Context: an optimization exercise on an open-source flow, tuned for small area. The choices shown serve that exercise and are no tape-out recipe. Where RTL was checked, it was by simulation tests only, not by an equivalence proof against the original. The series may have gaps, and a smaller design here may also do less where the tests do not look. For runs 2 to 4 and 20, only the layout was checked, not whether the RTL still works.

==> run_1/route_heat.png <==
23 x 23 tiles, from white (low) to dark blue (high), scaled to the fullest tile. Values are wire area over tile area, all layers added.
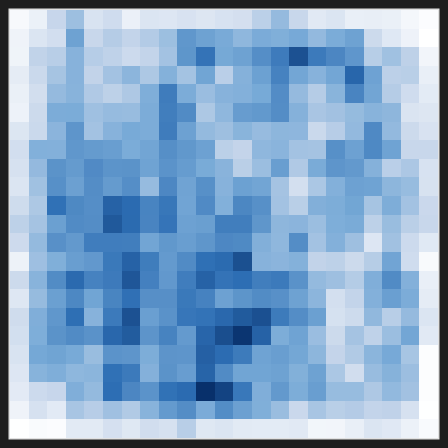
==> run_1/clock_wires.png <==
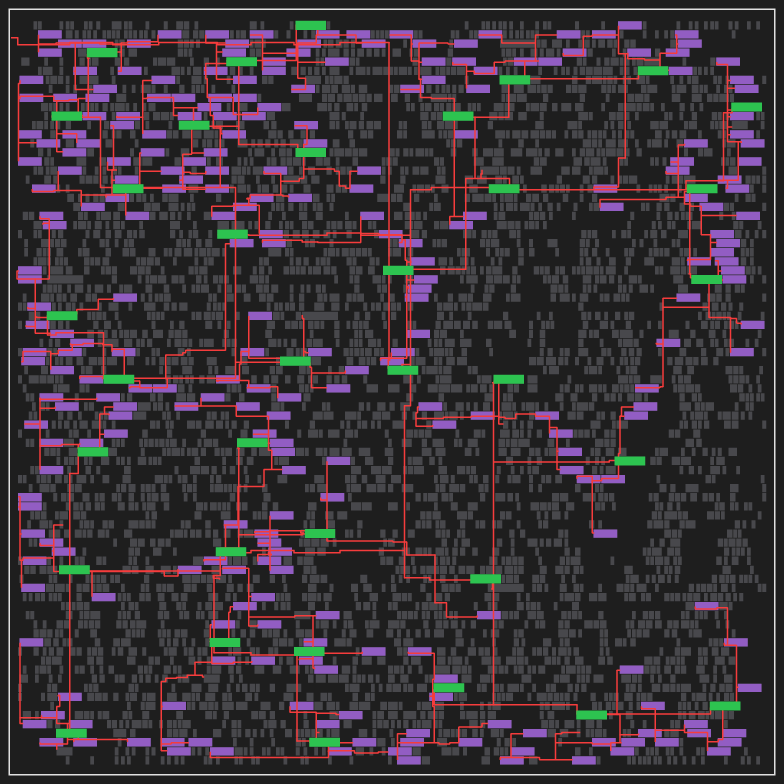
==> run_1/closeup.png <==
Scale bar: 20 um. Window x 147 to 197, y 32 to 82 um. Cells in grey, sequential cells in the stronger grey; small squares are vias.
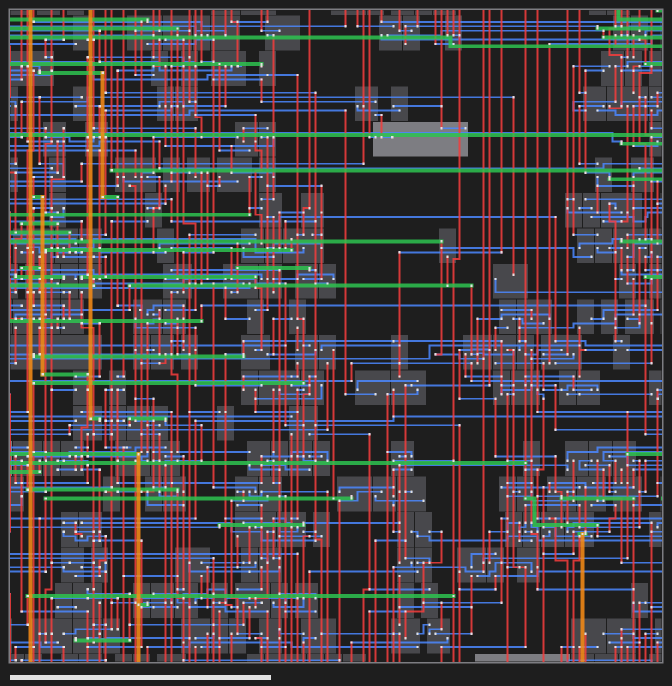
==> run_1/critical_path.png <==
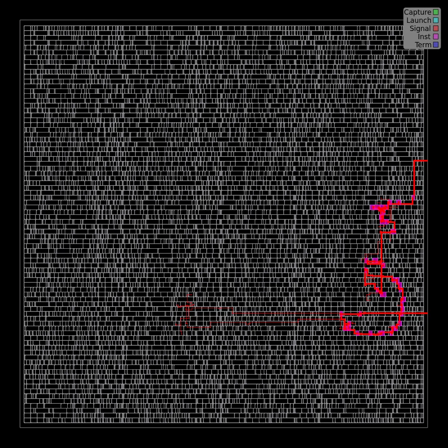
--- flow/dontuse.txt ---
sky130_fd_sc_hd__probe_p_8 sky130_fd_sc_hd__probec_p_8 sky130_fd_sc_hd__lpflow_bleeder_1 sky130_fd_sc_hd__lpflow_clkbufkapwr_1 sky130_fd_sc_hd__lpflow_clkbufkapwr_16 sky130_fd_sc_hd__lpflow_clkbufkapwr_2 sky130_fd_sc_hd__lpflow_clkbufkapwr_4 sky130_fd_sc_hd__lpflow_clkbufkapwr_8 sky130_fd_sc_hd__lpflow_clkinvkapwr_1 sky130_fd_sc_hd__lpflow_clkinvkapwr_16 sky130_fd_sc_hd__lpflow_clkinvkapwr_2 sky130_fd_sc_hd__lpflow_clkinvkapwr_4 sky130_fd_sc_hd__lpflow_clkinvkapwr_8 sky130_fd_sc_hd__lpflow_decapkapwr_12 sky130_fd_sc_hd__lpflow_decapkapwr_3 sky130_fd_sc_hd__lpflow_decapkapwr_4 sky130_fd_sc_hd__lpflow_decapkapwr_6 sky130_fd_sc_hd__lpflow_decapkapwr_8 sky130_fd_sc_hd__lpflow_inputiso0n_1 sky130_fd_sc_hd__lpflow_inputiso0p_1 sky130_fd_sc_hd__lpflow_inputiso1n_1 sky130_fd_sc_hd__lpflow_inputiso1p_1 sky130_fd_sc_hd__lpflow_inputisolatch_1 sky130_fd_sc_hd__lpflow_isobufsrc_1 sky130_fd_sc_hd__lpflow_isobufsrc_16 sky130_fd_sc_hd__lpflow_isobufsrc_2 sky130_fd_sc_hd__lpflow_isobufsrc_4 sky130_fd_sc_hd__lpflow_isobufsrc_8 sky130_fd_sc_hd__lpflow_isobufsrckapwr_16 sky130_fd_sc_hd__lpflow_lsbuf_lh_hl_isowell_tap_1 sky130_fd_sc_hd__lpflow_lsbuf_lh_hl_isowell_tap_2 sky130_fd_sc_hd__lpflow_lsbuf_lh_hl_isowell_tap_4 sky130_fd_sc_hd__lpflow_lsbuf_lh_isowell_4 sky130_fd_sc_hd__lpflow_lsbuf_lh_isowell_tap_1 sky130_fd_sc_hd__lpflow_lsbuf_lh_isowell_tap_2 sky130_fd_sc_hd__lpflow_lsbuf_lh_isowell_tap_4
--- flow/seqcells.txt ---
sky130_fd_sc_hd__dfbbn_1
sky130_fd_sc_hd__dfbbn_2
sky130_fd_sc_hd__dfbbp_1
sky130_fd_sc_hd__dfrbp_1
sky130_fd_sc_hd__dfrbp_2
sky130_fd_sc_hd__dfrtn_1
sky130_fd_sc_hd__dfrtp_1
sky130_fd_sc_hd__dfrtp_2
sky130_fd_sc_hd__dfrtp_4
sky130_fd_sc_hd__dfsbp_1
sky130_fd_sc_hd__dfsbp_2
sky130_fd_sc_hd__dfstp_1
sky130_fd_sc_hd__dfstp_2
sky130_fd_sc_hd__dfstp_4
sky130_fd_sc_hd__dfxbp_1
sky130_fd_sc_hd__dfxbp_2
sky130_fd_sc_hd__dfxtp_1
sky130_fd_sc_hd__dfxtp_2
sky130_fd_sc_hd__dfxtp_4
sky130_fd_sc_hd__dlclkp_1
sky130_fd_sc_hd__dlclkp_2
sky130_fd_sc_hd__dlclkp_4
sky130_fd_sc_hd__dlrbn_1
sky130_fd_sc_hd__dlrbn_2
sky130_fd_sc_hd__dlrbp_1
sky130_fd_sc_hd__dlrbp_2
sky130_fd_sc_hd__dlrtn_1
sky130_fd_sc_hd__dlrtn_2
sky130_fd_sc_hd__dlrtn_4
sky130_fd_sc_hd__dlrtp_1
sky130_fd_sc_hd__dlrtp_2
sky130_fd_sc_hd__dlrtp_4
sky130_fd_sc_hd__dlxbn_1
sky130_fd_sc_hd__dlxbn_2
sky130_fd_sc_hd__dlxbp_1
sky130_fd_sc_hd__dlxtn_1
sky130_fd_sc_hd__dlxtn_2
sky130_fd_sc_hd__dlxtn_4
sky130_fd_sc_hd__dlxtp_1
sky130_fd_sc_hd__edfxbp_1
sky130_fd_sc_hd__edfxtp_1
sky130_fd_sc_hd__lpflow_inputisolatch_1
sky130_fd_sc_hd__sdfbbn_1
sky130_fd_sc_hd__sdfbbn_2
sky130_fd_sc_hd__sdfbbp_1
sky130_fd_sc_hd__sdfrbp_1
sky130_fd_sc_hd__sdfrbp_2
sky130_fd_sc_hd__sdfrtn_1
sky130_fd_sc_hd__sdfrtp_1
sky130_fd_sc_hd__sdfrtp_2
sky130_fd_sc_hd__sdfrtp_4
sky130_fd_sc_hd__sdfsbp_1
sky130_fd_sc_hd__sdfsbp_2
sky130_fd_sc_hd__sdfstp_1
sky130_fd_sc_hd__sdfstp_2
sky130_fd_sc_hd__sdfstp_4
sky130_fd_sc_hd__sdfxbp_1
sky130_fd_sc_hd__sdfxbp_2
sky130_fd_sc_hd__sdfxtp_1
sky130_fd_sc_hd__sdfxtp_2
sky130_fd_sc_hd__sdfxtp_4
sky130_fd_sc_hd__sdlclkp_1
sky130_fd_sc_hd__sdlclkp_2
sky130_fd_sc_hd__sdlclkp_4
sky130_fd_sc_hd__sedfxbp_1
sky130_fd_sc_hd__sedfxbp_2
sky130_fd_sc_hd__sedfxtp_1
sky130_fd_sc_hd__sedfxtp_2
sky130_fd_sc_hd__sedfxtp_4
--- flow/run.sh ---
#!/bin/bash
# Own layout flow: the standard synthesis; then the combinational logic of
# the synthesized netlist is re-mapped for area with ABC (flip-flops are kept
# as they are: same instances, names and cells; several ABC random seeds are
# tried in parallel and the smallest netlist is kept); then the standard
# layout from floorplan to the final layout, with the smallest buffer on each
# port.  Each tool's output goes to a log file of its own in this folder.
set -euo pipefail
here=$(pwd)
flowdir=$here/flow
results=$here/orfs/results/${FLOW_PLATFORM}/game_core/base
lib=$FLOW_HOME/platforms/${FLOW_PLATFORM}/lib/sky130_fd_sc_hd__tt_025C_1v80.lib
yosys_bin=$FLOW_HOME/../tools/install/yosys/bin/yosys
[ -x "$yosys_bin" ] || yosys_bin=yosys
seeds="1 2 3 4 5 6"
dstime=150

# 1. standard synthesis
bash standard.sh synth > $here/log_1_synth.txt 2>&1

# 2. area re-mapping of the combinational logic
cp $results/1_2_yosys.v $here/remap_in.v
du=""
for c in $(cat $flowdir/dontuse.txt); do du="$du -dont_use $c"; done
printf 'set_driving_cell sky130_fd_sc_hd__buf_1\nset_load 5\n' > $here/remap_abc.constr
for s in $seeds; do
  sed "s/@SEED@/$s/; s/@TIME@/$dstime/" $flowdir/remap.abc > $here/remap_$s.abc
  cat > $here/remap_$s.ys <<EOY
read_liberty -ignore_miss_func $lib
blackbox $(tr '\n' ' ' < $flowdir/seqcells.txt) sky130_fd_sc_hd__conb_1
read_verilog $here/remap_in.v
hierarchy -top $FLOW_TOP
rename -hide c:_*
flatten
opt_clean -purge
abc -liberty $lib $du -script $here/remap_$s.abc -constr $here/remap_abc.constr
opt_clean -purge
hilomap -singleton -hicell sky130_fd_sc_hd__conb_1 HI -locell sky130_fd_sc_hd__conb_1 LO
splitnets
opt_clean -purge
insbuf -buf sky130_fd_sc_hd__buf_4 A X
opt_clean -purge
tee -o $here/remap_stat_$s.txt stat -liberty $lib
write_verilog -noattr -noexpr -nohex -nodec $here/remap_out_$s.v
EOY
  $yosys_bin -s $here/remap_$s.ys > $here/log_2_remap_$s.txt 2>&1 &
done
wait
best=""; bestarea=""
for s in $seeds; do
  a=$(sed -n "s/.*Chip area for module.*: \([0-9.]*\).*/\1/p" $here/remap_stat_$s.txt 2>/dev/null | head -1)
  [ -n "$a" ] || continue
  if [ -z "$best" ] || awk "BEGIN{exit !($a < $bestarea)}"; then best=$s; bestarea=$a; fi
done
echo "remap: seed $best area $bestarea" > $here/log_2_remap_choice.txt
[ -n "$best" ]
cp $here/remap_out_$best.v $results/1_2_yosys.v
touch $results/1_2_yosys.v

# 3. standard layout from the re-mapped netlist
bash standard.sh BUFFER_PORTS_ARGS="-buffer_cell sky130_fd_sc_hd__buf_1" finish > $here/log_3_layout.txt 2>&1
--- flow/remap.abc ---
strash
dc2
&get -n
&deepsyn -T @TIME@ -S @SEED@
&put
dch -f
amap -F 10 -A 20
topo
stime -c
--- config.mk ---
export PLATFORM = sky130hd
export DESIGN_NAME = game_core
export DESIGN_NICKNAME = game_core
export VERILOG_FILES = /design/flow/design.v
export SDC_FILE = /design/flow/constraint.sdc
export NUM_CORES = 8
export LEC_CHECK = 0
export ABC_AREA = 1
export CAP_MARGIN = 20
export CORE_MARGIN = 2
export CORE_UTILIZATION = 45
export PLACE_DENSITY = 0.6
export SLEW_MARGIN = 20
--- design.v ---
module frameCounter (
    input  logic Clk, Reset,
    input  logic fre,
    output logic changeFrame,
    output logic tick
);
    logic [3:0] a;
    logic       b;
    logic [2:0] c;
    always_ff @(posedge Clk) begin
        if (Reset) begin
            a <= 4'd0;
            b <= 1'b0;
            c <= 3'd0;
            changeFrame <= 1'b0;
        end else if (fre) begin
            changeFrame <= b;
            if (a == 4'd9) begin
                a <= 4'd0;
                b <= ~b;
                if (b) c <= (c == 3'd5) ? 3'd0 : c + 3'd1;
            end else
                a <= a + 4'd1;
        end
    end
    assign tick = (a == 4'd9) & b & (c == 3'd5);
endmodule
module health (
    input  logic       Clk, Reset,
    input  logic       fre, tick, hit_en,
    output logic [2:0] health_out,
    output logic       game_over
);
    always_ff @(posedge Clk) begin
        if (Reset)
            health_out <= 3'd5;
        else if (fre & tick & hit_en & ~game_over)
            health_out <= health_out - 3'd1;
    end
    assign game_over = (health_out == 3'd0);
endmodule
module enemy_health4 (
    input  logic       Clk, Reset,
    input  logic       fre, tick,
    input  logic [3:0] enemy_hit_en, is_enemy_shield,
    output logic [3:0] dead,
    output logic       all_dead
);
    logic [3:0][2:0] h;
    always_ff @(posedge Clk) begin
        for (int i = 0; i < 4; i++) begin
            if (Reset)
                h[i] <= (i == 3) ? 3'd7 : 3'd5;
            else if (fre & tick & enemy_hit_en[i] & ~is_enemy_shield[i] & ~dead[i])
                h[i] <= h[i] - 3'd1;
        end
    end
    always_comb
        for (int i = 0; i < 4; i++) dead[i] = (h[i] == 3'd0);
    assign all_dead = &dead;
endmodule
module platform (
    input  logic [9:0]  DrawX, DrawY,
    input  logic [13:0] left_bound,
    output logic        is_platform
);
    function automatic logic [8:0] top_of(input logic [3:0] k);
        case (k)
            4'd0:  top_of = 9'd300;  4'd1:  top_of = 9'd400;
            4'd2:  top_of = 9'd300;  4'd3:  top_of = 9'd225;
            4'd4:  top_of = 9'd150;  4'd5:  top_of = 9'd180;
            4'd6:  top_of = 9'd280;  4'd7:  top_of = 9'd380;
            4'd8:  top_of = 9'd440;  4'd9:  top_of = 9'd340;
            4'd10: top_of = 9'd380;  4'd11: top_of = 9'd280;
            4'd12: top_of = 9'd220;  4'd13: top_of = 9'd340;
            default: top_of = 9'd440;
        endcase
    endfunction
    function automatic logic [3:0] step_of(input logic [13:0] v);
        step_of = 4'd0;
        if (v >= 14'd400)  step_of = 4'd1;
        if (v >= 14'd500)  step_of = 4'd2;
        if (v >= 14'd750)  step_of = 4'd3;
        if (v >= 14'd870)  step_of = 4'd4;
        if (v >= 14'd910)  step_of = 4'd5;
        if (v >= 14'd1000) step_of = 4'd6;
        if (v >= 14'd1200) step_of = 4'd7;
        if (v >= 14'd1330) step_of = 4'd8;
        if (v >= 14'd1650) step_of = 4'd9;
        if (v >= 14'd2000) step_of = 4'd10;
        if (v >= 14'd2050) step_of = 4'd11;
        if (v >= 14'd2200) step_of = 4'd12;
        if (v >= 14'd2600) step_of = 4'd13;
        if (v >= 14'd3100) step_of = 4'd14;
    endfunction
    logic [13:0] sx;
    assign sx = {4'd0, DrawX} + left_bound;
    assign is_platform = (sx < 14'd4479) && ({1'b0, DrawY} >= {2'b0, top_of(step_of(sx))});
endmodule
module ball4 (
    input  logic        Clk, Reset,
    input  logic        fre,             
    input  logic        game_over,
    input  logic [7:0]  keycode,
    input  logic [10:0] dxp, dxm,        
    input  logic        dxlo,            
    input  logic [10:0] dyp, dym,        
    input  logic        dylo,            
    input  logic [3:0]  near,            
    input  logic [3:0]  enemy_shield,
    output logic        is_ball,
    output logic        is_shield, is_punch,
    output logic [3:0]  is_attack,
    output logic [13:0] player_location, Ball_X, Ball_Y, left_bound,
    output logic        ball_direction,
    output logic        can_move
);
    function automatic logic le14(input logic [13:0] a, input logic [13:0] b);
        logic c;
        c = 1'b1;
        for (int i = 0; i < 14; i++) c = (~a[i] & b[i]) | (~a[i] & c) | (b[i] & c);
        le14 = c;
    endfunction
    function automatic logic [13:0] add14(input logic [13:0] a, input logic [13:0] b, input logic ci);
        logic c;
        c = ci;
        for (int i = 0; i < 14; i++) begin
            add14[i] = a[i] ^ b[i] ^ c;
            c = (a[i] & b[i]) | (c & (a[i] ^ b[i]));
        end
    endfunction
    function automatic logic [13:0] C(input int k);
        case (k)
            0: C = 14'd0;     1: C = 14'd400;   2: C = 14'd500;   3: C = 14'd750;
            4: C = 14'd870;   5: C = 14'd910;   6: C = 14'd1000;  7: C = 14'd1200;
            8: C = 14'd1330;  9: C = 14'd1650;  10: C = 14'd2000; 11: C = 14'd2050;
            12: C = 14'd2200; 13: C = 14'd2600; 14: C = 14'd3100; default: C = 14'd4479;
        endcase
    endfunction
    function automatic logic [8:0] TOPK(input int k);
        case (k)
            0: TOPK = 9'd300;  1: TOPK = 9'd400;  2: TOPK = 9'd300;  3: TOPK = 9'd225;
            4: TOPK = 9'd150;  5: TOPK = 9'd180;  6: TOPK = 9'd280;  7: TOPK = 9'd380;
            8: TOPK = 9'd440;  9: TOPK = 9'd340;  10: TOPK = 9'd380; 11: TOPK = 9'd280;
            12: TOPK = 9'd220; 13: TOPK = 9'd340; default: TOPK = 9'd440;
        endcase
    endfunction
    function automatic logic [8:0] BOTK(input int k);
        case (k)
            0: BOTK = 9'd350;  1: BOTK = 9'd450;  2: BOTK = 9'd350;  3: BOTK = 9'd275;
            4: BOTK = 9'd200;  5: BOTK = 9'd230;  6: BOTK = 9'd330;  7: BOTK = 9'd430;
            8: BOTK = 9'd479;  9: BOTK = 9'd390;  10: BOTK = 9'd430; 11: BOTK = 9'd330;
            12: BOTK = 9'd370; 13: BOTK = 9'd390; default: BOTK = 9'd479;
        endcase
    endfunction
    logic [13:0] X, P, LB;
    logic [8:0]  Y;
    logic        f;                      
    logic [3:0]  top_i, tl_i, tr_i;      
    logic        dir, shield, attack;
    logic [3:0]  hit;
    logic [13:0] X_n, P_n, LB_n;
    logic [8:0]  Y_n;
    logic        f_n;
    logic [3:0]  top_n, tl_n, tr_n;
    logic        dir_n, shield_n, attack_n;
    logic [3:0]  hit_n;
    always_ff @(posedge Clk) begin
        if (Reset) begin
            X <= 14'd320; P <= 14'd320; LB <= 14'd0; Y <= 9'd270; f <= 1'b0;
            top_i <= 4'd0; tl_i <= 4'd0; tr_i <= 4'd0;
            dir <= 1'b1; shield <= 1'b0; attack <= 1'b0; hit <= 4'b0;
        end else begin
            X <= X_n; P <= P_n; LB <= LB_n; Y <= Y_n; f <= f_n;
            top_i <= top_n; tl_i <= tl_n; tr_i <= tr_n;
            dir <= dir_n; shield <= shield_n; attack <= attack_n; hit <= hit_n;
        end
    end
    logic fe, kl, kr, kj, ks, ka;
    assign fe = fre & ~game_over;
    assign kl = (keycode == 8'd4);
    assign kr = (keycode == 8'd7);
    assign kj = (keycode == 8'd26);
    assign ks = (keycode == 8'd22);
    assign ka = (keycode == 8'd44);
    logic [14:0] below, landing;     
    logic [14:0] yb;                 
    always_comb
        for (int k = 0; k < 15; k++) begin
            below[k]   = ~le14(14'(TOPK(k) - 9'd31), 14'(Y));
            landing[k] = ~le14(14'(Y), 14'(TOPK(k) - 9'd37));
            yb[k]      = ~le14(14'(Y), 14'(TOPK(k) - 9'd30)) & ~le14(14'(BOTK(k) + 9'd30), 14'(Y));
        end
    logic [8:0] tv;
    assign tv = TOPK(int'(top_i));
    logic [3:0]  sP;
    always_comb begin
        sP = 4'd0;
        for (int k = 1; k < 16; k++)
            if (le14(C(k), P)) sP = 4'(k);
    end
    logic [13:0] cs, cn, gap;
    logic [10:0] d, e;                   
    always_comb begin
        cs = 14'd0; cn = 14'd0;
        for (int k = 0; k < 16; k++)
            if (sP == 4'(k)) begin cs = C(k); cn = C(k + 1); end
        gap = cn - cs;
    end
    assign d = 11'(add14(P, ~cs, 1'b1));
    assign e = 11'(add14(gap, ~{3'd0, d}, 1'b1));
    logic collL, collR;
    logic [2:0] dl, er;
    always_comb begin
        collL = (sP >= 4'd1) && (sP <= 4'd14) && le14(14'd20, 14'(d)) && le14(14'(d), 14'd26) && yb[sP - 4'd1];
        collR = (sP <= 4'd13) && le14(14'd21, 14'(e)) && le14(14'(e), 14'd26) && yb[sP + 4'd1];
        dl = d[2:0] - 3'd4;              
        er = e[2:0] - 3'd5;              
    end
    logic lb0, lbnear, rbend, c3, d2, d3;
    assign lb0    = (LB == 14'd0);
    assign lbnear = le14(LB, 14'd6) || le14(14'd8198, LB);
    assign rbend  = f ? (LB == 14'd3839) : (LB == 14'd3840);
    assign c3     = rbend && ~le14(P, 14'd4160);
    assign d2     = f ? (le14(14'd3833, LB) && le14(LB, 14'd15737)) : (le14(14'd3834, LB) && le14(LB, 14'd15738));
    assign d3     = lb0 && ~le14(14'd320, P);
    logic p4166, p315;
    assign p4166 = ~le14(14'd4166, P);   
    assign p315  = le14(14'd315, P);     
    always_comb begin
        can_move = 1'b0;
        if (fe) begin
            if (kl) begin
                if (lb0) can_move = 1'b1;
                else if (lbnear) can_move = 1'b0;
                else if (c3) can_move = ~(~collL && p4166);
            end
            if (kr) begin
                if (rbend) can_move = 1'b1;
                else if (d2) can_move = 1'b0;
                else if (d3) can_move = ~(~collR && p315);
            end
        end
    end
    logic [3:0] w;
    logic       lb_add, lb_set0, lb_setR;
    always_comb begin
        w = 4'd0; lb_add = 1'b0; lb_set0 = 1'b0; lb_setR = 1'b0;
        if (kl) begin
            if (lb0) ;
            else if (lbnear) lb_set0 = ~collL;
            else if (c3) begin
                lb_add = ~collL && p4166;
                w = {1'b0, P[2:0]} - 4'd6;
            end else begin
                lb_add = 1'b1;
                w = collL ? 4'd1 - {1'b0, dl} : -4'sd6;
            end
        end
        if (kr) begin
            if (rbend) ;
            else if (d2) lb_setR = ~collR;
            else if (d3) begin
                lb_add = ~collR && p315;
                w = P[3:0] - 4'd10;
            end else begin
                lb_add = 1'b1;
                w = collR ? {1'b0, er} : 4'd6;
            end
        end
    end
    logic xle21, xre;
    assign xle21 = le14(X, 14'd21);
    assign xre   = le14(14'd618, X) && le14(X, 14'd16363);
    logic [5:0]  xa;                     
    logic [13:0] xs, ps, pm;             
    always_comb begin
        if (kl) xa = collL ? -6'sd21 - {3'd0, dl} : -6'sd6;
        else    xa = collR ? 6'd20 + {3'd0, er} : 6'd6;
    end
    assign xs = add14(X, {{8{xa[5]}}, xa}, 1'b0);
    assign ps = add14(P, kl ? -14'sd6 : 14'd6, 1'b0);
    assign pm = {ps[13:8] - 6'd15, ps[7:0]};
    always_comb begin
        X_n = X; P_n = P; LB_n = LB; Y_n = Y; f_n = f;
        top_n = top_i; tl_n = tl_i; tr_n = tr_i;
        dir_n = dir; shield_n = shield; attack_n = attack; hit_n = hit;
        if (fe) begin
            shield_n = ks;
            attack_n = ka;
            hit_n = near & ~enemy_shield & {4{attack}};
            if (kj) begin
                if (~below[top_i])
                    Y_n = (Y <= 9'd200) ? 9'd30 : Y - 9'd200;
                else
                    Y_n = Y + 9'd6;
            end else if (landing[top_i])
                Y_n = tv - 9'd31;
            else if (below[top_i] && below[tl_i] && below[tr_i])
                Y_n = Y + 9'd6;
            if (kl | kr) begin
                dir_n = kr;
                if (can_move) begin
                    if (kl ? (~collL && xle21) : (~collR && xre))
                        X_n = kl ? 14'd20 : 14'd619;
                    else
                        X_n = xs;
                end else if (kl ? (lbnear && !lb0 && !collL) : (d2 && !rbend && !collR))
                    X_n = kl ? ps : pm;
                else
                    X_n = 14'd320;
                if (kl ? collL : collR)
                    P_n = kl ? cs + 14'd21 : cn - 14'd21;
                else if (can_move && (kl ? xle21 : xre))
                    P_n = kl ? 14'd20 : 14'd4453;
                else
                    P_n = ps;
                if (lb_set0) begin LB_n = 14'd0; f_n = 1'b0; end
                if (lb_setR) begin LB_n = 14'd3839; f_n = 1'b1; end
                if (lb_add) LB_n = add14(LB, {{10{w[3]}}, w}, 1'b0);
                if (sP != 4'd15) top_n = sP;
                if (le14(14'd15, P) && ~le14(14'd4494, P))
                    tl_n = (sP == 4'd15) ? 4'd14 : (sP != 4'd0 && d < 11'd15) ? sP - 4'd1 : sP;
                if (~le14(14'd4464, P))
                    tr_n = (e <= 11'd15) ? sP + 4'd1 : sP;
                else if (le14(14'd16369, P))
                    tr_n = 4'd0;
            end
        end
    end
    assign is_ball = le14(X, 14'(dxp)) && (dxlo || le14(14'(dxm), X)) &&
                     le14(14'(Y), 14'(dyp)) && (dylo || le14(14'(dym), 14'(Y)));
    assign player_location = P;
    assign Ball_X          = X;
    assign Ball_Y          = {5'd0, Y};
    assign left_bound      = LB;
    assign ball_direction  = dir;
    assign is_shield       = shield;
    assign is_punch        = attack;
    assign is_attack       = {4{attack & ~game_over}} & (fe ? (near & ~enemy_shield) : hit);
endmodule
module enemy4 (
    input  logic        Clk, Reset,
    input  logic        fre,
    input  logic [10:0] dxp, dxm,        
    input  logic        dxlo,            
    input  logic [10:0] dyp, dym,        
    input  logic        dylo,            
    input  logic [7:0]  keycode,
    input  logic [13:0] Ball_X,
    input  logic        can_move,
    input  logic [13:0] player_location,
    input  logic        hit_en,
    input  logic [3:0]  dead,
    output logic [3:0]  is_enemy, is_enemy_shield, is_enemy_attack, direction, near,
    output logic [55:0] enemy_location, Enemy_X, Enemy_Y
);
    function automatic logic [14:0] add15(input logic [14:0] a, input logic [14:0] b, input logic ci);
        logic c;
        c = ci;
        for (int i = 0; i < 15; i++) begin
            add15[i] = a[i] ^ b[i] ^ c;
            c = (a[i] & b[i]) | (c & (a[i] ^ b[i]));
        end
    endfunction
    logic [13:0] P;
    assign P = player_location;
    logic kany, k4, k7;
    assign kany = (keycode == 8'd0) || (keycode == 8'd22) || (keycode == 8'd44) || (keycode == 8'd26);
    assign k4 = (keycode == 8'd4);
    assign k7 = (keycode == 8'd7);
    logic plo20, phi20;
    assign plo20 = (player_location < 14'd20);
    assign phi20 = (player_location >= 14'd16364);
    for (genvar i = 0; i < 4; i++) begin : g
        enemy_unit #(.IDX(i)) u (
            .Clk(Clk), .Reset(Reset), .fre(fre),
            .dxp(dxp), .dxm(dxm), .dxlo(dxlo), .dyp(dyp), .dym(dym), .dylo(dylo),
            .P(P), .BX(Ball_X),
            .cmL(can_move | k7 | kany), .cmR(can_move | k4 | kany),
            .plo20(plo20), .phi20(phi20), .hit_en(hit_en), .dead(dead[i]),
            .is_enemy(is_enemy[i]), .shield(is_enemy_shield[i]), .attack_hit(is_enemy_attack[i]),
            .dir(direction[i]), .near(near[i]),
            .L(enemy_location[14*i +: 14]), .X(Enemy_X[14*i +: 14]), .Y(Enemy_Y[14*i +: 14])
        );
    end
endmodule
module enemy_unit #(parameter int IDX = 0) (
    input  logic        Clk, Reset, fre,
    input  logic [10:0] dxp, dxm,
    input  logic        dxlo,
    input  logic [10:0] dyp, dym,
    input  logic        dylo,
    input  logic [13:0] P, BX,
    input  logic        cmL, cmR,
    input  logic        plo20, phi20,
    input  logic        hit_en, dead,
    output logic        is_enemy, shield, attack_hit, dir, near,
    output logic [13:0] L, X, Y
);
    localparam int B0 = (IDX == 0) ? 20  : (IDX == 1) ? 1023 : (IDX == 2) ? 2220 : 3121;
    localparam int B1 = (IDX == 0) ? 375 : (IDX == 1) ? 1627 : (IDX == 2) ? 2800 : 4453;
    localparam int LS = (IDX == 0) ? 120 : (IDX == 1) ? 1500 : (IDX == 2) ? 2400 : 3800;
    localparam int LW = (IDX == 0) ? 9 : (IDX == 1) ? 11 : (IDX == 2) ? 12 : 13;
    function automatic logic le15(input logic [14:0] a, input logic [14:0] b);
        logic c;
        c = 1'b1;
        for (int i = 0; i < 15; i++) c = (~a[i] & b[i]) | (~a[i] & c) | (b[i] & c);
        le15 = c;
    endfunction
    function automatic logic [14:0] add15(input logic [14:0] a, input logic [14:0] b, input logic ci);
        logic c;
        c = ci;
        for (int i = 0; i < 15; i++) begin
            add15[i] = a[i] ^ b[i] ^ c;
            c = (a[i] & b[i]) | (c & (a[i] ^ b[i]));
        end
    endfunction
    function automatic logic [13:0] add14(input logic [13:0] a, input logic [13:0] b, input logic ci);
        logic c;
        c = ci;
        for (int i = 0; i < 14; i++) begin
            add14[i] = a[i] ^ b[i] ^ c;
            c = (a[i] & b[i]) | (c & (a[i] ^ b[i]));
        end
    endfunction
    function automatic logic [4:0] ytest(input logic [8:0] y, input int tv);
        ytest[4] = ~le15(15'(tv - 1), 15'(y));
        ytest[3] = ~le15(15'(tv - 2), 15'(y));
        ytest[2] = ~le15(15'(y), 15'(tv - 31));
        ytest[1] = ~le15(15'(y), 15'(tv - 37));
        ytest[0] = le15(15'(tv - 31), 15'(y));
    endfunction
    logic [LW-1:0] l, l_n;
    logic [13:0]   x, x_n;
    logic [8:0]    y, y_n;
    logic          m, m_n;               
    logic [1:0]    t, t_n;               
    logic          nm, nm_n;             
    logic          sh, at, ht, dr, sh_n, at_n, ht_n, dr_n;
    logic [1:0]    lm3, lm3_n;           
    always_ff @(posedge Clk) begin
        if (Reset) begin
            l <= LW'(LS); x <= 14'(LS); y <= 9'd449; m <= 1'b0; t <= 2'd0;
            nm <= 1'b0; sh <= 1'b0; at <= 1'b0; ht <= 1'b0; dr <= (IDX == 0);
            lm3 <= 2'(LS % 3);
        end else if (fre) begin
            lm3 <= lm3_n;
            l <= l_n; x <= x_n; y <= y_n; m <= m_n; t <= t_n;
            nm <= nm_n; sh <= sh_n; at <= at_n; ht <= ht_n; dr <= dr_n;
        end
    end
    logic [8:0] tv;
    logic [4:0] yt;
    always_comb begin
        tv = 9'd300; yt = ytest(y, 300);
        if (IDX == 1) begin
            tv = (t == 2'd1) ? 9'd280 : (t == 2'd2) ? 9'd380 : (t == 2'd3) ? 9'd440 : 9'd300;
            yt = (t == 2'd1) ? ytest(y, 280) : (t == 2'd2) ? ytest(y, 380) : (t == 2'd3) ? ytest(y, 440) : ytest(y, 300);
        end
        if (IDX == 2) begin
            tv = (t == 2'd1) ? 9'd220 : (t == 2'd2) ? 9'd340 : 9'd300;
            yt = (t == 2'd1) ? ytest(y, 220) : (t == 2'd2) ? ytest(y, 340) : ytest(y, 300);
        end
        if (IDX == 3) begin
            tv = t[0] ? 9'd440 : 9'd300;
            yt = t[0] ? ytest(y, 440) : ytest(y, 300);
        end
    end
    always_comb begin
        t_n = t;
        if (IDX == 1) t_n = (l < 11'd1200) ? 2'd1 : (l < 11'd1330) ? 2'd2 : 2'd3;
        if (IDX == 2) begin
            if (l >= 12'd2201 && l <= 12'd2598) t_n = 2'd1;
            if (l >= 12'd2601 && l <= 12'd3098) t_n = 2'd2;
        end
        if (IDX == 3) t_n = 2'd1;
    end
    logic ml, mr, az, in320, in340;
    logic [14:0] D;                      
    assign D = add15(15'(l), ~{1'b0, P}, 1'b1);
    if (IDX == 0) begin : g0
        logic ln20, ln30, plo30, phi30;
        assign ln20  = (l < 9'd20);
        assign ln30  = (l < 9'd30);
        assign plo30 = (P < 14'd30);
        assign phi30 = (P >= 14'd16354);
        function automatic logic ge(input logic signed [14:0] d, input int c, input int n);
            if (n >= 1) ge = 1'b0;
            else if (n <= -2) ge = 1'b1;
            else if (n == 0) ge = (d >= $signed(15'(c)));
            else ge = (d >= $signed(15'(c - 16384)));
        endfunction
        int wp20p, wp20m, wp30p, wp30m, wl20, wl30;
        always_comb begin
            wp20p = phi20 ? 1 : 0;  wp20m = plo20 ? -1 : 0;
            wp30p = phi30 ? 1 : 0;  wp30m = plo30 ? -1 : 0;
            wl20  = ln20 ? -1 : 0;  wl30  = ln30 ? -1 : 0;
        end
        logic le_p20_l20, ge_p20_lm20, le_m20_l20, ge_m20_lm20;
        logic le_p30_l30, ge_p30_lm30, le_m30_l30, ge_m30_lm30;
        always_comb begin
            le_p20_l20  = ge(D, 0, -wp20p);                   
            ge_p20_lm20 = ~ge(D, 41, wl20 - wp20p);           
            le_m20_l20  = ge(D, -40, -wp20m);                 
            ge_m20_lm20 = ~ge(D, 1, wl20 - wp20m);            
            le_p30_l30  = ge(D, 0, -wp30p);
            ge_p30_lm30 = ~ge(D, 61, wl30 - wp30p);
            le_m30_l30  = ge(D, -60, -wp30m);
            ge_m30_lm30 = ~ge(D, 1, wl30 - wp30m);
            ml = ~ge_p20_lm20;                                
            mr = ~le_m20_l20;                                 
            az = ge_p20_lm20 | le_m20_l20;
            near = ((le_p20_l20 & ge_p20_lm20) | (le_m20_l20 & ge_m20_lm20)) &
                   ((le_p30_l30 & ge_p30_lm30) | (le_m30_l30 & ge_m30_lm30));
            in320 = (D[13:0] <= 14'd320);
            in340 = (D[13:0] >= 14'd16044) && (D[13:0] <= 14'd16364);
        end
    end else begin : g1
        logic c_gt, c_lt;
        assign c_gt  = ~D[14] & ~le15(D, 15'd40);             
        assign c_lt  = D[14] & ~le15(15'h7FD8, D);            
        assign ml    = phi20 | c_gt;
        assign mr    = plo20 | c_lt;
        assign az    = ~(plo20 | phi20);
        assign near  = ~c_gt & ~c_lt;
        assign in320 = ~phi20 & ~D[14] & le15(D, 15'd320);           
        assign in340 = ~plo20 & D[14] & le15(15'h7EAC, D);           
    end
    logic [13:0] q;
    logic        jw, cw;
    assign q = 14'(l) - 14'd20;
    always_comb begin
        jw = 1'b0; cw = 1'b0;
        if (IDX == 1) begin
            jw = (q >= 1000 && q <= 1006) || (q >= 1200 && q <= 1206) || (q >= 1330 && q <= 1336);
            cw = (q >= 1000 && q <= 1004 && y > 150 && y < 260) ||
                 (q >= 1200 && q <= 1204 && y > 250 && y < 360) ||
                 (q >= 1330 && q <= 1334 && y > 350 && y < 460);
        end
        if (IDX == 2) begin
            jw = (q >= 2200 && q <= 2206) || (q >= 2600 && q <= 2606);
            cw = (q >= 2200 && q <= 2204 && y > 250 && y < 360) ||
                 (q >= 2600 && q <= 2604 && y > 190 && y < 400);
        end
        if (IDX == 3) begin
            jw = (q >= 3100 && q <= 3106);
            cw = (q >= 3100 && q <= 3104 && y > 310 && y < 420);
        end
    end
    logic s1, s2;                        
    assign s1 = nm & (lm3 == 2'd2);
    assign s2 = nm & (lm3 == 2'd0);
    logic [1:0]  la;                     
    logic        selk2;                  
    logic        xc;                     
    logic [13:0] xcv;
    logic [8:0]  ya;                     
    logic        yc;                     
    logic [8:0]  ycv;
    always_comb begin
        la = 2'd0; selk2 = 1'b0; xc = 1'b0; xcv = 14'd0;
        dr_n = dr;
        nm_n = 1'b1;
        m_n = (IDX == 0) ? yt[4] : yt[3];
        ya = m ? 9'd6 : 9'd0; yc = 1'b0; ycv = tv - 9'd31;
        if (m ? yt[1] : yt[2]) begin     
            m_n = 1'b0;
            yc = 1'b1;
        end
        if (y <= (m ? 9'd37 : 9'd31)) m_n = 1'b1;
        if (ml) begin
            dr_n = 1'b0;
            nm_n = 1'b0;
            if (l >= LW'(B0)) begin
                if (IDX == 0 && cmL && P <= 14'd319 && l <= LW'(21)) begin
                    xc = 1'b1; xcv = 14'd20; la = 2'd3;
                end else begin
                    la = 2'd1;
                    if (!(cmL && !cw)) begin
                        if (in320) selk2 = 1'b1;
                        else begin xc = 1'b1; xcv = 14'd662; end
                    end
                end
                if (jw) begin
                    if (yt[0]) begin
                        if (y <= 9'd200) begin yc = 1'b1; ycv = 9'd30; end
                        else begin yc = 1'b0; ya = -9'sd200; end
                    end else begin
                        yc = 1'b0; ya = 9'd6;
                    end
                end
            end
        end
        if (mr) begin
            dr_n = 1'b1;
            nm_n = 1'b0;
            xc = 1'b0; selk2 = 1'b0;
            if (l <= LW'(B1)) begin
                la = 2'd2;
                if (!cmR) begin
                    if (in340) selk2 = 1'b1;
                    else begin xc = 1'b1; xcv = 14'd15745; end
                end
            end else
                la = 2'd0;
        end
    end
    logic [13:0] xsum;
    assign xsum = add14(selk2 ? 14'd320 : BX, D[13:0], 1'b0);
    always_comb begin
        case (la)
            2'd1:    begin l_n = l - LW'(4); lm3_n = (lm3 == 2'd0) ? 2'd2 : lm3 - 2'd1; end
            2'd2:    begin l_n = l + LW'(4); lm3_n = (lm3 == 2'd2) ? 2'd0 : lm3 + 2'd1; end
            2'd3:    begin l_n = LW'(20);    lm3_n = 2'd2; end
            default: begin l_n = l;          lm3_n = lm3; end
        endcase
        x_n = x;
        if (ml | mr) x_n = xc ? xcv : xsum;
        y_n = yc ? ycv : y + ya;
    end
    assign sh_n = az & s1;
    assign at_n = az & s2;
    assign ht_n = near & hit_en & at & ~dead & (l >= LW'(B0)) & (l <= LW'(B1));
    assign is_enemy = le15({1'b0, x}, 15'(dxp)) && (dxlo || le15(15'(dxm), {1'b0, x})) &&
                      le15(15'(y), 15'(dyp)) && (dylo || le15(15'(dym), 15'(y))) && ~dead;
    assign shield     = sh;
    assign attack_hit = at & ht;
    assign dir        = dr;
    assign L          = 14'(l);
    assign X          = x;
    assign Y          = {5'd0, y};
endmodule
module game_core (
    input  logic        Clk,
    input  logic        Reset,           
    input  logic        frame_clk,       
    input  logic [7:0]  keycode,
    input  logic [9:0]  DrawX,
    input  logic [9:0]  DrawY,
    output logic        is_ball,
    output logic [3:0]  is_enemy,
    output logic        is_platform,
    output logic        is_shield,
    output logic        is_punch,
    output logic [3:0]  is_attack,
    output logic [13:0] player_location,
    output logic [13:0] Ball_X,
    output logic [13:0] Ball_Y,
    output logic        ball_direction,
    output logic [55:0] enemy_loc,
    output logic [55:0] Enemy_X,
    output logic [55:0] Enemy_Y,
    output logic [3:0]  enemy_direction,
    output logic [3:0]  is_enemy_shield,
    output logic [3:0]  is_enemy_attack,
    output logic [2:0]  health_out,
    output logic        game_over,
    output logic [3:0]  dead,
    output logic        all_dead,
    output logic        changeFrame,
    output logic [13:0] left_bound
);
    logic frame_clk_delayed, fre;
    always_ff @(posedge Clk) begin
        frame_clk_delayed <= frame_clk;
        fre <= frame_clk & ~frame_clk_delayed;
    end
    logic       tick, can_move;
    logic [3:0] near;
    logic [10:0] dxp, dxm, dyp, dym;
    logic        dxlo, dylo;
    assign dxp  = {1'b0, DrawX} + 11'd20;
    assign dxm  = {1'b0, DrawX} - 11'd20;
    assign dxlo = (DrawX < 10'd20);
    assign dyp  = {1'b0, DrawY} + 11'd30;
    assign dym  = {1'b0, DrawY} - 11'd30;
    assign dylo = (DrawY < 10'd30);
    frameCounter frame_count (
        .Clk(Clk), .Reset(Reset), .fre(fre), .changeFrame(changeFrame), .tick(tick)
    );
    ball4 ball_instance (
        .Clk(Clk), .Reset(Reset), .fre(fre), .game_over(game_over), .keycode(keycode),
        .dxp(dxp), .dxm(dxm), .dxlo(dxlo), .dyp(dyp), .dym(dym), .dylo(dylo), .near(near), .enemy_shield(is_enemy_shield),
        .is_ball(is_ball), .is_shield(is_shield), .is_punch(is_punch), .is_attack(is_attack),
        .player_location(player_location), .Ball_X(Ball_X), .Ball_Y(Ball_Y),
        .left_bound(left_bound), .ball_direction(ball_direction), .can_move(can_move)
    );
    enemy4 enemy (
        .Clk(Clk), .Reset(Reset), .fre(fre), .dxp(dxp), .dxm(dxm), .dxlo(dxlo), .dyp(dyp), .dym(dym), .dylo(dylo),
        .keycode(keycode), .Ball_X(Ball_X), .can_move(can_move), .player_location(player_location),
        .hit_en(~is_shield), .dead(dead), .is_enemy(is_enemy), .is_enemy_shield(is_enemy_shield),
        .is_enemy_attack(is_enemy_attack), .direction(enemy_direction), .near(near),
        .enemy_location(enemy_loc), .Enemy_X(Enemy_X), .Enemy_Y(Enemy_Y)
    );
    platform plat (
        .DrawX(DrawX), .DrawY(DrawY), .left_bound(left_bound), .is_platform(is_platform)
    );
    health player_health (
        .Clk(Clk), .Reset(Reset), .fre(fre), .tick(tick), .hit_en(|is_enemy_attack),
        .health_out(health_out), .game_over(game_over)
    );
    enemy_health4 enemy_health (
        .Clk(Clk), .Reset(Reset), .fre(fre), .tick(tick), .enemy_hit_en(is_attack),
        .is_enemy_shield(is_enemy_shield), .dead(dead), .all_dead(all_dead)
    );
endmodule
--- standard.sh ---
#!/bin/bash
# synth_recipe.tcl (not shown) runs the flow's synth.tcl, then flattens the netlist and writes it again
# the make line also repeats each setting of config.mk as NAME=value (left out here)
make -C /OpenROAD-flow-scripts/flow DESIGN_CONFIG=/design/flow/config.mk WORK_HOME=/design/flow/orfs CLKGATE_MAP_FILE= SYNTH_SCRIPT=/design/flow/synth_recipe.tcl "${@:-finish}"
--- constraint.sdc ---
create_clock -name core_clock -period 25.0 [get_ports {Clk}]
set_input_delay 5.0000 -clock core_clock [delete_from_list [all_inputs] [get_ports {Clk}]]
set_output_delay 5.0000 -clock core_clock [all_outputs]
set_load 0.01 [all_outputs]
==> results_dict.tcl, run 1 <==
set metrics [dict create \
    io-pin-count 290 \
    nets 3970 \
    grt_pass1_vias 26820 \
    finalWeightedCongestion 1.056 \
    antenna_found_initial 4 \
    dpl.hpwl_um 88080 \
    cpPeakStageDelay_ns 0.72 \
    crit_path_end_kind "output pin" \
    htree_levels 2 \
    grt_start_max_net_pins 46 \
    whs_endpoint "fre" \
    ctsResizeCount 0 \
    grt-ovfl-total 0 \
    clockRootBuffer "clkbuf_16" \
    cts_setup_buffers 0 \
    die_x_um 229.0 \
    cts_hold_buf 0 \
    drt-initial-drc-count 4184 \
    numCtsBuffers 35 \
    core_sq_mm 0.05007 \
    slew_violations 0 \
    crit_required_ns 20.00 \
    initial_core_util_pct 45.51 \
    cts_buffer_depth 3 \
    fillers 5415 \
    status "timing/DRC/antenna clean" \
    path_buf_inv 4 \
    ant_nets 0 \
    crit_start "DrawX[1]" \
    rows 82 \
    r2r_end "ball_instance.X[8]" \
    postSynthCellCount 3624 \
    fmax_mhz 58.19 \
    criticalPathCategory "in -> out" \
    tightest_slew_ns 1.201 \
    mostFrequentLayoutCells "682 x nor2_1, 527 x clkinv_1, 407 x o21ai_0, 341 x a21oi_1, 272 x dfxtp_1" \
    min_period_over_period_pct 68.74 \
    grt_pass1_wl_um 168700 \
    path_common_cell "a21oi_1" \
    dp.cells 4574 \
    synth.yosys.warnings 10 \
    crit_fanout 8 \
    relSlewSlack_pct 19.18 \
    syn_area_sq_mm 0.02278 \
    avgSynthCellArea_sq_um 6.287 \
    whs_path_depth 1 \
    start_kind "input port" \
    r2r_start "ball_instance.P[13]" \
    worstPathArrival_ns 12.18 \
    layout-drive-gt1-share_pct 3.204 \
    place_ws_ns 8.116 \
    fin_cells 4638 \
    post-route-drc-count 0 \
    io_buffers 245 \
    final_common_cell "nor2_1" \
    r2r_slack_ns 11.15 \
    hold_viol 0 \
    min-delay-start "frame_clk_delayed" \
    critPathSlowestCell "o31ai_1" \
    maxCapViolations 0 \
    synthToLayoutAreaGrowth_pct 13.45 \
    first_pass_iters 10 \
    clk_pin_slew_ns 0.06 \
    cts_tree "done" \
    chipHeight_um 229.0 \
    hp-class "reg -> reg" \
    setup_viol 0 \
    rsz0062_at_grt "no" \
    via_per_inst 6.503 \
    path_delay_family "compound AO/OA/AOI/OAI gates" \
    cts.sinks 272 \
    dieArea_sq_mm 0.05245 \
    rr_worst_depth 53 \
]
Notes on route_heat.png above:
- nearly empty tiles: 1.5%
- mean over tiles: 0.39
- fullest tile: 0.88
- tiles over half the peak: 40%
GR Util All Layers: 41.71%
via count: 30160
DR WL/cell: 24.65 um
total routed wirelength: 114300 um

Notes on clock_wires.png above:
- purple: flip-flops (count 272)
- red: clock wires (length 4620 um)
- green: clock-net drivers (count 35)
- routed clock nets: 36
- flops lie: spread over the die
Clock Latency Late Sink: 0.59 ns
Setup Skew: 0.03841 ns

Notes on closeup.png above:
- red: M2
- green: M3
- blue: M1
- orange: M4
- sequential cells in the window: 1
- netlist names of flops here include: `ball_instance.tr_i` (1)
- most frequent: nor2_1 (36), o21ai_0 (29), clkinv_1 (24)
- cells with their middle in the window: 188

Notes on critical_path.png above:
fin worst setup slack: 7.816 ns
final core area utilization: 51.63%
Final TNS setup: 0 ns
minimum clock period after layout: 17.18 ns

run 1: flip-flops by register name (all words and copies together) (netlist names), 4 cells and up:
| signal | count |
|---|---|
| ball_instance.tl_i | 4 |
| enemy.g.u.t | 5 |
| ball_instance.tr_i | 4 |
| enemy.g.u.dr | 4 |
| enemy.g.u.lm3 | 8 |
| ball_instance.Y | 9 |
| enemy.g.u.m | 4 |
| enemy_health.h | 12 |
| ball_instance.X | 14 |
| enemy.g.u.nm | 4 |
| enemy.g.u.at | 4 |
| enemy.g.u.y | 36 |
| ball_instance.tv | 9 |
| enemy.g.u.l | 37 |
| enemy.g.u.x | 56 |
| ball_instance.top_i | 4 |
| frame_count.a | 4 |
| enemy.g.u.sh | 4 |
| enemy.g.u.ht | 4 |
| ball_instance.hit | 4 |
| ball_instance.LB | 14 |
| ball_instance.P | 14 |
run 1: metal layers:
metal	share of wire (%)	global-route usage, %	wire length [um]	vias to the layer above
met3	12	10.16	13680	455
met1	40	55.06	45510	13850
met2	41	62.39	47230	1923
met4	6.9	22.81	7853	4
met5	0.024	0	28	-
li1	-	-	-	13930
run 1: worst max path at each step:
stage | to | slack, ns | cells after the start
floorplan | is_platform | 9.91 | 37
global placement | is_platform | 7.94 | 37
detailed placement | is_platform | 8.12 | 37
CTS | is_platform | 8.09 | 39
global route | is_platform | 7.00 | 39
finish | is_platform | 7.82 | 39
run 1: stage by stage:
step / hold slack, ns / instance area [sq um]
detailed placement: 0.3743 / 24630
global placement: 0.3725 / 24630
CTS: 0.3833 / 25840
finish: 0.3834 / 25850
floorplan: 0.3674 / 22950
global route: 0.4006 / 25840
run 1: layout make-up:
type                    count  area (sq um)  area share (%)
multi-input cells        2789         14930           57.77
flip-flops and latches    272          5445           21.07
inverters                 528          1983           7.672
repair buffers            313          1434           5.547
clock buffers              51          1036           4.008
well taps                 672         840.8           3.253
clock inverters            11         172.7          0.6680
diodes                      2         5.005         0.01936
==> run 1 -> run 2 <==
--- a/design.v
+++ b/design.v
@@ -66,34 +66,42 @@
 );
-    function automatic logic [8:0] top_of(input logic [3:0] k);
+    function automatic logic [13:0] C(input int k);
         case (k)
-            4'd0:  top_of = 9'd300;  4'd1:  top_of = 9'd400;
-            4'd2:  top_of = 9'd300;  4'd3:  top_of = 9'd225;
-            4'd4:  top_of = 9'd150;  4'd5:  top_of = 9'd180;
-            4'd6:  top_of = 9'd280;  4'd7:  top_of = 9'd380;
-            4'd8:  top_of = 9'd440;  4'd9:  top_of = 9'd340;
-            4'd10: top_of = 9'd380;  4'd11: top_of = 9'd280;
-            4'd12: top_of = 9'd220;  4'd13: top_of = 9'd340;
-            default: top_of = 9'd440;
+            0: C = 14'd0;     1: C = 14'd400;   2: C = 14'd500;   3: C = 14'd750;
+            4: C = 14'd870;   5: C = 14'd910;   6: C = 14'd1000;  7: C = 14'd1200;
+            8: C = 14'd1330;  9: C = 14'd1650;  10: C = 14'd2000; 11: C = 14'd2050;
+            12: C = 14'd2200; 13: C = 14'd2600; 14: C = 14'd3100; default: C = 14'd4479;
         endcase
     endfunction
-    function automatic logic [3:0] step_of(input logic [13:0] v);
-        step_of = 4'd0;
-        if (v >= 14'd400)  step_of = 4'd1;
-        if (v >= 14'd500)  step_of = 4'd2;
-        if (v >= 14'd750)  step_of = 4'd3;
-        if (v >= 14'd870)  step_of = 4'd4;
-        if (v >= 14'd910)  step_of = 4'd5;
-        if (v >= 14'd1000) step_of = 4'd6;
-        if (v >= 14'd1200) step_of = 4'd7;
-        if (v >= 14'd1330) step_of = 4'd8;
-        if (v >= 14'd1650) step_of = 4'd9;
-        if (v >= 14'd2000) step_of = 4'd10;
-        if (v >= 14'd2050) step_of = 4'd11;
-        if (v >= 14'd2200) step_of = 4'd12;
-        if (v >= 14'd2600) step_of = 4'd13;
-        if (v >= 14'd3100) step_of = 4'd14;
+    function automatic logic [9:0] TOPK(input int k);
+        case (k)
+            0: TOPK = 10'd300;  1: TOPK = 10'd400;  2: TOPK = 10'd300;  3: TOPK = 10'd225;
+            4: TOPK = 10'd150;  5: TOPK = 10'd180;  6: TOPK = 10'd280;  7: TOPK = 10'd380;
+            8: TOPK = 10'd440;  9: TOPK = 10'd340;  10: TOPK = 10'd380; 11: TOPK = 10'd280;
+            12: TOPK = 10'd220; 13: TOPK = 10'd340; default: TOPK = 10'd440;
+        endcase
+    endfunction
+    function automatic logic ge14(input logic [13:0] a, input logic [13:0] b);
+        logic c;
+        c = 1'b1;
+        for (int i = 0; i < 14; i++) c = (a[i] & ~b[i]) | (a[i] & c) | (~b[i] & c);
+        ge14 = c;
     endfunction
     logic [13:0] sx;
-    assign sx = {4'd0, DrawX} + left_bound;
-    assign is_platform = (sx < 14'd4479) && ({1'b0, DrawY} >= {2'b0, top_of(step_of(sx))});
+    always_comb begin
+        logic c;
+        c = 1'b0;
+        for (int i = 0; i < 14; i++) begin
+            logic a;
+            a = (i < 10) ? DrawX[i] : 1'b0;
+            sx[i] = a ^ left_bound[i] ^ c;
+            c = (a & left_bound[i]) | (c & (a ^ left_bound[i]));
+        end
+    end
+    logic [15:0] past;
+    always_comb begin
+        for (int k = 0; k < 16; k++) past[k] = ge14(sx, C(k));
+        is_platform = 1'b0;
+        for (int k = 0; k < 15; k++)
+            if (past[k] && !past[k+1] && ge14(14'(DrawY), 14'(TOPK(k)))) is_platform = 1'b1;
+    end
 endmodule
@@ -195,2 +203,7 @@
     assign tv = TOPK(int'(top_i));
+    logic [8:0] land_y;                 
+    always_comb begin
+        land_y = 9'd0;
+        for (int k = 0; k < 16; k++) if (top_i == 4'(k)) land_y = TOPK(k) - 9'd31;
+    end
     logic [3:0]  sP;
@@ -201,9 +214,11 @@
     end
-    logic [13:0] cs, cn, gap;
+    logic [13:0] cs, cn, gap, plw, prw;    
     logic [10:0] d, e;                   
     always_comb begin
-        cs = 14'd0; cn = 14'd0;
+        cs = 14'd0; cn = 14'd0; gap = 14'd0; plw = 14'd0; prw = 14'd0;
         for (int k = 0; k < 16; k++)
-            if (sP == 4'(k)) begin cs = C(k); cn = C(k + 1); end
-        gap = cn - cs;
+            if (sP == 4'(k)) begin
+                cs = C(k); cn = C(k + 1); gap = C(k + 1) - C(k);
+                plw = C(k) + 14'd21; prw = C(k + 1) - 14'd21;
+            end
     end
@@ -297,3 +312,3 @@
             end else if (landing[top_i])
-                Y_n = tv - 9'd31;
+                Y_n = land_y;
             else if (below[top_i] && below[tl_i] && below[tr_i])
@@ -312,3 +327,3 @@
                 if (kl ? collL : collR)
-                    P_n = kl ? cs + 14'd21 : cn - 14'd21;
+                    P_n = kl ? plw : prw;
                 else if (can_move && (kl ? xle21 : xre))
@@ -469,2 +484,9 @@
     end
+    logic [8:0] land_y;                  
+    always_comb begin
+        land_y = 9'd269;
+        if (IDX == 1) land_y = (t == 2'd1) ? 9'd249 : (t == 2'd2) ? 9'd349 : (t == 2'd3) ? 9'd409 : 9'd269;
+        if (IDX == 2) land_y = (t == 2'd1) ? 9'd189 : (t == 2'd2) ? 9'd309 : 9'd269;
+        if (IDX == 3) land_y = t[0] ? 9'd409 : 9'd269;
+    end
     always_comb begin
@@ -529,5 +551,3 @@
     end
-    logic [13:0] q;
-    logic        jw, cw;
-    assign q = 14'(l) - 14'd20;
+    logic jw, cw;
     always_comb begin
@@ -535,15 +555,15 @@
         if (IDX == 1) begin
-            jw = (q >= 1000 && q <= 1006) || (q >= 1200 && q <= 1206) || (q >= 1330 && q <= 1336);
-            cw = (q >= 1000 && q <= 1004 && y > 150 && y < 260) ||
-                 (q >= 1200 && q <= 1204 && y > 250 && y < 360) ||
-                 (q >= 1330 && q <= 1334 && y > 350 && y < 460);
+            jw = (l >= 1020 && l <= 1026) || (l >= 1220 && l <= 1226) || (l >= 1350 && l <= 1356);
+            cw = (l >= 1020 && l <= 1024 && y > 150 && y < 260) ||
+                 (l >= 1220 && l <= 1224 && y > 250 && y < 360) ||
+                 (l >= 1350 && l <= 1354 && y > 350 && y < 460);
         end
         if (IDX == 2) begin
-            jw = (q >= 2200 && q <= 2206) || (q >= 2600 && q <= 2606);
-            cw = (q >= 2200 && q <= 2204 && y > 250 && y < 360) ||
-                 (q >= 2600 && q <= 2604 && y > 190 && y < 400);
+            jw = (l >= 2220 && l <= 2226) || (l >= 2620 && l <= 2626);
+            cw = (l >= 2220 && l <= 2224 && y > 250 && y < 360) ||
+                 (l >= 2620 && l <= 2624 && y > 190 && y < 400);
         end
         if (IDX == 3) begin
-            jw = (q >= 3100 && q <= 3106);
-            cw = (q >= 3100 && q <= 3104 && y > 310 && y < 420);
+            jw = (l >= 3120 && l <= 3126);
+            cw = (l >= 3120 && l <= 3124 && y > 310 && y < 420);
         end
@@ -565,3 +585,3 @@
         m_n = (IDX == 0) ? yt[4] : yt[3];
-        ya = m ? 9'd6 : 9'd0; yc = 1'b0; ycv = tv - 9'd31;
+        ya = m ? 9'd6 : 9'd0; yc = 1'b0; ycv = land_y;
         if (m ? yt[1] : yt[2]) begin     
@@ -570,3 +590,3 @@
         end
-        if (y <= (m ? 9'd37 : 9'd31)) m_n = 1'b1;
+        if (m ? (y <= 9'd37) : (y <= 9'd31)) m_n = 1'b1;
         if (ml) begin
==> run 2 against run 1 <==
Compared with the run above: still clean; final cell count down 3.3%; first-iteration DRC count down 11%; non-clock buffer count down 16; largest cell class unchanged; highest routed layer unchanged.
==> results_dict.tcl, run 2 <==
set metrics [dict create \
    multi_input_area_sq_mm 0.01470 \
    antenna_found_initial 1 \
    grt_pass1_vias 25770 \
    via_per_inst 6.469 \
    crit_path_end_kind "output pin" \
    syn_area_sq_mm 0.02226 \
    min_period_over_period_pct 61.48 \
    first_pass_iters 8 \
    avgSynthCellArea_sq_um 6.355 \
    ctsResizeCount 0 \
    period_needed_ns 15.37 \
    cts_buffer_depth 3 \
    finalWeightedCongestion 1.019 \
    vias 29010 \
    path_delay_family "compound AO/OA/AOI/OAI gates" \
    grt_pass1_wl_um 157700 \
    hold_viol 0 \
    status "timing/DRC/antenna clean" \
    grt-ovfl-total 0 \
    rsz0062_at_grt "no" \
    drt_wl_total_um 107000 \
    crit_required_ns 20.00 \
    initial_core_util_pct 45.56 \
    setup_viol 0 \
    die_x_um 226.4 \
    rows 81 \
    cpPeakStageDelay_ns 0.52 \
    nets 3827 \
    top_register "enemy.g.u.x" \
    criticalPathCategory "in -> out" \
    fillers 5276 \
    largest_reg_flops 56 \
    worstPathArrival_ns 10.37 \
    cts_hold_buf 0 \
    cts_tree "done" \
    cts_setup_buffers 0 \
    clk_pin_slew_ns 0.06 \
    fin_skew_ns 0.02402 \
    maxCapViolations 0 \
    clockRootBuffer "clkbuf_16" \
    final_common_cell "nor2_1" \
    path_buf_inv 4 \
    critPathSlowestCell "or4_1" \
    core_sq_mm 0.04885 \
    fmax_mhz 65.06 \
    slew_violations 0 \
]
==> run 2: stage by stage <==
stage	setup WS, ns	cells	utilization [%]	area, sq um	hold WS, ns
finish	9.630	4484	51.56	25190	0.3911
global route	8.983	4484	51.56	25190	0.4172
CTS	9.693	4484	51.54	25180	0.3986
detailed placement	9.744	4423	49.03	23950	0.3746
global placement	9.736	4423	49.03	23950	0.3699
floorplan	10.78	3545	-	22420	0.3674
==> run 2: worst paths after layout <==
check / from / endpoint / slack, ns / depth (start not counted)
worst max register to register: ball_instance.P[8] / ball_instance.X[13] / 12.31 / 48
worst min-delay path: frame_clk_delayed / fre / 0.39 / 1
worst min register to register: frame_clk_delayed / fre / 0.39 / 1
worst max-delay path: DrawX[1] / is_platform / 9.63 / 31
==> run 2: layout make-up <==
class,count,area share (%)
clock buffers,48,3.989
clock inverters,13,0.8793
inverters,492,7.333
multi-input cells,2707,58.38
flip-flops and latches,263,20.91
well taps,664,3.299
repair buffers,297,5.216
==> run 2: metal layers <==
layer,vias to the layer above,track usage (%),wire length (um)
li1,13570,-,-
met1,13300,51.51,42520
met2,1758,63.09,46140
met3,377,9.382,11800
met4,2,21.16,6580
met5,-,0,11
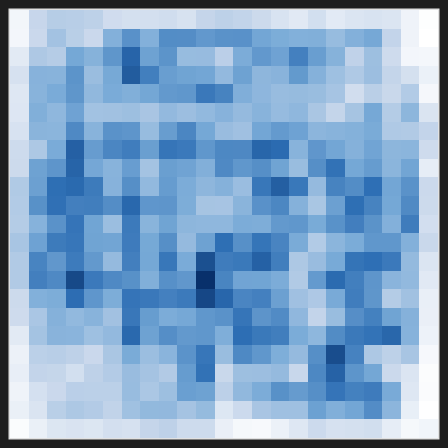
(run_2/route_heat.png)
23 x 23 tiles, from white (low) to dark blue (high), scaled to the fullest tile. Values are wire area over tile area, all layers added.
- nearly empty tiles: 0.80%
- tiles over half the peak: 42%
- mean over tiles: 0.36
- fullest tile: 0.81

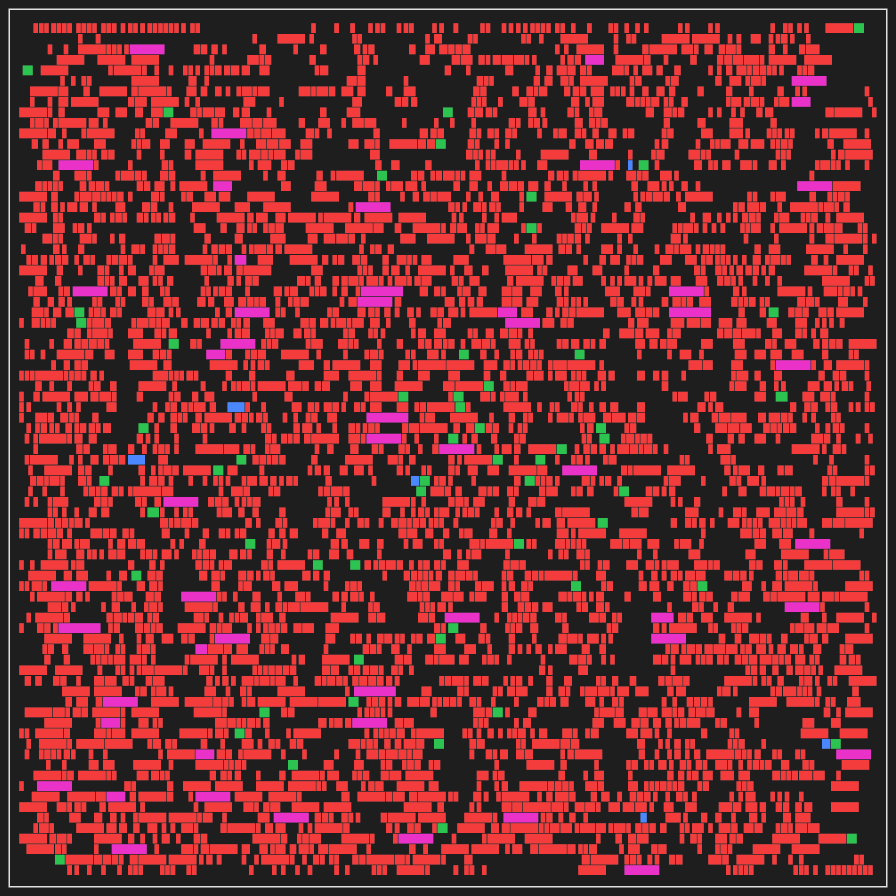
(run_2/sizing.png)
- green: x3 and x4 (cells 57)
- magenta: x6 and larger (cells 51)
- blue: x2 (cells 6)
- red: x1 and smaller (cells 3706)
count of plain and timing-repair buffers in the layout: 297
fin worst setup slack: 9.630 ns
Layout area overhead: 13.16%
design area: 0.02519 sq mm

==> run 2 -> run 3 <==
--- a/design.v
+++ b/design.v
@@ -203,2 +203,4 @@
     assign tv = TOPK(int'(top_i));
+    logic [8:0] yadd;                    
+    assign yadd = Y + ((kj && ~below[top_i]) ? 9'd312 : 9'd6);
     logic [8:0] land_y;                 
@@ -307,6 +309,6 @@
             if (kj) begin
-                if (~below[top_i])
-                    Y_n = (Y <= 9'd200) ? 9'd30 : Y - 9'd200;
+                if (~below[top_i] && Y <= 9'd200)
+                    Y_n = 9'd30;
                 else
-                    Y_n = Y + 9'd6;
+                    Y_n = yadd;
             end else if (landing[top_i])
@@ -314,3 +316,3 @@
             else if (below[top_i] && below[tl_i] && below[tr_i])
-                Y_n = Y + 9'd6;
+                Y_n = yadd;
             if (kl | kr) begin
@@ -450,3 +452,4 @@
     logic [13:0]   x, x_n;
-    logic [8:0]    y, y_n;
+    logic [8:0]    y, yr, y_n;
+    logic          yl;                   
     logic          m, m_n;               
@@ -458,3 +461,3 @@
         if (Reset) begin
-            l <= LW'(LS); x <= 14'(LS); y <= 9'd449; m <= 1'b0; t <= 2'd0;
+            l <= LW'(LS); x <= 14'(LS); yr <= 9'd449; yl <= 1'b0; m <= 1'b0; t <= 2'd0;
             nm <= 1'b0; sh <= 1'b0; at <= 1'b0; ht <= 1'b0; dr <= (IDX == 0);
@@ -463,3 +466,3 @@
             lm3 <= lm3_n;
-            l <= l_n; x <= x_n; y <= y_n; m <= m_n; t <= t_n;
+            l <= l_n; x <= x_n; yr <= y_n; yl <= 1'b1; m <= m_n; t <= t_n;
             nm <= nm_n; sh <= sh_n; at <= at_n; ht <= ht_n; dr <= dr_n;
@@ -467,2 +470,3 @@
     end
+    assign y = (IDX == 0) ? (yl ? 9'd269 : 9'd449) : yr;
     logic [8:0] tv;
@@ -627,2 +631,3 @@
         end
+        if (IDX == 0) m_n = yl & ~m;
     end
--- a/config.mk
+++ b/config.mk
@@ -11,2 +11,4 @@
 export CORE_UTILIZATION = 45
+export CTS_CLUSTER_DIAMETER = 100
+export CTS_CLUSTER_SIZE = 20
 export PLACE_DENSITY = 0.6
==> run 3 against run 2 <==
Compared with the run above: still clean; sequential share of layout area increased by 0.12 points; non-clock buffer count up 3; fmax grew 1.7%; utilization decreased by 1.2 points; clock skew increased by 0.0068 ns; worst setup slack improved by 0.26 ns; die area is 1.6% lower; synthesized area is 1.6% lower; synthesized cell count down 0.40%; critical path type unchanged; critical endpoint unchanged; largest cell class unchanged.
==> results_dict.tcl, run 3 <==
set metrics [dict create \
    syn_area_sq_mm 0.02189 \
    path_delay_family "compound AO/OA/AOI/OAI gates" \
    rsz0062_at_grt "no" \
    layout-drive-gt1-share_pct 2.384 \
    initial_core_util_pct 45.75 \
    io-pin-count 290 \
    first_pass_iters 9 \
    ant_nets 0 \
    cts_buffer_depth 3 \
    top_register "enemy.g.u.x" \
    final_common_cell "nor2_1" \
    crit_path_end_kind "output pin" \
    clk_pin_slew_ns 0.08 \
    whs_ns 0.3848 \
    chipHeight_um 224.6 \
    wl_met3_um 12130 \
    antenna_found_initial 1 \
    met1_length_um 43030 \
    grt_pass1_wl_um 157000 \
    crit_fanout 17 \
    setup_viol 0 \
    synthToLayoutAreaGrowth_pct 10.04 \
    grt-ovfl-total 0 \
    min_period_over_period_pct 60.44 \
    clockRootBuffer "clkbuf_16" \
    synth.yosys.warnings 10 \
    reg_top3 "enemy.g.u.x: 56 flops, enemy.g.u.l: 37 flops, enemy.g.u.yr: 27 flops" \
    cts.sinks 253 \
    crit_start "DrawX[2]" \
    dieArea_sq_mm 0.05043 \
    avgSynthCellArea_sq_um 6.276 \
    via_per_inst 6.533 \
    htree_levels 1 \
    cpPeakStageDelay_ns 0.56 \
    path_buf_inv 4 \
    fmax_mhz 66.19 \
    ctsResizeCount 0 \
    numCtsBuffers 18 \
    crit_required_ns 20.00 \
    hp-class "reg -> reg" \
    tightest_slew_ns 1.236 \
    worstPathArrival_ns 10.11 \
    core_sq_mm 0.04785 \
    dr_wl_met2_um 45480 \
    maxCapViolations 0 \
    path_common_cell "nor2_1" \
    insertion_delay_ns 0.58 \
    r2r_start "ball_instance.P[12]" \
    status "timing/DRC/antenna clean" \
    largest_reg_flops 56 \
    postSynthCellCount 3488 \
    start_kind "input port" \
    finalWeightedCongestion 1.053 \
    dr.max_layer_used "met5" \
    criticalPathCategory "in -> out" \
    critPathSlowestCell "a21oi_1" \
    diodes 0 \
    fin_skew_ns 0.03080 \
    relSlewSlack_pct 16.82 \
    grt_pass1_vias 25330 \
    min-delay-start "frame_clk_delayed" \
    hold_viol 0 \
    slew_violations 0 \
    dpl.hpwl_um 83920 \
    nets 3798 \
    cts_tree "done" \
    io_buffers 240 \
    drt-initial-drc-count 3801 \
    grt_start_max_net_pins 52 \
    die_x_um 224.6 \
    mostFrequentLayoutCells "688 x nor2_1, 482 x clkinv_1, 356 x o21ai_0, 301 x a21oi_1, 260 x nand2_1" \
    rows 80 \
    cts_setup_buffers 0 \
    cts_hold_buf 0 \
    tns_ns 0 \
]
==> run 3: changes by cell type in the layout (fill, tap and decap cells not counted), sizes merged, moves of 12 or more <==
cell / previous run / this run
nor2: 635 / 688
o21ai: 389 / 357
a21oi: 330 / 301
clkbuf: 49 / 22
nand2: 237 / 260
a31oi: 51 / 71
nand3: 63 / 47
o221ai: 100 / 85
o22ai: 189 / 177
==> run 3: worst reg2reg max path, delay by kind of cell, from the launching register on <==
family          cells  cell delay (ns)
compound gates     19             3.73
buf+inv            12             3.04
flops               1             0.30
simple gates       21             4.77
==> run 3: through the flow <==
| step | utilization [%] | worst slack (ns) | cells | area, sq um |
|---|---|---|---|---|
| after detailed placement | 49.18 | 10.04 | 4361 | 23530 |
| final | 50.35 | 9.891 | 4390 | 24090 |
| after floorplan | - | 11.32 | 3535 | 22070 |
| after global routing | 50.35 | 9.411 | 4390 | 24090 |
| after global placement | 49.18 | 9.961 | 4361 | 23530 |
| after CTS | 50.33 | 10.01 | 4389 | 24080 |
==> run 3: final timing paths <==
kind                                             end  slack, ns  cells past startpoint
worst max register to register  ball_instance.LB[12]      13.07                     52
worst max-delay path                     is_platform       9.89                     29
worst min register to register                   fre       0.38                      1
worst min-delay path                             fre       0.38                      1
==> run 3: metal layers <==
| layer | vias up | global-route usage [%] |
|---|---|---|
| met5 | - | 0 |
| met4 | 2 | 20.04 |
| met3 | 329 | 9.784 |
| met2 | 1777 | 61.82 |
| met1 | 13180 | 53.45 |
| li1 | 13390 | - |
==> run 3: cell type report <==
type / count / area (sq um)
clock buffer: 21 / 481.7
clock inverter: 7 / 71.32
fill: 5204 / 23760
inverter: 483 / 1813
multi-input combinational: 2711 / 14540
sequential: 253 / 5065
tap: 615 / 769.5
timing repair buffer: 300 / 1353
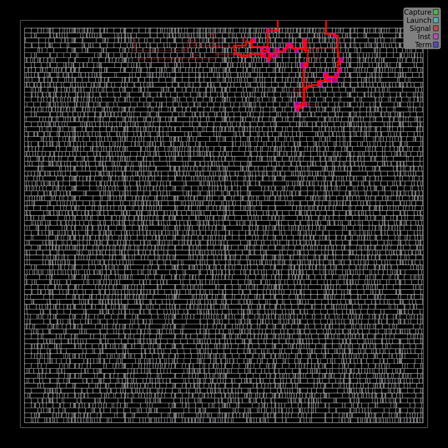
(run_3/critical_path.png)
minimum clock period after layout: 15.11 ns
fin worst setup slack: 9.891 ns
final std cells w/o fill: 4390
final core area utilization: 50.35%

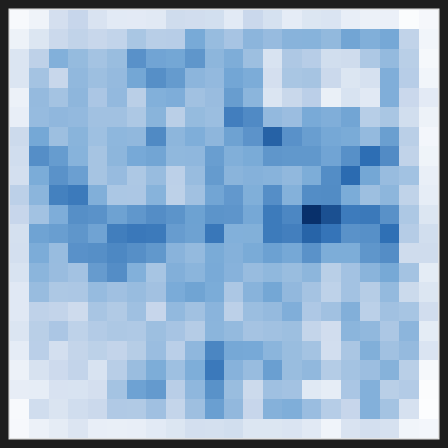
(run_3/route_heat.png)
22 x 22 tiles, from white (low) to dark blue (high), scaled to the fullest tile. Values are wire area over tile area, all layers added.
- tiles over half the peak: 22%
- nearly empty tiles: 0.40%
- mean over tiles: 0.37
- emptiest ninth of the die: south-west
DR WL/cell: 24.30 um
total routed wirelength: 106700 um
GR Util All Layers: 40.54%
via count: 28680

==> run 3 -> run 4 <==
--- a/config.mk
+++ b/config.mk
@@ -11,4 +11,4 @@
 export CORE_UTILIZATION = 45
-export CTS_CLUSTER_DIAMETER = 100
-export CTS_CLUSTER_SIZE = 20
+export CTS_CLUSTER_DIAMETER = 80
+export CTS_CLUSTER_SIZE = 25
 export PLACE_DENSITY = 0.6
==> run 4 against run 3 <==
Compared with the run above: worst setup slack improved by 0.61 ns; via count rose by 0.48%; die area barely moved; cell area rose by 1.3%; largest cell class unchanged.
==> results_dict.tcl, run 4 <==
set metrics [dict create \
    tightest_slew_ns 1.184 \
    postSynthCellCount 3511 \
    grt_start_max_net_pins 52 \
    largest_reg_flops 56 \
    start_kind "input port" \
    ant_nets 0 \
    cpPeakStageDelay_ns 0.35 \
    track_usage_pct 39.77 \
    min_period_over_period_pct 58.01 \
    period_needed_ns 14.50 \
    slew_violations 0 \
    criticalPathCategory "in -> out" \
    nets 3818 \
    clockRootBuffer "clkbuf_16" \
    drt-wirelength-per-cell_um 23.71 \
    insertion_delay_ns 0.60 \
    fin_cells 4421 \
    path_buf_inv 4 \
    fillers 5198 \
    ctsResizeCount 0 \
    r2r_slack_ns 12.24 \
    hold_viol 0 \
    cts_buffer_depth 3 \
    fin_skew_ns 0.03907 \
    rsz0062_at_grt "no" \
    rows 80 \
    crit_path_end_kind "output pin" \
    finalWeightedCongestion 1.064 \
    drt-initial-drc-count 4005 \
    grt_pass1_vias 25590 \
    synth.yosys.warnings 10 \
    htree_levels 1 \
    io_buffers 240 \
    via_per_inst 6.519 \
    min-delay-start "frame_clk_delayed" \
    first_pass_iters 6 \
    io-pin-count 290 \
    core_sq_mm 0.04795 \
    path_delay_family "compound AO/OA/AOI/OAI gates" \
    dpl.hpwl_um 82460 \
    numCtsBuffers 25 \
    reg_top3 "enemy.g.u.x: 56 flops, enemy.g.u.l: 37 flops, enemy.g.u.yr: 27 flops" \
    cts_hold_buf 0 \
    worst-path-stages 27 \
    relSlewSlack_pct 20.47 \
    rr_worst_depth 54 \
    die_x_um 224.7 \
    clk_pin_slew_ns 0.08 \
    initial_core_util_pct 45.70 \
    syn_area_sq_mm 0.02191 \
    final_common_cell "nor2_1" \
    top_register "enemy.g.u.x" \
    dieArea_sq_mm 0.05047 \
    path_common_cell "nor2_1" \
    status "timing/DRC/antenna clean" \
    crit_end "is_platform" \
    layout-drive-gt1-share_pct 2.601 \
    cts.sinks 253 \
    critPathSlowestCell "clkinv_1" \
    tns_ns 0 \
    crit_start "DrawX[1]" \
    r2r_end "ball_instance.X[12]" \
    chipHeight_um 224.7 \
    mostFrequentLayoutCells "650 x nor2_1, 496 x clkinv_1, 425 x o21ai_0, 288 x nand2_1, 281 x a21oi_1" \
]
[run 4: worst reg2reg max path, delay by kind of cell, from the launching register on]
family / cells / cell delay [ns]
compound gates: 18 / 4.06
buf+inv: 9 / 1.98
flops: 1 / 0.30
simple gates: 27 / 6.26
[run 4: worst min path at each step]
stage / end / cells after the start
after CTS: fre / 1
after global placement: fre / 1
after floorplan: fre / 1
final: fre / 1
after global routing: fre / 1
after detailed placement: fre / 1
[run 4: layer usage]
layer  part of all wire, %  vias to the layer above  GRT usage, %
li1                      -                    13440             -
met1                    40                    13180         52.12
met2                    42                     1844         61.27
met3                    12                      352         9.014
met4                   6.0                        2         20.06
met5                 0.012                        -             0
[run 4: stage by stage]
| stage | hold slack, ns | instance area, sq um | setup WS [ns] |
|---|---|---|---|
| finish | 0.3852 | 24410 | 10.50 |
| global route | 0.3975 | 24410 | 9.857 |
| CTS | 0.3889 | 24410 | 10.58 |
| detailed placement | 0.3774 | 23480 | 10.59 |
| global placement | 0.3701 | 23480 | 10.59 |
| floorplan | 0.3674 | 22090 | 11.76 |
[run 4: cell type report]
type	instances	area, sq um	share of cell area, %
clock buffers	26	639.4	2.620
flip-flops and latches	253	5065	20.75
inverters	497	1866	7.644
repair buffers	290	1280	5.245
well taps	615	769.5	3.153
clock inverters	20	284.0	1.164
multi-input cells	2720	14500	59.42
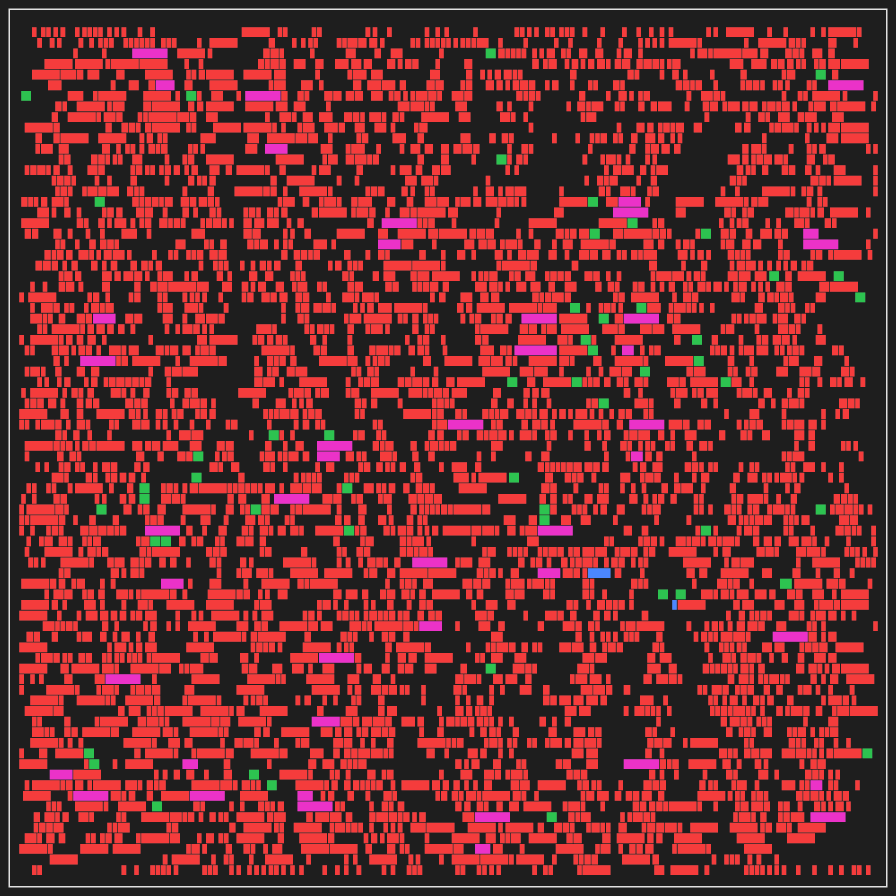
(run_4/sizing.png)
- magenta: x6 and larger (cells 44)
- red: x1 and smaller (cells 3707)
- blue: x2 (cells 2)
- green: x3 and x4 (cells 53)
count of plain and timing-repair buffers in the layout: 290
Layout area overhead: 11.39%

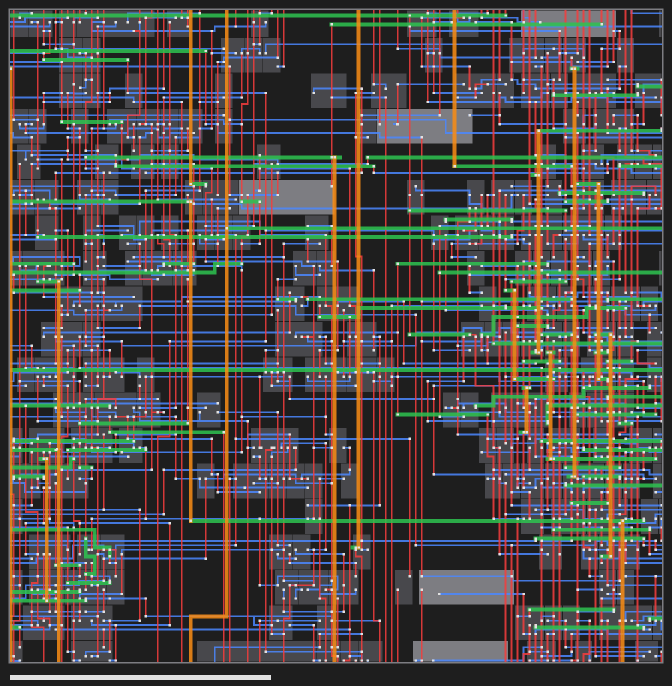
(run_4/closeup.png)
Scale bar: 20 um. Window x 143 to 193, y 31 to 81 um. Cells in grey, sequential cells in the stronger grey; small squares are vias.
- green: M3
- red: M2
- orange: M4
- blue: M1
- sequential cells in the window: 5
- most frequent: nor2_1 (45), clkinv_1 (30), o21ai_0 (28)
- cells with their middle in the window: 216
- netlist names of flops here include: `ball_instance.Y` (2), `ball_instance.tl_i` (2)

==> run 4 -> run 5 <==
--- a/design.v
+++ b/design.v
@@ -11,8 +11,6 @@
         if (Reset) begin
-            a <= 4'd0;
+            a <= 4'd15;
             b <= 1'b0;
             c <= 3'd0;
-            changeFrame <= 1'b0;
         end else if (fre) begin
-            changeFrame <= b;
             if (a == 4'd9) begin
@@ -21,3 +19,5 @@
                 if (b) c <= (c == 3'd5) ? 3'd0 : c + 3'd1;
-            end else
+            end else if (a == 4'd15)
+                a <= 4'd0;
+            else
                 a <= a + 4'd1;
@@ -25,3 +25,4 @@
     end
-    assign tick = (a == 4'd9) & b & (c == 3'd5);
+    assign changeFrame = b;
+    assign tick = (a == 4'd8) & b & (c == 3'd5);
 endmodule
@@ -384,2 +385,7 @@
     assign P = player_location;
+    logic seen;
+    always_ff @(posedge Clk) begin
+        if (Reset) seen <= 1'b0;
+        else if (fre) seen <= 1'b1;
+    end
     logic kany, k4, k7;
@@ -395,3 +401,3 @@
             .dxp(dxp), .dxm(dxm), .dxlo(dxlo), .dyp(dyp), .dym(dym), .dylo(dylo),
-            .P(P), .BX(Ball_X),
+            .P(P), .BX(Ball_X), .seen(seen),
             .cmL(can_move | k7 | kany), .cmR(can_move | k4 | kany),
@@ -411,2 +417,3 @@
     input  logic [13:0] P, BX,
+    input  logic        seen,
     input  logic        cmL, cmR,
@@ -453,3 +460,2 @@
     logic [8:0]    y, yr, y_n;
-    logic          yl;                   
     logic          m, m_n;               
@@ -461,3 +467,3 @@
         if (Reset) begin
-            l <= LW'(LS); x <= 14'(LS); yr <= 9'd449; yl <= 1'b0; m <= 1'b0; t <= 2'd0;
+            l <= LW'(LS); x <= 14'(LS); yr <= 9'd449; m <= 1'b0; t <= 2'd0;
             nm <= 1'b0; sh <= 1'b0; at <= 1'b0; ht <= 1'b0; dr <= (IDX == 0);
@@ -466,3 +472,3 @@
             lm3 <= lm3_n;
-            l <= l_n; x <= x_n; yr <= y_n; yl <= 1'b1; m <= m_n; t <= t_n;
+            l <= l_n; x <= x_n; yr <= y_n; m <= m_n; t <= t_n;
             nm <= nm_n; sh <= sh_n; at <= at_n; ht <= ht_n; dr <= dr_n;
@@ -470,3 +476,3 @@
     end
-    assign y = (IDX == 0) ? (yl ? 9'd269 : 9'd449) : yr;
+    assign y = (IDX == 0) ? (seen ? 9'd269 : 9'd449) : yr;
     logic [8:0] tv;
@@ -484,4 +490,4 @@
         if (IDX == 3) begin
-            tv = t[0] ? 9'd440 : 9'd300;
-            yt = t[0] ? ytest(y, 440) : ytest(y, 300);
+            tv = seen ? 9'd440 : 9'd300;
+            yt = seen ? ytest(y, 440) : ytest(y, 300);
         end
@@ -493,3 +499,3 @@
         if (IDX == 2) land_y = (t == 2'd1) ? 9'd189 : (t == 2'd2) ? 9'd309 : 9'd269;
-        if (IDX == 3) land_y = t[0] ? 9'd409 : 9'd269;
+        if (IDX == 3) land_y = seen ? 9'd409 : 9'd269;
     end
@@ -502,3 +508,2 @@
         end
-        if (IDX == 3) t_n = 2'd1;
     end
@@ -631,3 +636,3 @@
         end
-        if (IDX == 0) m_n = yl & ~m;
+        if (IDX == 0) m_n = seen & ~m;
     end
==> flow/run.sh (replaced) <==
#!/bin/bash
# Own layout flow: the standard synthesis; then the combinational logic of
# the synthesized netlist is re-mapped for area with ABC (flip-flops are kept
# as they are: same instances, names and cells; several ABC random seeds are
# tried in parallel and the smallest netlist is kept); then the standard
# layout from floorplan to the final layout, with the smallest buffer on each
# port.  Each tool's output goes to a log file of its own in this folder.
set -euo pipefail
here=$(pwd)
flowdir=$here/flow
results=$here/orfs/results/${FLOW_PLATFORM}/game_core/base
lib=$FLOW_HOME/platforms/${FLOW_PLATFORM}/lib/sky130_fd_sc_hd__tt_025C_1v80.lib
yosys_bin=$FLOW_HOME/../tools/install/yosys/bin/yosys
[ -x "$yosys_bin" ] || yosys_bin=yosys

# 1. standard synthesis
bash standard.sh synth > $here/log_1_synth.txt 2>&1

# 2. area re-mapping of the combinational logic, in two passes; each pass
#    tries several ABC seeds in parallel and keeps the smallest netlist
du=""
for c in $(cat $flowdir/dontuse.txt); do du="$du -dont_use $c"; done
printf 'set_driving_cell sky130_fd_sc_hd__buf_1\nset_load 5\n' > $here/remap_abc.constr
remap_pass() {  # remap_pass NAME INPUT.v DSTIME SEEDS... ; leaves the best as NAME_best.v
  local name=$1 input=$2 dstime=$3; shift 3
  local s
  for s in "$@"; do
    sed "s/@SEED@/$s/; s/@TIME@/$dstime/" $flowdir/remap.abc > $here/${name}_$s.abc
    cat > $here/${name}_$s.ys <<EOY
read_liberty -ignore_miss_func $lib
blackbox $(tr '\n' ' ' < $flowdir/seqcells.txt)
read_verilog $input
hierarchy -top $FLOW_TOP
rename -hide c:_*
flatten
opt_clean -purge
abc -liberty $lib $du -script $here/${name}_$s.abc -constr $here/remap_abc.constr
opt_clean -purge
hilomap -singleton -hicell sky130_fd_sc_hd__conb_1 HI -locell sky130_fd_sc_hd__conb_1 LO
splitnets
opt_clean -purge
insbuf -buf sky130_fd_sc_hd__buf_4 A X
opt_clean -purge
tee -o $here/${name}_stat_$s.txt stat -liberty $lib
write_verilog -noattr -noexpr -nohex -nodec $here/${name}_out_$s.v
EOY
    $yosys_bin -s $here/${name}_$s.ys > $here/log_2_${name}_$s.txt 2>&1 &
  done
  wait
  local best="" bestarea="" a
  for s in "$@"; do
    a=$(sed -n "s/.*Chip area for module.*: \([0-9.]*\).*/\1/p" $here/${name}_stat_$s.txt 2>/dev/null | head -1)
    [ -n "$a" ] || continue
    if [ -z "$best" ] || awk "BEGIN{exit !($a < $bestarea)}"; then best=$s; bestarea=$a; fi
  done
  echo "$name: seed $best area $bestarea" >> $here/log_2_remap_choice.txt
  [ -n "$best" ]
  cp $here/${name}_out_$best.v $here/${name}_best.v
}
cp $results/1_2_yosys.v $here/remap_in.v
remap_pass remap1 $here/remap_in.v 240 1 2 3 4 5 6 7 8
remap_pass remap2 $here/remap1_best.v 120 11 12 13 14 15 16
cp $here/remap2_best.v $results/1_2_yosys.v
touch $results/1_2_yosys.v

# 3. standard layout from the re-mapped netlist
bash standard.sh BUFFER_PORTS_ARGS="-buffer_cell sky130_fd_sc_hd__buf_1" finish > $here/log_3_layout.txt 2>&1
--- a/config.mk
+++ b/config.mk
@@ -8,8 +8,8 @@
 export ABC_AREA = 1
-export CAP_MARGIN = 20
+export CAP_MARGIN = 10
 export CORE_MARGIN = 2
 export CORE_UTILIZATION = 45
-export CTS_CLUSTER_DIAMETER = 80
-export CTS_CLUSTER_SIZE = 25
+export CTS_CLUSTER_DIAMETER = 100
+export CTS_CLUSTER_SIZE = 20
 export PLACE_DENSITY = 0.6
-export SLEW_MARGIN = 20
+export SLEW_MARGIN = 10
==> run 5 against run 4 <==
Compared with the run above: critical path depth down 1; non-clock buffer count is 5 lower; still clean; global-route usage increased by 1.9 points; clock skew fell by 0.013 ns; sequential cell count down 1; utilization fell by 0.97 points; synthesized cell count down 1.3%; largest cell class unchanged; final cell count fell by 1.6%; routed wire length increased by 3.8%.
==> results_dict.tcl, run 5 <==
set metrics [dict create \
    status "timing/DRC/antenna clean" \
    rsz0062_at_grt "no" \
    grt_pass1_wl_um 160100 \
    synthToLayoutAreaGrowth_pct 9.869 \
    via_per_inst 6.705 \
    avgSynthCellArea_sq_um 6.251 \
    core_sq_mm 0.04765 \
    ctsResizeCount 0 \
    clockRootBuffer "clkbuf_16" \
    chipHeight_um 223.4 \
    grtUsageMet1_pct 52.94 \
    vias 29180 \
    htree_levels 1 \
    fin_skew_ns 0.02633 \
    grt_start_max_net_pins 58 \
    first_pass_iters 8 \
    io_buffers 240 \
    final_common_cell "nor2_1" \
    diodes 0 \
    mostFrequentLayoutCells "662 x nor2_1, 507 x clkinv_1, 399 x o21ai_0, 303 x a21oi_1, 259 x nand2_1" \
    grt_pass1_vias 26370 \
    cts_tree "done" \
    worstPathArrival_ns 10.13 \
    nets 3759 \
    layout-drive-gt1-share_pct 2.034 \
    min-delay-start "frame_clk_delayed" \
    use_met2_pct 65.13 \
    cts_buffer_depth 3 \
    drt-initial-drc-count 3406 \
    regArea_sq_mm 0.005045 \
    tns_ns 0 \
    cts.sinks 252 \
    fillers 5114 \
    grt-ovfl-total 0 \
    path_buf_inv 4 \
    finalWeightedCongestion 1.052 \
    dpl.hpwl_um 85280 \
    crit_fanout 14 \
    reg_top3 "enemy.g.u.x: 56 flops, enemy.g.u.l: 37 flops, enemy.g.u.yr: 27 flops" \
    ant_nets 0 \
    crit_start "DrawX[2]" \
    slew_violations 0 \
    syn_area_sq_mm 0.02165 \
    path_delay_family "compound AO/OA/AOI/OAI gates" \
    start_kind "input port" \
    synth.yosys.warnings 11 \
    r2r_start "ball_instance.P[13]" \
    largest_reg_flops 56 \
    cts_setup_buffers 0 \
    path_common_cell "nor2_1" \
    insertion_delay_ns 0.56 \
    relSlewSlack_pct 8.343 \
    hold_viol 0 \
    criticalPathCategory "in -> out" \
    drt_wl_total_um 108800 \
    track_usage_pct 41.70 \
    crit_required_ns 20.00 \
    min_period_over_period_pct 60.54 \
    post-route-drc-count 0 \
    initial_core_util_pct 45.45 \
    setup_viol 0 \
    antenna_found_initial 2 \
    fmax_mhz 66.08 \
    clk_pin_slew_ns 0.07 \
    maxCapViolations 0 \
    tightest_slew_ns 1.360 \
    multi_input_area_sq_mm 0.01421 \
    io-pin-count 290 \
    postSynthCellCount 3464 \
    critPathSlowestCell "buf_1" \
    cts_hold_buf 0 \
    busiest_layer "met2" \
    hp-class "reg -> reg" \
    crit_path_end_kind "output pin" \
    top_register "enemy.g.u.x" \
    cpPeakStageDelay_ns 0.52 \
    numCtsBuffers 19 \
    rows 80 \
    drt-wirelength-per-cell_um 25.01 \
    grt_use_met3_pct 7.876 \
    die_x_um 223.4 \
    dieArea_sq_mm 0.04989 \
]
==> run 5: through the flow <==
step	util, %	instance area (sq um)	std cells	hold slack, ns	setup WS, ns
3_5_place_dp	48.65	23180	4322	0.3770	10.16
2_1_floorplan	-	21830	3511	0.3674	11.73
4_1_cts	49.93	23790	4352	0.3878	10.12
6_report	49.93	23790	4352	0.3857	9.866
3_3_place_gp	48.65	23180	4322	0.3731	10.24
5_1_grt	49.93	23790	4352	0.3934	9.451
==> run 5: worst reg2reg max path: cells and delay by family (launching register included) <==
kind,cells,cell delay (ns)
buffers and inverters,10,2.49
and+or+nand+nor,23,4.65
DFF,1,0.47
AOI/OAI and AO/OA,22,5.17
==> run 5: layout make-up <==
cell class,count,share of cell area (%)
sequential,252,21.21
tap,615,3.234
clock buffer,22,2.088
inverter,508,8.015
multi-input combinational,2662,59.75
clock inverter,8,0.4839
timing repair buffer,285,5.222
==> run 5: worst paths after layout <==
check	end	slack (ns)	cells after the start
min reg2reg	fre	0.39	1
max reg2reg	ball_instance.X[13]	12.11	55
max	is_platform	9.87	26
min	fre	0.39	1
==> run 5: per-layer routing <==
layer | part of all wire, % | wire (um) | vias up
met3 | 11 | 12070 | 435
met1 | 38 | 41810 | 13510
met4 | 7.3 | 7908 | 2
met5 | 0.012 | 13 | -
li1 | - | - | 13180
met2 | 43 | 47050 | 2056
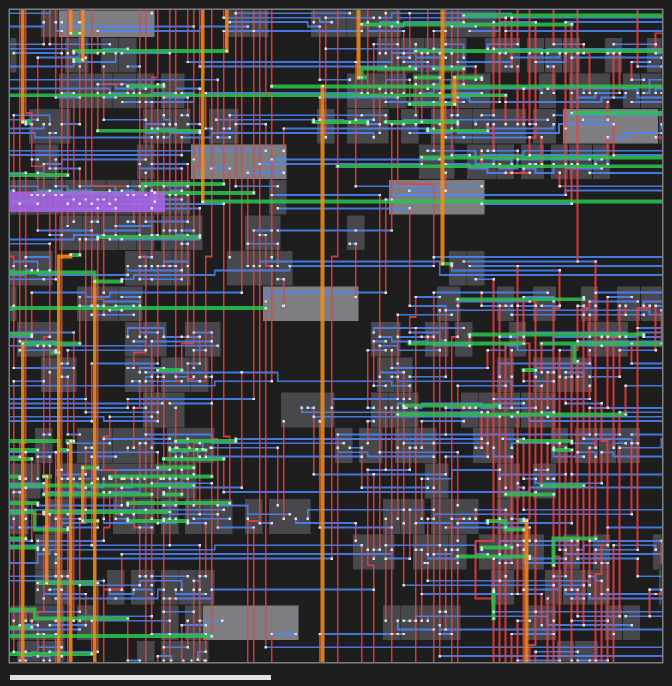
(run_5/closeup.png)
Scale bar: 20 um. Window x 143 to 193, y 31 to 81 um. Cells in grey, sequential cells in the stronger grey; small squares are vias.
- orange: M4
- purple: M5
- blue: M1
- green: M3
- red: M2
- cells with their middle in the window: 193
- sequential cells in the window: 6
- most frequent: nor2_1 (42), clkinv_1 (28)
- netlist names of flops here include: `enemy.g.u.t` (2)

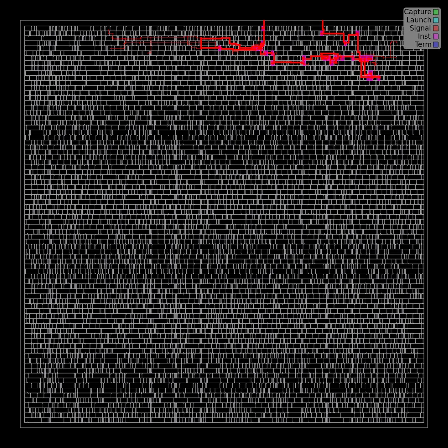
(run_5/critical_path.png)
final core area utilization: 49.93%
minimum clock period after layout: 15.13 ns
fin worst setup slack: 9.866 ns

==> run 5 -> run 6 <==
--- a/config.mk
+++ b/config.mk
@@ -8,3 +8,3 @@
 export ABC_AREA = 1
-export CAP_MARGIN = 10
+export CAP_MARGIN = 20
 export CORE_MARGIN = 2
@@ -14,2 +14,2 @@
 export PLACE_DENSITY = 0.6
-export SLEW_MARGIN = 10
+export SLEW_MARGIN = 20
==> run 6 against run 5 <==
Compared with the run above: still clean; clock skew shrank 0.0090 ns; synthesized area decreased by 0.77%; cell area fell by 0.89%; clock-buffer cell count is 4 lower; fmax grew 1.3%; die area down 0.76%; critical path type unchanged.
==> results_dict.tcl, run 6 <==
set metrics [dict create \
    cts.sinks 252 \
    setup_viol 0 \
    cts_hold_buf 0 \
    avgSynthCellArea_sq_um 6.231 \
    place_ws_ns 10.33 \
    first_pass_iters 7 \
    fin_cells 4338 \
    dp.cells 4310 \
    grt_start_max_net_pins 55 \
    worstPathArrival_ns 9.94 \
    clk_pin_slew_ns 0.08 \
    chipHeight_um 222.5 \
    io-pin-count 290 \
    tns_ns 0 \
    whs_path_depth 1 \
    r2r_slack_ns 12.53 \
    rows 80 \
    postSynthCellCount 3448 \
    maxCapViolations 0 \
    tightest_slew_ns 1.165 \
    top_register "enemy.g.u.x" \
    reg_top3 "enemy.g.u.x: 56 flops, enemy.g.u.l: 37 flops, enemy.g.u.yr: 27 flops" \
    crit_required_ns 20.00 \
    cts_setup_buffers 0 \
    crit_path_end_kind "output pin" \
    finalWeightedCongestion 1.040 \
    via_per_inst 6.623 \
    cts_tree "done" \
    grt_pass1_vias 25600 \
    fin_util_pct 49.69 \
    place_area_sq_mm 0.02305 \
    insertion_delay_ns 0.54 \
    dieArea_sq_mm 0.04951 \
    slew_violations 0 \
    ctsResizeCount 0 \
    fmax_mhz 66.96 \
    status "timing/DRC/antenna clean" \
    core_sq_mm 0.04745 \
    hold_viol 0 \
    initial_core_util_pct 45.28 \
    hp-class "reg -> reg" \
    syn_area_sq_mm 0.02149 \
    fin_skew_ns 0.01731 \
    vias 28730 \
    period_needed_ns 14.94 \
    final_common_cell "nor2_1" \
    grt-ovfl-total 0 \
    start_kind "input port" \
    clockRootBuffer "clkbuf_16" \
    mostFrequentLayoutCells "682 x nor2_1, 460 x clkinv_1, 381 x o21ai_0, 331 x a21oi_1, 276 x nand2_1" \
    nets 3746 \
    htree_levels 1 \
    post-route-drc-count 0 \
    layout-drive-gt1-share_pct 2.124 \
    relSlewSlack_pct 21.73 \
    numCtsBuffers 17 \
    grt_pass1_wl_um 157800 \
    ant_nets 0 \
    dpl.hpwl_um 83240 \
    synth.yosys.warnings 11 \
    drt-initial-drc-count 3704 \
    io_buffers 240 \
    drt-wirelength-per-cell_um 24.77 \
    antenna_found_initial 5 \
    crit_fanout 14 \
    largest_reg_flops 56 \
]
-- run 6: critical path: stages --
cell,delay [ns]
buf_1,0.47
clkinv_1,0.39
o22ai_1,0.28
o22ai_1,0.15
nor2_1,0.17
a21oi_1,0.07
nor2_1,0.16
a21oi_1,0.07
nor2_1,0.16
a21oi_1,0.09
nor2_1,0.15
a21oi_1,0.07
nor2_1,0.14
a21oi_1,0.08
a21oi_1,0.47
clkinv_1,0.22
nor2_1,0.23
clkinv_1,0.15
a2111oi_0,0.37
o22a_1,0.21
nor2_1,0.04
a21oi_1,0.20
nor2_1,0.06
or3b_1,0.39
buf_1,0.14
-- run 6: worst paths after layout --
check                      start                    to
min reg2reg    frame_clk_delayed                   fre
max                     DrawX[2]           is_platform
min            frame_clk_delayed                   fre
max reg2reg  ball_instance.P[12]  ball_instance.LB[12]
-- run 6: layout make-up --
class	instances	area, sq um
diodes	4	10.01
clock inverters	5	60.06
clock buffers	18	429.2
flip-flops and latches	252	5045
inverters	461	1730
well taps	615	769.5
fillers	5054	23870
repair buffers	290	1280
multi-input cells	2693	14250
-- run 6: per-layer routing --
metal	vias up	routed length, um	track usage [%]
met5	-	14	0
met4	2	7319	23.97
met3	420	12560	9.693
met2	1976	46570	65.38
met1	13240	40990	51.46
li1	13090	-	-
-- run 6: through the flow --
stage | hold WS [ns]
floorplan | 0.3674
global placement | 0.3735
CTS | 0.4014
detailed placement | 0.3797
global route | 0.4215
finish | 0.3977
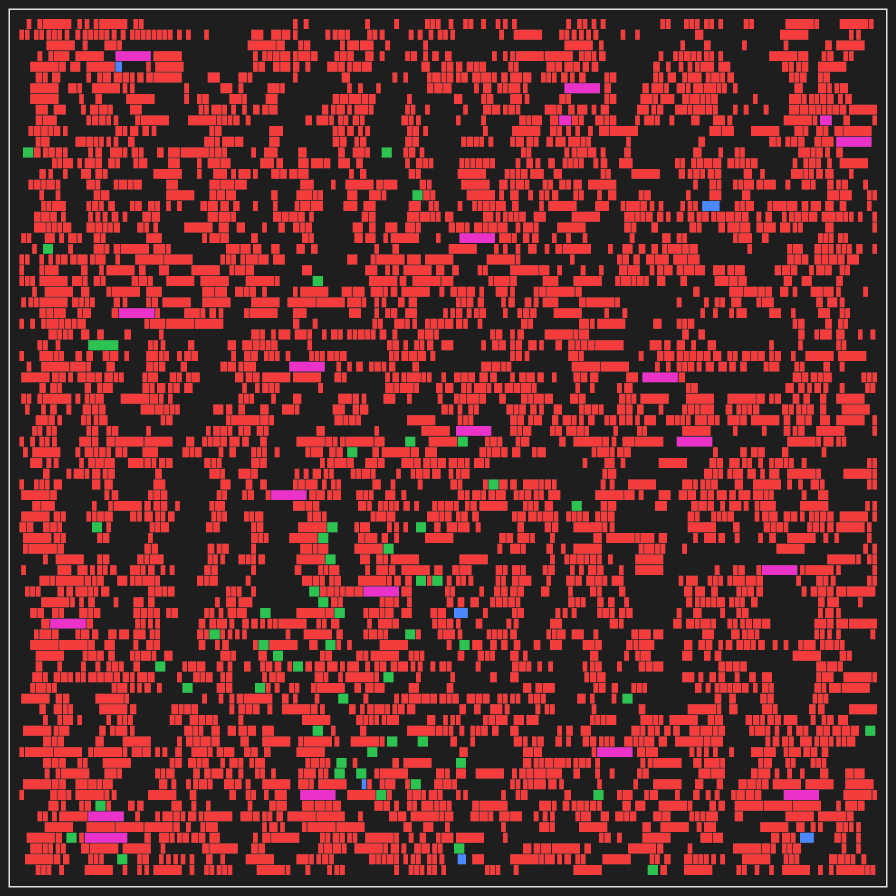
(run_6/sizing.png)
- magenta: x6 and larger (cells 20)
- green: x3 and x4 (cells 53)
- red: x1 and smaller (cells 3640)
- blue: x2 (cells 6)
Layout area overhead: 9.737%
fin worst setup slack: 10.06 ns
design area: 0.02358 sq mm

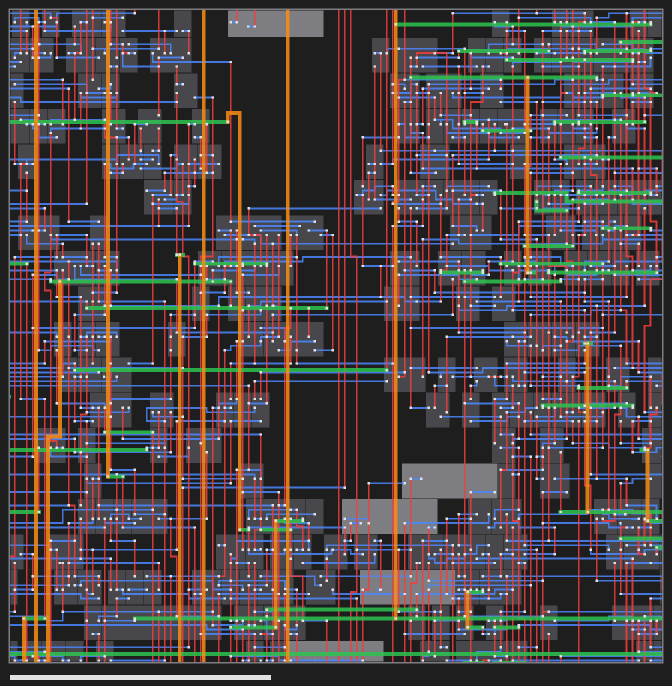
(run_6/closeup.png)
Scale bar: 20 um. Window x 142 to 192, y 31 to 81 um. Cells in grey, sequential cells in the stronger grey; small squares are vias.
- red: M2
- orange: M4
- blue: M1
- green: M3
- netlist names of flops here include: `ball_instance.tr_i` (4), `enemy.g.u.t` (1)
- cells with their middle in the window: 214
- most frequent: nor2_1 (43), o21ai_0 (37), clkinv_1 (27)
- sequential cells in the window: 5

==> run 6 -> run 7 <==
--- a/design.v
+++ b/design.v
@@ -457,3 +457,10 @@
     endfunction
+    localparam int LR = (IDX == 2) ? 11 : LW;      
     logic [LW-1:0] l, l_n;
+    logic [LR-1:0] lr;
+    if (IDX == 2) begin : gl2
+        assign l = {1'b1, lr};           
+    end else begin : gl
+        assign l = lr;
+    end
     logic [13:0]   x, x_n;
@@ -467,3 +474,3 @@
         if (Reset) begin
-            l <= LW'(LS); x <= 14'(LS); yr <= 9'd449; m <= 1'b0; t <= 2'd0;
+            lr <= LR'(LS); x <= 14'(LS); yr <= 9'd449; m <= 1'b0; t <= 2'd0;
             nm <= 1'b0; sh <= 1'b0; at <= 1'b0; ht <= 1'b0; dr <= (IDX == 0);
@@ -472,3 +479,3 @@
             lm3 <= lm3_n;
-            l <= l_n; x <= x_n; yr <= y_n; m <= m_n; t <= t_n;
+            lr <= l_n[LR-1:0]; x <= x_n; yr <= y_n; m <= m_n; t <= t_n;
             nm <= nm_n; sh <= sh_n; at <= at_n; ht <= ht_n; dr <= dr_n;
--- a/config.mk
+++ b/config.mk
@@ -8,3 +8,3 @@
 export ABC_AREA = 1
-export CAP_MARGIN = 20
+export CAP_MARGIN = 10
 export CORE_MARGIN = 2
@@ -14,2 +14,2 @@
 export PLACE_DENSITY = 0.6
-export SLEW_MARGIN = 20
+export SLEW_MARGIN = 10
==> run 7 against run 6 <==
Compared with the run above: still clean; global-route usage grew 1.6 points; register-to-register slack lost 1.4 ns; fmax grew 0.50%; critical endpoint unchanged; highest routed layer unchanged.
==> results_dict.tcl, run 7 <==
set metrics [dict create \
    status "timing/DRC/antenna clean" \
    drt-wirelength-per-cell_um 26.11 \
    dieArea_sq_mm 0.04944 \
    drt-initial-drc-count 4124 \
    fmax_mhz 67.29 \
    crit_fanout 13 \
    slew_violations 0 \
    min-delay-start "frame_clk_delayed" \
    r2r_start "ball_instance.P[6]" \
    chipHeight_um 222.4 \
    dpl.hpwl_um 87490 \
    postSynthCellCount 3414 \
    r2r_end "ball_instance.X[9]" \
    grt-ovfl-total 0 \
    cts_tree "done" \
    finalWeightedCongestion 1.071 \
    crit_required_ns 20.00 \
    avgSynthCellArea_sq_um 6.284 \
    cts_hold_buf 0 \
    grt_start_max_net_pins 64 \
    synthToLayoutAreaGrowth_pct 9.850 \
    top_register "enemy.g.u.x" \
    setup_viol 0 \
    hold_viol 0 \
    grt_pass1_vias 25520 \
    whs_ns 0.3873 \
    rows 80 \
    clk_pin_slew_ns 0.08 \
    relSlewSlack_pct 17.21 \
    first_pass_iters 9 \
    whs_path_depth 1 \
    via_per_inst 6.776 \
    mostFrequentLayoutCells "645 x nor2_1, 482 x clkinv_1, 388 x o21ai_0, 287 x a21oi_1" \
    largest_reg_flops 56 \
    ctsResizeCount 0 \
    layout-drive-gt1-share_pct 2.252 \
    vias 29150 \
    insertion_delay_ns 0.55 \
    ant_nets 0 \
    initial_core_util_pct 45.22 \
    core_sq_mm 0.04745 \
    whs_endpoint "fre" \
    nets 3712 \
    syn_area_sq_mm 0.02145 \
    antenna_found_initial 5 \
    grt_pass1_wl_um 162800 \
    worstPathArrival_ns 9.86 \
    cts_setup_buffers 0 \
    io-pin-count 290 \
    maxCapViolations 0 \
    start_kind "input port" \
    tns_ns 0 \
    clockRootBuffer "clkbuf_16" \
    r2r_slack_ns 11.14 \
    io_buffers 239 \
    htree_levels 1 \
    reg_top3 "enemy.g.u.x: 56 flops, enemy.g.u.lr: 36 flops, enemy.g.u.yr: 27 flops" \
    tightest_slew_ns 1.237 \
    hp-class "reg -> reg" \
    final_common_cell "nor2_1" \
    post-route-drc-count 0 \
    period_needed_ns 14.86 \
    cts.sinks 251 \
]
[run 7: layout make-up]
| cell class | instances | area (sq um) | share of cell area (%) |
|---|---|---|---|
| antenna | 1 | 2.502 | 0.01062 |
| clock buffer | 20 | 489.2 | 2.076 |
| clock inverter | 5 | 56.30 | 0.2389 |
| inverter | 483 | 1813 | 7.693 |
| multi-input combinational | 2635 | 14110 | 59.89 |
| sequential | 251 | 5025 | 21.32 |
| tap | 615 | 769.5 | 3.265 |
| timing repair buffer | 292 | 1299 | 5.511 |
[run 7: how the worst max path moves through the flow]
stage	depth (start not counted)	from	slack (ns)	endpoint
finish	27	DrawX[2]	10.14	is_platform
global route	29	DrawX[1]	9.69	is_platform
CTS	27	DrawX[2]	10.26	is_platform
detailed placement	27	DrawX[2]	10.28	is_platform
global placement	27	DrawX[2]	10.22	is_platform
floorplan	28	DrawX[1]	11.53	is_platform
[run 7: metrics by stage]
step	utilization (%)	cell area, sq um	worst slack (ns)	std cells
global route	49.67	23570	9.693	4301
global placement	48.51	23010	10.22	4276
floorplan	-	21630	11.53	3462
CTS	49.66	23560	10.26	4301
finish	49.67	23570	10.14	4302
detailed placement	48.51	23010	10.28	4276
[run 7: per-layer routing]
metal  track usage (%)  wire (um)
met1             57.61      44420
met2             63.77      45670
met3             9.997      14560
met4             23.23       7614
met5                 0         58
[run 7: critical path, stage by stage]
cell and delay (ns):
buf_1 0.56, clkinv_1 0.46, o22ai_1 0.32, o22ai_1 0.13, nor2_1 0.17, a21oi_1 0.07
nor2_1 0.16, a21oi_1 0.10, nor2_1 0.17, a21oi_1 0.07, nor2_1 0.14, a21oi_1 0.07
nor2_1 0.15, a21oi_1 0.08, a21oi_1 0.32, clkinv_1 0.20, nor2_1 0.18, clkinv_1 0.10
o41ai_1 0.29, o31ai_1 0.13, a222oi_1 0.29, o21ai_0 0.14, o21a_1 0.13, nor3_1 0.12
nand2_1 0.07, o21a_1 0.10, buf_1 0.14
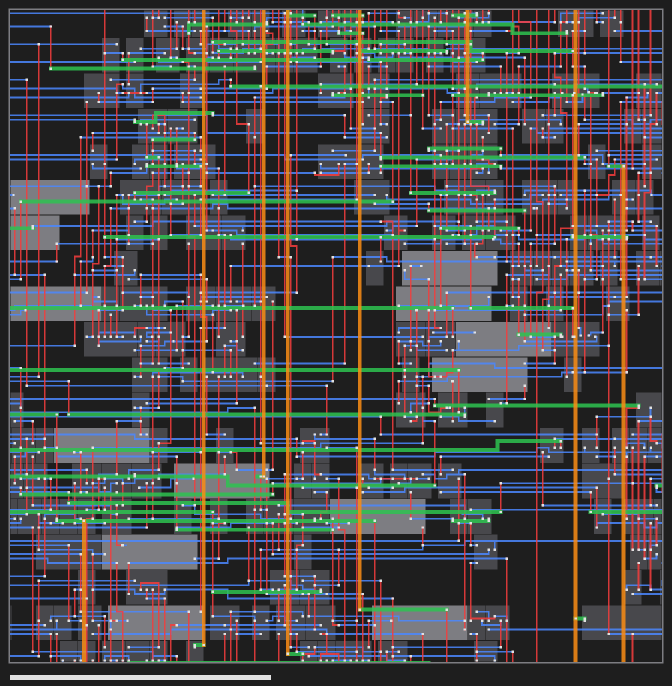
(run_7/closeup.png)
Scale bar: 20 um. Window x 142 to 192, y 31 to 81 um. Cells in grey, sequential cells in the stronger grey; small squares are vias.
- red: M2
- blue: M1
- orange: M4
- green: M3
- most frequent: clkinv_1 (34), nor2_1 (32), o21ai_0 (23)
- netlist names of flops here include: `ball_instance.tl_i` (4), `ball_instance.top_i` (4), `ball_instance.tr_i` (3)
- sequential cells in the window: 13
- cells with their middle in the window: 196

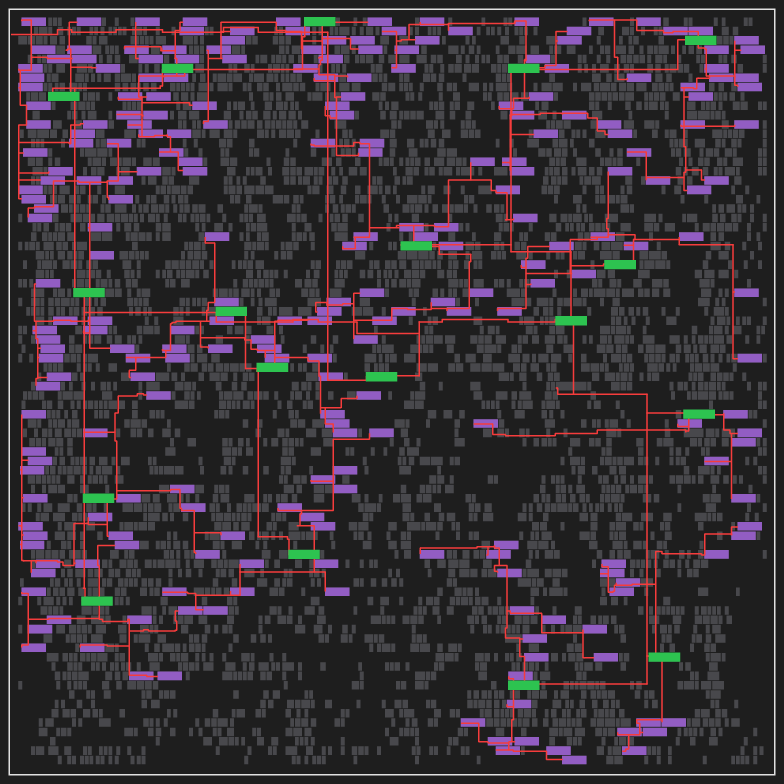
(run_7/clock_wires.png)
- red: clock wires (length 3720 um)
- green: clock-net drivers (count 18)
- purple: flip-flops (count 251)
- flops lie: spread over the die
- routed clock nets: 19

==> run 7 -> run 8 <==
--- a/config.mk
+++ b/config.mk
@@ -11,4 +11,4 @@
 export CORE_UTILIZATION = 45
-export CTS_CLUSTER_DIAMETER = 100
-export CTS_CLUSTER_SIZE = 20
+export CTS_CLUSTER_DIAMETER = 130
+export CTS_CLUSTER_SIZE = 24
 export PLACE_DENSITY = 0.6
==> run 8 against run 7 <==
Compared with the run above: global-route usage about the same; register-to-register slack better by 0.05 ns; die area unchanged; via count down 0.15%; critical path type unchanged; largest cell class unchanged.
==> results_dict.tcl, run 8 <==
set metrics [dict create \
    io-pin-count 290 \
    whs_path_depth 1 \
    clk_pin_slew_ns 0.10 \
    dpl.hpwl_um 87490 \
    postSynthCellCount 3414 \
    start_kind "input port" \
    vias 29110 \
    ant_nets 0 \
    synthToLayoutAreaGrowth_pct 9.407 \
    tightest_slew_ns 1.232 \
    htree_levels 1 \
    cpPeakStageDelay_ns 0.39 \
    mostFrequentLayoutCells "645 x nor2_1, 482 x clkinv_1, 388 x o21ai_0, 287 x a21oi_1" \
    layout-drive-gt1-share_pct 2.173 \
    hold_viol 0 \
    avgSynthCellArea_sq_um 6.284 \
    dieArea_sq_mm 0.04944 \
    fmax_mhz 67.19 \
    path_common_cell "a21oi_1" \
    crit_fanout 10 \
    status "timing/DRC/antenna clean" \
    grt-ovfl-total 0 \
    setup_viol 0 \
    final_common_cell "nor2_1" \
    critPathSlowestCell "a21oi_1" \
    drt-wirelength-per-cell_um 26.17 \
    cts.sinks 251 \
    slew_violations 0 \
    cts_hold_buf 0 \
    worst-path-stages 30 \
    chipHeight_um 222.4 \
    grtUsageMet1_pct 56.50 \
    cts_setup_buffers 0 \
    worstPathArrival_ns 9.88 \
    rows 80 \
    path_buf_inv 5 \
    largest_reg_flops 56 \
    grt_pass1_wl_um 162800 \
    grt_use_met3_pct 11.74 \
    finalWeightedCongestion 1.071 \
    path_delay_family "compound AO/OA/AOI/OAI gates" \
]
-- run 8: through the flow --
step	hold slack (ns)	util, %	std cells	instance area (sq um)	worst slack, ns
after floorplan	0.3674	-	3462	21630	11.53
after global placement	0.3701	48.51	4276	23010	10.22
after detailed placement	0.3765	48.51	4276	23010	10.28
after CTS	0.3910	49.44	4297	23460	10.26
after global routing	0.4108	49.46	4297	23470	9.693
final	0.3921	49.47	4299	23470	10.12
-- run 8: final timing paths --
kind                                         start                  to  slack [ns]
worst max register to register  ball_instance.P[6]  ball_instance.X[9]       11.19
worst min-delay path             frame_clk_delayed                 fre        0.39
worst max-delay path                      DrawX[1]         is_platform       10.12
worst min register to register   frame_clk_delayed                 fre        0.39
-- run 8: worst reg2reg max path: cells and delay by family, from the launching register on --
kind,cells,cell delay (ns)
simple gates,26,6.15
compound gates,21,5.10
flops,1,0.32
buf+inv,8,2.15
-- run 8: layout make-up --
| class | instances | area, sq um |
|---|---|---|
| inverters | 483 | 1813 |
| fillers | 5015 | 23970 |
| multi-input cells | 2635 | 14120 |
| clock inverters | 5 | 52.55 |
| clock buffers | 16 | 389.1 |
| flip-flops and latches | 251 | 5025 |
| well taps | 615 | 769.5 |
| repair buffers | 292 | 1299 |
| diodes | 2 | 5.005 |
-- run 8: layer usage --
metal	routed length (um)	share of wire [%]	vias up
li1	-	-	12990
met1	44010	39	13390
met2	45740	41	2301
met3	15170	13	420
met4	7517	6.7	8
met5	54	0.048	-
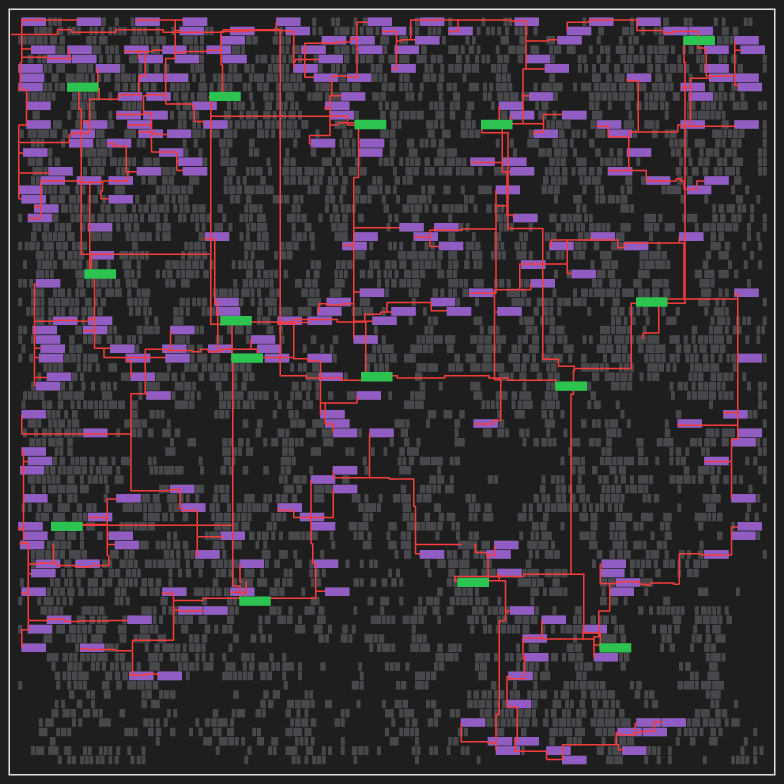
(run_8/clock_wires.png)
- purple: flip-flops (count 251)
- red: clock wires (length 3750 um)
- green: clock-net drivers (count 15)
- flops lie: spread over the die
- routed clock nets: 16

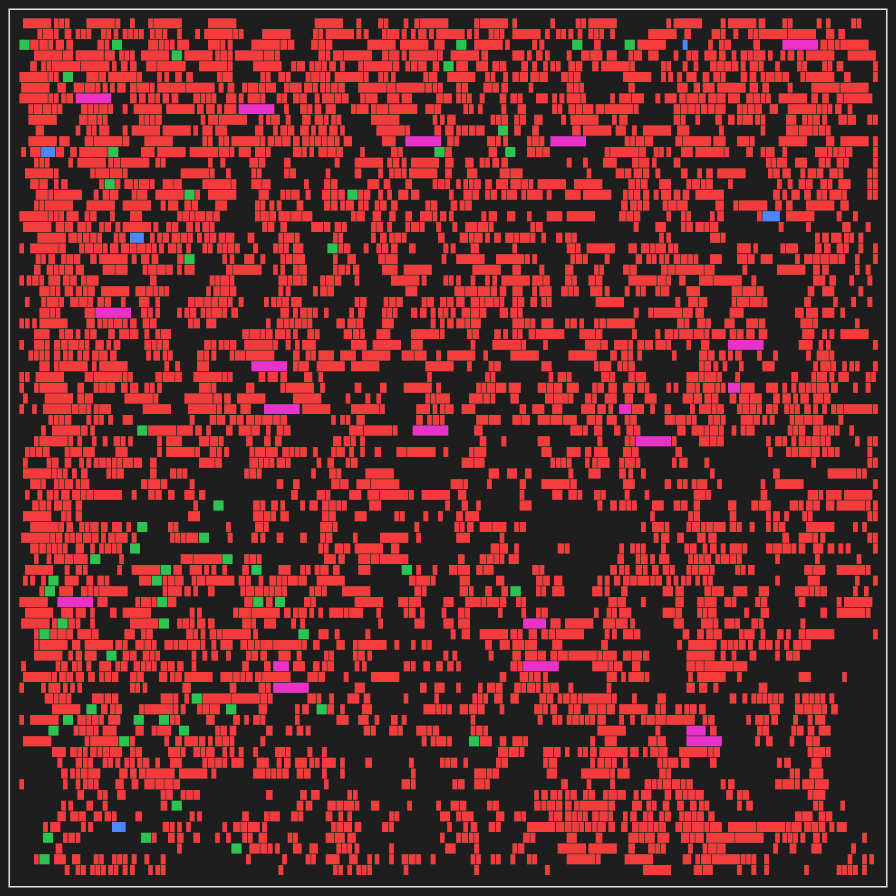
(run_8/sizing.png)
- red: x1 and smaller (cells 3602)
- green: x3 and x4 (cells 55)
- magenta: x6 and larger (cells 20)
- blue: x2 (cells 5)

==> run 8 -> run 9 <==
--- a/design.v
+++ b/design.v
@@ -205,3 +205,5 @@
     logic [8:0] yadd;                    
-    assign yadd = Y + ((kj && ~below[top_i]) ? 9'd312 : 9'd6);
+    logic ymv;                           
+    assign ymv = fe && (kj || (~landing[top_i] && below[top_i] && below[tl_i] && below[tr_i]));
+    assign yadd = Y + (!ymv ? 9'd0 : (kj && ~below[top_i]) ? 9'd312 : 9'd6);
     logic [8:0] land_y;                 
@@ -294,11 +296,16 @@
     logic [13:0] xs, ps, pm;             
+    logic mv;
+    assign mv = fe & (kl | kr);
     always_comb begin
-        if (kl) xa = collL ? -6'sd21 - {3'd0, dl} : -6'sd6;
-        else    xa = collR ? 6'd20 + {3'd0, er} : 6'd6;
+        if (!mv)     xa = 6'd0;
+        else if (kl) xa = collL ? -6'sd21 - {3'd0, dl} : -6'sd6;
+        else         xa = collR ? 6'd20 + {3'd0, er} : 6'd6;
     end
     assign xs = add14(X, {{8{xa[5]}}, xa}, 1'b0);
-    assign ps = add14(P, kl ? -14'sd6 : 14'd6, 1'b0);
+    assign ps = add14(P, !mv ? 14'd0 : kl ? -14'sd6 : 14'd6, 1'b0);
     assign pm = {ps[13:8] - 6'd15, ps[7:0]};
+    logic [13:0] lbs;                    
+    assign lbs = add14(LB, (fe && lb_add) ? {{10{w[3]}}, w} : 14'd0, 1'b0);
     always_comb begin
-        X_n = X; P_n = P; LB_n = LB; Y_n = Y; f_n = f;
+        X_n = xs; P_n = ps; LB_n = lbs; Y_n = yadd; f_n = f;
         top_n = top_i; tl_n = tl_i; tr_n = tr_i;
@@ -337,3 +344,2 @@
                 if (lb_setR) begin LB_n = 14'd3839; f_n = 1'b1; end
-                if (lb_add) LB_n = add14(LB, {{10{w[3]}}, w}, 1'b0);
                 if (sP != 4'd15) top_n = sP;
@@ -474,8 +480,6 @@
         if (Reset) begin
-            lr <= LR'(LS); x <= 14'(LS); yr <= 9'd449; m <= 1'b0; t <= 2'd0;
+            x <= 14'(LS); m <= 1'b0; t <= 2'd0;
             nm <= 1'b0; sh <= 1'b0; at <= 1'b0; ht <= 1'b0; dr <= (IDX == 0);
-            lm3 <= 2'(LS % 3);
         end else if (fre) begin
-            lm3 <= lm3_n;
-            lr <= l_n[LR-1:0]; x <= x_n; yr <= y_n; m <= m_n; t <= t_n;
+            x <= x_n; m <= m_n; t <= t_n;
             nm <= nm_n; sh <= sh_n; at <= at_n; ht <= ht_n; dr <= dr_n;
@@ -483,2 +487,9 @@
     end
+    always_ff @(posedge Clk) begin
+        if (Reset) begin
+            lr <= LR'(LS); yr <= 9'd449; lm3 <= 2'(LS % 3);
+        end else begin
+            lr <= l_n[LR-1:0]; yr <= y_n; lm3 <= lm3_n;
+        end
+    end
     assign y = (IDX == 0) ? (seen ? 9'd269 : 9'd449) : yr;
@@ -645,2 +656,8 @@
     end
+    logic [1:0]  la_f;                   
+    logic [8:0]  ya_f;
+    logic        yc_f;
+    assign la_f = fre ? la : 2'd0;
+    assign ya_f = fre ? ya : 9'd0;
+    assign yc_f = fre & yc;
     logic [13:0] xsum;
@@ -648,3 +665,3 @@
     always_comb begin
-        case (la)
+        case (la_f)
             2'd1:    begin l_n = l - LW'(4); lm3_n = (lm3 == 2'd0) ? 2'd2 : lm3 - 2'd1; end
@@ -656,3 +673,3 @@
         if (ml | mr) x_n = xc ? xcv : xsum;
-        y_n = yc ? ycv : y + ya;
+        y_n = yc_f ? ycv : y + ya_f;
     end
--- a/flow/run.sh
+++ b/flow/run.sh
@@ -60,4 +60,4 @@
 cp $results/1_2_yosys.v $here/remap_in.v
-remap_pass remap1 $here/remap_in.v 240 1 2 3 4 5 6 7 8
-remap_pass remap2 $here/remap1_best.v 120 11 12 13 14 15 16
+remap_pass remap1 $here/remap_in.v 300 1 2 3 4 5 6 7 8
+remap_pass remap2 $here/remap1_best.v 150 11 12 13 14 15 16 17 18
 cp $here/remap2_best.v $results/1_2_yosys.v
--- a/config.mk
+++ b/config.mk
@@ -11,5 +11,5 @@
 export CORE_UTILIZATION = 45
-export CTS_CLUSTER_DIAMETER = 130
-export CTS_CLUSTER_SIZE = 24
-export PLACE_DENSITY = 0.6
+export CTS_CLUSTER_DIAMETER = 115
+export CTS_CLUSTER_SIZE = 22
+export PLACE_DENSITY = 0.8
 export SLEW_MARGIN = 10
==> run 9 against run 8 <==
Compared with the run above: critical path depth shrank 4; register-to-register slack gained 1.2 ns; worst setup slack gained 0.080 ns; worst hold slack lost 0.0029 ns; first-iteration DRC count grew 10%; die area shrank 0.92%; via count shrank 3.3%; critical path type unchanged; highest routed layer unchanged; synthesized area shrank 0.94%.
==> results_dict.tcl, run 9 <==
set metrics [dict create \
    cts_tree "done" \
    dpl.hpwl_um 75330 \
    relSlewSlack_pct 24.09 \
    dieArea_sq_mm 0.04898 \
    vias 28140 \
    clk_pin_slew_ns 0.09 \
    htree_levels 1 \
    syn_area_sq_mm 0.02125 \
    postSynthCellCount 3371 \
    die_x_um 221.3 \
    core_sq_mm 0.04656 \
    insertion_delay_ns 0.58 \
    tightest_slew_ns 1.130 \
    io_buffers 239 \
    crit_start "DrawX[2]" \
    avgSynthCellArea_sq_um 6.305 \
    hold_viol 0 \
    rows 79 \
    crit_path_end_kind "output pin" \
    chipHeight_um 221.3 \
    ant_nets 0 \
    largest_reg_flops 56 \
    grt_pass1_vias 24760 \
    reg_top3 "enemy.g.u.x: 56 flops, enemy.g.u.lr: 36 flops, enemy.g.u.yr: 27 flops" \
    start_kind "input port" \
    slew_violations 0 \
    initial_core_util_pct 45.65 \
    status "timing/DRC/antenna clean" \
    period_needed_ns 14.80 \
    grt_pass1_wl_um 144500 \
    setup_viol 0 \
    worstPathArrival_ns 9.80 \
    critPathSlowestCell "buf_1" \
    r2r_start "ball_instance.P[10]" \
    final_common_cell "nor2_1" \
    first_pass_iters 11 \
    grt-ovfl-total 0 \
    drt-wirelength-per-cell_um 22.71 \
    dp.cells 4216 \
    cts_setup_buffers 0 \
    cts.sinks 251 \
    finalWeightedCongestion 1.056 \
    criticalPathCategory "in -> out" \
    path_common_cell "a21oi_1" \
    post-route-drc-count 0 \
    via_per_inst 6.636 \
    path_buf_inv 4 \
    cpPeakStageDelay_ns 0.46 \
    path_delay_family "compound AO/OA/AOI/OAI gates" \
    min-delay-start "frame_clk_delayed" \
    cts_hold_buf 0 \
    fillers 4878 \
    fmax_mhz 67.55 \
    io-pin-count 290 \
    fin_cells 4241 \
    crit_fanout 15 \
    mostFrequentLayoutCells "648 x nor2_1, 462 x clkinv_1, 369 x o21ai_0, 282 x a21oi_1, 255 x nand2_1" \
    layout-drive-gt1-share_pct 1.652 \
    synthToLayoutAreaGrowth_pct 9.290 \
]
-- run 9: worst reg2reg max path: cells and delay by family (launching register included) --
family          cells  cell delay [ns]
buf+inv             9             2.84
simple gates       14             3.10
flops               1             0.32
compound gates     23             6.35
-- run 9: through the flow --
stage                     utilization [%]  hold WS (ns)  worst slack (ns)  instance area [sq um]
final                               49.89        0.3891             10.20                  23230
after detailed placement            48.82        0.3780             10.46                  22730
after CTS                           49.86        0.3918             10.41                  23210
after global routing                49.89        0.4122             9.635                  23220
after floorplan                         -        0.3674             11.87                  21430
after global placement              48.82        0.3721             10.41                  22730
-- run 9: path summary, 6_finish.rpt --
check	depth (start not counted)	slack [ns]	endpoint
hold reg to reg	1	0.39	fre
setup / recovery	26	10.20	is_platform
hold / removal	1	0.39	fre
setup reg to reg	46	12.35	ball_instance.X[13]
-- run 9: final cells by class --
class                      count  area [sq um]  area share, %
multi-input combinational   2620         14040          60.43
sequential                   251          5025          21.63
inverter                     463          1738          7.482
timing repair buffer         276          1179          5.074
tap                          607         759.5          3.270
clock buffer                  16         400.4          1.724
clock inverter                 5         82.58         0.3555
antenna                        3         7.507        0.03232
-- run 9: metal layers --
metal  share of wire, %  track usage (%)  up-vias
met5              0.030                0        -
li1                   -                -    12880
met2                 43            57.17     2165
met3                 14            8.936      438
met1                 36            46.69    12660
met4                7.0            22.28        4
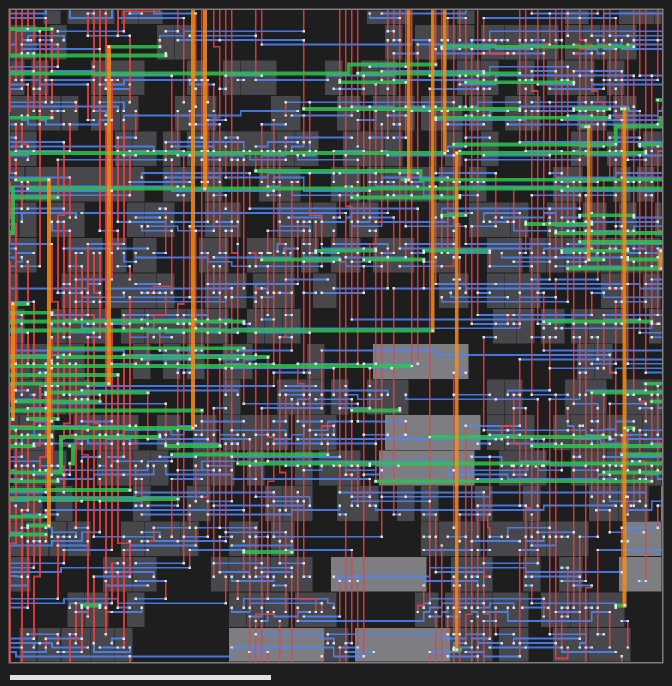
(run_9/closeup.png)
Scale bar: 20 um. Window x 141 to 191, y 30 to 80 um. Cells in grey, sequential cells in the stronger grey; small squares are vias.
- green: M3
- blue: M1
- orange: M4
- red: M2
- sequential cells in the window: 6
- most frequent: nor2_1 (50), clkinv_1 (41), nand2_1 (24)
- netlist names of flops here include: `ball_instance.tl_i` (3), `ball_instance.tr_i` (3)
- cells with their middle in the window: 255

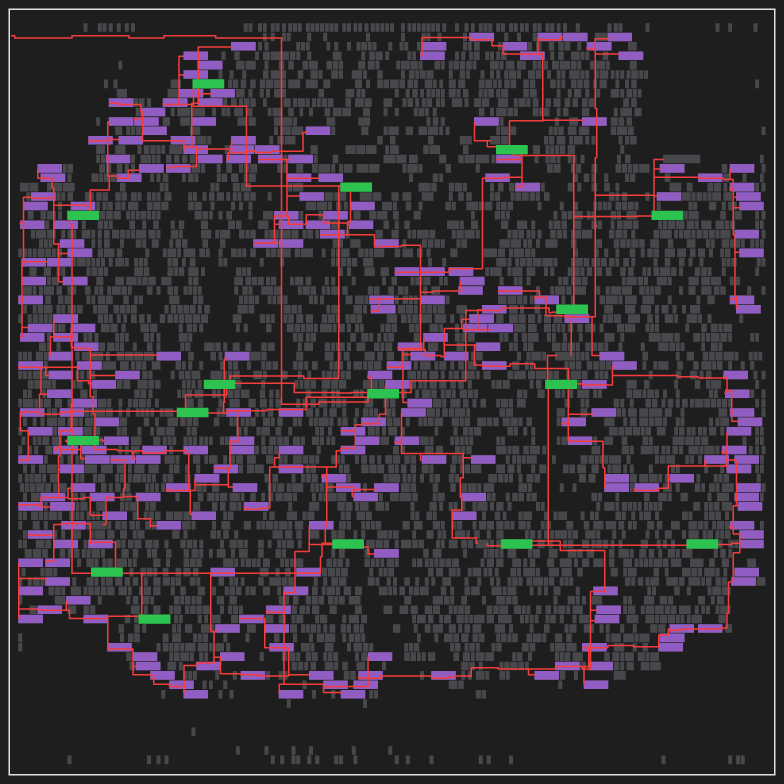
(run_9/clock_wires.png)
- purple: flip-flops (count 251)
- red: clock wires (length 3700 um)
- green: clock-net drivers (count 16)
- routed clock nets: 17
- flops lie: spread over the die

==> run 9 -> run 10 <==
--- a/config.mk
+++ b/config.mk
@@ -13,3 +13,3 @@
 export CTS_CLUSTER_SIZE = 22
-export PLACE_DENSITY = 0.8
+export PLACE_DENSITY = 0.6
 export SLEW_MARGIN = 10
==> run 10 against run 9 <==
Compared with the run above: routed wire length grew 12%; sequential share of layout area shrank 0.23 points; final cell count increased by 1.3%; worst hold slack better by 0.0084 ns; utilization up 0.33 points; register-to-register slack barely moved.
==> results_dict.tcl, run 10 <==
set metrics [dict create \
    finalWeightedCongestion 1.095 \
    htree_levels 1 \
    dpl.hpwl_um 84150 \
    core_sq_mm 0.04675 \
    insertion_delay_ns 0.56 \
    crit_fanout 15 \
    clockRootBuffer "clkbuf_16" \
    final_common_cell "nor2_1" \
    cts_buffer_depth 3 \
    numCtsBuffers 17 \
    dp.cells 4270 \
    largest_reg_flops 56 \
    worstPathArrival_ns 9.85 \
    rows 79 \
    status "timing/DRC/antenna clean" \
    path_buf_inv 4 \
    criticalPathCategory "in -> out" \
    mostFrequentLayoutCells "677 x nor2_1, 511 x clkinv_1, 391 x o21ai_0, 287 x a21oi_1, 251 x dfxtp_1" \
    drt-wirelength-per-cell_um 24.99 \
    tns_ns 0 \
    vias 28840 \
    dieArea_sq_mm 0.04926 \
    maxCapViolations 0 \
    path_common_cell "nor2_1" \
    tightest_slew_ns 1.225 \
    start_kind "input port" \
    hold_viol 0 \
    critPathSlowestCell "buf_1" \
    cts_hold_buf 0 \
    relSlewSlack_pct 17.60 \
    path_delay_family "compound AO/OA/AOI/OAI gates" \
    top_register "enemy.g.u.x" \
    layout-drive-gt1-share_pct 2.060 \
    antenna_found_initial 6 \
    grt-ovfl-total 0 \
    clk_pin_slew_ns 0.09 \
    cts_setup_buffers 0 \
    ant_nets 0 \
    crit_required_ns 20.00 \
    track_usage_pct 41.38 \
    drt-initial-drc-count 4427 \
    io_buffers 239 \
    ctsResizeCount 0 \
    reg_top3 "enemy.g.u.x: 56 flops, enemy.g.u.lr: 36 flops, enemy.g.u.yr: 27 flops" \
    fillers 4991 \
    post-route-drc-count 0 \
    drt_wl_total_um 107400 \
    avgSynthCellArea_sq_um 6.263 \
    slew_violations 0 \
    crit_path_end_kind "output pin" \
    setup_viol 0 \
    grt_start_max_net_pins 64 \
    period_needed_ns 14.85 \
    via_per_inst 6.710 \
    chipHeight_um 222.0 \
    first_pass_iters 8 \
    die_x_um 222.0 \
    io-pin-count 290 \
    cts_tree "done" \
    min_period_over_period_pct 59.41 \
    cpPeakStageDelay_ns 0.50 \
    synthToLayoutAreaGrowth_pct 9.845 \
    grt_pass1_wl_um 158300 \
    fin_skew_ns 0.03101 \
    hp-class "reg -> reg" \
    rsz0062_at_grt "no" \
    grt_pass1_vias 26030 \
    nets 3713 \
    initial_core_util_pct 45.72 \
    cts.sinks 251 \
    synth.yosys.warnings 11 \
    syn_area_sq_mm 0.02138 \
    fmax_mhz 67.33 \
    postSynthCellCount 3413 \
]
[run 10: metrics by stage]
step	util [%]	worst slack, ns	hold slack [ns]	instance area, sq um
2_1_floorplan	-	11.67	0.3674	21560
3_3_place_gp	49.06	10.27	0.3739	22940
3_5_place_dp	49.06	10.29	0.3825	22940
4_1_cts	50.22	10.26	0.4012	23480
5_1_grt	50.22	9.386	0.4145	23480
6_report	50.22	10.15	0.3976	23480
[run 10: layout make-up]
cell class	instances	area [sq um]	share of cell area (%)
Inverter	512	1922	8.185
Timing Repair Buffer	287	1261	5.371
Clock inverter	9	110.1	0.4689
Sequential cell	251	5025	21.40
Tap cell	607	759.5	3.234
Multi-Input combinational cell	2613	13970	59.50
Antenna cell	1	2.502	0.01066
Clock buffer	18	429.2	1.828
[run 10: path summary, 6_finish.rpt]
kind,from,to,slack (ns),depth (start not counted)
worst max-delay path,DrawX[2],is_platform,10.15,29
worst min-delay path,frame_clk_delayed,fre,0.40,1
worst max register to register,ball_instance.P[8],ball_instance.X[13],12.36,52
worst min register to register,frame_clk_delayed,fre,0.40,1
[run 10: layer usage]
metal  wire length (um)  track usage, %  vias up  share of wire (%)
met5                 42               0        -              0.039
met4               7159           23.58        6                6.7
met3              12540           8.720      459                 12
met2              46680           65.70     2124                 43
met1              40990           52.04    13280                 38
li1                   -               -    12970                  -
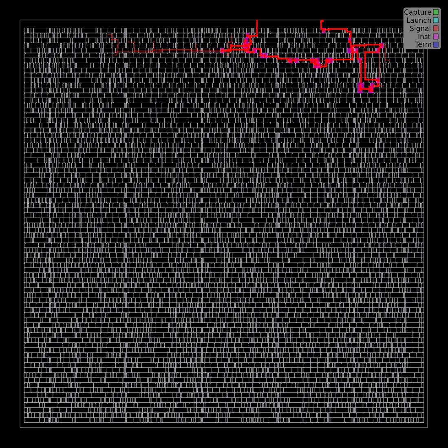
(run_10/critical_path.png)
fin worst setup slack: 10.15 ns
final std cells w/o fill: 4298
final core area utilization: 50.22%

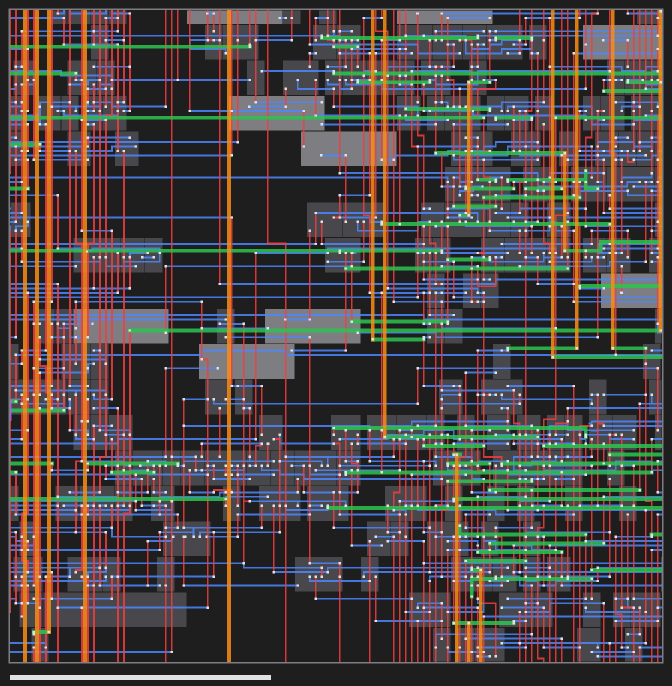
(run_10/closeup.png)
Scale bar: 20 um. Window x 141 to 191, y 30 to 80 um. Cells in grey, sequential cells in the stronger grey; small squares are vias.
- blue: M1
- orange: M4
- green: M3
- red: M2
- purple: M5
- most frequent: nor2_1 (38), clkinv_1 (26), o21ai_0 (21)
- cells with their middle in the window: 176
- netlist names of flops here include: `enemy.g.u.yr` (4), `enemy.g.u.t` (2)
- sequential cells in the window: 7

==> run 10 -> run 11 <==
--- a/flow/run.sh
+++ b/flow/run.sh
@@ -58,7 +58,13 @@
   cp $here/${name}_out_$best.v $here/${name}_best.v
+  echo "$bestarea" > $here/${name}_best_area.txt
 }
 cp $results/1_2_yosys.v $here/remap_in.v
-remap_pass remap1 $here/remap_in.v 300 1 2 3 4 5 6 7 8
+remap_pass remap1 $here/remap_in.v 300 1 2 3 4 5 6 7 8 9 10 11 12
 remap_pass remap2 $here/remap1_best.v 150 11 12 13 14 15 16 17 18
-cp $here/remap2_best.v $results/1_2_yosys.v
+# keep the second pass only if it improved on the first
+if awk "BEGIN{exit !($(cat $here/remap2_best_area.txt) < $(cat $here/remap1_best_area.txt))}"; then
+  cp $here/remap2_best.v $results/1_2_yosys.v
+else
+  cp $here/remap1_best.v $results/1_2_yosys.v
+fi
 touch $results/1_2_yosys.v
--- a/config.mk
+++ b/config.mk
@@ -13,3 +13,4 @@
 export CTS_CLUSTER_SIZE = 22
-export PLACE_DENSITY = 0.6
+export GPL_TIMING_DRIVEN = 0
+export PLACE_DENSITY = 0.8
 export SLEW_MARGIN = 10
==> run 11 against run 10 <==
Compared with the run above: sequential cell count stayed put; via count is 1.8% lower; synthesized area hardly changed; final cell count is 0.98% higher; clock skew is 0.0025 ns lower; non-clock buffer count is 41 higher.
==> results_dict.tcl, run 11 <==
set metrics [dict create \
    htree_levels 1 \
    status "timing/DRC/antenna clean" \
    synth.yosys.warnings 11 \
    worstPathArrival_ns 10.61 \
    initial_core_util_pct 45.70 \
    drt-wirelength-per-cell_um 22.84 \
    path_delay_family "compound AO/OA/AOI/OAI gates" \
    criticalPathCategory "in -> out" \
    final_common_cell "nor2_1" \
    maxCapViolations 0 \
    grt_pass1_vias 24970 \
    clk_pin_slew_ns 0.09 \
    grt_start_max_net_pins 77 \
    post-route-drc-count 0 \
    synthToLayoutAreaGrowth_pct 11.43 \
    cts_tree "done" \
    path_common_cell "nor2_1" \
    reg_top3 "enemy.g.u.x: 56 flops, enemy.g.u.lr: 36 flops, enemy.g.u.yr: 27 flops" \
    fin_skew_ns 0.02854 \
    grt_pass1_wl_um 147000 \
    vias 28320 \
    track_usage_pct 38.04 \
    avgSynthCellArea_sq_um 6.256 \
    first_pass_iters 6 \
    place_ws_ns 9.821 \
    largest_reg_flops 56 \
    die_x_um 221.9 \
    crit_fanout 9 \
    cpPeakStageDelay_ns 0.59 \
    cts_setup_buffers 0 \
    critPathSlowestCell "a211oi_1" \
    tightest_slew_ns 1.265 \
    dp.cells 4312 \
    relSlewSlack_pct 14.92 \
    top_register "enemy.g.u.x" \
    cts_buffer_depth 3 \
    slew_violations 0 \
    dieArea_sq_mm 0.04924 \
    insertion_delay_ns 0.56 \
    rows 79 \
    finalWeightedCongestion 1.041 \
    drt_wl_total_um 99130 \
    cts.sinks 251 \
    setup_viol 0 \
    antenna_found_initial 3 \
    clockRootBuffer "clkbuf_16" \
    crit_path_end_kind "output pin" \
    via_per_inst 6.524 \
    period_needed_ns 15.61 \
    drt-initial-drc-count 3993 \
    io_buffers 239 \
    path_buf_inv 4 \
]
[run 11: path summary, 6_finish.rpt]
check                   endpoint                from  slack (ns)  depth (start not counted)
max                  is_platform            DrawX[1]        9.39                         30
min                          fre   frame_clk_delayed        0.39                          1
max reg2reg  ball_instance.X[13]  ball_instance.P[5]       11.57                         54
min reg2reg                  fre   frame_clk_delayed        0.39                          1
[run 11: metrics by stage]
| stage | area, sq um |
|---|---|
| after floorplan | 21540 |
| after global placement | 23200 |
| after detailed placement | 23260 |
| after CTS | 23790 |
| after global routing | 23800 |
| final | 23810 |
[run 11: per-layer routing]
layer | global-route usage [%] | vias up | share of wire (%)
met2 | 61.38 | 1930 | 44
li1 | - | 13050 | -
met1 | 47.59 | 12960 | 38
met3 | 8.375 | 375 | 12
met5 | 0 | - | 0.030
met4 | 19.70 | 6 | 6.0
[run 11: area by class of cell]
cell class              count  area [sq um]  area share, %
well taps                 607         759.5          3.190
clock inverters             8         101.3         0.4257
plain buffers              85         638.1          2.681
clock buffers              18         429.2          1.803
flip-flops and latches    251          5025          21.11
repair buffers            243         950.9          3.995
diodes                      1         2.502        0.01051
multi-input cells        2644         14080          59.15
inverters                 483          1818          7.637
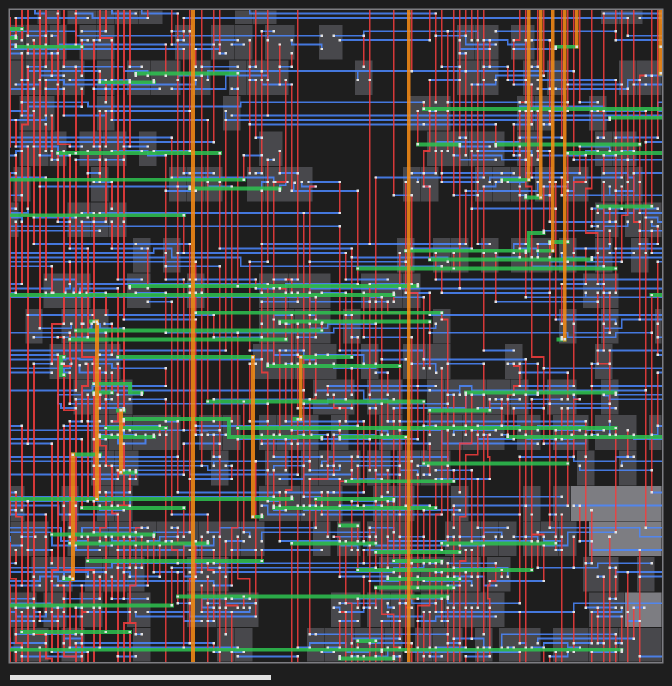
(run_11/closeup.png)
Scale bar: 20 um. Window x 141 to 191, y 30 to 80 um. Cells in grey, sequential cells in the stronger grey; small squares are vias.
- green: M3
- orange: M4
- red: M2
- blue: M1
- netlist names of flops here include: `enemy.g.u.yr` (2)
- cells with their middle in the window: 211
- sequential cells in the window: 2
- most frequent: clkinv_1 (42), nor2_1 (37), o21ai_0 (31)

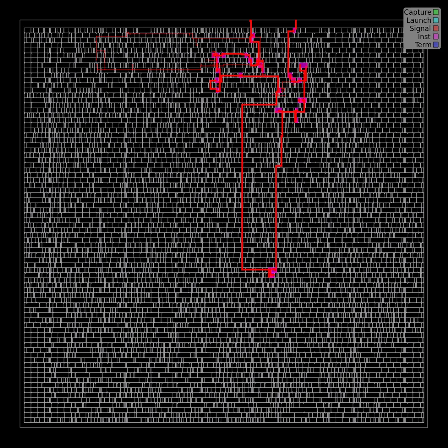
(run_11/critical_path.png)
final core area utilization: 50.92%
fin worst setup slack: 9.393 ns
final std cells w/o fill: 4340

==> run 11 -> run 12 <==
--- a/config.mk
+++ b/config.mk
@@ -13,3 +13,2 @@
 export CTS_CLUSTER_SIZE = 22
-export GPL_TIMING_DRIVEN = 0
 export PLACE_DENSITY = 0.8
==> run 12 against run 11 <==
Compared with the run above: utilization down 1.0 points; sequential share of layout area up 0.53 points; via count down 0.60%; clock-buffer cell count down 2; clock skew up 0.030 ns; synthesized cell count down 1.3%; still clean on timing, DRC and antenna; critical path depth down 4; fmax up 5.4%; critical endpoint unchanged.
==> results_dict.tcl, run 12 <==
set metrics [dict create \
    synth.yosys.warnings 11 \
    slew_violations 0 \
    track_usage_pct 37.03 \
    cts_setup_buffers 0 \
    initial_core_util_pct 45.65 \
    multi_input_area_sq_mm 0.01404 \
    htree_levels 1 \
    status "timing/DRC/antenna clean" \
    path_delay_family "compound AO/OA/AOI/OAI gates" \
    ctsResizeCount 0 \
    tightest_slew_ns 1.130 \
    crit_fanout 15 \
    crit_path_end_kind "output pin" \
    dpl.hpwl_um 75330 \
    setup_viol 0 \
    avgSynthCellArea_sq_um 6.305 \
    reg_top3 "enemy.g.u.x: 56 flops, enemy.g.u.lr: 36 flops, enemy.g.u.yr: 27 flops" \
    drt-wirelength-per-cell_um 22.71 \
    fin_skew_ns 0.05901 \
    min-delay-start "frame_clk_delayed" \
    start_kind "input port" \
    io_buffers 239 \
    grt_start_max_net_pins 38 \
    grt_pass1_wl_um 144500 \
    post-route-drc-count 0 \
    r2r_start "ball_instance.P[10]" \
    antenna_found_initial 4 \
    fmax_mhz 67.55 \
    dieArea_sq_mm 0.04898 \
    hold_viol 0 \
    place_ws_ns 10.46 \
    finalWeightedCongestion 1.056 \
    clk_pin_slew_ns 0.09 \
    cts_buffer_depth 3 \
    final_common_cell "nor2_1" \
    first_pass_iters 11 \
    regArea_sq_mm 0.005025 \
    vias 28140 \
    syn_area_sq_mm 0.02125 \
    cts_tree "done" \
    grt_pass1_vias 24760 \
    cts.sinks 251 \
    drt_wl_total_um 96300 \
    crit_start "DrawX[2]" \
    cpPeakStageDelay_ns 0.46 \
    grt-ovfl-total 0 \
    critPathSlowestCell "buf_1" \
    insertion_delay_ns 0.58 \
    clockRootBuffer "clkbuf_16" \
    rows 79 \
    top_register "enemy.g.u.x" \
    drt-initial-drc-count 4433 \
    worstPathArrival_ns 9.80 \
    maxCapViolations 0 \
    path_common_cell "a21oi_1" \
    largest_reg_flops 56 \
    path_buf_inv 4 \
    numCtsBuffers 16 \
    criticalPathCategory "in -> out" \
    via_per_inst 6.636 \
    die_x_um 221.3 \
    core_sq_mm 0.04656 \
    relSlewSlack_pct 24.09 \
]
run 12: path summary, 6_finish.rpt:
path,slack [ns],cells past startpoint,end
max,10.20,26,is_platform
min,0.39,1,fre
max reg2reg,12.35,46,ball_instance.X[13]
min reg2reg,0.39,1,fre
run 12: cell type report:
type | instances | share of cell area [%]
Timing Repair Buffer | 276 | 5.074
Antenna cell | 3 | 0.03232
Sequential cell | 251 | 21.63
Clock inverter | 5 | 0.3555
Clock buffer | 16 | 1.724
Tap cell | 607 | 3.270
Multi-Input combinational cell | 2620 | 60.43
Inverter | 463 | 7.482
run 12: per-stage QoR:
stage	hold WS [ns]	cell area [sq um]	instances
floorplan	0.3674	21430	3419
global placement	0.3721	22730	4216
detailed placement	0.3780	22730	4216
CTS	0.3918	23210	4237
global route	0.4122	23220	4240
finish	0.3891	23230	4241
run 12: worst register-to-register path, delay by kind of cell, from the launching register on:
family                 cells  cell delay [ns]
AOI/OAI and AO/OA         23             6.35
buffers and inverters      9             2.84
DFF                        1             0.32
and+or+nand+nor           14             3.10
run 12: layer usage:
| metal | vias up | global-route usage, % | part of all wire, % |
|---|---|---|---|
| li1 | 12880 | - | - |
| met1 | 12660 | 46.69 | 36 |
| met2 | 2165 | 57.17 | 43 |
| met3 | 438 | 8.936 | 14 |
| met4 | 4 | 22.28 | 7.0 |
| met5 | - | 0 | 0.030 |
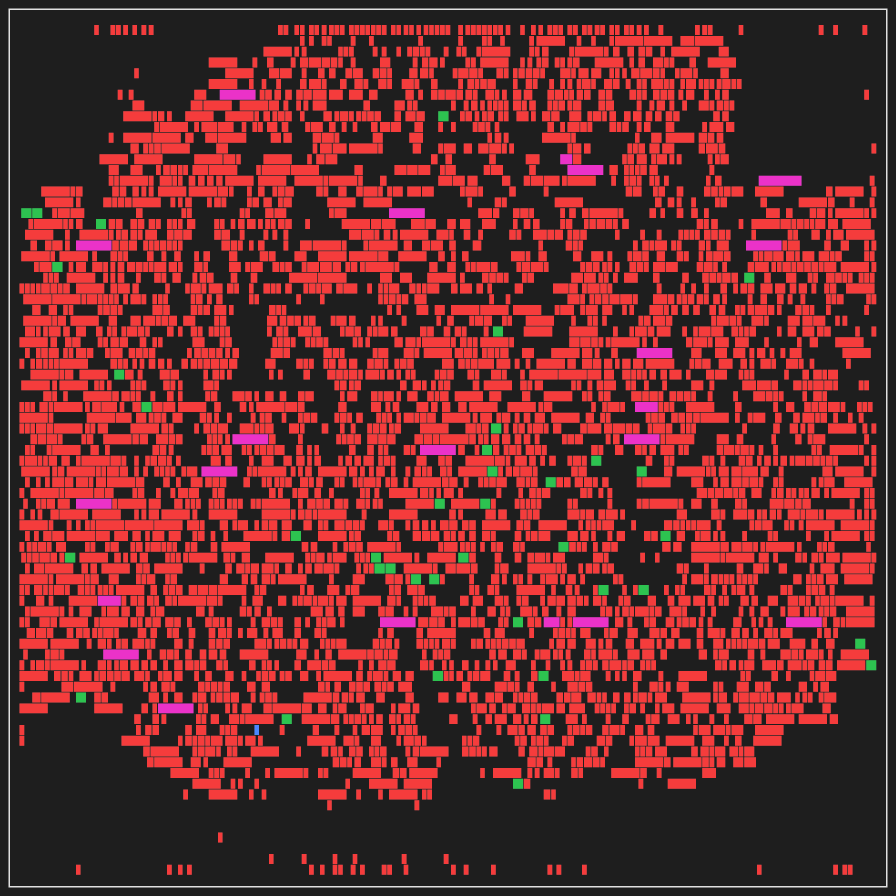
(run_12/sizing.png)
- blue: x2 (cells 1)
- magenta: x6 and larger (cells 21)
- red: x1 and smaller (cells 3571)
- green: x3 and x4 (cells 38)
design area: 0.02323 sq mm
Layout area overhead: 9.290%
count of plain and timing-repair buffers in the layout: 276

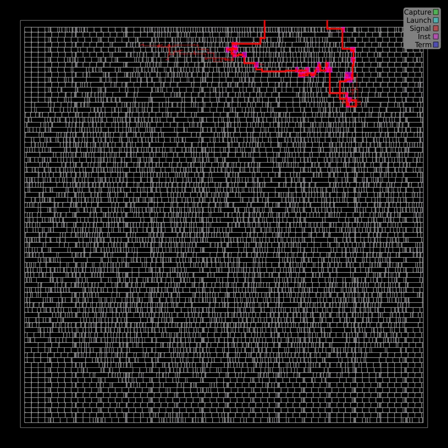
(run_12/critical_path.png)
final core area utilization: 49.89%
minimum clock period after layout: 14.80 ns
final std cells w/o fill: 4241
fin worst setup slack: 10.20 ns

==> run 12 -> run 13 <==
--- a/design.v
+++ b/design.v
@@ -9,2 +9,8 @@
     logic [2:0] c;
+    logic wa, ia, tb, ic, wc;
+    assign wa = fre & ((a == 4'd9) | (a == 4'd15));     
+    assign ia = fre & ~wa;                              
+    assign tb = fre & (a == 4'd9);                      
+    assign ic = tb & b;                                 
+    assign wc = ic & (c == 3'd5);                       
     always_ff @(posedge Clk) begin
@@ -14,11 +20,6 @@
             c <= 3'd0;
-        end else if (fre) begin
-            if (a == 4'd9) begin
-                a <= 4'd0;
-                b <= ~b;
-                if (b) c <= (c == 3'd5) ? 3'd0 : c + 3'd1;
-            end else if (a == 4'd15)
-                a <= 4'd0;
-            else
-                a <= a + 4'd1;
+        end else begin
+            a <= wa ? 4'd0 : a + {3'd0, ia};
+            b <= b ^ tb;
+            c <= wc ? 3'd0 : c + {2'd0, ic};
         end
@@ -34,2 +35,4 @@
 );
+    logic dec;
+    assign dec = fre & tick & hit_en & ~game_over;
     always_ff @(posedge Clk) begin
@@ -37,4 +40,4 @@
             health_out <= 3'd5;
-        else if (fre & tick & hit_en & ~game_over)
-            health_out <= health_out - 3'd1;
+        else
+            health_out <= health_out - {2'd0, dec};
     end
@@ -50,2 +53,4 @@
     logic [3:0][2:0] h;
+    logic [3:0] dec;
+    assign dec = {4{fre & tick}} & enemy_hit_en & ~is_enemy_shield & ~dead;
     always_ff @(posedge Clk) begin
@@ -54,4 +59,4 @@
                 h[i] <= (i == 3) ? 3'd7 : 3'd5;
-            else if (fre & tick & enemy_hit_en[i] & ~is_enemy_shield[i] & ~dead[i])
-                h[i] <= h[i] - 3'd1;
+            else
+                h[i] <= h[i] - {2'd0, dec[i]};
         end
@@ -202,4 +207,2 @@
         end
-    logic [8:0] tv;
-    assign tv = TOPK(int'(top_i));
     logic [8:0] yadd;                    
@@ -219,9 +222,9 @@
     end
-    logic [13:0] cs, cn, gap, plw, prw;    
+    logic [13:0] cs, gap, plw, prw;        
     logic [10:0] d, e;                   
     always_comb begin
-        cs = 14'd0; cn = 14'd0; gap = 14'd0; plw = 14'd0; prw = 14'd0;
+        cs = 14'd0; gap = 14'd0; plw = 14'd0; prw = 14'd0;
         for (int k = 0; k < 16; k++)
             if (sP == 4'(k)) begin
-                cs = C(k); cn = C(k + 1); gap = C(k + 1) - C(k);
+                cs = C(k); gap = C(k + 1) - C(k);
                 plw = C(k) + 14'd21; prw = C(k + 1) - 14'd21;
@@ -495,8 +498,6 @@
     assign y = (IDX == 0) ? (seen ? 9'd269 : 9'd449) : yr;
-    logic [8:0] tv;
     logic [4:0] yt;
     always_comb begin
-        tv = 9'd300; yt = ytest(y, 300);
+        yt = ytest(y, 300);
         if (IDX == 1) begin
-            tv = (t == 2'd1) ? 9'd280 : (t == 2'd2) ? 9'd380 : (t == 2'd3) ? 9'd440 : 9'd300;
             yt = (t == 2'd1) ? ytest(y, 280) : (t == 2'd2) ? ytest(y, 380) : (t == 2'd3) ? ytest(y, 440) : ytest(y, 300);
@@ -504,3 +505,2 @@
         if (IDX == 2) begin
-            tv = (t == 2'd1) ? 9'd220 : (t == 2'd2) ? 9'd340 : 9'd300;
             yt = (t == 2'd1) ? ytest(y, 220) : (t == 2'd2) ? ytest(y, 340) : ytest(y, 300);
@@ -508,3 +508,2 @@
         if (IDX == 3) begin
-            tv = seen ? 9'd440 : 9'd300;
             yt = seen ? ytest(y, 440) : ytest(y, 300);
--- a/config.mk
+++ b/config.mk
@@ -13,3 +13,3 @@
 export CTS_CLUSTER_SIZE = 22
-export PLACE_DENSITY = 0.8
+export PLACE_DENSITY = 0.9
 export SLEW_MARGIN = 10
==> run 13 against run 12 <==
Compared with the run above: sequential share of layout area is essentially flat; final cell count grew 0.26%; synthesized cell count grew 0.33%; critical path type unchanged; cell area shrank 0.15%; worst hold slack lost 0.0018 ns; die area shrank 0.21%.
==> results_dict.tcl, run 13 <==
set metrics [dict create \
    status "timing/DRC/antenna clean" \
    fmax_mhz 67.59 \
    multi_input_area_sq_mm 0.01400 \
    setup_viol 0 \
    synth.yosys.warnings 11 \
    initial_core_util_pct 45.55 \
    ctsResizeCount 0 \
    r2r_slack_ns 10.96 \
    worstPathArrival_ns 9.80 \
    die_x_um 221.1 \
    numCtsBuffers 16 \
    dpl.hpwl_um 73720 \
    ant_nets 0 \
    criticalPathCategory "in -> out" \
    dp.cells 4230 \
    start_kind "input port" \
    finalWeightedCongestion 1.056 \
    io-pin-count 290 \
    drt-wirelength-per-cell_um 22.41 \
    crit_end "is_platform" \
    grt_pass1_vias 24740 \
    dieArea_sq_mm 0.04888 \
    postSynthCellCount 3382 \
    r2r_end "ball_instance.X[13]" \
    post-route-drc-count 0 \
    vias 27890 \
    tightest_slew_ns 1.253 \
    fillers 4817 \
    grt_start_max_net_pins 61 \
    cts_tree "done" \
    slew_violations 0 \
    crit_path_end_kind "output pin" \
    rows 79 \
    synthToLayoutAreaGrowth_pct 9.369 \
    regArea_sq_mm 0.005025 \
    rr_worst_depth 55 \
    fin_skew_ns 0.06273 \
    whs_path_depth 1 \
    fin_util_pct 49.82 \
    r2r_start "ball_instance.P[12]" \
    cts.sinks 251 \
    first_pass_iters 7 \
    reg_top3 "enemy.g.u.x: 56 flops, enemy.g.u.lr: 36 flops, enemy.g.u.yr: 27 flops" \
    clk_pin_slew_ns 0.09 \
    drt_wl_total_um 95280 \
    drt-initial-drc-count 4079 \
    crit_start "DrawX[1]" \
    top_register "enemy.g.u.x" \
    cts_buffer_depth 3 \
    crit_fanout 10 \
    clockRootBuffer "clkbuf_16" \
    hold_viol 0 \
    syn_area_sq_mm 0.02121 \
    grt_pass1_wl_um 142700 \
    largest_reg_flops 56 \
    cts_setup_buffers 0 \
    min_period_over_period_pct 59.18 \
    htree_levels 1 \
    relSlewSlack_pct 15.73 \
    insertion_delay_ns 0.57 \
    fin_cells 4252 \
    track_usage_pct 36.57 \
    grt-ovfl-total 0 \
    io_buffers 239 \
    hp-class "reg -> reg" \
    avgSynthCellArea_sq_um 6.270 \
    final_common_cell "nor2_1" \
    core_sq_mm 0.04656 \
    cts_hold_buf 0 \
    antenna_found_initial 3 \
    via_per_inst 6.560 \
    whs_ns 0.3873 \
    maxCapViolations 0 \
    layout-drive-gt1-share_pct 1.756 \
]
==> run 13: how the worst min path moves through the flow <==
stage	startpoint	endpoint	slack (ns)
finish	frame_clk_delayed	fre	0.39
global route	frame_clk_delayed	fre	0.41
CTS	frame_clk_delayed	fre	0.39
detailed placement	frame_clk_delayed	fre	0.37
global placement	frame_clk_delayed	fre	0.37
floorplan	frame_clk_delayed	fre	0.37
==> run 13: stage by stage <==
stage               instance area, sq um  setup slack, ns
CTS                                23190            10.45
global placement                   22710            10.47
detailed placement                 22710            10.48
global route                       23190            9.799
floorplan                          21390            11.50
finish                             23190            10.20
==> run 13: cell type report <==
type                    count  share of cell area, %
diodes                      1                0.01079
clock buffers              16                  1.726
clock inverters             5                 0.3560
inverters                 458                  7.412
multi-input cells        2635                  60.38
flip-flops and latches    251                  21.66
well taps                 607                  3.275
repair buffers            279                  5.179
==> run 13: metal layers <==
| layer | global-route usage [%] | vias to the layer above | routed length [um] |
|---|---|---|---|
| li1 | - | 12860 | - |
| met1 | 46.19 | 12480 | 35700 |
| met2 | 56.67 | 2094 | 40350 |
| met3 | 7.728 | 448 | 12000 |
| met4 | 23.14 | 4 | 7204 |
| met5 | 0 | - | 29 |
==> run 13: worst max-delay path, stage by stage <==
cell,delay (ns)
buf_1,0.20
clkinv_1,0.32
o22ai_1,0.27
a21oi_1,0.11
o21bai_1,0.22
nor2_1,0.13
a21oi_1,0.08
o22ai_1,0.20
nor2_1,0.08
a21oi_1,0.16
nor2_1,0.07
a21oi_1,0.19
nor2_1,0.08
a21oi_1,0.16
nor2_1,0.07
a21oi_1,0.16
nor2_1,0.07
a21oi_1,0.31
clkinv_1,0.23
a2111oi_0,0.60
a211oi_1,0.17
nor4_1,0.33
nor3_1,0.11
o22a_1,0.21
nand2_1,0.08
buf_1,0.15
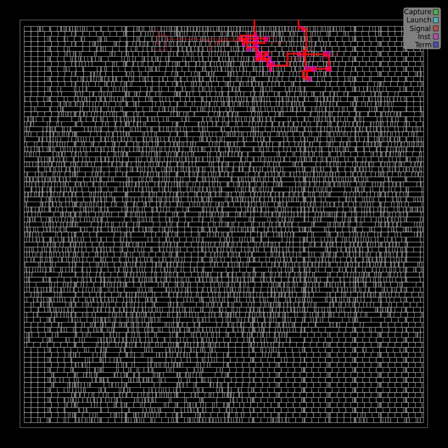
(run_13/critical_path.png)
fin worst setup slack: 10.20 ns
minimum clock period after layout: 14.80 ns

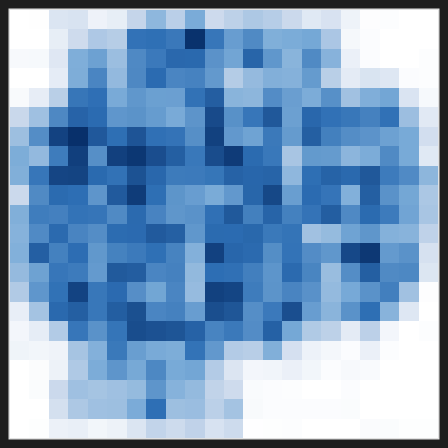
(run_13/route_heat.png)
22 x 22 tiles, from white (low) to dark blue (high), scaled to the fullest tile. Values are wire area over tile area, all layers added.
- emptiest ninth of the die: south-east
- tiles over half the peak: 52%
- nearly empty tiles: 13%
- fullest tile: 0.76
- mean over tiles: 0.35

==> run 13 -> run 14 <==
--- a/config.mk
+++ b/config.mk
@@ -10,3 +10,3 @@
 export CORE_MARGIN = 2
-export CORE_UTILIZATION = 45
+export CORE_UTILIZATION = 70
 export CTS_CLUSTER_DIAMETER = 115
==> run 14 against run 13 <==
Compared with the run above: cell area fell by 1.8%; first-iteration DRC count rose by 77%; register-to-register slack improved by 0.08 ns; clock skew fell by 0.039 ns; critical path depth rose by 3; final cell count fell by 5.2%.
==> results_dict.tcl, run 14 <==
set metrics [dict create \
    grt_pass1_vias 26620 \
    crit_fanout 10 \
    relSlewSlack_pct 6.469 \
    clk_pin_slew_ns 0.09 \
    slew_violations 0 \
    initial_core_util_pct 71.36 \
    fmax_mhz 66.87 \
    avgSynthCellArea_sq_um 6.270 \
    cpPeakStageDelay_ns 0.34 \
    start_kind "input port" \
    synth.yosys.warnings 11 \
    fin_skew_ns 0.02324 \
    clockRootBuffer "clkbuf_16" \
    final_common_cell "nor2_1" \
    rsz0062_at_grt "no" \
    cts_tree "done" \
    crit_path_end_kind "output pin" \
    largest_reg_flops 56 \
    top_register "enemy.g.u.x" \
    grt_pass1_wl_um 138300 \
    die_x_um 178.1 \
    fin_cells 4029 \
    syn_area_sq_mm 0.02121 \
    setup_viol 0 \
    crit_required_ns 20.00 \
    min_period_over_period_pct 59.82 \
    drt-initial-drc-count 7213 \
    hp-class "reg -> reg" \
    dp.cells 4004 \
    maxCapViolations 0 \
    period_needed_ns 14.95 \
    post-route-drc-count 0 \
    layout-drive-gt1-share_pct 1.431 \
    criticalPathCategory "in -> out" \
    htree_levels 1 \
    grt-ovfl-total 0 \
    io-pin-count 290 \
    insertion_delay_ns 0.55 \
    nets 3662 \
    chipHeight_um 178.1 \
    antenna_found_initial 6 \
    status "timing/DRC/antenna clean" \
    reg_top3 "enemy.g.u.x: 56 flops, enemy.g.u.lr: 36 flops, enemy.g.u.yr: 27 flops" \
    dpl.hpwl_um 67510 \
    drt_wl_total_um 91290 \
    core_sq_mm 0.02972 \
    vias 29810 \
    first_pass_iters 31 \
    cts.sinks 251 \
    finalWeightedCongestion 1.218 \
    cts_hold_buf 0 \
    cts_buffer_depth 3 \
    worstPathArrival_ns 9.95 \
    numCtsBuffers 15 \
    rows 63 \
    tns_ns 0 \
    via_per_inst 7.399 \
    track_usage_pct 55.24 \
    ant_nets 0 \
    grt_start_max_net_pins 71 \
    fillers 2432 \
    critPathSlowestCell "a21oi_1" \
    io_buffers 239 \
    dieArea_sq_mm 0.03170 \
    mostFrequentLayoutCells "637 x nor2_1, 457 x clkinv_1, 366 x o21ai_0, 310 x a21oi_1, 277 x nand2_1" \
    ctsResizeCount 0 \
    fin_util_pct 76.68 \
    postSynthCellCount 3382 \
    tightest_slew_ns 1.400 \
    drt-wirelength-per-cell_um 22.66 \
    cts_setup_buffers 0 \
    synthToLayoutAreaGrowth_pct 7.452 \
    hold_viol 0 \
]
## run 14: layout make-up
class / instances / area [sq um] / area share, %
antenna: 6 / 15.01 / 0.06589
clock buffer: 16 / 379.1 / 1.664
clock inverter: 3 / 26.28 / 0.1153
inverter: 458 / 1719 / 7.544
multi-input combinational: 2635 / 14000 / 61.45
sequential: 251 / 5025 / 22.05
tap: 390 / 488.0 / 2.141
timing repair buffer: 270 / 1131 / 4.964
## run 14: worst paths after layout
| kind | start | endpoint | slack, ns | cells after the start |
|---|---|---|---|---|
| worst max register to register | ball_instance.P[13] | ball_instance.X[13] | 11.04 | 55 |
| worst max-delay path | DrawX[1] | is_platform | 10.05 | 29 |
| worst min register to register | frame_clk_delayed | fre | 0.40 | 1 |
| worst min-delay path | frame_clk_delayed | fre | 0.40 | 1 |
## run 14: critical path, delay by kind of cell
family	cells	cell delay, ns
AOI/OAI and AO/OA	13	2.62
and+or+nand+nor	11	1.29
buffers and inverters	5	1.06
## run 14: per-layer routing
metal | share of wire (%) | wire [um] | track usage [%] | up-vias
met5 | 0.056 | 51 | 0 | -
met4 | 11 | 10450 | 45.66 | 6
met3 | 19 | 17090 | 23.59 | 1118
met2 | 39 | 35280 | 79.25 | 3127
met1 | 31 | 28420 | 63.48 | 12730
li1 | - | - | - | 12830
## run 14: metrics by stage
stage	setup slack [ns]	hold slack (ns)	area, sq um
after floorplan	11.50	0.3674	21390
after global placement	10.70	0.3734	22370
after detailed placement	10.42	0.3883	22370
after CTS	10.36	0.4007	22770
after global routing	9.739	0.4258	22770
final	10.05	0.3978	22790
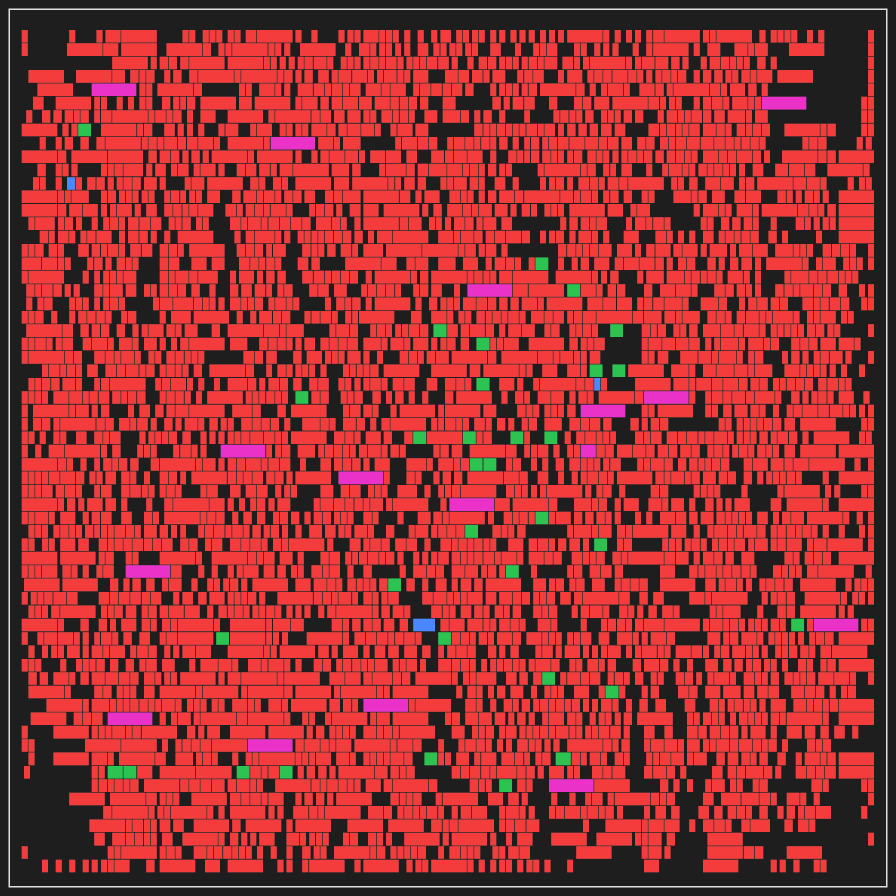
(run_14/sizing.png)
- blue: x2 (cells 3)
- green: x3 and x4 (cells 33)
- magenta: x6 and larger (cells 16)
- red: x1 and smaller (cells 3581)
count of plain and timing-repair buffers in the layout: 270
design area: 0.02279 sq mm
fin worst setup slack: 10.05 ns

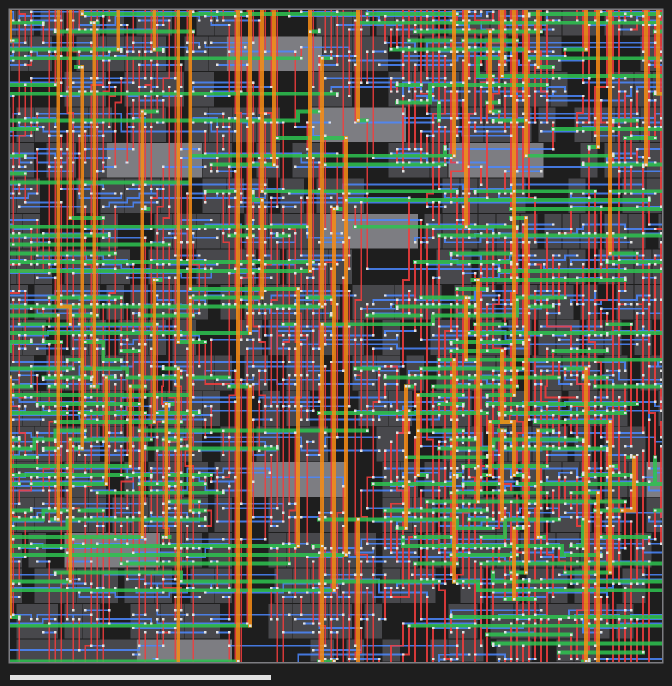
(run_14/closeup.png)
Scale bar: 20 um. Window x 109 to 159, y 20 to 70 um. Cells in grey, sequential cells in the stronger grey; small squares are vias.
- green: M3
- orange: M4
- blue: M1
- red: M2
- netlist names of flops here include: `ball_instance.tr_i` (3), `enemy.g.u.t` (2)
- most frequent: nor2_1 (80), clkinv_1 (49), o21ai_0 (46)
- sequential cells in the window: 8
- cells with their middle in the window: 351

==> run 14 -> run 15 <==
--- a/config.mk
+++ b/config.mk
@@ -10,6 +10,6 @@
 export CORE_MARGIN = 2
-export CORE_UTILIZATION = 70
+export CORE_UTILIZATION = 45
 export CTS_CLUSTER_DIAMETER = 115
 export CTS_CLUSTER_SIZE = 22
-export PLACE_DENSITY = 0.9
+export PLACE_DENSITY = 0.8
 export SLEW_MARGIN = 10
==> run 15 against run 14 <==
Compared with the run above: still clean; global-route usage down 19 points; sequential share of layout area decreased by 0.37 points; first-iteration DRC count is 51% lower; non-clock buffer count is 12 higher; synthesized area unchanged; final cell count grew 5.6%; register-to-register slack better by 0.37 ns; critical endpoint unchanged.
==> results_dict.tcl, run 15 <==
set metrics [dict create \
    numCtsBuffers 15 \
    min-delay-start "frame_clk_delayed" \
    tns_ns 0 \
    r2r_start "ball_instance.P[12]" \
    status "timing/DRC/antenna clean" \
    tightest_slew_ns 1.245 \
    relSlewSlack_pct 14.89 \
    final_common_cell "nor2_1" \
    clockRootBuffer "clkbuf_16" \
    die_x_um 221.1 \
    grt-ovfl-total 0 \
    first_pass_iters 7 \
    cts_setup_buffers 0 \
    worstPathArrival_ns 9.99 \
    via_per_inst 6.516 \
    setup_viol 0 \
    start_kind "input port" \
    ctsResizeCount 0 \
    hold_viol 0 \
    htree_levels 1 \
    min_period_over_period_pct 59.98 \
    avgSynthCellArea_sq_um 6.270 \
    io_buffers 239 \
    whs_endpoint "fre" \
    whs_path_depth 1 \
    synth.yosys.warnings 11 \
    post-route-drc-count 0 \
    crit_required_ns 20.00 \
    track_usage_pct 36.34 \
    r2r_slack_ns 11.41 \
    crit_fanout 10 \
    dp.cells 4233 \
    crit_path_end_kind "output pin" \
    grt_start_max_net_pins 50 \
    rr_worst_depth 56 \
    grt_pass1_wl_um 141100 \
    synthToLayoutAreaGrowth_pct 9.299 \
    drt-initial-drc-count 3527 \
]
run 15: final cells by class:
type	count	area [sq um]	area share [%]
antenna	2	5.005	0.02159
clock buffer	18	396.6	1.711
clock inverter	3	46.29	0.1997
inverter	458	1719	7.417
multi-input combinational	2635	14000	60.42
sequential	251	5025	21.68
tap	607	759.5	3.277
timing repair buffer	282	1224	5.279
run 15: through the flow:
stage	instance area (sq um)	utilization, %
2_1_floorplan	21390	-
3_3_place_gp	22730	48.82
3_5_place_dp	22730	48.82
4_1_cts	23170	49.78
5_1_grt	23170	49.78
6_report	23180	49.79
run 15: how the worst max path moves through the flow:
stage,startpoint,to,slack (ns),cells past startpoint
4_1_cts,DrawX[1],is_platform,10.23,26
3_5_place_dp,DrawX[1],is_platform,10.28,26
3_3_place_gp,DrawX[1],is_platform,10.24,26
5_1_grt,DrawX[1],is_platform,9.52,26
2_1_floorplan,DrawX[1],is_platform,11.50,24
6_report,DrawX[1],is_platform,10.01,26
run 15: worst max-delay path, stage by stage:
cell,delay [ns]
buf_1,0.22
clkinv_1,0.36
o22ai_1,0.27
a21oi_1,0.10
o21bai_1,0.21
nor2_1,0.14
a21oi_1,0.08
o22ai_1,0.20
nor2_1,0.07
a21oi_1,0.17
nor2_1,0.08
a21oi_1,0.19
nor2_1,0.08
a21oi_1,0.16
nor2_1,0.07
a21oi_1,0.16
nor2_1,0.07
a21oi_1,0.30
clkinv_1,0.23
a2111oi_0,0.80
a211oi_1,0.17
nor4_1,0.32
nor3_1,0.09
o22a_1,0.21
nand2_1,0.08
buf_1,0.15
run 15: layer usage:
layer	part of all wire (%)	up-vias	track usage, %
met3	12	423	7.383
met4	7.2	2	22.17
met2	43	1912	56.90
met1	38	12520	45.94
li1	-	12880	-
met5	0.011	-	0
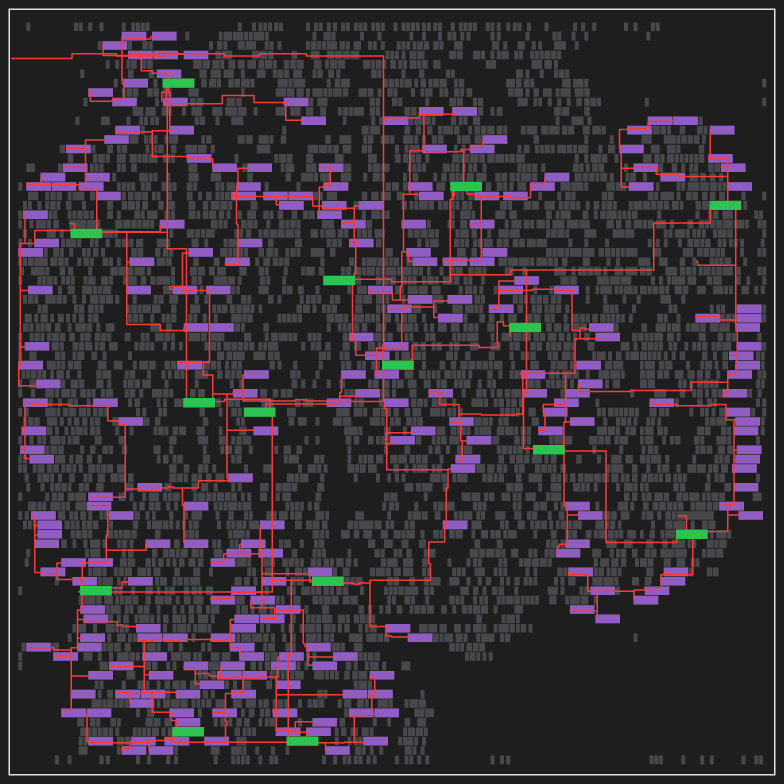
(run_15/clock_wires.png)
- red: clock wires (length 3590 um)
- purple: flip-flops (count 251)
- green: clock-net drivers (count 15)
- flops lie: spread over the die
- routed clock nets: 16
Clock Latency Late Sink: 0.55 ns
Setup Skew: 0.03666 ns

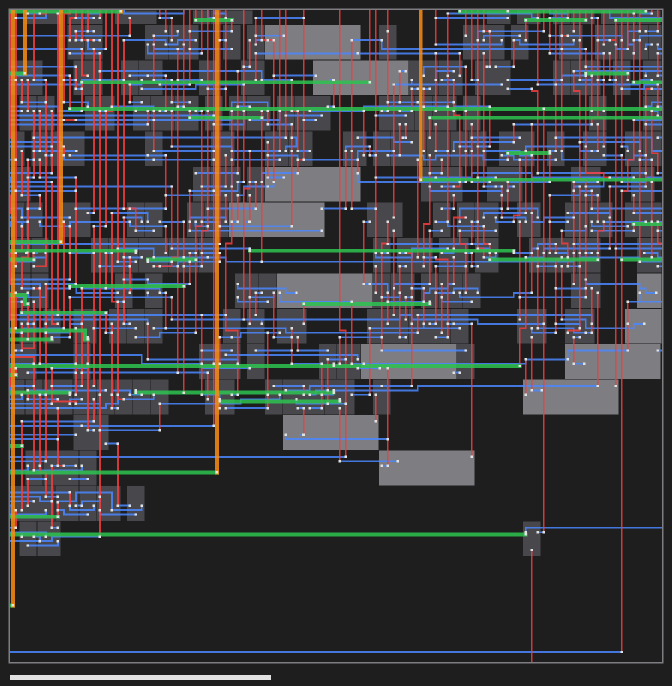
(run_15/closeup.png)
Scale bar: 20 um. Window x 141 to 191, y 30 to 80 um. Cells in grey, sequential cells in the stronger grey; small squares are vias.
- orange: M4
- red: M2
- blue: M1
- green: M3
- cells with their middle in the window: 166
- sequential cells in the window: 10
- netlist names of flops here include: `ball_instance.tl_i` (4), `ball_instance.tr_i` (4), `ball_instance.top_i` (2)
- most frequent: nor2_1 (37), clkinv_1 (29), a21oi_1 (17)

==> run 15 -> run 16 <==
--- a/config.mk
+++ b/config.mk
@@ -10,6 +10,6 @@
 export CORE_MARGIN = 2
-export CORE_UTILIZATION = 45
+export CORE_UTILIZATION = 60
 export CTS_CLUSTER_DIAMETER = 115
 export CTS_CLUSTER_SIZE = 22
-export PLACE_DENSITY = 0.8
+export PLACE_DENSITY = 0.85
 export SLEW_MARGIN = 10
==> run 16 against run 15 <==
Compared with the run above: still clean; global-route usage up 12 points; register-to-register slack worse by 0.25 ns; clock-buffer cell count fell by 3; sequential share of layout area is 0.27 points higher; routed wire length decreased by 2.0%; non-clock buffer count decreased by 6; critical path depth did not move; utilization rose by 16 points; synthesized cell count did not move; critical path type unchanged; largest cell class unchanged.
==> results_dict.tcl, run 16 <==
set metrics [dict create \
    status "timing/DRC/antenna clean" \
    fin_util_pct 65.95 \
    grt_start_max_net_pins 62 \
    ctsResizeCount 0 \
    tightest_slew_ns 1.361 \
    crit_required_ns 20.00 \
    grt-ovfl-total 0 \
    hold_viol 0 \
    start_kind "input port" \
    synth.yosys.warnings 11 \
    clk_pin_slew_ns 0.10 \
    path_delay_family "compound AO/OA/AOI/OAI gates" \
    place_area_sq_mm 0.02249 \
    htree_levels 1 \
    cts_hold_buf 0 \
    whs_path_depth 1 \
    post-route-drc-count 0 \
    finalWeightedCongestion 1.084 \
    track_usage_pct 48.43 \
    tns_ns 0 \
    cts_setup_buffers 0 \
    first_pass_iters 8 \
    drt-initial-drc-count 3997 \
    cpPeakStageDelay_ns 0.67 \
    period_needed_ns 14.82 \
    numCtsBuffers 15 \
    regArea_sq_mm 0.005025 \
    rr_worst_depth 55 \
    multi_input_area_sq_mm 0.01400 \
    worst-path-stages 26 \
    path_common_cell "a21oi_1" \
    via_per_inst 6.807 \
    grt_pass1_wl_um 138800 \
    synthToLayoutAreaGrowth_pct 7.959 \
    path_buf_inv 4 \
    design_area_sq_mm 0.02289 \
    fin_skew_ns 0.02945 \
    clockRootBuffer "clkbuf_16" \
    die_x_um 192 \
    avgSynthCellArea_sq_um 6.270 \
    crit_fanout 10 \
    io_buffers 239 \
    min_period_over_period_pct 59.26 \
    setup_viol 0 \
    worstPathArrival_ns 9.82 \
    final_common_cell "nor2_1" \
]
-- run 16: area by class of cell --
cell class	instances	area share, %
Multi-Input combinational cell	2635	61.14
Sequential cell	251	21.95
Inverter	458	7.509
Timing Repair Buffer	276	5.148
Tap cell	455	2.487
Clock buffer	15	1.640
Clock inverter	4	0.1202
Antenna cell	1	0.01093
-- run 16: worst paths after layout --
check,start,endpoint,slack (ns)
setup reg to reg,ball_instance.P[13],ball_instance.X[13],11.16
setup / recovery,DrawX[1],is_platform,10.18
hold / removal,frame_clk_delayed,fre,0.40
hold reg to reg,frame_clk_delayed,fre,0.40
-- run 16: worst reg2reg max path, delay by kind of cell, from the launching register on --
family                 cells  cell delay, ns
buffers and inverters      9            2.43
and+or+nand+nor           26            6.31
DFF                        1            0.49
AOI/OAI and AO/OA         20            4.48
-- run 16: layer usage --
layer	global-route usage, %	routed length [um]	up-vias
li1	-	-	12860
met1	58.59	33050	12360
met2	73.63	38750	2115
met3	13.81	13010	536
met4	34.59	7847	8
met5	0	56	-
-- run 16: through the flow --
| step | instances |
|---|---|
| 2_1_floorplan | 3430 |
| 3_3_place_gp | 4075 |
| 3_5_place_dp | 4075 |
| 4_1_cts | 4094 |
| 5_1_grt | 4094 |
| 6_report | 4095 |
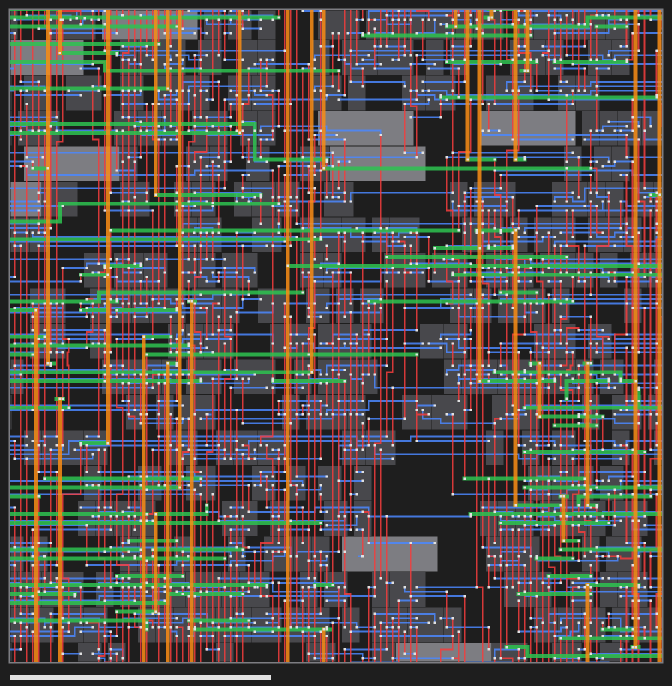
(run_16/closeup.png)
Scale bar: 20 um. Window x 119 to 169, y 23 to 73 um. Cells in grey, sequential cells in the stronger grey; small squares are vias.
- red: M2
- blue: M1
- green: M3
- orange: M4
- cells with their middle in the window: 276
- most frequent: nor2_1 (61), o21ai_0 (35), clkinv_1 (33)
- netlist names of flops here include: `ball_instance.P` (3), `ball_instance.tr_i` (2), `enemy.g.u.t` (2)
- sequential cells in the window: 8

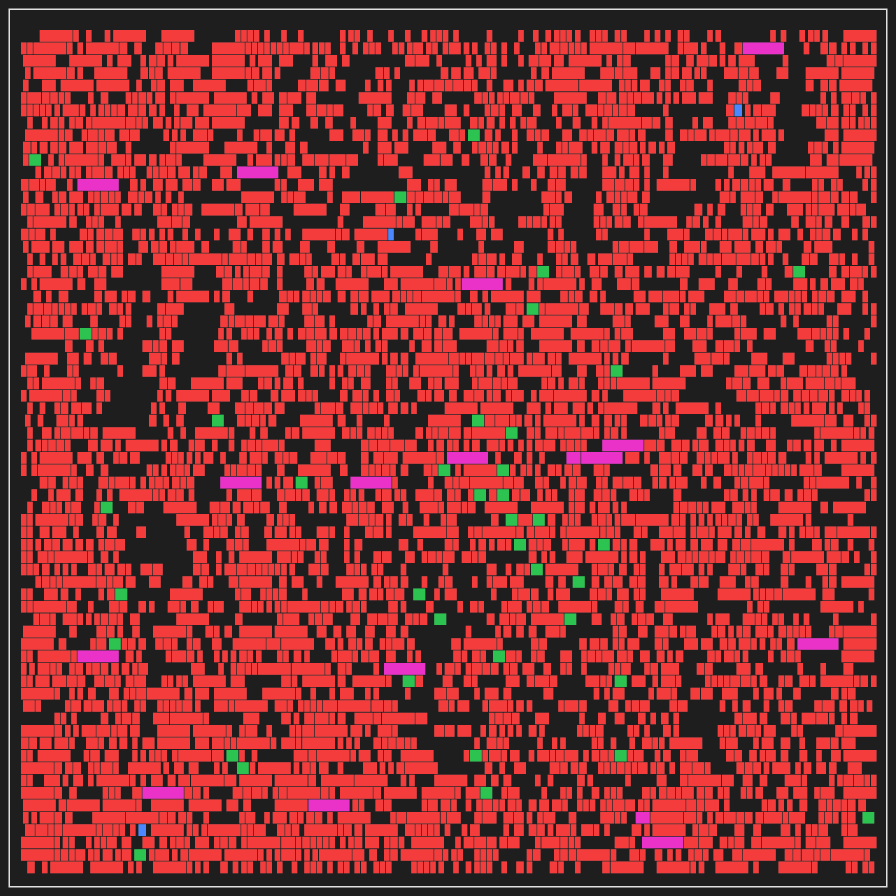
(run_16/sizing.png)
- red: x1 and smaller (cells 3581)
- green: x3 and x4 (cells 38)
- magenta: x6 and larger (cells 17)
- blue: x2 (cells 3)

==> run 16 -> run 17 <==
--- a/config.mk
+++ b/config.mk
@@ -10,3 +10,3 @@
 export CORE_MARGIN = 2
-export CORE_UTILIZATION = 60
+export CORE_UTILIZATION = 65
 export CTS_CLUSTER_DIAMETER = 115
==> run 17 against run 16 <==
Compared with the run above: routed wire length increased by 1.1%; worst setup slack got worse by 0.14 ns; clock skew increased by 0.0021 ns; cell area decreased by 0.33%; still clean; critical path type unchanged.
==> results_dict.tcl, run 17 <==
set metrics [dict create \
    first_pass_iters 14 \
    r2r_slack_ns 11.03 \
    initial_core_util_pct 65.51 \
    crit_start "DrawX[1]" \
    status "timing/DRC/antenna clean" \
    avgSynthCellArea_sq_um 6.270 \
    cts_setup_buffers 0 \
    hp-class "reg -> reg" \
    post-route-drc-count 0 \
    finalWeightedCongestion 1.128 \
    ctsResizeCount 0 \
    worstPathArrival_ns 9.95 \
    ant_nets 0 \
    cts_buffer_depth 3 \
    whs_endpoint "fre" \
    min_period_over_period_pct 59.81 \
    grt_start_max_net_pins 63 \
    io_buffers 239 \
    r2r_end "ball_instance.X[13]" \
    track_usage_pct 52.78 \
    grt-ovfl-total 0 \
    clk_pin_slew_ns 0.10 \
    htree_levels 1 \
    rr_worst_depth 55 \
    via_per_inst 7.154 \
    start_kind "input port" \
    min-delay-start "frame_clk_delayed" \
    cts_hold_buf 0 \
    whs_path_depth 1 \
    clockRootBuffer "clkbuf_16" \
    grt_pass1_wl_um 141300 \
    tightest_slew_ns 1.385 \
    hold_viol 0 \
    synth.yosys.warnings 11 \
    slew_violations 0 \
    die_x_um 184.6 \
    crit_fanout 10 \
    vias 29140 \
    synthToLayoutAreaGrowth_pct 7.599 \
    setup_viol 0 \
    dieArea_sq_mm 0.03409 \
    numCtsBuffers 15 \
    drt_wl_total_um 93770 \
    tns_ns 0 \
    final_common_cell "nor2_1" \
    crit_required_ns 20.00 \
    drt-initial-drc-count 5002 \
    r2r_start "ball_instance.P[12]" \
]
## run 17: critical path: stages
cell	delay, ns
buf_1	0.20
clkinv_1	0.33
o22ai_1	0.29
a21oi_1	0.12
o21bai_1	0.22
nor2_1	0.13
a21oi_1	0.08
o22ai_1	0.21
nor2_1	0.08
a21oi_1	0.20
nor2_1	0.09
a21oi_1	0.17
nor2_1	0.08
a21oi_1	0.17
nor2_1	0.08
a21oi_1	0.18
nor2_1	0.08
a21oi_1	0.33
clkinv_1	0.24
a2111oi_0	0.67
a211oi_1	0.17
nor4_1	0.30
nor3_1	0.09
o22a_1	0.20
nand2_1	0.08
buf_1	0.15
## run 17: how the worst max path moves through the flow
stage / endpoint / cells past startpoint
5_1_grt: is_platform / 26
2_1_floorplan: is_platform / 24
4_1_cts: is_platform / 26
3_5_place_dp: is_platform / 26
3_3_place_gp: is_platform / 26
6_report: is_platform / 26
## run 17: area by class of cell
| class | count | area, sq um |
|---|---|---|
| repair buffers | 267 | 1111 |
| inverters | 458 | 1719 |
| clock inverters | 2 | 25.02 |
| clock buffers | 15 | 375.4 |
| diodes | 3 | 7.507 |
| fillers | 2892 | 9553 |
| multi-input cells | 2635 | 14000 |
| flip-flops and latches | 251 | 5025 |
| well taps | 442 | 553.0 |
## run 17: metal layers
metal | global-route usage [%] | vias to the layer above | part of all wire, %
li1 | - | 12810 | -
met1 | 62.33 | 12830 | 33
met2 | 79.29 | 2735 | 41
met3 | 17.49 | 759 | 16
met4 | 40.03 | 2 | 9.8
met5 | 0.1481 | - | 0.083
## run 17: metrics by stage
stage / hold slack, ns / std cells / cell area [sq um] / worst slack [ns]
2_1_floorplan: 0.3674 / 3430 / 21390 / 11.50
4_1_cts: 0.3928 / 4070 / 22810 / 10.28
5_1_grt: 0.4131 / 4071 / 22810 / 9.585
3_5_place_dp: 0.3799 / 4053 / 22410 / 10.35
3_3_place_gp: 0.3708 / 4053 / 22410 / 10.47
6_report: 0.3926 / 4073 / 22820 / 10.05
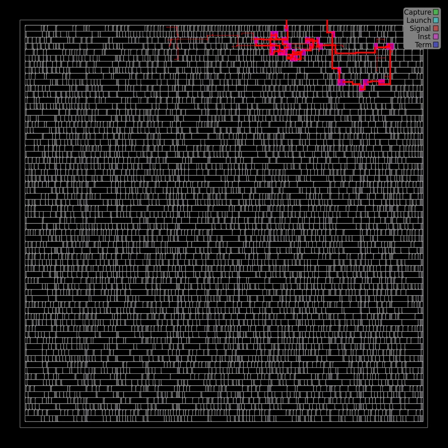
(run_17/critical_path.png)
final core area utilization: 70.49%
minimum clock period after layout: 14.95 ns
fin worst setup slack: 10.05 ns

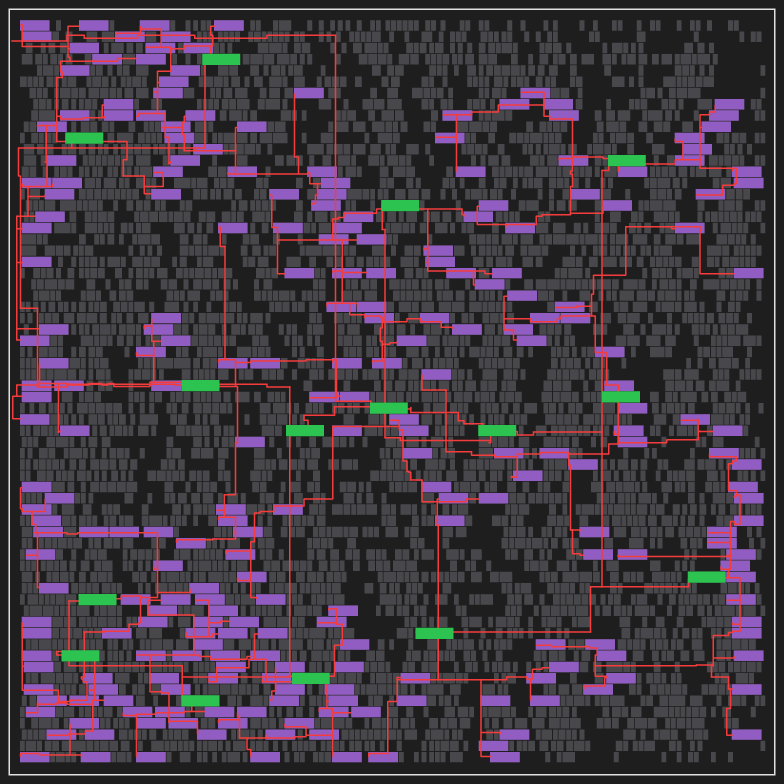
(run_17/clock_wires.png)
- purple: flip-flops (count 251)
- green: clock-net drivers (count 15)
- red: clock wires (length 3350 um)
- routed clock nets: 16
Clock Latency Late Sink: 0.54 ns
Setup Skew: 0.03153 ns

==> run 17 -> run 18 <==
--- a/config.mk
+++ b/config.mk
@@ -8,3 +8,3 @@
 export ABC_AREA = 1
-export CAP_MARGIN = 10
+export CAP_MARGIN = 5
 export CORE_MARGIN = 2
@@ -14,2 +14,2 @@
 export PLACE_DENSITY = 0.85
-export SLEW_MARGIN = 10
+export SLEW_MARGIN = 5
==> run 18 against run 17 <==
Compared with the run above: still clean on timing, DRC and antenna; clock-buffer cell count is the same; first-iteration DRC count is 0.96% lower; via count up 0.50%; global-route usage is the same.
==> results_dict.tcl, run 18 <==
set metrics [dict create \
    setup_viol 0 \
    insertion_delay_ns 0.54 \
    drt-initial-drc-count 4954 \
    status "timing/DRC/antenna clean" \
    grt_pass1_wl_um 141300 \
    hold_viol 0 \
    wl_met3_um 15280 \
    ant_nets 0 \
    htree_levels 1 \
    largest_reg_flops 56 \
    rsz0062_at_grt "no" \
    hp-class "reg -> reg" \
    synthToLayoutAreaGrowth_pct 7.564 \
    first_pass_iters 11 \
    via_per_inst 7.192 \
    tightest_slew_ns 1.470 \
    top_register "enemy.g.u.x" \
    path_common_cell "a21oi_1" \
    critPathSlowestCell "a2111oi_0" \
    syn_area_sq_mm 0.02121 \
    met1_length_um 31340 \
    cts_setup_buffers 0 \
    cts.sinks 251 \
    core_sq_mm 0.03237 \
    whs_ns 0.3930 \
    dr.max_layer_used "met4" \
    worstPathArrival_ns 9.95 \
    cpPeakStageDelay_ns 0.67 \
    start_kind "input port" \
    grt-ovfl-total 0 \
    path_delay_family "compound AO/OA/AOI/OAI gates" \
    avgSynthCellArea_sq_um 6.270 \
    io-pin-count 290 \
    period_needed_ns 14.95 \
    die_x_um 184.6 \
    cts_buffer_depth 3 \
    clockRootBuffer "clkbuf_16" \
    final_common_cell "nor2_1" \
    cts_hold_buf 0 \
    fin_cells 4072 \
    dieArea_sq_mm 0.03409 \
    dp.cells 4053 \
    fin_util_pct 70.47 \
    numCtsBuffers 15 \
    maxCapViolations 0 \
    finalWeightedCongestion 1.128 \
    slew_violations 0 \
    io_buffers 239 \
    ctsResizeCount 0 \
    min_period_over_period_pct 59.82 \
    track_usage_pct 52.78 \
    clk_pin_slew_ns 0.10 \
    path_buf_inv 4 \
    layout-drive-gt1-share_pct 1.295 \
    crit_required_ns 20.00 \
    nets 3659 \
    crit_fanout 10 \
    initial_core_util_pct 65.51 \
    post-route-drc-count 0 \
    fmax_mhz 66.87 \
    tns_ns 0 \
    grt_start_max_net_pins 63 \
    cts_tree "done" \
    dr_wl_met2_um 38360 \
    synth.yosys.warnings 11 \
]
==> run 18: changes by cell type in the layout (fill, tap and decap cells not counted) <==
cell     previous run  this run
diode_2             3         2
nor3b_1             2         3
nor3b_2             1         0
==> run 18: layout make-up <==
| cell class | count | area [sq um] |
|---|---|---|
| fillers | 2893 | 9560 |
| repair buffers | 267 | 1111 |
| well taps | 442 | 553.0 |
| clock inverters | 2 | 25.02 |
| flip-flops and latches | 251 | 5025 |
| inverters | 458 | 1719 |
| multi-input cells | 2635 | 14000 |
| clock buffers | 15 | 375.4 |
| diodes | 2 | 5.005 |
==> run 18: worst reg2reg max path, delay by kind of cell, from the launching register on <==
family	cells	cell delay, ns
AOI/OAI and AO/OA	20	4.52
buffers and inverters	9	2.46
DFF	1	0.52
and+or+nand+nor	26	6.52
==> run 18: per-layer routing <==
metal,track usage [%],vias to the layer above
li1,-,12820
met1,62.33,12940
met2,79.29,2782
met3,17.49,750
met4,40.03,0
met5,0.1481,-
==> run 18: path summary, 6_finish.rpt <==
path | from | endpoint | slack [ns] | depth (start not counted)
setup / recovery | DrawX[1] | is_platform | 10.05 | 26
hold / removal | frame_clk_delayed | fre | 0.39 | 1
setup reg to reg | ball_instance.P[12] | ball_instance.X[13] | 10.90 | 55
hold reg to reg | frame_clk_delayed | fre | 0.39 | 1
==> run 18: metrics by stage <==
stage,setup WS [ns],area [sq um]
after floorplan,11.50,21390
after global placement,10.47,22410
after detailed placement,10.35,22410
after CTS,10.28,22810
after global routing,9.585,22810
final,10.05,22810
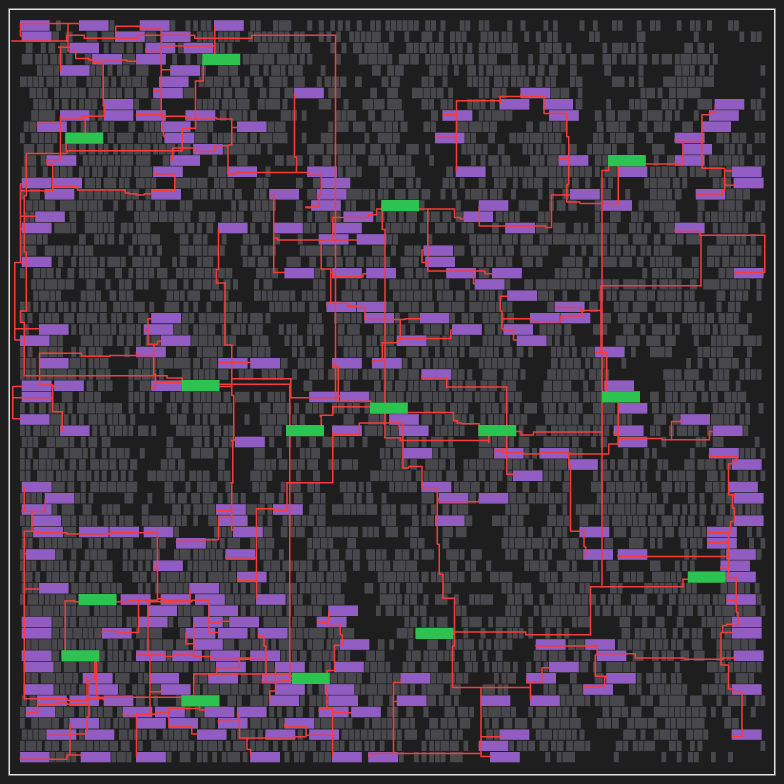
(run_18/clock_wires.png)
- purple: flip-flops (count 251)
- red: clock wires (length 3390 um)
- green: clock-net drivers (count 15)
- routed clock nets: 16
Setup Skew: 0.03020 ns

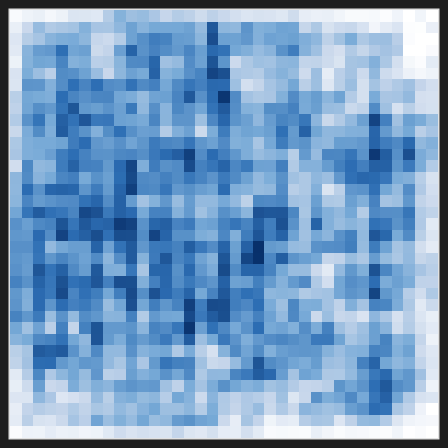
(run_18/route_heat.png)
37 x 37 tiles, from white (low) to dark blue (high), scaled to the fullest tile. Values are wire area over tile area, all layers added.
- mean over tiles: 0.53
- emptiest ninth of the die: north-east
- tiles over half the peak: 52%
- nearly empty tiles: 1.1%
DR WL/cell: 23.09 um
via count: 29290
total routed wirelength: 94030 um

==> run 18 -> run 19 <==
--- a/flow/run.sh
+++ b/flow/run.sh
@@ -61,10 +61,12 @@
 cp $results/1_2_yosys.v $here/remap_in.v
-remap_pass remap1 $here/remap_in.v 300 1 2 3 4 5 6 7 8 9 10 11 12
-remap_pass remap2 $here/remap1_best.v 150 11 12 13 14 15 16 17 18
-# keep the second pass only if it improved on the first
-if awk "BEGIN{exit !($(cat $here/remap2_best_area.txt) < $(cat $here/remap1_best_area.txt))}"; then
-  cp $here/remap2_best.v $results/1_2_yosys.v
-else
-  cp $here/remap1_best.v $results/1_2_yosys.v
-fi
+remap_pass remap1 $here/remap_in.v 300 1 2 3 4 5 6 7 8 9 10 11 12 13 14 15 16
+remap_pass remap2 $here/remap1_best.v 200 21 22 23 24 25 26 27 28
+remap_pass remap3 $here/remap2_best.v 150 31 32 33 34 35 36 37 38
+# keep the smallest netlist of the three passes
+best=remap1
+for p in remap2 remap3; do
+  if awk "BEGIN{exit !($(cat $here/${p}_best_area.txt) < $(cat $here/${best}_best_area.txt))}"; then best=$p; fi
+done
+echo "kept: $best" >> $here/log_2_remap_choice.txt
+cp $here/${best}_best.v $results/1_2_yosys.v
 touch $results/1_2_yosys.v
--- a/config.mk
+++ b/config.mk
@@ -8,8 +8,8 @@
 export ABC_AREA = 1
-export CAP_MARGIN = 5
+export CAP_MARGIN = 10
 export CORE_MARGIN = 2
-export CORE_UTILIZATION = 65
+export CORE_UTILIZATION = 45
 export CTS_CLUSTER_DIAMETER = 115
 export CTS_CLUSTER_SIZE = 22
-export PLACE_DENSITY = 0.85
-export SLEW_MARGIN = 5
+export PLACE_DENSITY = 0.8
+export SLEW_MARGIN = 10
==> run 19 against run 18 <==
Compared with the run above: utilization decreased by 21 points; worst setup slack improved by 0.033 ns; still clean on timing, DRC and antenna; fmax rose by 0.22%; critical endpoint unchanged; routed wire length increased by 6.1%; final cell count up 4.5%.
==> results_dict.tcl, run 19 <==
set metrics [dict create \
    cts_hold_buf 0 \
    cpPeakStageDelay_ns 0.49 \
    clockRootBuffer "clkbuf_16" \
    whs_path_depth 1 \
    post-route-drc-count 0 \
    grt_start_max_net_pins 65 \
    cts_setup_buffers 0 \
    syn_area_sq_mm 0.02119 \
    synth.yosys.warnings 11 \
    grt_use_met3_pct 8.379 \
    rr_worst_depth 50 \
    whs_ns 0.3859 \
    relSlewSlack_pct 13.57 \
    via_per_inst 6.616 \
    largest_reg_flops 56 \
    rows 79 \
    hold_viol 0 \
    insertion_delay_ns 0.56 \
    crit_required_ns 20.00 \
    use_met2_pct 58.27 \
    io-pin-count 290 \
    r2r_start "ball_instance.P[8]" \
    htree_levels 1 \
    ant_nets 0 \
    tns_ns 0 \
    grt-ovfl-total 0 \
    slew_violations 0 \
    layout-drive-gt1-share_pct 2.029 \
    drt-initial-drc-count 4064 \
    finalWeightedCongestion 1.048 \
    nets 3675 \
    ctsResizeCount 0 \
    start_kind "input port" \
    fin_skew_ns 0.03731 \
    critPathSlowestCell "or4_1" \
    setup_viol 0 \
    grtUsageMet1_pct 49.10 \
    tightest_slew_ns 1.264 \
    path_delay_family "compound AO/OA/AOI/OAI gates" \
    busiest_layer "met2" \
    cts_tree "done" \
    crit_fanout 9 \
    status "timing/DRC/antenna clean" \
    maxCapViolations 0 \
    hp-class "reg -> reg" \
    antenna_found_initial 1 \
    min-delay-start "frame_clk_delayed" \
    initial_core_util_pct 45.51 \
    top_register "enemy.g.u.x" \
    core_sq_mm 0.04656 \
    io_buffers 239 \
    numCtsBuffers 15 \
    fillers 4951 \
    die_x_um 221.0 \
    postSynthCellCount 3374 \
    avgSynthCellArea_sq_um 6.279 \
    clk_pin_slew_ns 0.08 \
    fmax_mhz 67.02 \
    cts_buffer_depth 3 \
    worstPathArrival_ns 9.92 \
    whs_endpoint "fre" \
    path_buf_inv 4 \
    cts.sinks 251 \
    final_common_cell "nor2_1" \
    r2r_slack_ns 11.38 \
    period_needed_ns 14.92 \
]
[run 19: worst max-delay path by stage]
| stage | end | depth (start not counted) | from | slack (ns) |
|---|---|---|---|---|
| after floorplan | is_platform | 25 | DrawX[1] | 11.52 |
| after global placement | is_platform | 26 | DrawX[0] | 10.37 |
| after detailed placement | is_platform | 26 | DrawX[0] | 10.32 |
| after CTS | is_platform | 26 | DrawX[0] | 10.27 |
| after global routing | is_platform | 26 | DrawX[0] | 9.60 |
| final | is_platform | 26 | DrawX[0] | 10.08 |
[run 19: area by class of cell]
class	instances	area, sq um	share of cell area [%]
multi-input combinational	2601	13880	59.82
inverter	484	1818	7.833
timing repair buffer	291	1289	5.553
clock buffer	16	379.1	1.633
clock inverter	4	51.30	0.2210
sequential	251	5025	21.65
antenna	2	5.005	0.02156
tap	607	759.5	3.272
[run 19: per-stage QoR]
stage | cells | cell area, sq um | util, %
final | 4256 | 23210 | 49.85
after global routing | 4254 | 23200 | 49.84
after CTS | 4254 | 23200 | 49.84
after detailed placement | 4234 | 22770 | 48.92
after global placement | 4234 | 22770 | 48.92
after floorplan | 3422 | 21370 | -
[run 19: metal layers]
metal,wire length (um),vias to the layer above
li1,-,12880
met5,0,-
met2,41350,2032
met1,37620,12780
met3,12730,470
met4,8108,0
[run 19: worst reg2reg max path: cells and delay by family (launching register included)]
family	cells	cell delay, ns
buffers and inverters	10	2.80
and+or+nand+nor	21	5.58
DFF	1	0.32
AOI/OAI and AO/OA	19	4.78
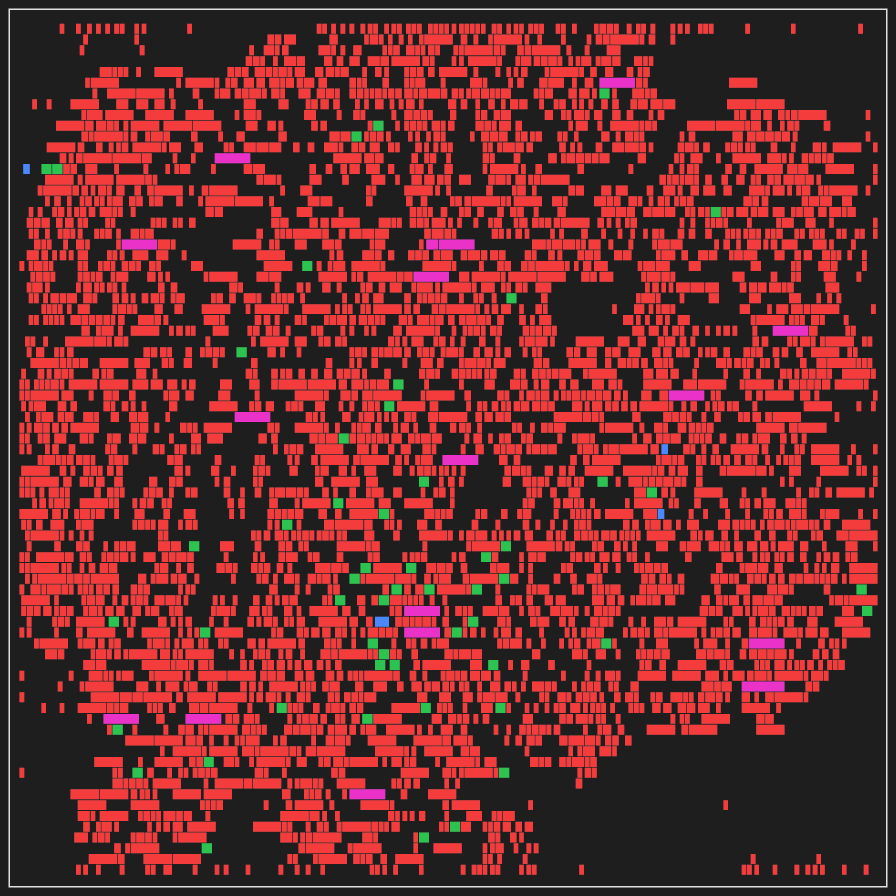
(run_19/sizing.png)
- red: x1 and smaller (cells 3573)
- green: x3 and x4 (cells 53)
- blue: x2 (cells 4)
- magenta: x6 and larger (cells 17)
design area: 0.02321 sq mm
count of plain and timing-repair buffers in the layout: 291
fin worst setup slack: 10.08 ns
Layout area overhead: 9.556%

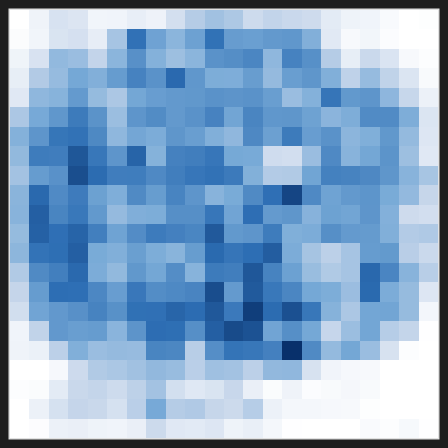
(run_19/route_heat.png)
22 x 22 tiles, from white (low) to dark blue (high), scaled to the fullest tile. Values are wire area over tile area, all layers added.
- emptiest ninth of the die: south-east
- fullest tile: 0.86
- nearly empty tiles: 7.0%
- tiles over half the peak: 46%
- mean over tiles: 0.37
via count: 28160
DR WL/cell: 23.45 um
total routed wirelength: 99810 um
GR Util All Layers: 38.59%

==> run 20: too many edits to list; what changed since run 19 <==
design.v: 760 -> 1567 lines; modules unchanged: 0
  frameCounter: edited, 29 -> 42 lines
  health: edited, 16 -> 52 lines
  enemy_health4: edited, 22 -> 59 lines
  platform: edited, 46 -> 529 lines
  ball4: edited, 255 -> 373 lines
  enemy4: edited, 51 -> 394 lines
  game_core: edited, 74 -> 118 lines
  removed: enemy_unit
==> module health as of run 20 <==
module health (
				input  logic 		Clk, Reset, hit_en,
				input logic 		frame_clk,           
            output logic[2:0] health_out,
				output logic 		game_over);
	logic frame_clk_delayed, frame_clk_rising_edge;
   always_ff @ (posedge Clk) begin
        frame_clk_delayed <= frame_clk;
        frame_clk_rising_edge <= (frame_clk == 1'b1) && (frame_clk_delayed == 1'b0);
   end
	logic[2:0] health, health_in;
	logic[6:0] counter, counter_in;
	always_ff @ (posedge Clk)
   begin
		if (Reset)
			begin
				health <= 3'b101;
				counter <= 7'd119;
			end
		else
			begin
				health <= health_in;
				counter <= counter_in;
			end
   end
	always_comb
	begin
		health_in = health;
		counter_in = counter;
		if (frame_clk_rising_edge)
			begin
				if (counter == 7'd0)
					counter_in = 7'd119;
				else
					counter_in = counter - 1'd1;
				if (health == 3'b00)
					health_in = 3'b00;
				else if (hit_en && counter == 7'd0)		 
					health_in = health - 1'b1;
				else
					health_in = health_in;
			end
	end
	assign health_out = health;
	always_comb
	begin
		if (health == 3'b0)
			game_over = 1'b1;
		else
			game_over = 1'b0;
	end
endmodule
==> module enemy_health4 as of run 20 <==
module enemy_health4 (
				input  logic 		Clk, Reset, 
				input logic[0:3] 		enemy_hit_en, is_enemy_shield,
				input logic 		frame_clk,           
				output logic[0:3] 		dead,
				output logic		all_dead);
	logic frame_clk_delayed, frame_clk_rising_edge;
   always_ff @ (posedge Clk) begin
        frame_clk_delayed <= frame_clk;
        frame_clk_rising_edge <= (frame_clk == 1'b1) && (frame_clk_delayed == 1'b0);
   end
	logic[0:3][2:0] health, health_in;
	logic[6:0] counter, counter_in;
	always_ff @ (posedge Clk)
   begin
		if (Reset)
			begin
				health <= {3'b101, 3'b101, 3'b101, 3'b111};
				counter <= 7'd119;
			end
		else
			begin
				health <= health_in;
				counter <= counter_in;
			end
   end
	always_comb
	begin
		health_in = health;
		counter_in = counter;
		if (frame_clk_rising_edge)
			begin
				if (counter == 7'd0)
					counter_in = 7'd119;
				else
					counter_in = counter - 1'd1;
				for (int i = 0; i < 4; i++)
				begin
					if (health[i] == 3'b00)
						health_in[i] = 3'b00;
					else if (enemy_hit_en[i] && ~is_enemy_shield[i] && counter == 7'd0)		 
						health_in[i] = health[i] - 1'b1;
					else
						health_in[i] = health[i];
				end
			end
	end
	always_comb
	begin
		for (int i = 0; i < 4; i++)
		begin
			if (health[i] == 3'b0)
				dead[i] = 1'b1;
			else
				dead[i] = 1'b0;
		end
	end
	assign all_dead = dead[0] & dead[1] & dead[2] & dead[3];
endmodule
==> module game_core as of run 20 <==
module game_core (
    input  logic        Clk,
    input  logic        Reset,           
    input  logic        frame_clk,       
    input  logic [7:0]  keycode,
    input  logic [9:0]  DrawX,
    input  logic [9:0]  DrawY,
    output logic        is_ball,
    output logic [3:0]  is_enemy,
    output logic        is_platform,
    output logic        is_shield,
    output logic        is_punch,
    output logic [3:0]  is_attack,
    output logic [13:0] player_location,
    output logic [13:0] Ball_X,
    output logic [13:0] Ball_Y,
    output logic        ball_direction,
    output logic [55:0] enemy_loc,
    output logic [55:0] Enemy_X,
    output logic [55:0] Enemy_Y,
    output logic [3:0]  enemy_direction,
    output logic [3:0]  is_enemy_shield,
    output logic [3:0]  is_enemy_attack,
    output logic [2:0]  health_out,
    output logic        game_over,
    output logic [3:0]  dead,
    output logic        all_dead,
    output logic        changeFrame,
    output logic [13:0] left_bound
);
    logic Reset_h;
    assign Reset_h = Reset;
    logic               is_shield_w, is_punch_w, is_move, ball_direction_w;
    logic [0:3]         is_attack_w;
    logic [13:0]        excess_is_move;
    logic [13:0]        player_location_w, Ball_X_w, Ball_Y_w;
    logic [9:0]         start_X, start_Y;
    logic               can_move;
    logic [13:0]        bot, top, top_left, top_right, excess, left_bound_w, right_bound;
    logic [0:15][0:2][13:0] platform_change;
    logic [0:3]         is_enemy_w, is_enemy_shield_w, is_enemy_attack_w, direction_w;
    logic [0:3][13:0]   enemy_loc_w, Enemy_X_w, Enemy_Y_w;
    logic [0:3]         dead_w;
    logic               all_dead_w;
    logic [2:0]         health_out_w;
    logic               game_over_w;
    logic               changeFrame_w;
    ball4 ball_instance (
        .Clk(Clk), .Reset(Reset_h), .frame_clk(frame_clk),
        .DrawX(DrawX), .DrawY(DrawY), .keycode(keycode),
        .can_move(can_move), .top(top), .platform_change(platform_change),
        .excess(excess), .top_left(top_left), .top_right(top_right),
        .is_ball(is_ball), .is_shield(is_shield_w), .is_punch(is_punch_w),
        .is_attack(is_attack_w), .player_location(player_location_w),
        .is_move(is_move), .excess_is_move(excess_is_move),
        .ball_direction(ball_direction_w), .Ball_X(Ball_X_w), .Ball_Y(Ball_Y_w),
        .enemy_location(enemy_loc_w), .game_over(game_over_w),
        .enemy_hit_en(is_enemy_shield_w)
    );
    enemy4 enemy (
        .Clk(Clk), .Reset(Reset_h), .frame_clk(frame_clk),
        .DrawX(DrawX), .DrawY(DrawY), .keycode(keycode), .Ball_X(Ball_X_w),
        .can_move(can_move), .platform_change(platform_change),
        .player_location(player_location_w), .hit_en(~is_shield_w),
        .is_enemy(is_enemy_w), .is_enemy_shield(is_enemy_shield_w),
        .is_enemy_attack(is_enemy_attack_w), .enemy_location(enemy_loc_w),
        .direction(direction_w), .Enemy_X(Enemy_X_w), .Enemy_Y(Enemy_Y_w),
        .dead(dead_w)
    );
    platform plat (
        .Clk(Clk), .Reset(Reset_h), .frame_clk(frame_clk), .keycode(keycode),
        .DrawX(DrawX), .DrawY(DrawY), .is_move(is_move),
        .excess_is_move(excess_is_move), .player_location(player_location_w),
        .game_over(game_over_w), .start_X(start_X), .start_Y(start_Y),
        .is_platform(is_platform), .can_move(can_move), .top(top),
        .top_left(top_left), .top_right(top_right), .bot(bot), .excess(excess),
        .left_bound(left_bound_w), .right_bound(right_bound),
        .platform_change(platform_change)
    );
    health player_health (
        .Clk(Clk), .Reset(Reset_h), .frame_clk(frame_clk),
        .hit_en(is_enemy_attack_w[0] || is_enemy_attack_w[1] || is_enemy_attack_w[2] || is_enemy_attack_w[3]),
        .health_out(health_out_w), .game_over(game_over_w)
    );
    enemy_health4 enemy_health (
        .Clk(Clk), .Reset(Reset_h), .frame_clk(frame_clk),
        .enemy_hit_en(is_attack_w), .is_enemy_shield(is_enemy_shield_w),
        .dead(dead_w), .all_dead(all_dead_w)
    );
    frameCounter frame_count (
        .Clk(Clk), .Reset(Reset_h), .frame_clk(frame_clk),
        .changeFrame(changeFrame_w)
    );
    always_comb begin
        for (int i = 0; i < 4; i++) begin
            is_enemy[i]              = is_enemy_w[i];
            is_attack[i]             = is_attack_w[i];
            enemy_direction[i]       = direction_w[i];
            is_enemy_shield[i]       = is_enemy_shield_w[i];
            is_enemy_attack[i]       = is_enemy_attack_w[i];
            dead[i]                  = dead_w[i];
            enemy_loc[14*i +: 14]    = enemy_loc_w[i];
            Enemy_X[14*i +: 14]      = Enemy_X_w[i];
            Enemy_Y[14*i +: 14]      = Enemy_Y_w[i];
        end
    end
    assign is_shield       = is_shield_w;
    assign is_punch        = is_punch_w;
    assign player_location = player_location_w;
    assign Ball_X          = Ball_X_w;
    assign Ball_Y          = Ball_Y_w;
    assign ball_direction  = ball_direction_w;
    assign health_out      = health_out_w;
    assign game_over       = game_over_w;
    assign all_dead        = all_dead_w;
    assign changeFrame     = changeFrame_w;
    assign left_bound      = left_bound_w;
endmodule
==> module frameCounter as of run 20 <==
module frameCounter (
				input  logic 		Clk, Reset,
				input logic 		frame_clk,           
				output logic 		changeFrame);
	logic frame_clk_delayed, frame_clk_rising_edge;
   always_ff @ (posedge Clk) begin
        frame_clk_delayed <= frame_clk;
        frame_clk_rising_edge <= (frame_clk == 1'b1) && (frame_clk_delayed == 1'b0);
   end
	logic[6:0] counter, counter_in;
   logic	ChangeFrame, ChangeFrame_in;
	always_ff @ (posedge Clk)
   begin
		if (Reset)
		begin
			counter <= 7'd0;
			ChangeFrame <= 1'b0;
		end
		else
		begin
			counter <= counter_in;
			ChangeFrame <= ChangeFrame_in;
		end
   end
	always_comb
	begin
		counter_in = counter;
		ChangeFrame_in = changeFrame;
		if (frame_clk_rising_edge)
		begin
			if (counter == 7'd59)
				counter_in = 7'd0;
			else
				counter_in = counter + 1'd1;
			if (counter % 20 >= 0 && counter % 20 < 10)
				ChangeFrame_in = 1'b0;
			else
				ChangeFrame_in = 1'b1;
		end		
	end
	assign changeFrame = ChangeFrame;
endmodule
==> run.sh (new file) <==
#!/bin/bash
# synth_recipe.tcl (not shown) runs the flow's synth.tcl, then flattens the netlist and writes it again
# the make line also repeats each setting of config.mk as NAME=value (left out here)
make -C /OpenROAD-flow-scripts/flow DESIGN_CONFIG=/design/flow/config.mk WORK_HOME=/design/flow/orfs CLKGATE_MAP_FILE= SYNTH_SCRIPT=/design/flow/synth_recipe.tcl finish
==> config.mk (replaced) <==
export PLATFORM = sky130hd
export DESIGN_NAME = game_core
export DESIGN_NICKNAME = game_core
export VERILOG_FILES = /design/flow/design.v
export SDC_FILE = /design/flow/constraint.sdc
export NUM_CORES = 8
export LEC_CHECK = 0
export CAP_MARGIN = 20
export CORE_MARGIN = 2
export CORE_UTILIZATION = 40
export PLACE_DENSITY = 0.6
export SLEW_MARGIN = 20
removed: flow/run.sh
removed: flow/dontuse.txt
removed: flow/remap.abc
removed: flow/seqcells.txt
removed: standard.sh
==> run 20 against run 19 <==
Compared with the run above: worst hold slack worse by 0.0068 ns; clock skew up 0.084 ns; utilization down 6.5 points; critical path type unchanged.
==> results_dict.tcl, run 20 <==
set metrics [dict create \
    status "timing/DRC/antenna clean" \
    cts_buffer_depth 4 \
    ys_seq_area_share_pct 4.477 \
    avgSynthCellArea_sq_um 7.482 \
    drt-wirelength-per-cell_um 27.63 \
    vias 209200 \
    largest_reg_flops 68 \
    antenna_found_initial 81 \
    cpPeakStageDelay_ns 0.89 \
    crit_path_end_kind "output pin" \
    io-pin-count 290 \
    r2r_start "ball_instance.location[3]" \
    crit_required_ns 20.00 \
    final_common_cell "inv_1" \
    clk_pin_slew_ns 0.06 \
    clockRootBuffer "clkbuf_16" \
    syn_area_sq_mm 0.2012 \
    path_common_cell "o21a_1" \
    cts_tree "done" \
    whs_ns 0.3791 \
    grt_pass1_vias 202000 \
    tns_ns 0 \
    worstPathArrival_ns 18.65 \
    htree_levels 3 \
    die_x_um 713.2 \
    layout-drive-gt1-share_pct 5.028 \
    cts_hold_buf 0 \
    design_area_sq_mm 0.2172 \
    rows 260 \
    crit_start "DrawY[0]" \
    cts_setup_buffers 0 \
    start_kind "input port" \
    critPathSlowestCell "xor2_1" \
    io_buffers 289 \
    drt_wl_total_um 930700 \
    synth_edf_count 0 \
    ctsResizeCount 0 \
    initial_core_util_pct 40.14 \
    grt_start_max_net_pins 64 \
    grt_pass1_wl_um 1354000 \
    hp-class "reg -> reg" \
    insertion_delay_ns 0.95 \
    postSynthCellCount 26890 \
    synthToLayoutAreaGrowth_pct 7.929 \
    track_usage_pct 35.33 \
    nets 31330 \
    fmax_mhz 42.29 \
    maxCapViolations 0 \
    numCtsBuffers 80 \
    place_area_sq_mm 0.2143 \
    grt-ovfl-total 0 \
    fillers 51560 \
    chipHeight_um 713.2 \
    synth.yosys.warnings 7 \
    min_period_over_period_pct 94.58 \
    tightest_slew_ns 1.361 \
    finalWeightedCongestion 1.073 \
    top_register "enemy.attack_shield" \
    min-delay-start "enemy.frame_clk_delayed" \
    setup_viol 0 \
    slew_violations 0 \
    post-route-drc-count 0 \
    via_per_inst 6.209 \
    hold_viol 0 \
    crit_fanout 10 \
    drt-initial-drc-count 23980 \
    core_sq_mm 0.5013 \
    relSlewSlack_pct 8.917 \
    ant_nets 0 \
    cts.sinks 450 \
]
==> run 20: changes by cell type in the layout (fill, tap and decap cells not counted), moves of 687 or more <==
cell / before / now
xnor2_1: 0 / 1490
o21ai_0: 385 / 1470
nor2_1: 613 / 2376
buf_4: 52 / 739
nor3_1: 100 / 808
nand2_1: 265 / 2600
inv_1: 0 / 3092
fa_1: 0 / 2187
ha_1: 0 / 2220
a21oi_1: 304 / 1944
==> run 20: logic make-up after synthesis <==
kind of cell               count (synthesis)  synth area share [%]
and+or+nand+nor                         8639                 20.13
AOI/OAI and AO/OA                       6931                 22.25
adders and majority gates               4412                 35.59
buffers and inverters                   4319                 8.106
xor gates and xnor gates                1996                 8.706
DFF                                      450                 4.477
muxes                                    144                0.7412
==> run 20: stage by stage <==
stage | worst slack [ns] | std cells
floorplan | 5.222 | 26890
finish | 1.354 | 33690
global route | 0.6853 | 33640
CTS | 1.567 | 33630
global placement | 1.730 | 33490
detailed placement | 1.600 | 33490
==> run 20: path summary, 6_finish.rpt <==
check                                           end  slack (ns)  depth (start not counted)
hold reg to reg   frame_count.frame_clk_rising_edge        0.38                          1
hold / removal    frame_count.frame_clk_rising_edge        0.38                          1
setup / recovery                        is_enemy[0]        1.35                         45
setup reg to reg               plat.right_bound[13]        7.88                         47
==> run 20: layer usage <==
| layer | part of all wire, % | global-route usage [%] | vias to the layer above | wire [um] |
|---|---|---|---|---|
| met5 | 0.045 | 0 | - | 416 |
| met2 | 42 | 52.27 | 11340 | 387300 |
| met1 | 40 | 45.87 | 101800 | 375700 |
| li1 | - | - | 93290 | - |
| met3 | 11 | 9.443 | 2673 | 101100 |
| met4 | 7.1 | 21.49 | 66 | 66090 |
==> run 20: critical path: cells and delay by family <==
family | cells | cell delay, ns
simple gates | 2 | 0.43
buf+inv | 8 | 2.89
xor+xnor | 1 | 0.89
compound gates | 25 | 5.41
fa+ha+maj | 9 | 3.95
==> run 20: final cells by class <==
type	count	area (sq um)	share of cell area (%)
Antenna cell	57	142.6	0.06568
Clock buffer	98	2201	1.013
Clock inverter	43	470.5	0.2166
Inverter	3208	12050	5.548
Multi-Input combinational cell	22120	176500	81.26
Sequential cell	450	9069	4.176
Tap cell	6681	8359	3.849
Timing Repair Buffer	1029	8401	3.868
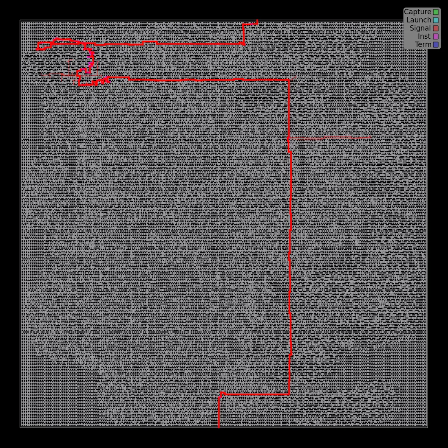
(run_20/critical_path.png)
final std cells w/o fill: 33690
final core area utilization: 43.32%
minimum clock period after layout: 23.65 ns

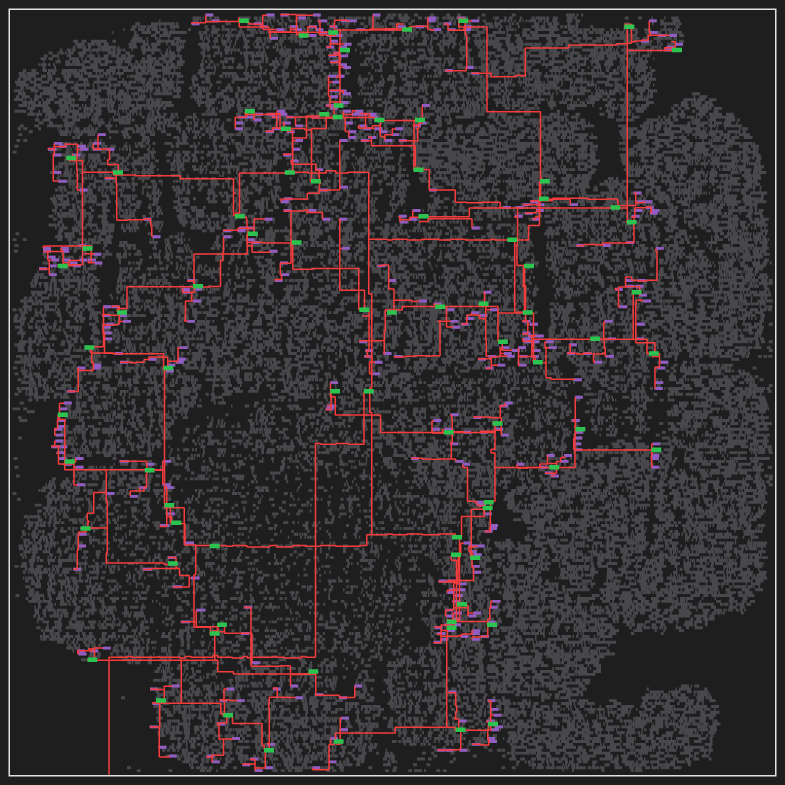
(run_20/clock_wires.png)
- red: clock wires (length 13600 um)
- green: clock-net drivers (count 80)
- purple: flip-flops (count 450)
- routed clock nets: 81
- flops lie: spread over the die
Setup Skew: 0.1214 ns


==> screenshots <==
Zoomed window.
image #1
Scale bar: 20 um. Window x 145 to 195, y 32 to 82 um. Cells in grey, sequential cells in the stronger grey; small squares are vias.
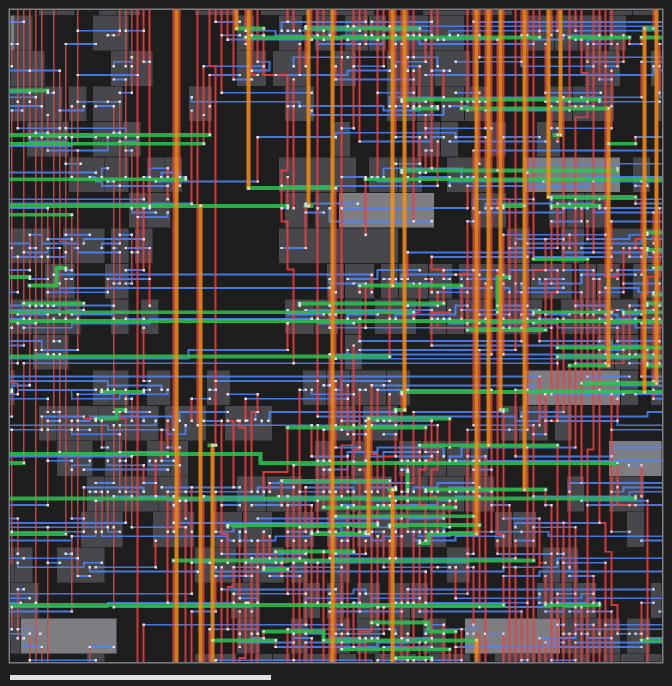
image #2
Scale bar: 20 um. Window x 141 to 191, y 30 to 80 um. Cells in grey, sequential cells in the stronger grey; small squares are vias.
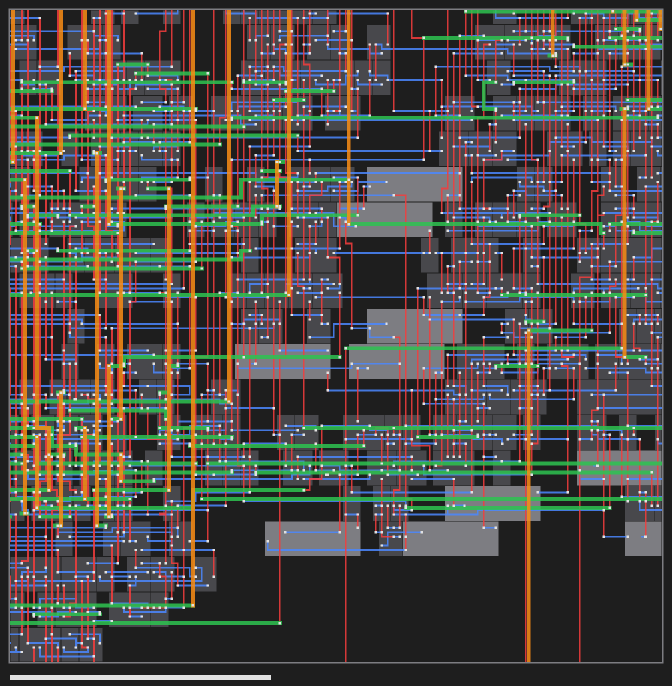
image #3
Scale bar: 20 um. Window x 142 to 192, y 31 to 81 um. Cells in grey, sequential cells in the stronger grey; small squares are vias.
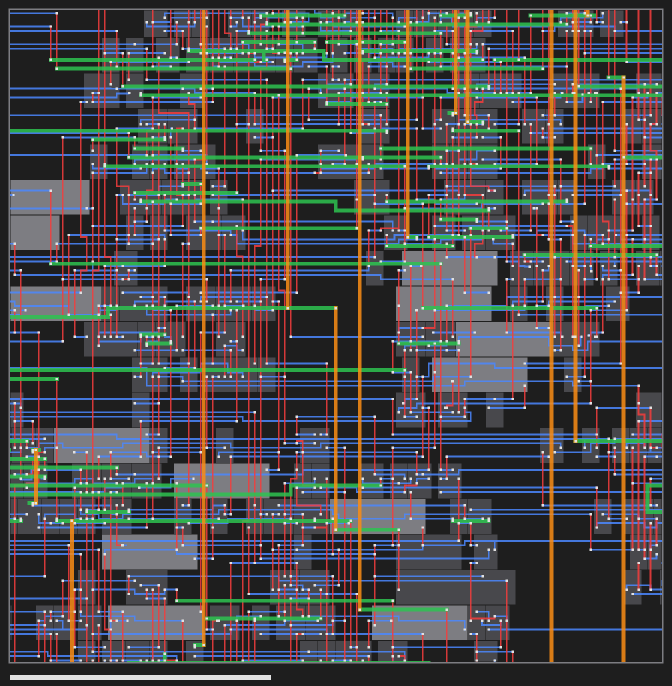
image #4
Scale bar: 20 um. Window x 113 to 163, y 21 to 71 um. Cells in grey, sequential cells in the stronger grey; small squares are vias.
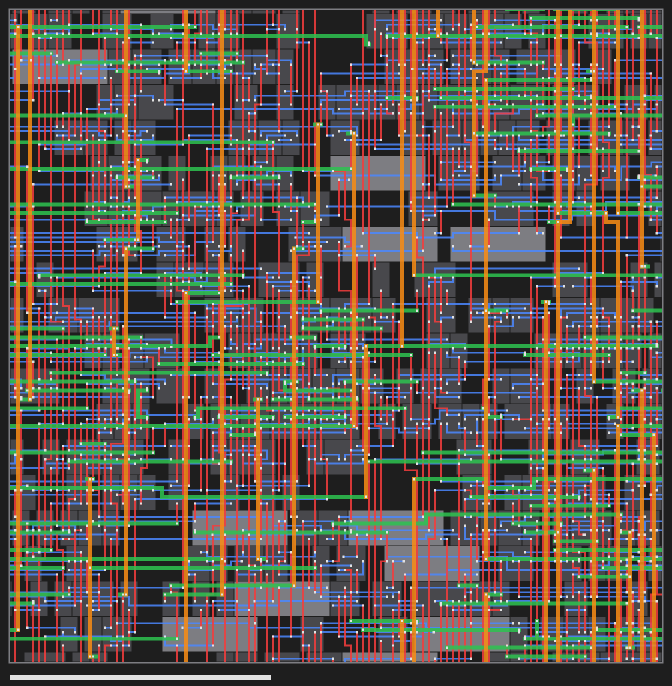
image #5
Scale bar: 20 um. Window x 143 to 193, y 31 to 81 um. Cells in grey, sequential cells in the stronger grey; small squares are vias.
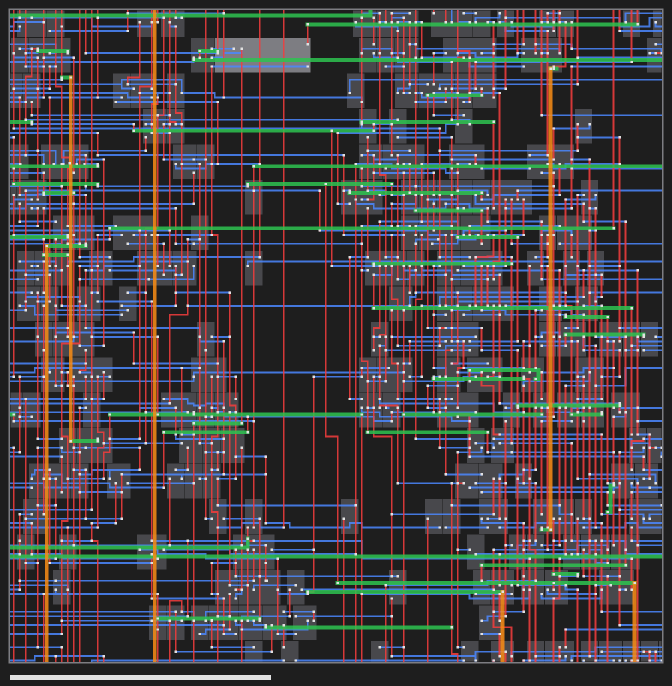
image #6
Scale bar: 20 um. Window x 141 to 191, y 30 to 80 um. Cells in grey, sequential cells in the stronger grey; small squares are vias.
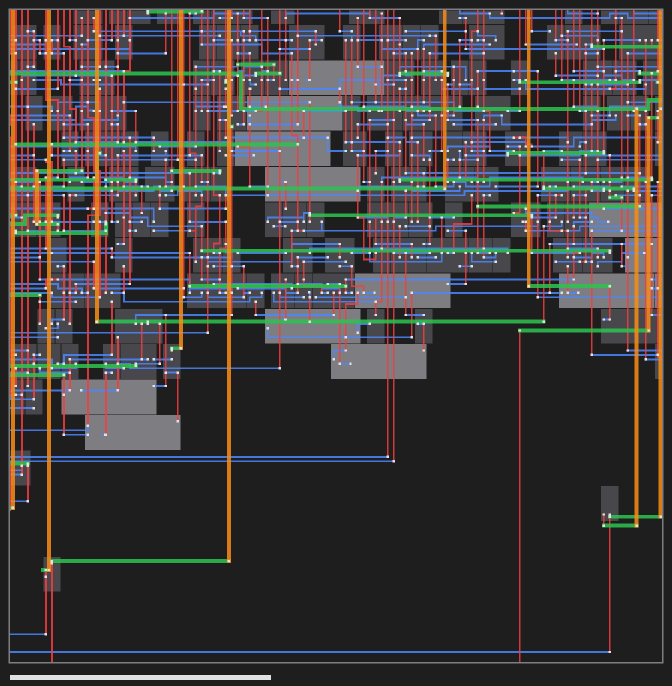
- smallest die: image #4
For run 3, see image #5.
For run 8, see image #3.
For run 18, see image #4.
For run 13, see image #6.
For run 19, see image #2.
For run 2, see image #1.

Key to image #2:
- green: M3
- red: M2
- orange: M4
- blue: M1
- cells with their middle in the window: 212
- sequential cells in the window: 9
- most frequent: nor2_1 (41), clkinv_1 (29), o21ai_0 (21)
- netlist names of flops here include: `ball_instance.tl_i` (4), `ball_instance.tr_i` (4)


==> notes/layouts.md <==
Pictures saved along the way, in no particular order.

Cell sizes after repair.
picture 1
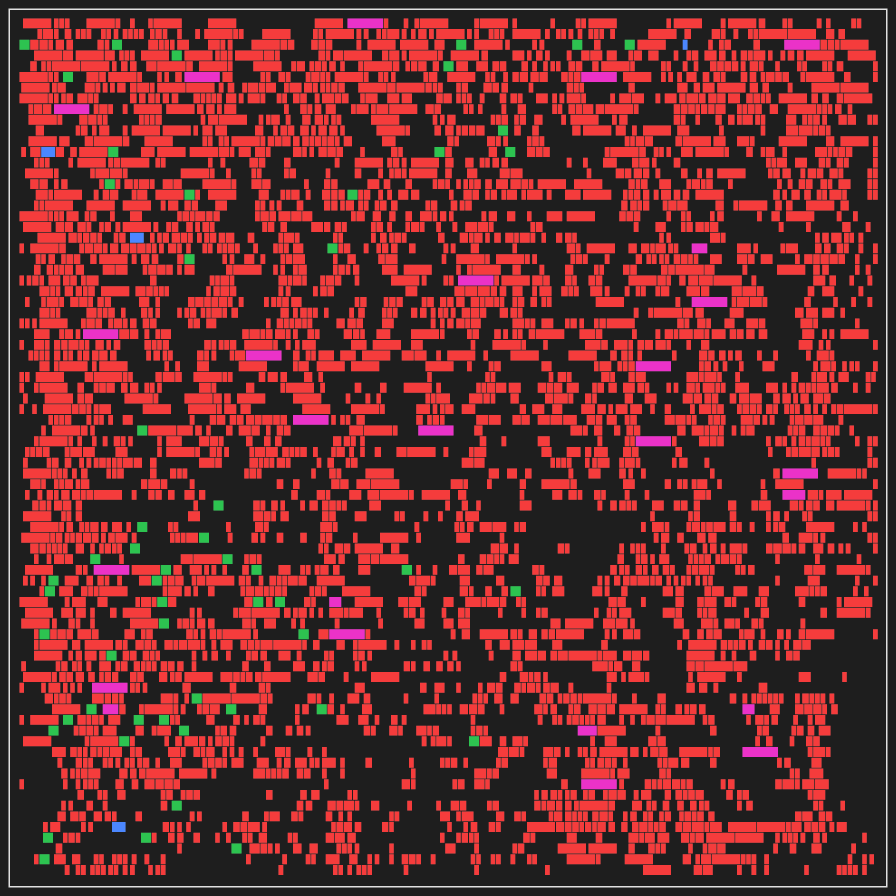
picture 2
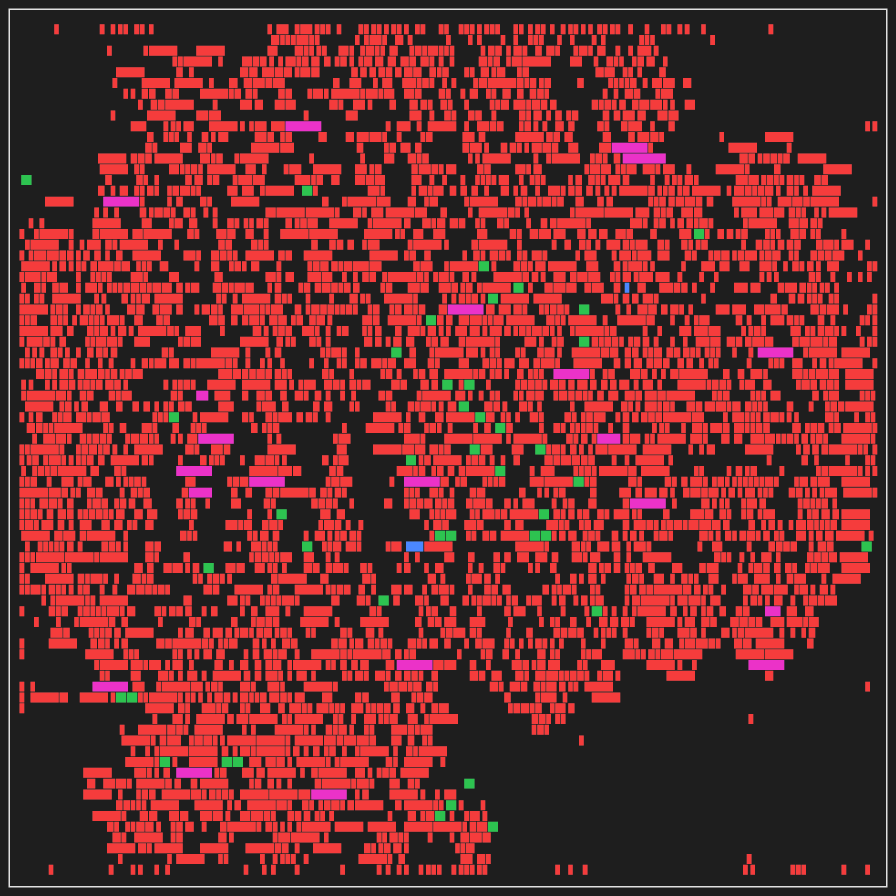
picture 3
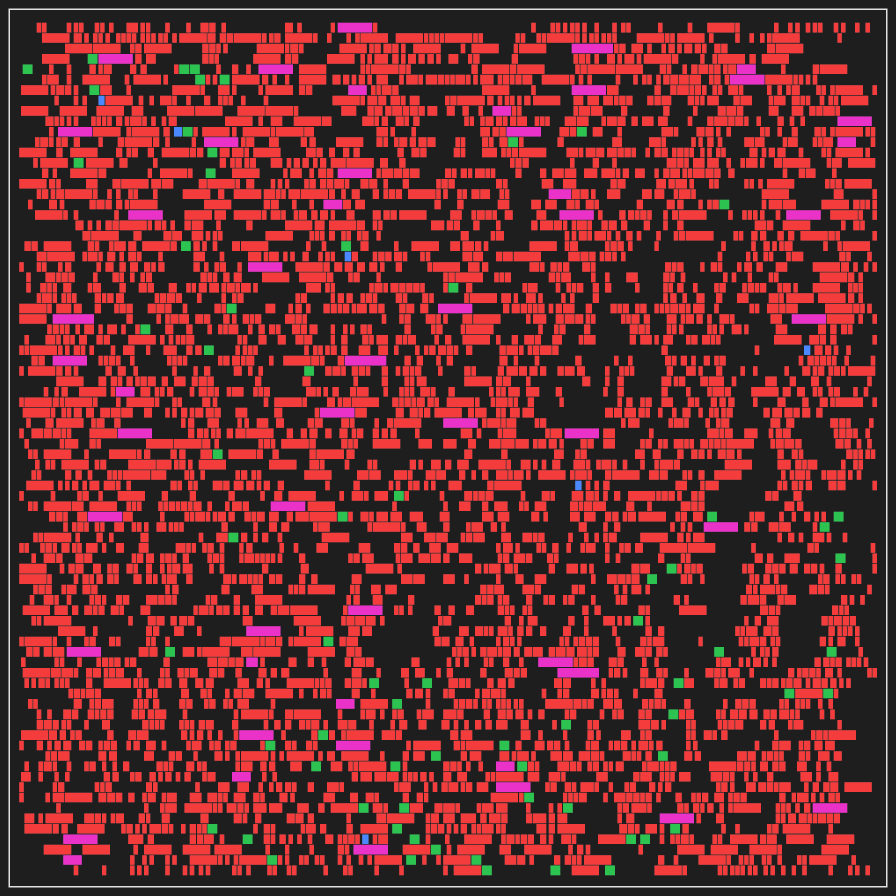
picture 4
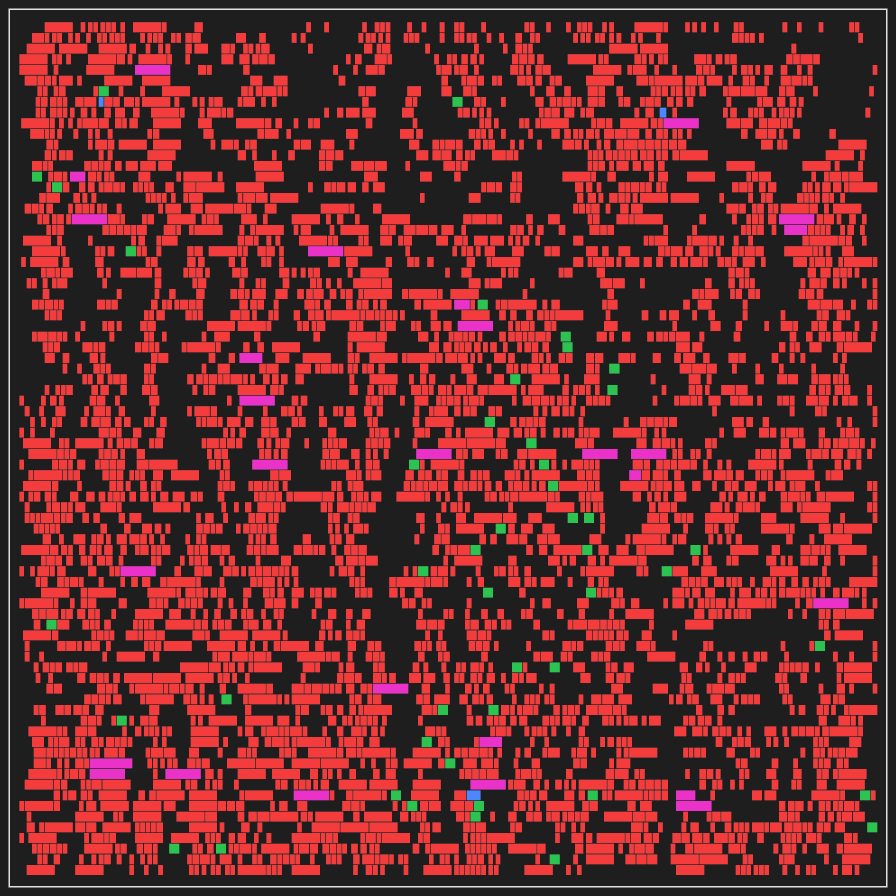
picture 5
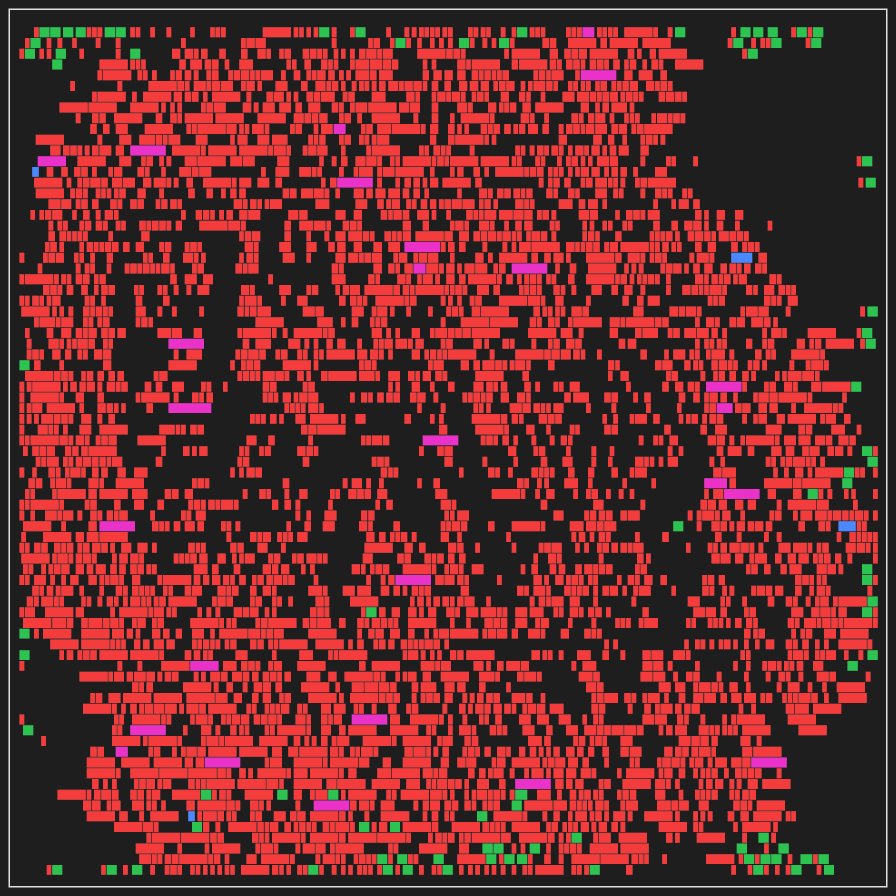
picture 6
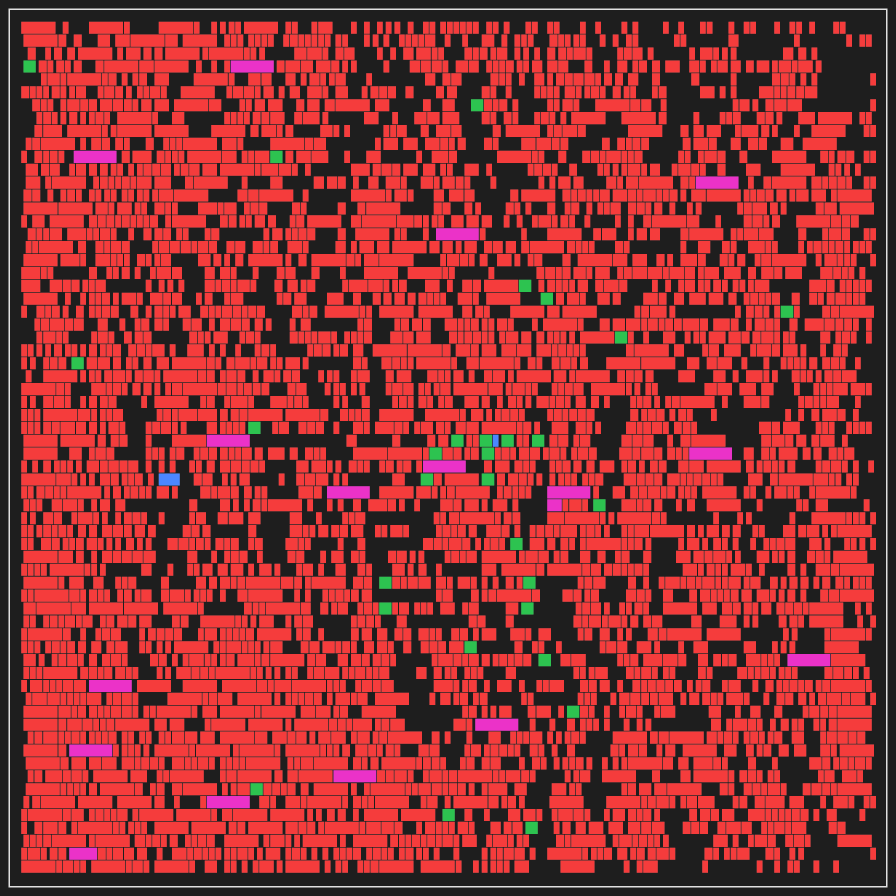
Picture 5 comes from run 11.
Picture 2 comes from run 13.
Picture 1 comes from run 7.
Picture 4 comes from run 5.
Picture 3 comes from run 1.
Picture 6 comes from run 17.

==> port drivers added, routing unchanged <==
In the flow no input, the clock included, has a driving cell. The finished layouts below were timed again as built, in two steps.
Step 1 sets driving cells, clkbuf_16 on the clock port and buf_2 on the other inputs (assumed; they add their load-dependent delay and slew).
Step 2 also shifts input and output timing later by t, the mid clock arrival at the registers, as if the neighbouring blocks saw the same clock.
Three values: ideal, step 1, step 2; two values: the first two.
run	shift t [ns]	setup WS [ns]	worst register clock-pin slew, ns	worst data-port slew with drivers (ns)	pins driven straight from the clock port
run 1	0.632	7.816 / 7.761 / 7.761	0.07 / 0.07	0.06	1
run 2	0.635	9.630 / 9.603 / 9.603	0.06 / 0.06	0.07	1
run 3	0.626	9.891 / 9.861 / 9.861	0.10 / 0.10	0.08	1
run 4	0.648	10.499 / 10.473 / 10.473	0.10 / 0.10	0.08	1
run 5	0.613	9.866 / 9.840 / 9.840	0.10 / 0.10	0.03	1
run 6	0.598	10.065 / 10.041 / 10.041	0.09 / 0.09	0.05	1
run 7	0.603	10.140 / 10.110 / 10.110	0.10 / 0.10	0.10	1
run 8	0.604	10.117 / 10.066 / 10.066	0.11 / 0.11	0.10	1
run 9	0.607	10.197 / 10.147 / 10.147	0.11 / 0.11	0.08	1
run 10	0.609	10.147 / 10.112 / 10.112	0.11 / 0.11	0.07	1
run 11	0.609	9.393 / 9.366 / 9.366	0.10 / 0.10	0.10	1
run 12	0.607	10.197 / 10.147 / 10.147	0.11 / 0.11	0.08	1
run 13	0.603	10.204 / 10.180 / 10.180	0.12 / 0.12	0.05	1
run 14	0.597	10.046 / 10.018 / 10.018	0.11 / 0.11	0.04	1
run 15	0.595	10.006 / 9.982 / 9.982	0.11 / 0.11	0.05	1
run 16	0.587	10.185 / 10.162 / 10.162	0.11 / 0.11	0.06	1
run 17	0.584	10.047 / 10.025 / 10.025	0.11 / 0.11	0.04	1
run 18	0.585	10.046 / 10.024 / 10.024	0.12 / 0.12	0.04	1
run 19	0.607	10.078 / 10.052 / 10.052	0.11 / 0.11	0.05	1
run 20	1.002	1.354 / 1.309 / 1.309	0.08 / 0.08	0.16	1
After both steps every run listed still meets setup and hold. The setup slack of run 1, which loses most, moves by -0.055 ns with the drivers and by -0.055 ns with both steps.
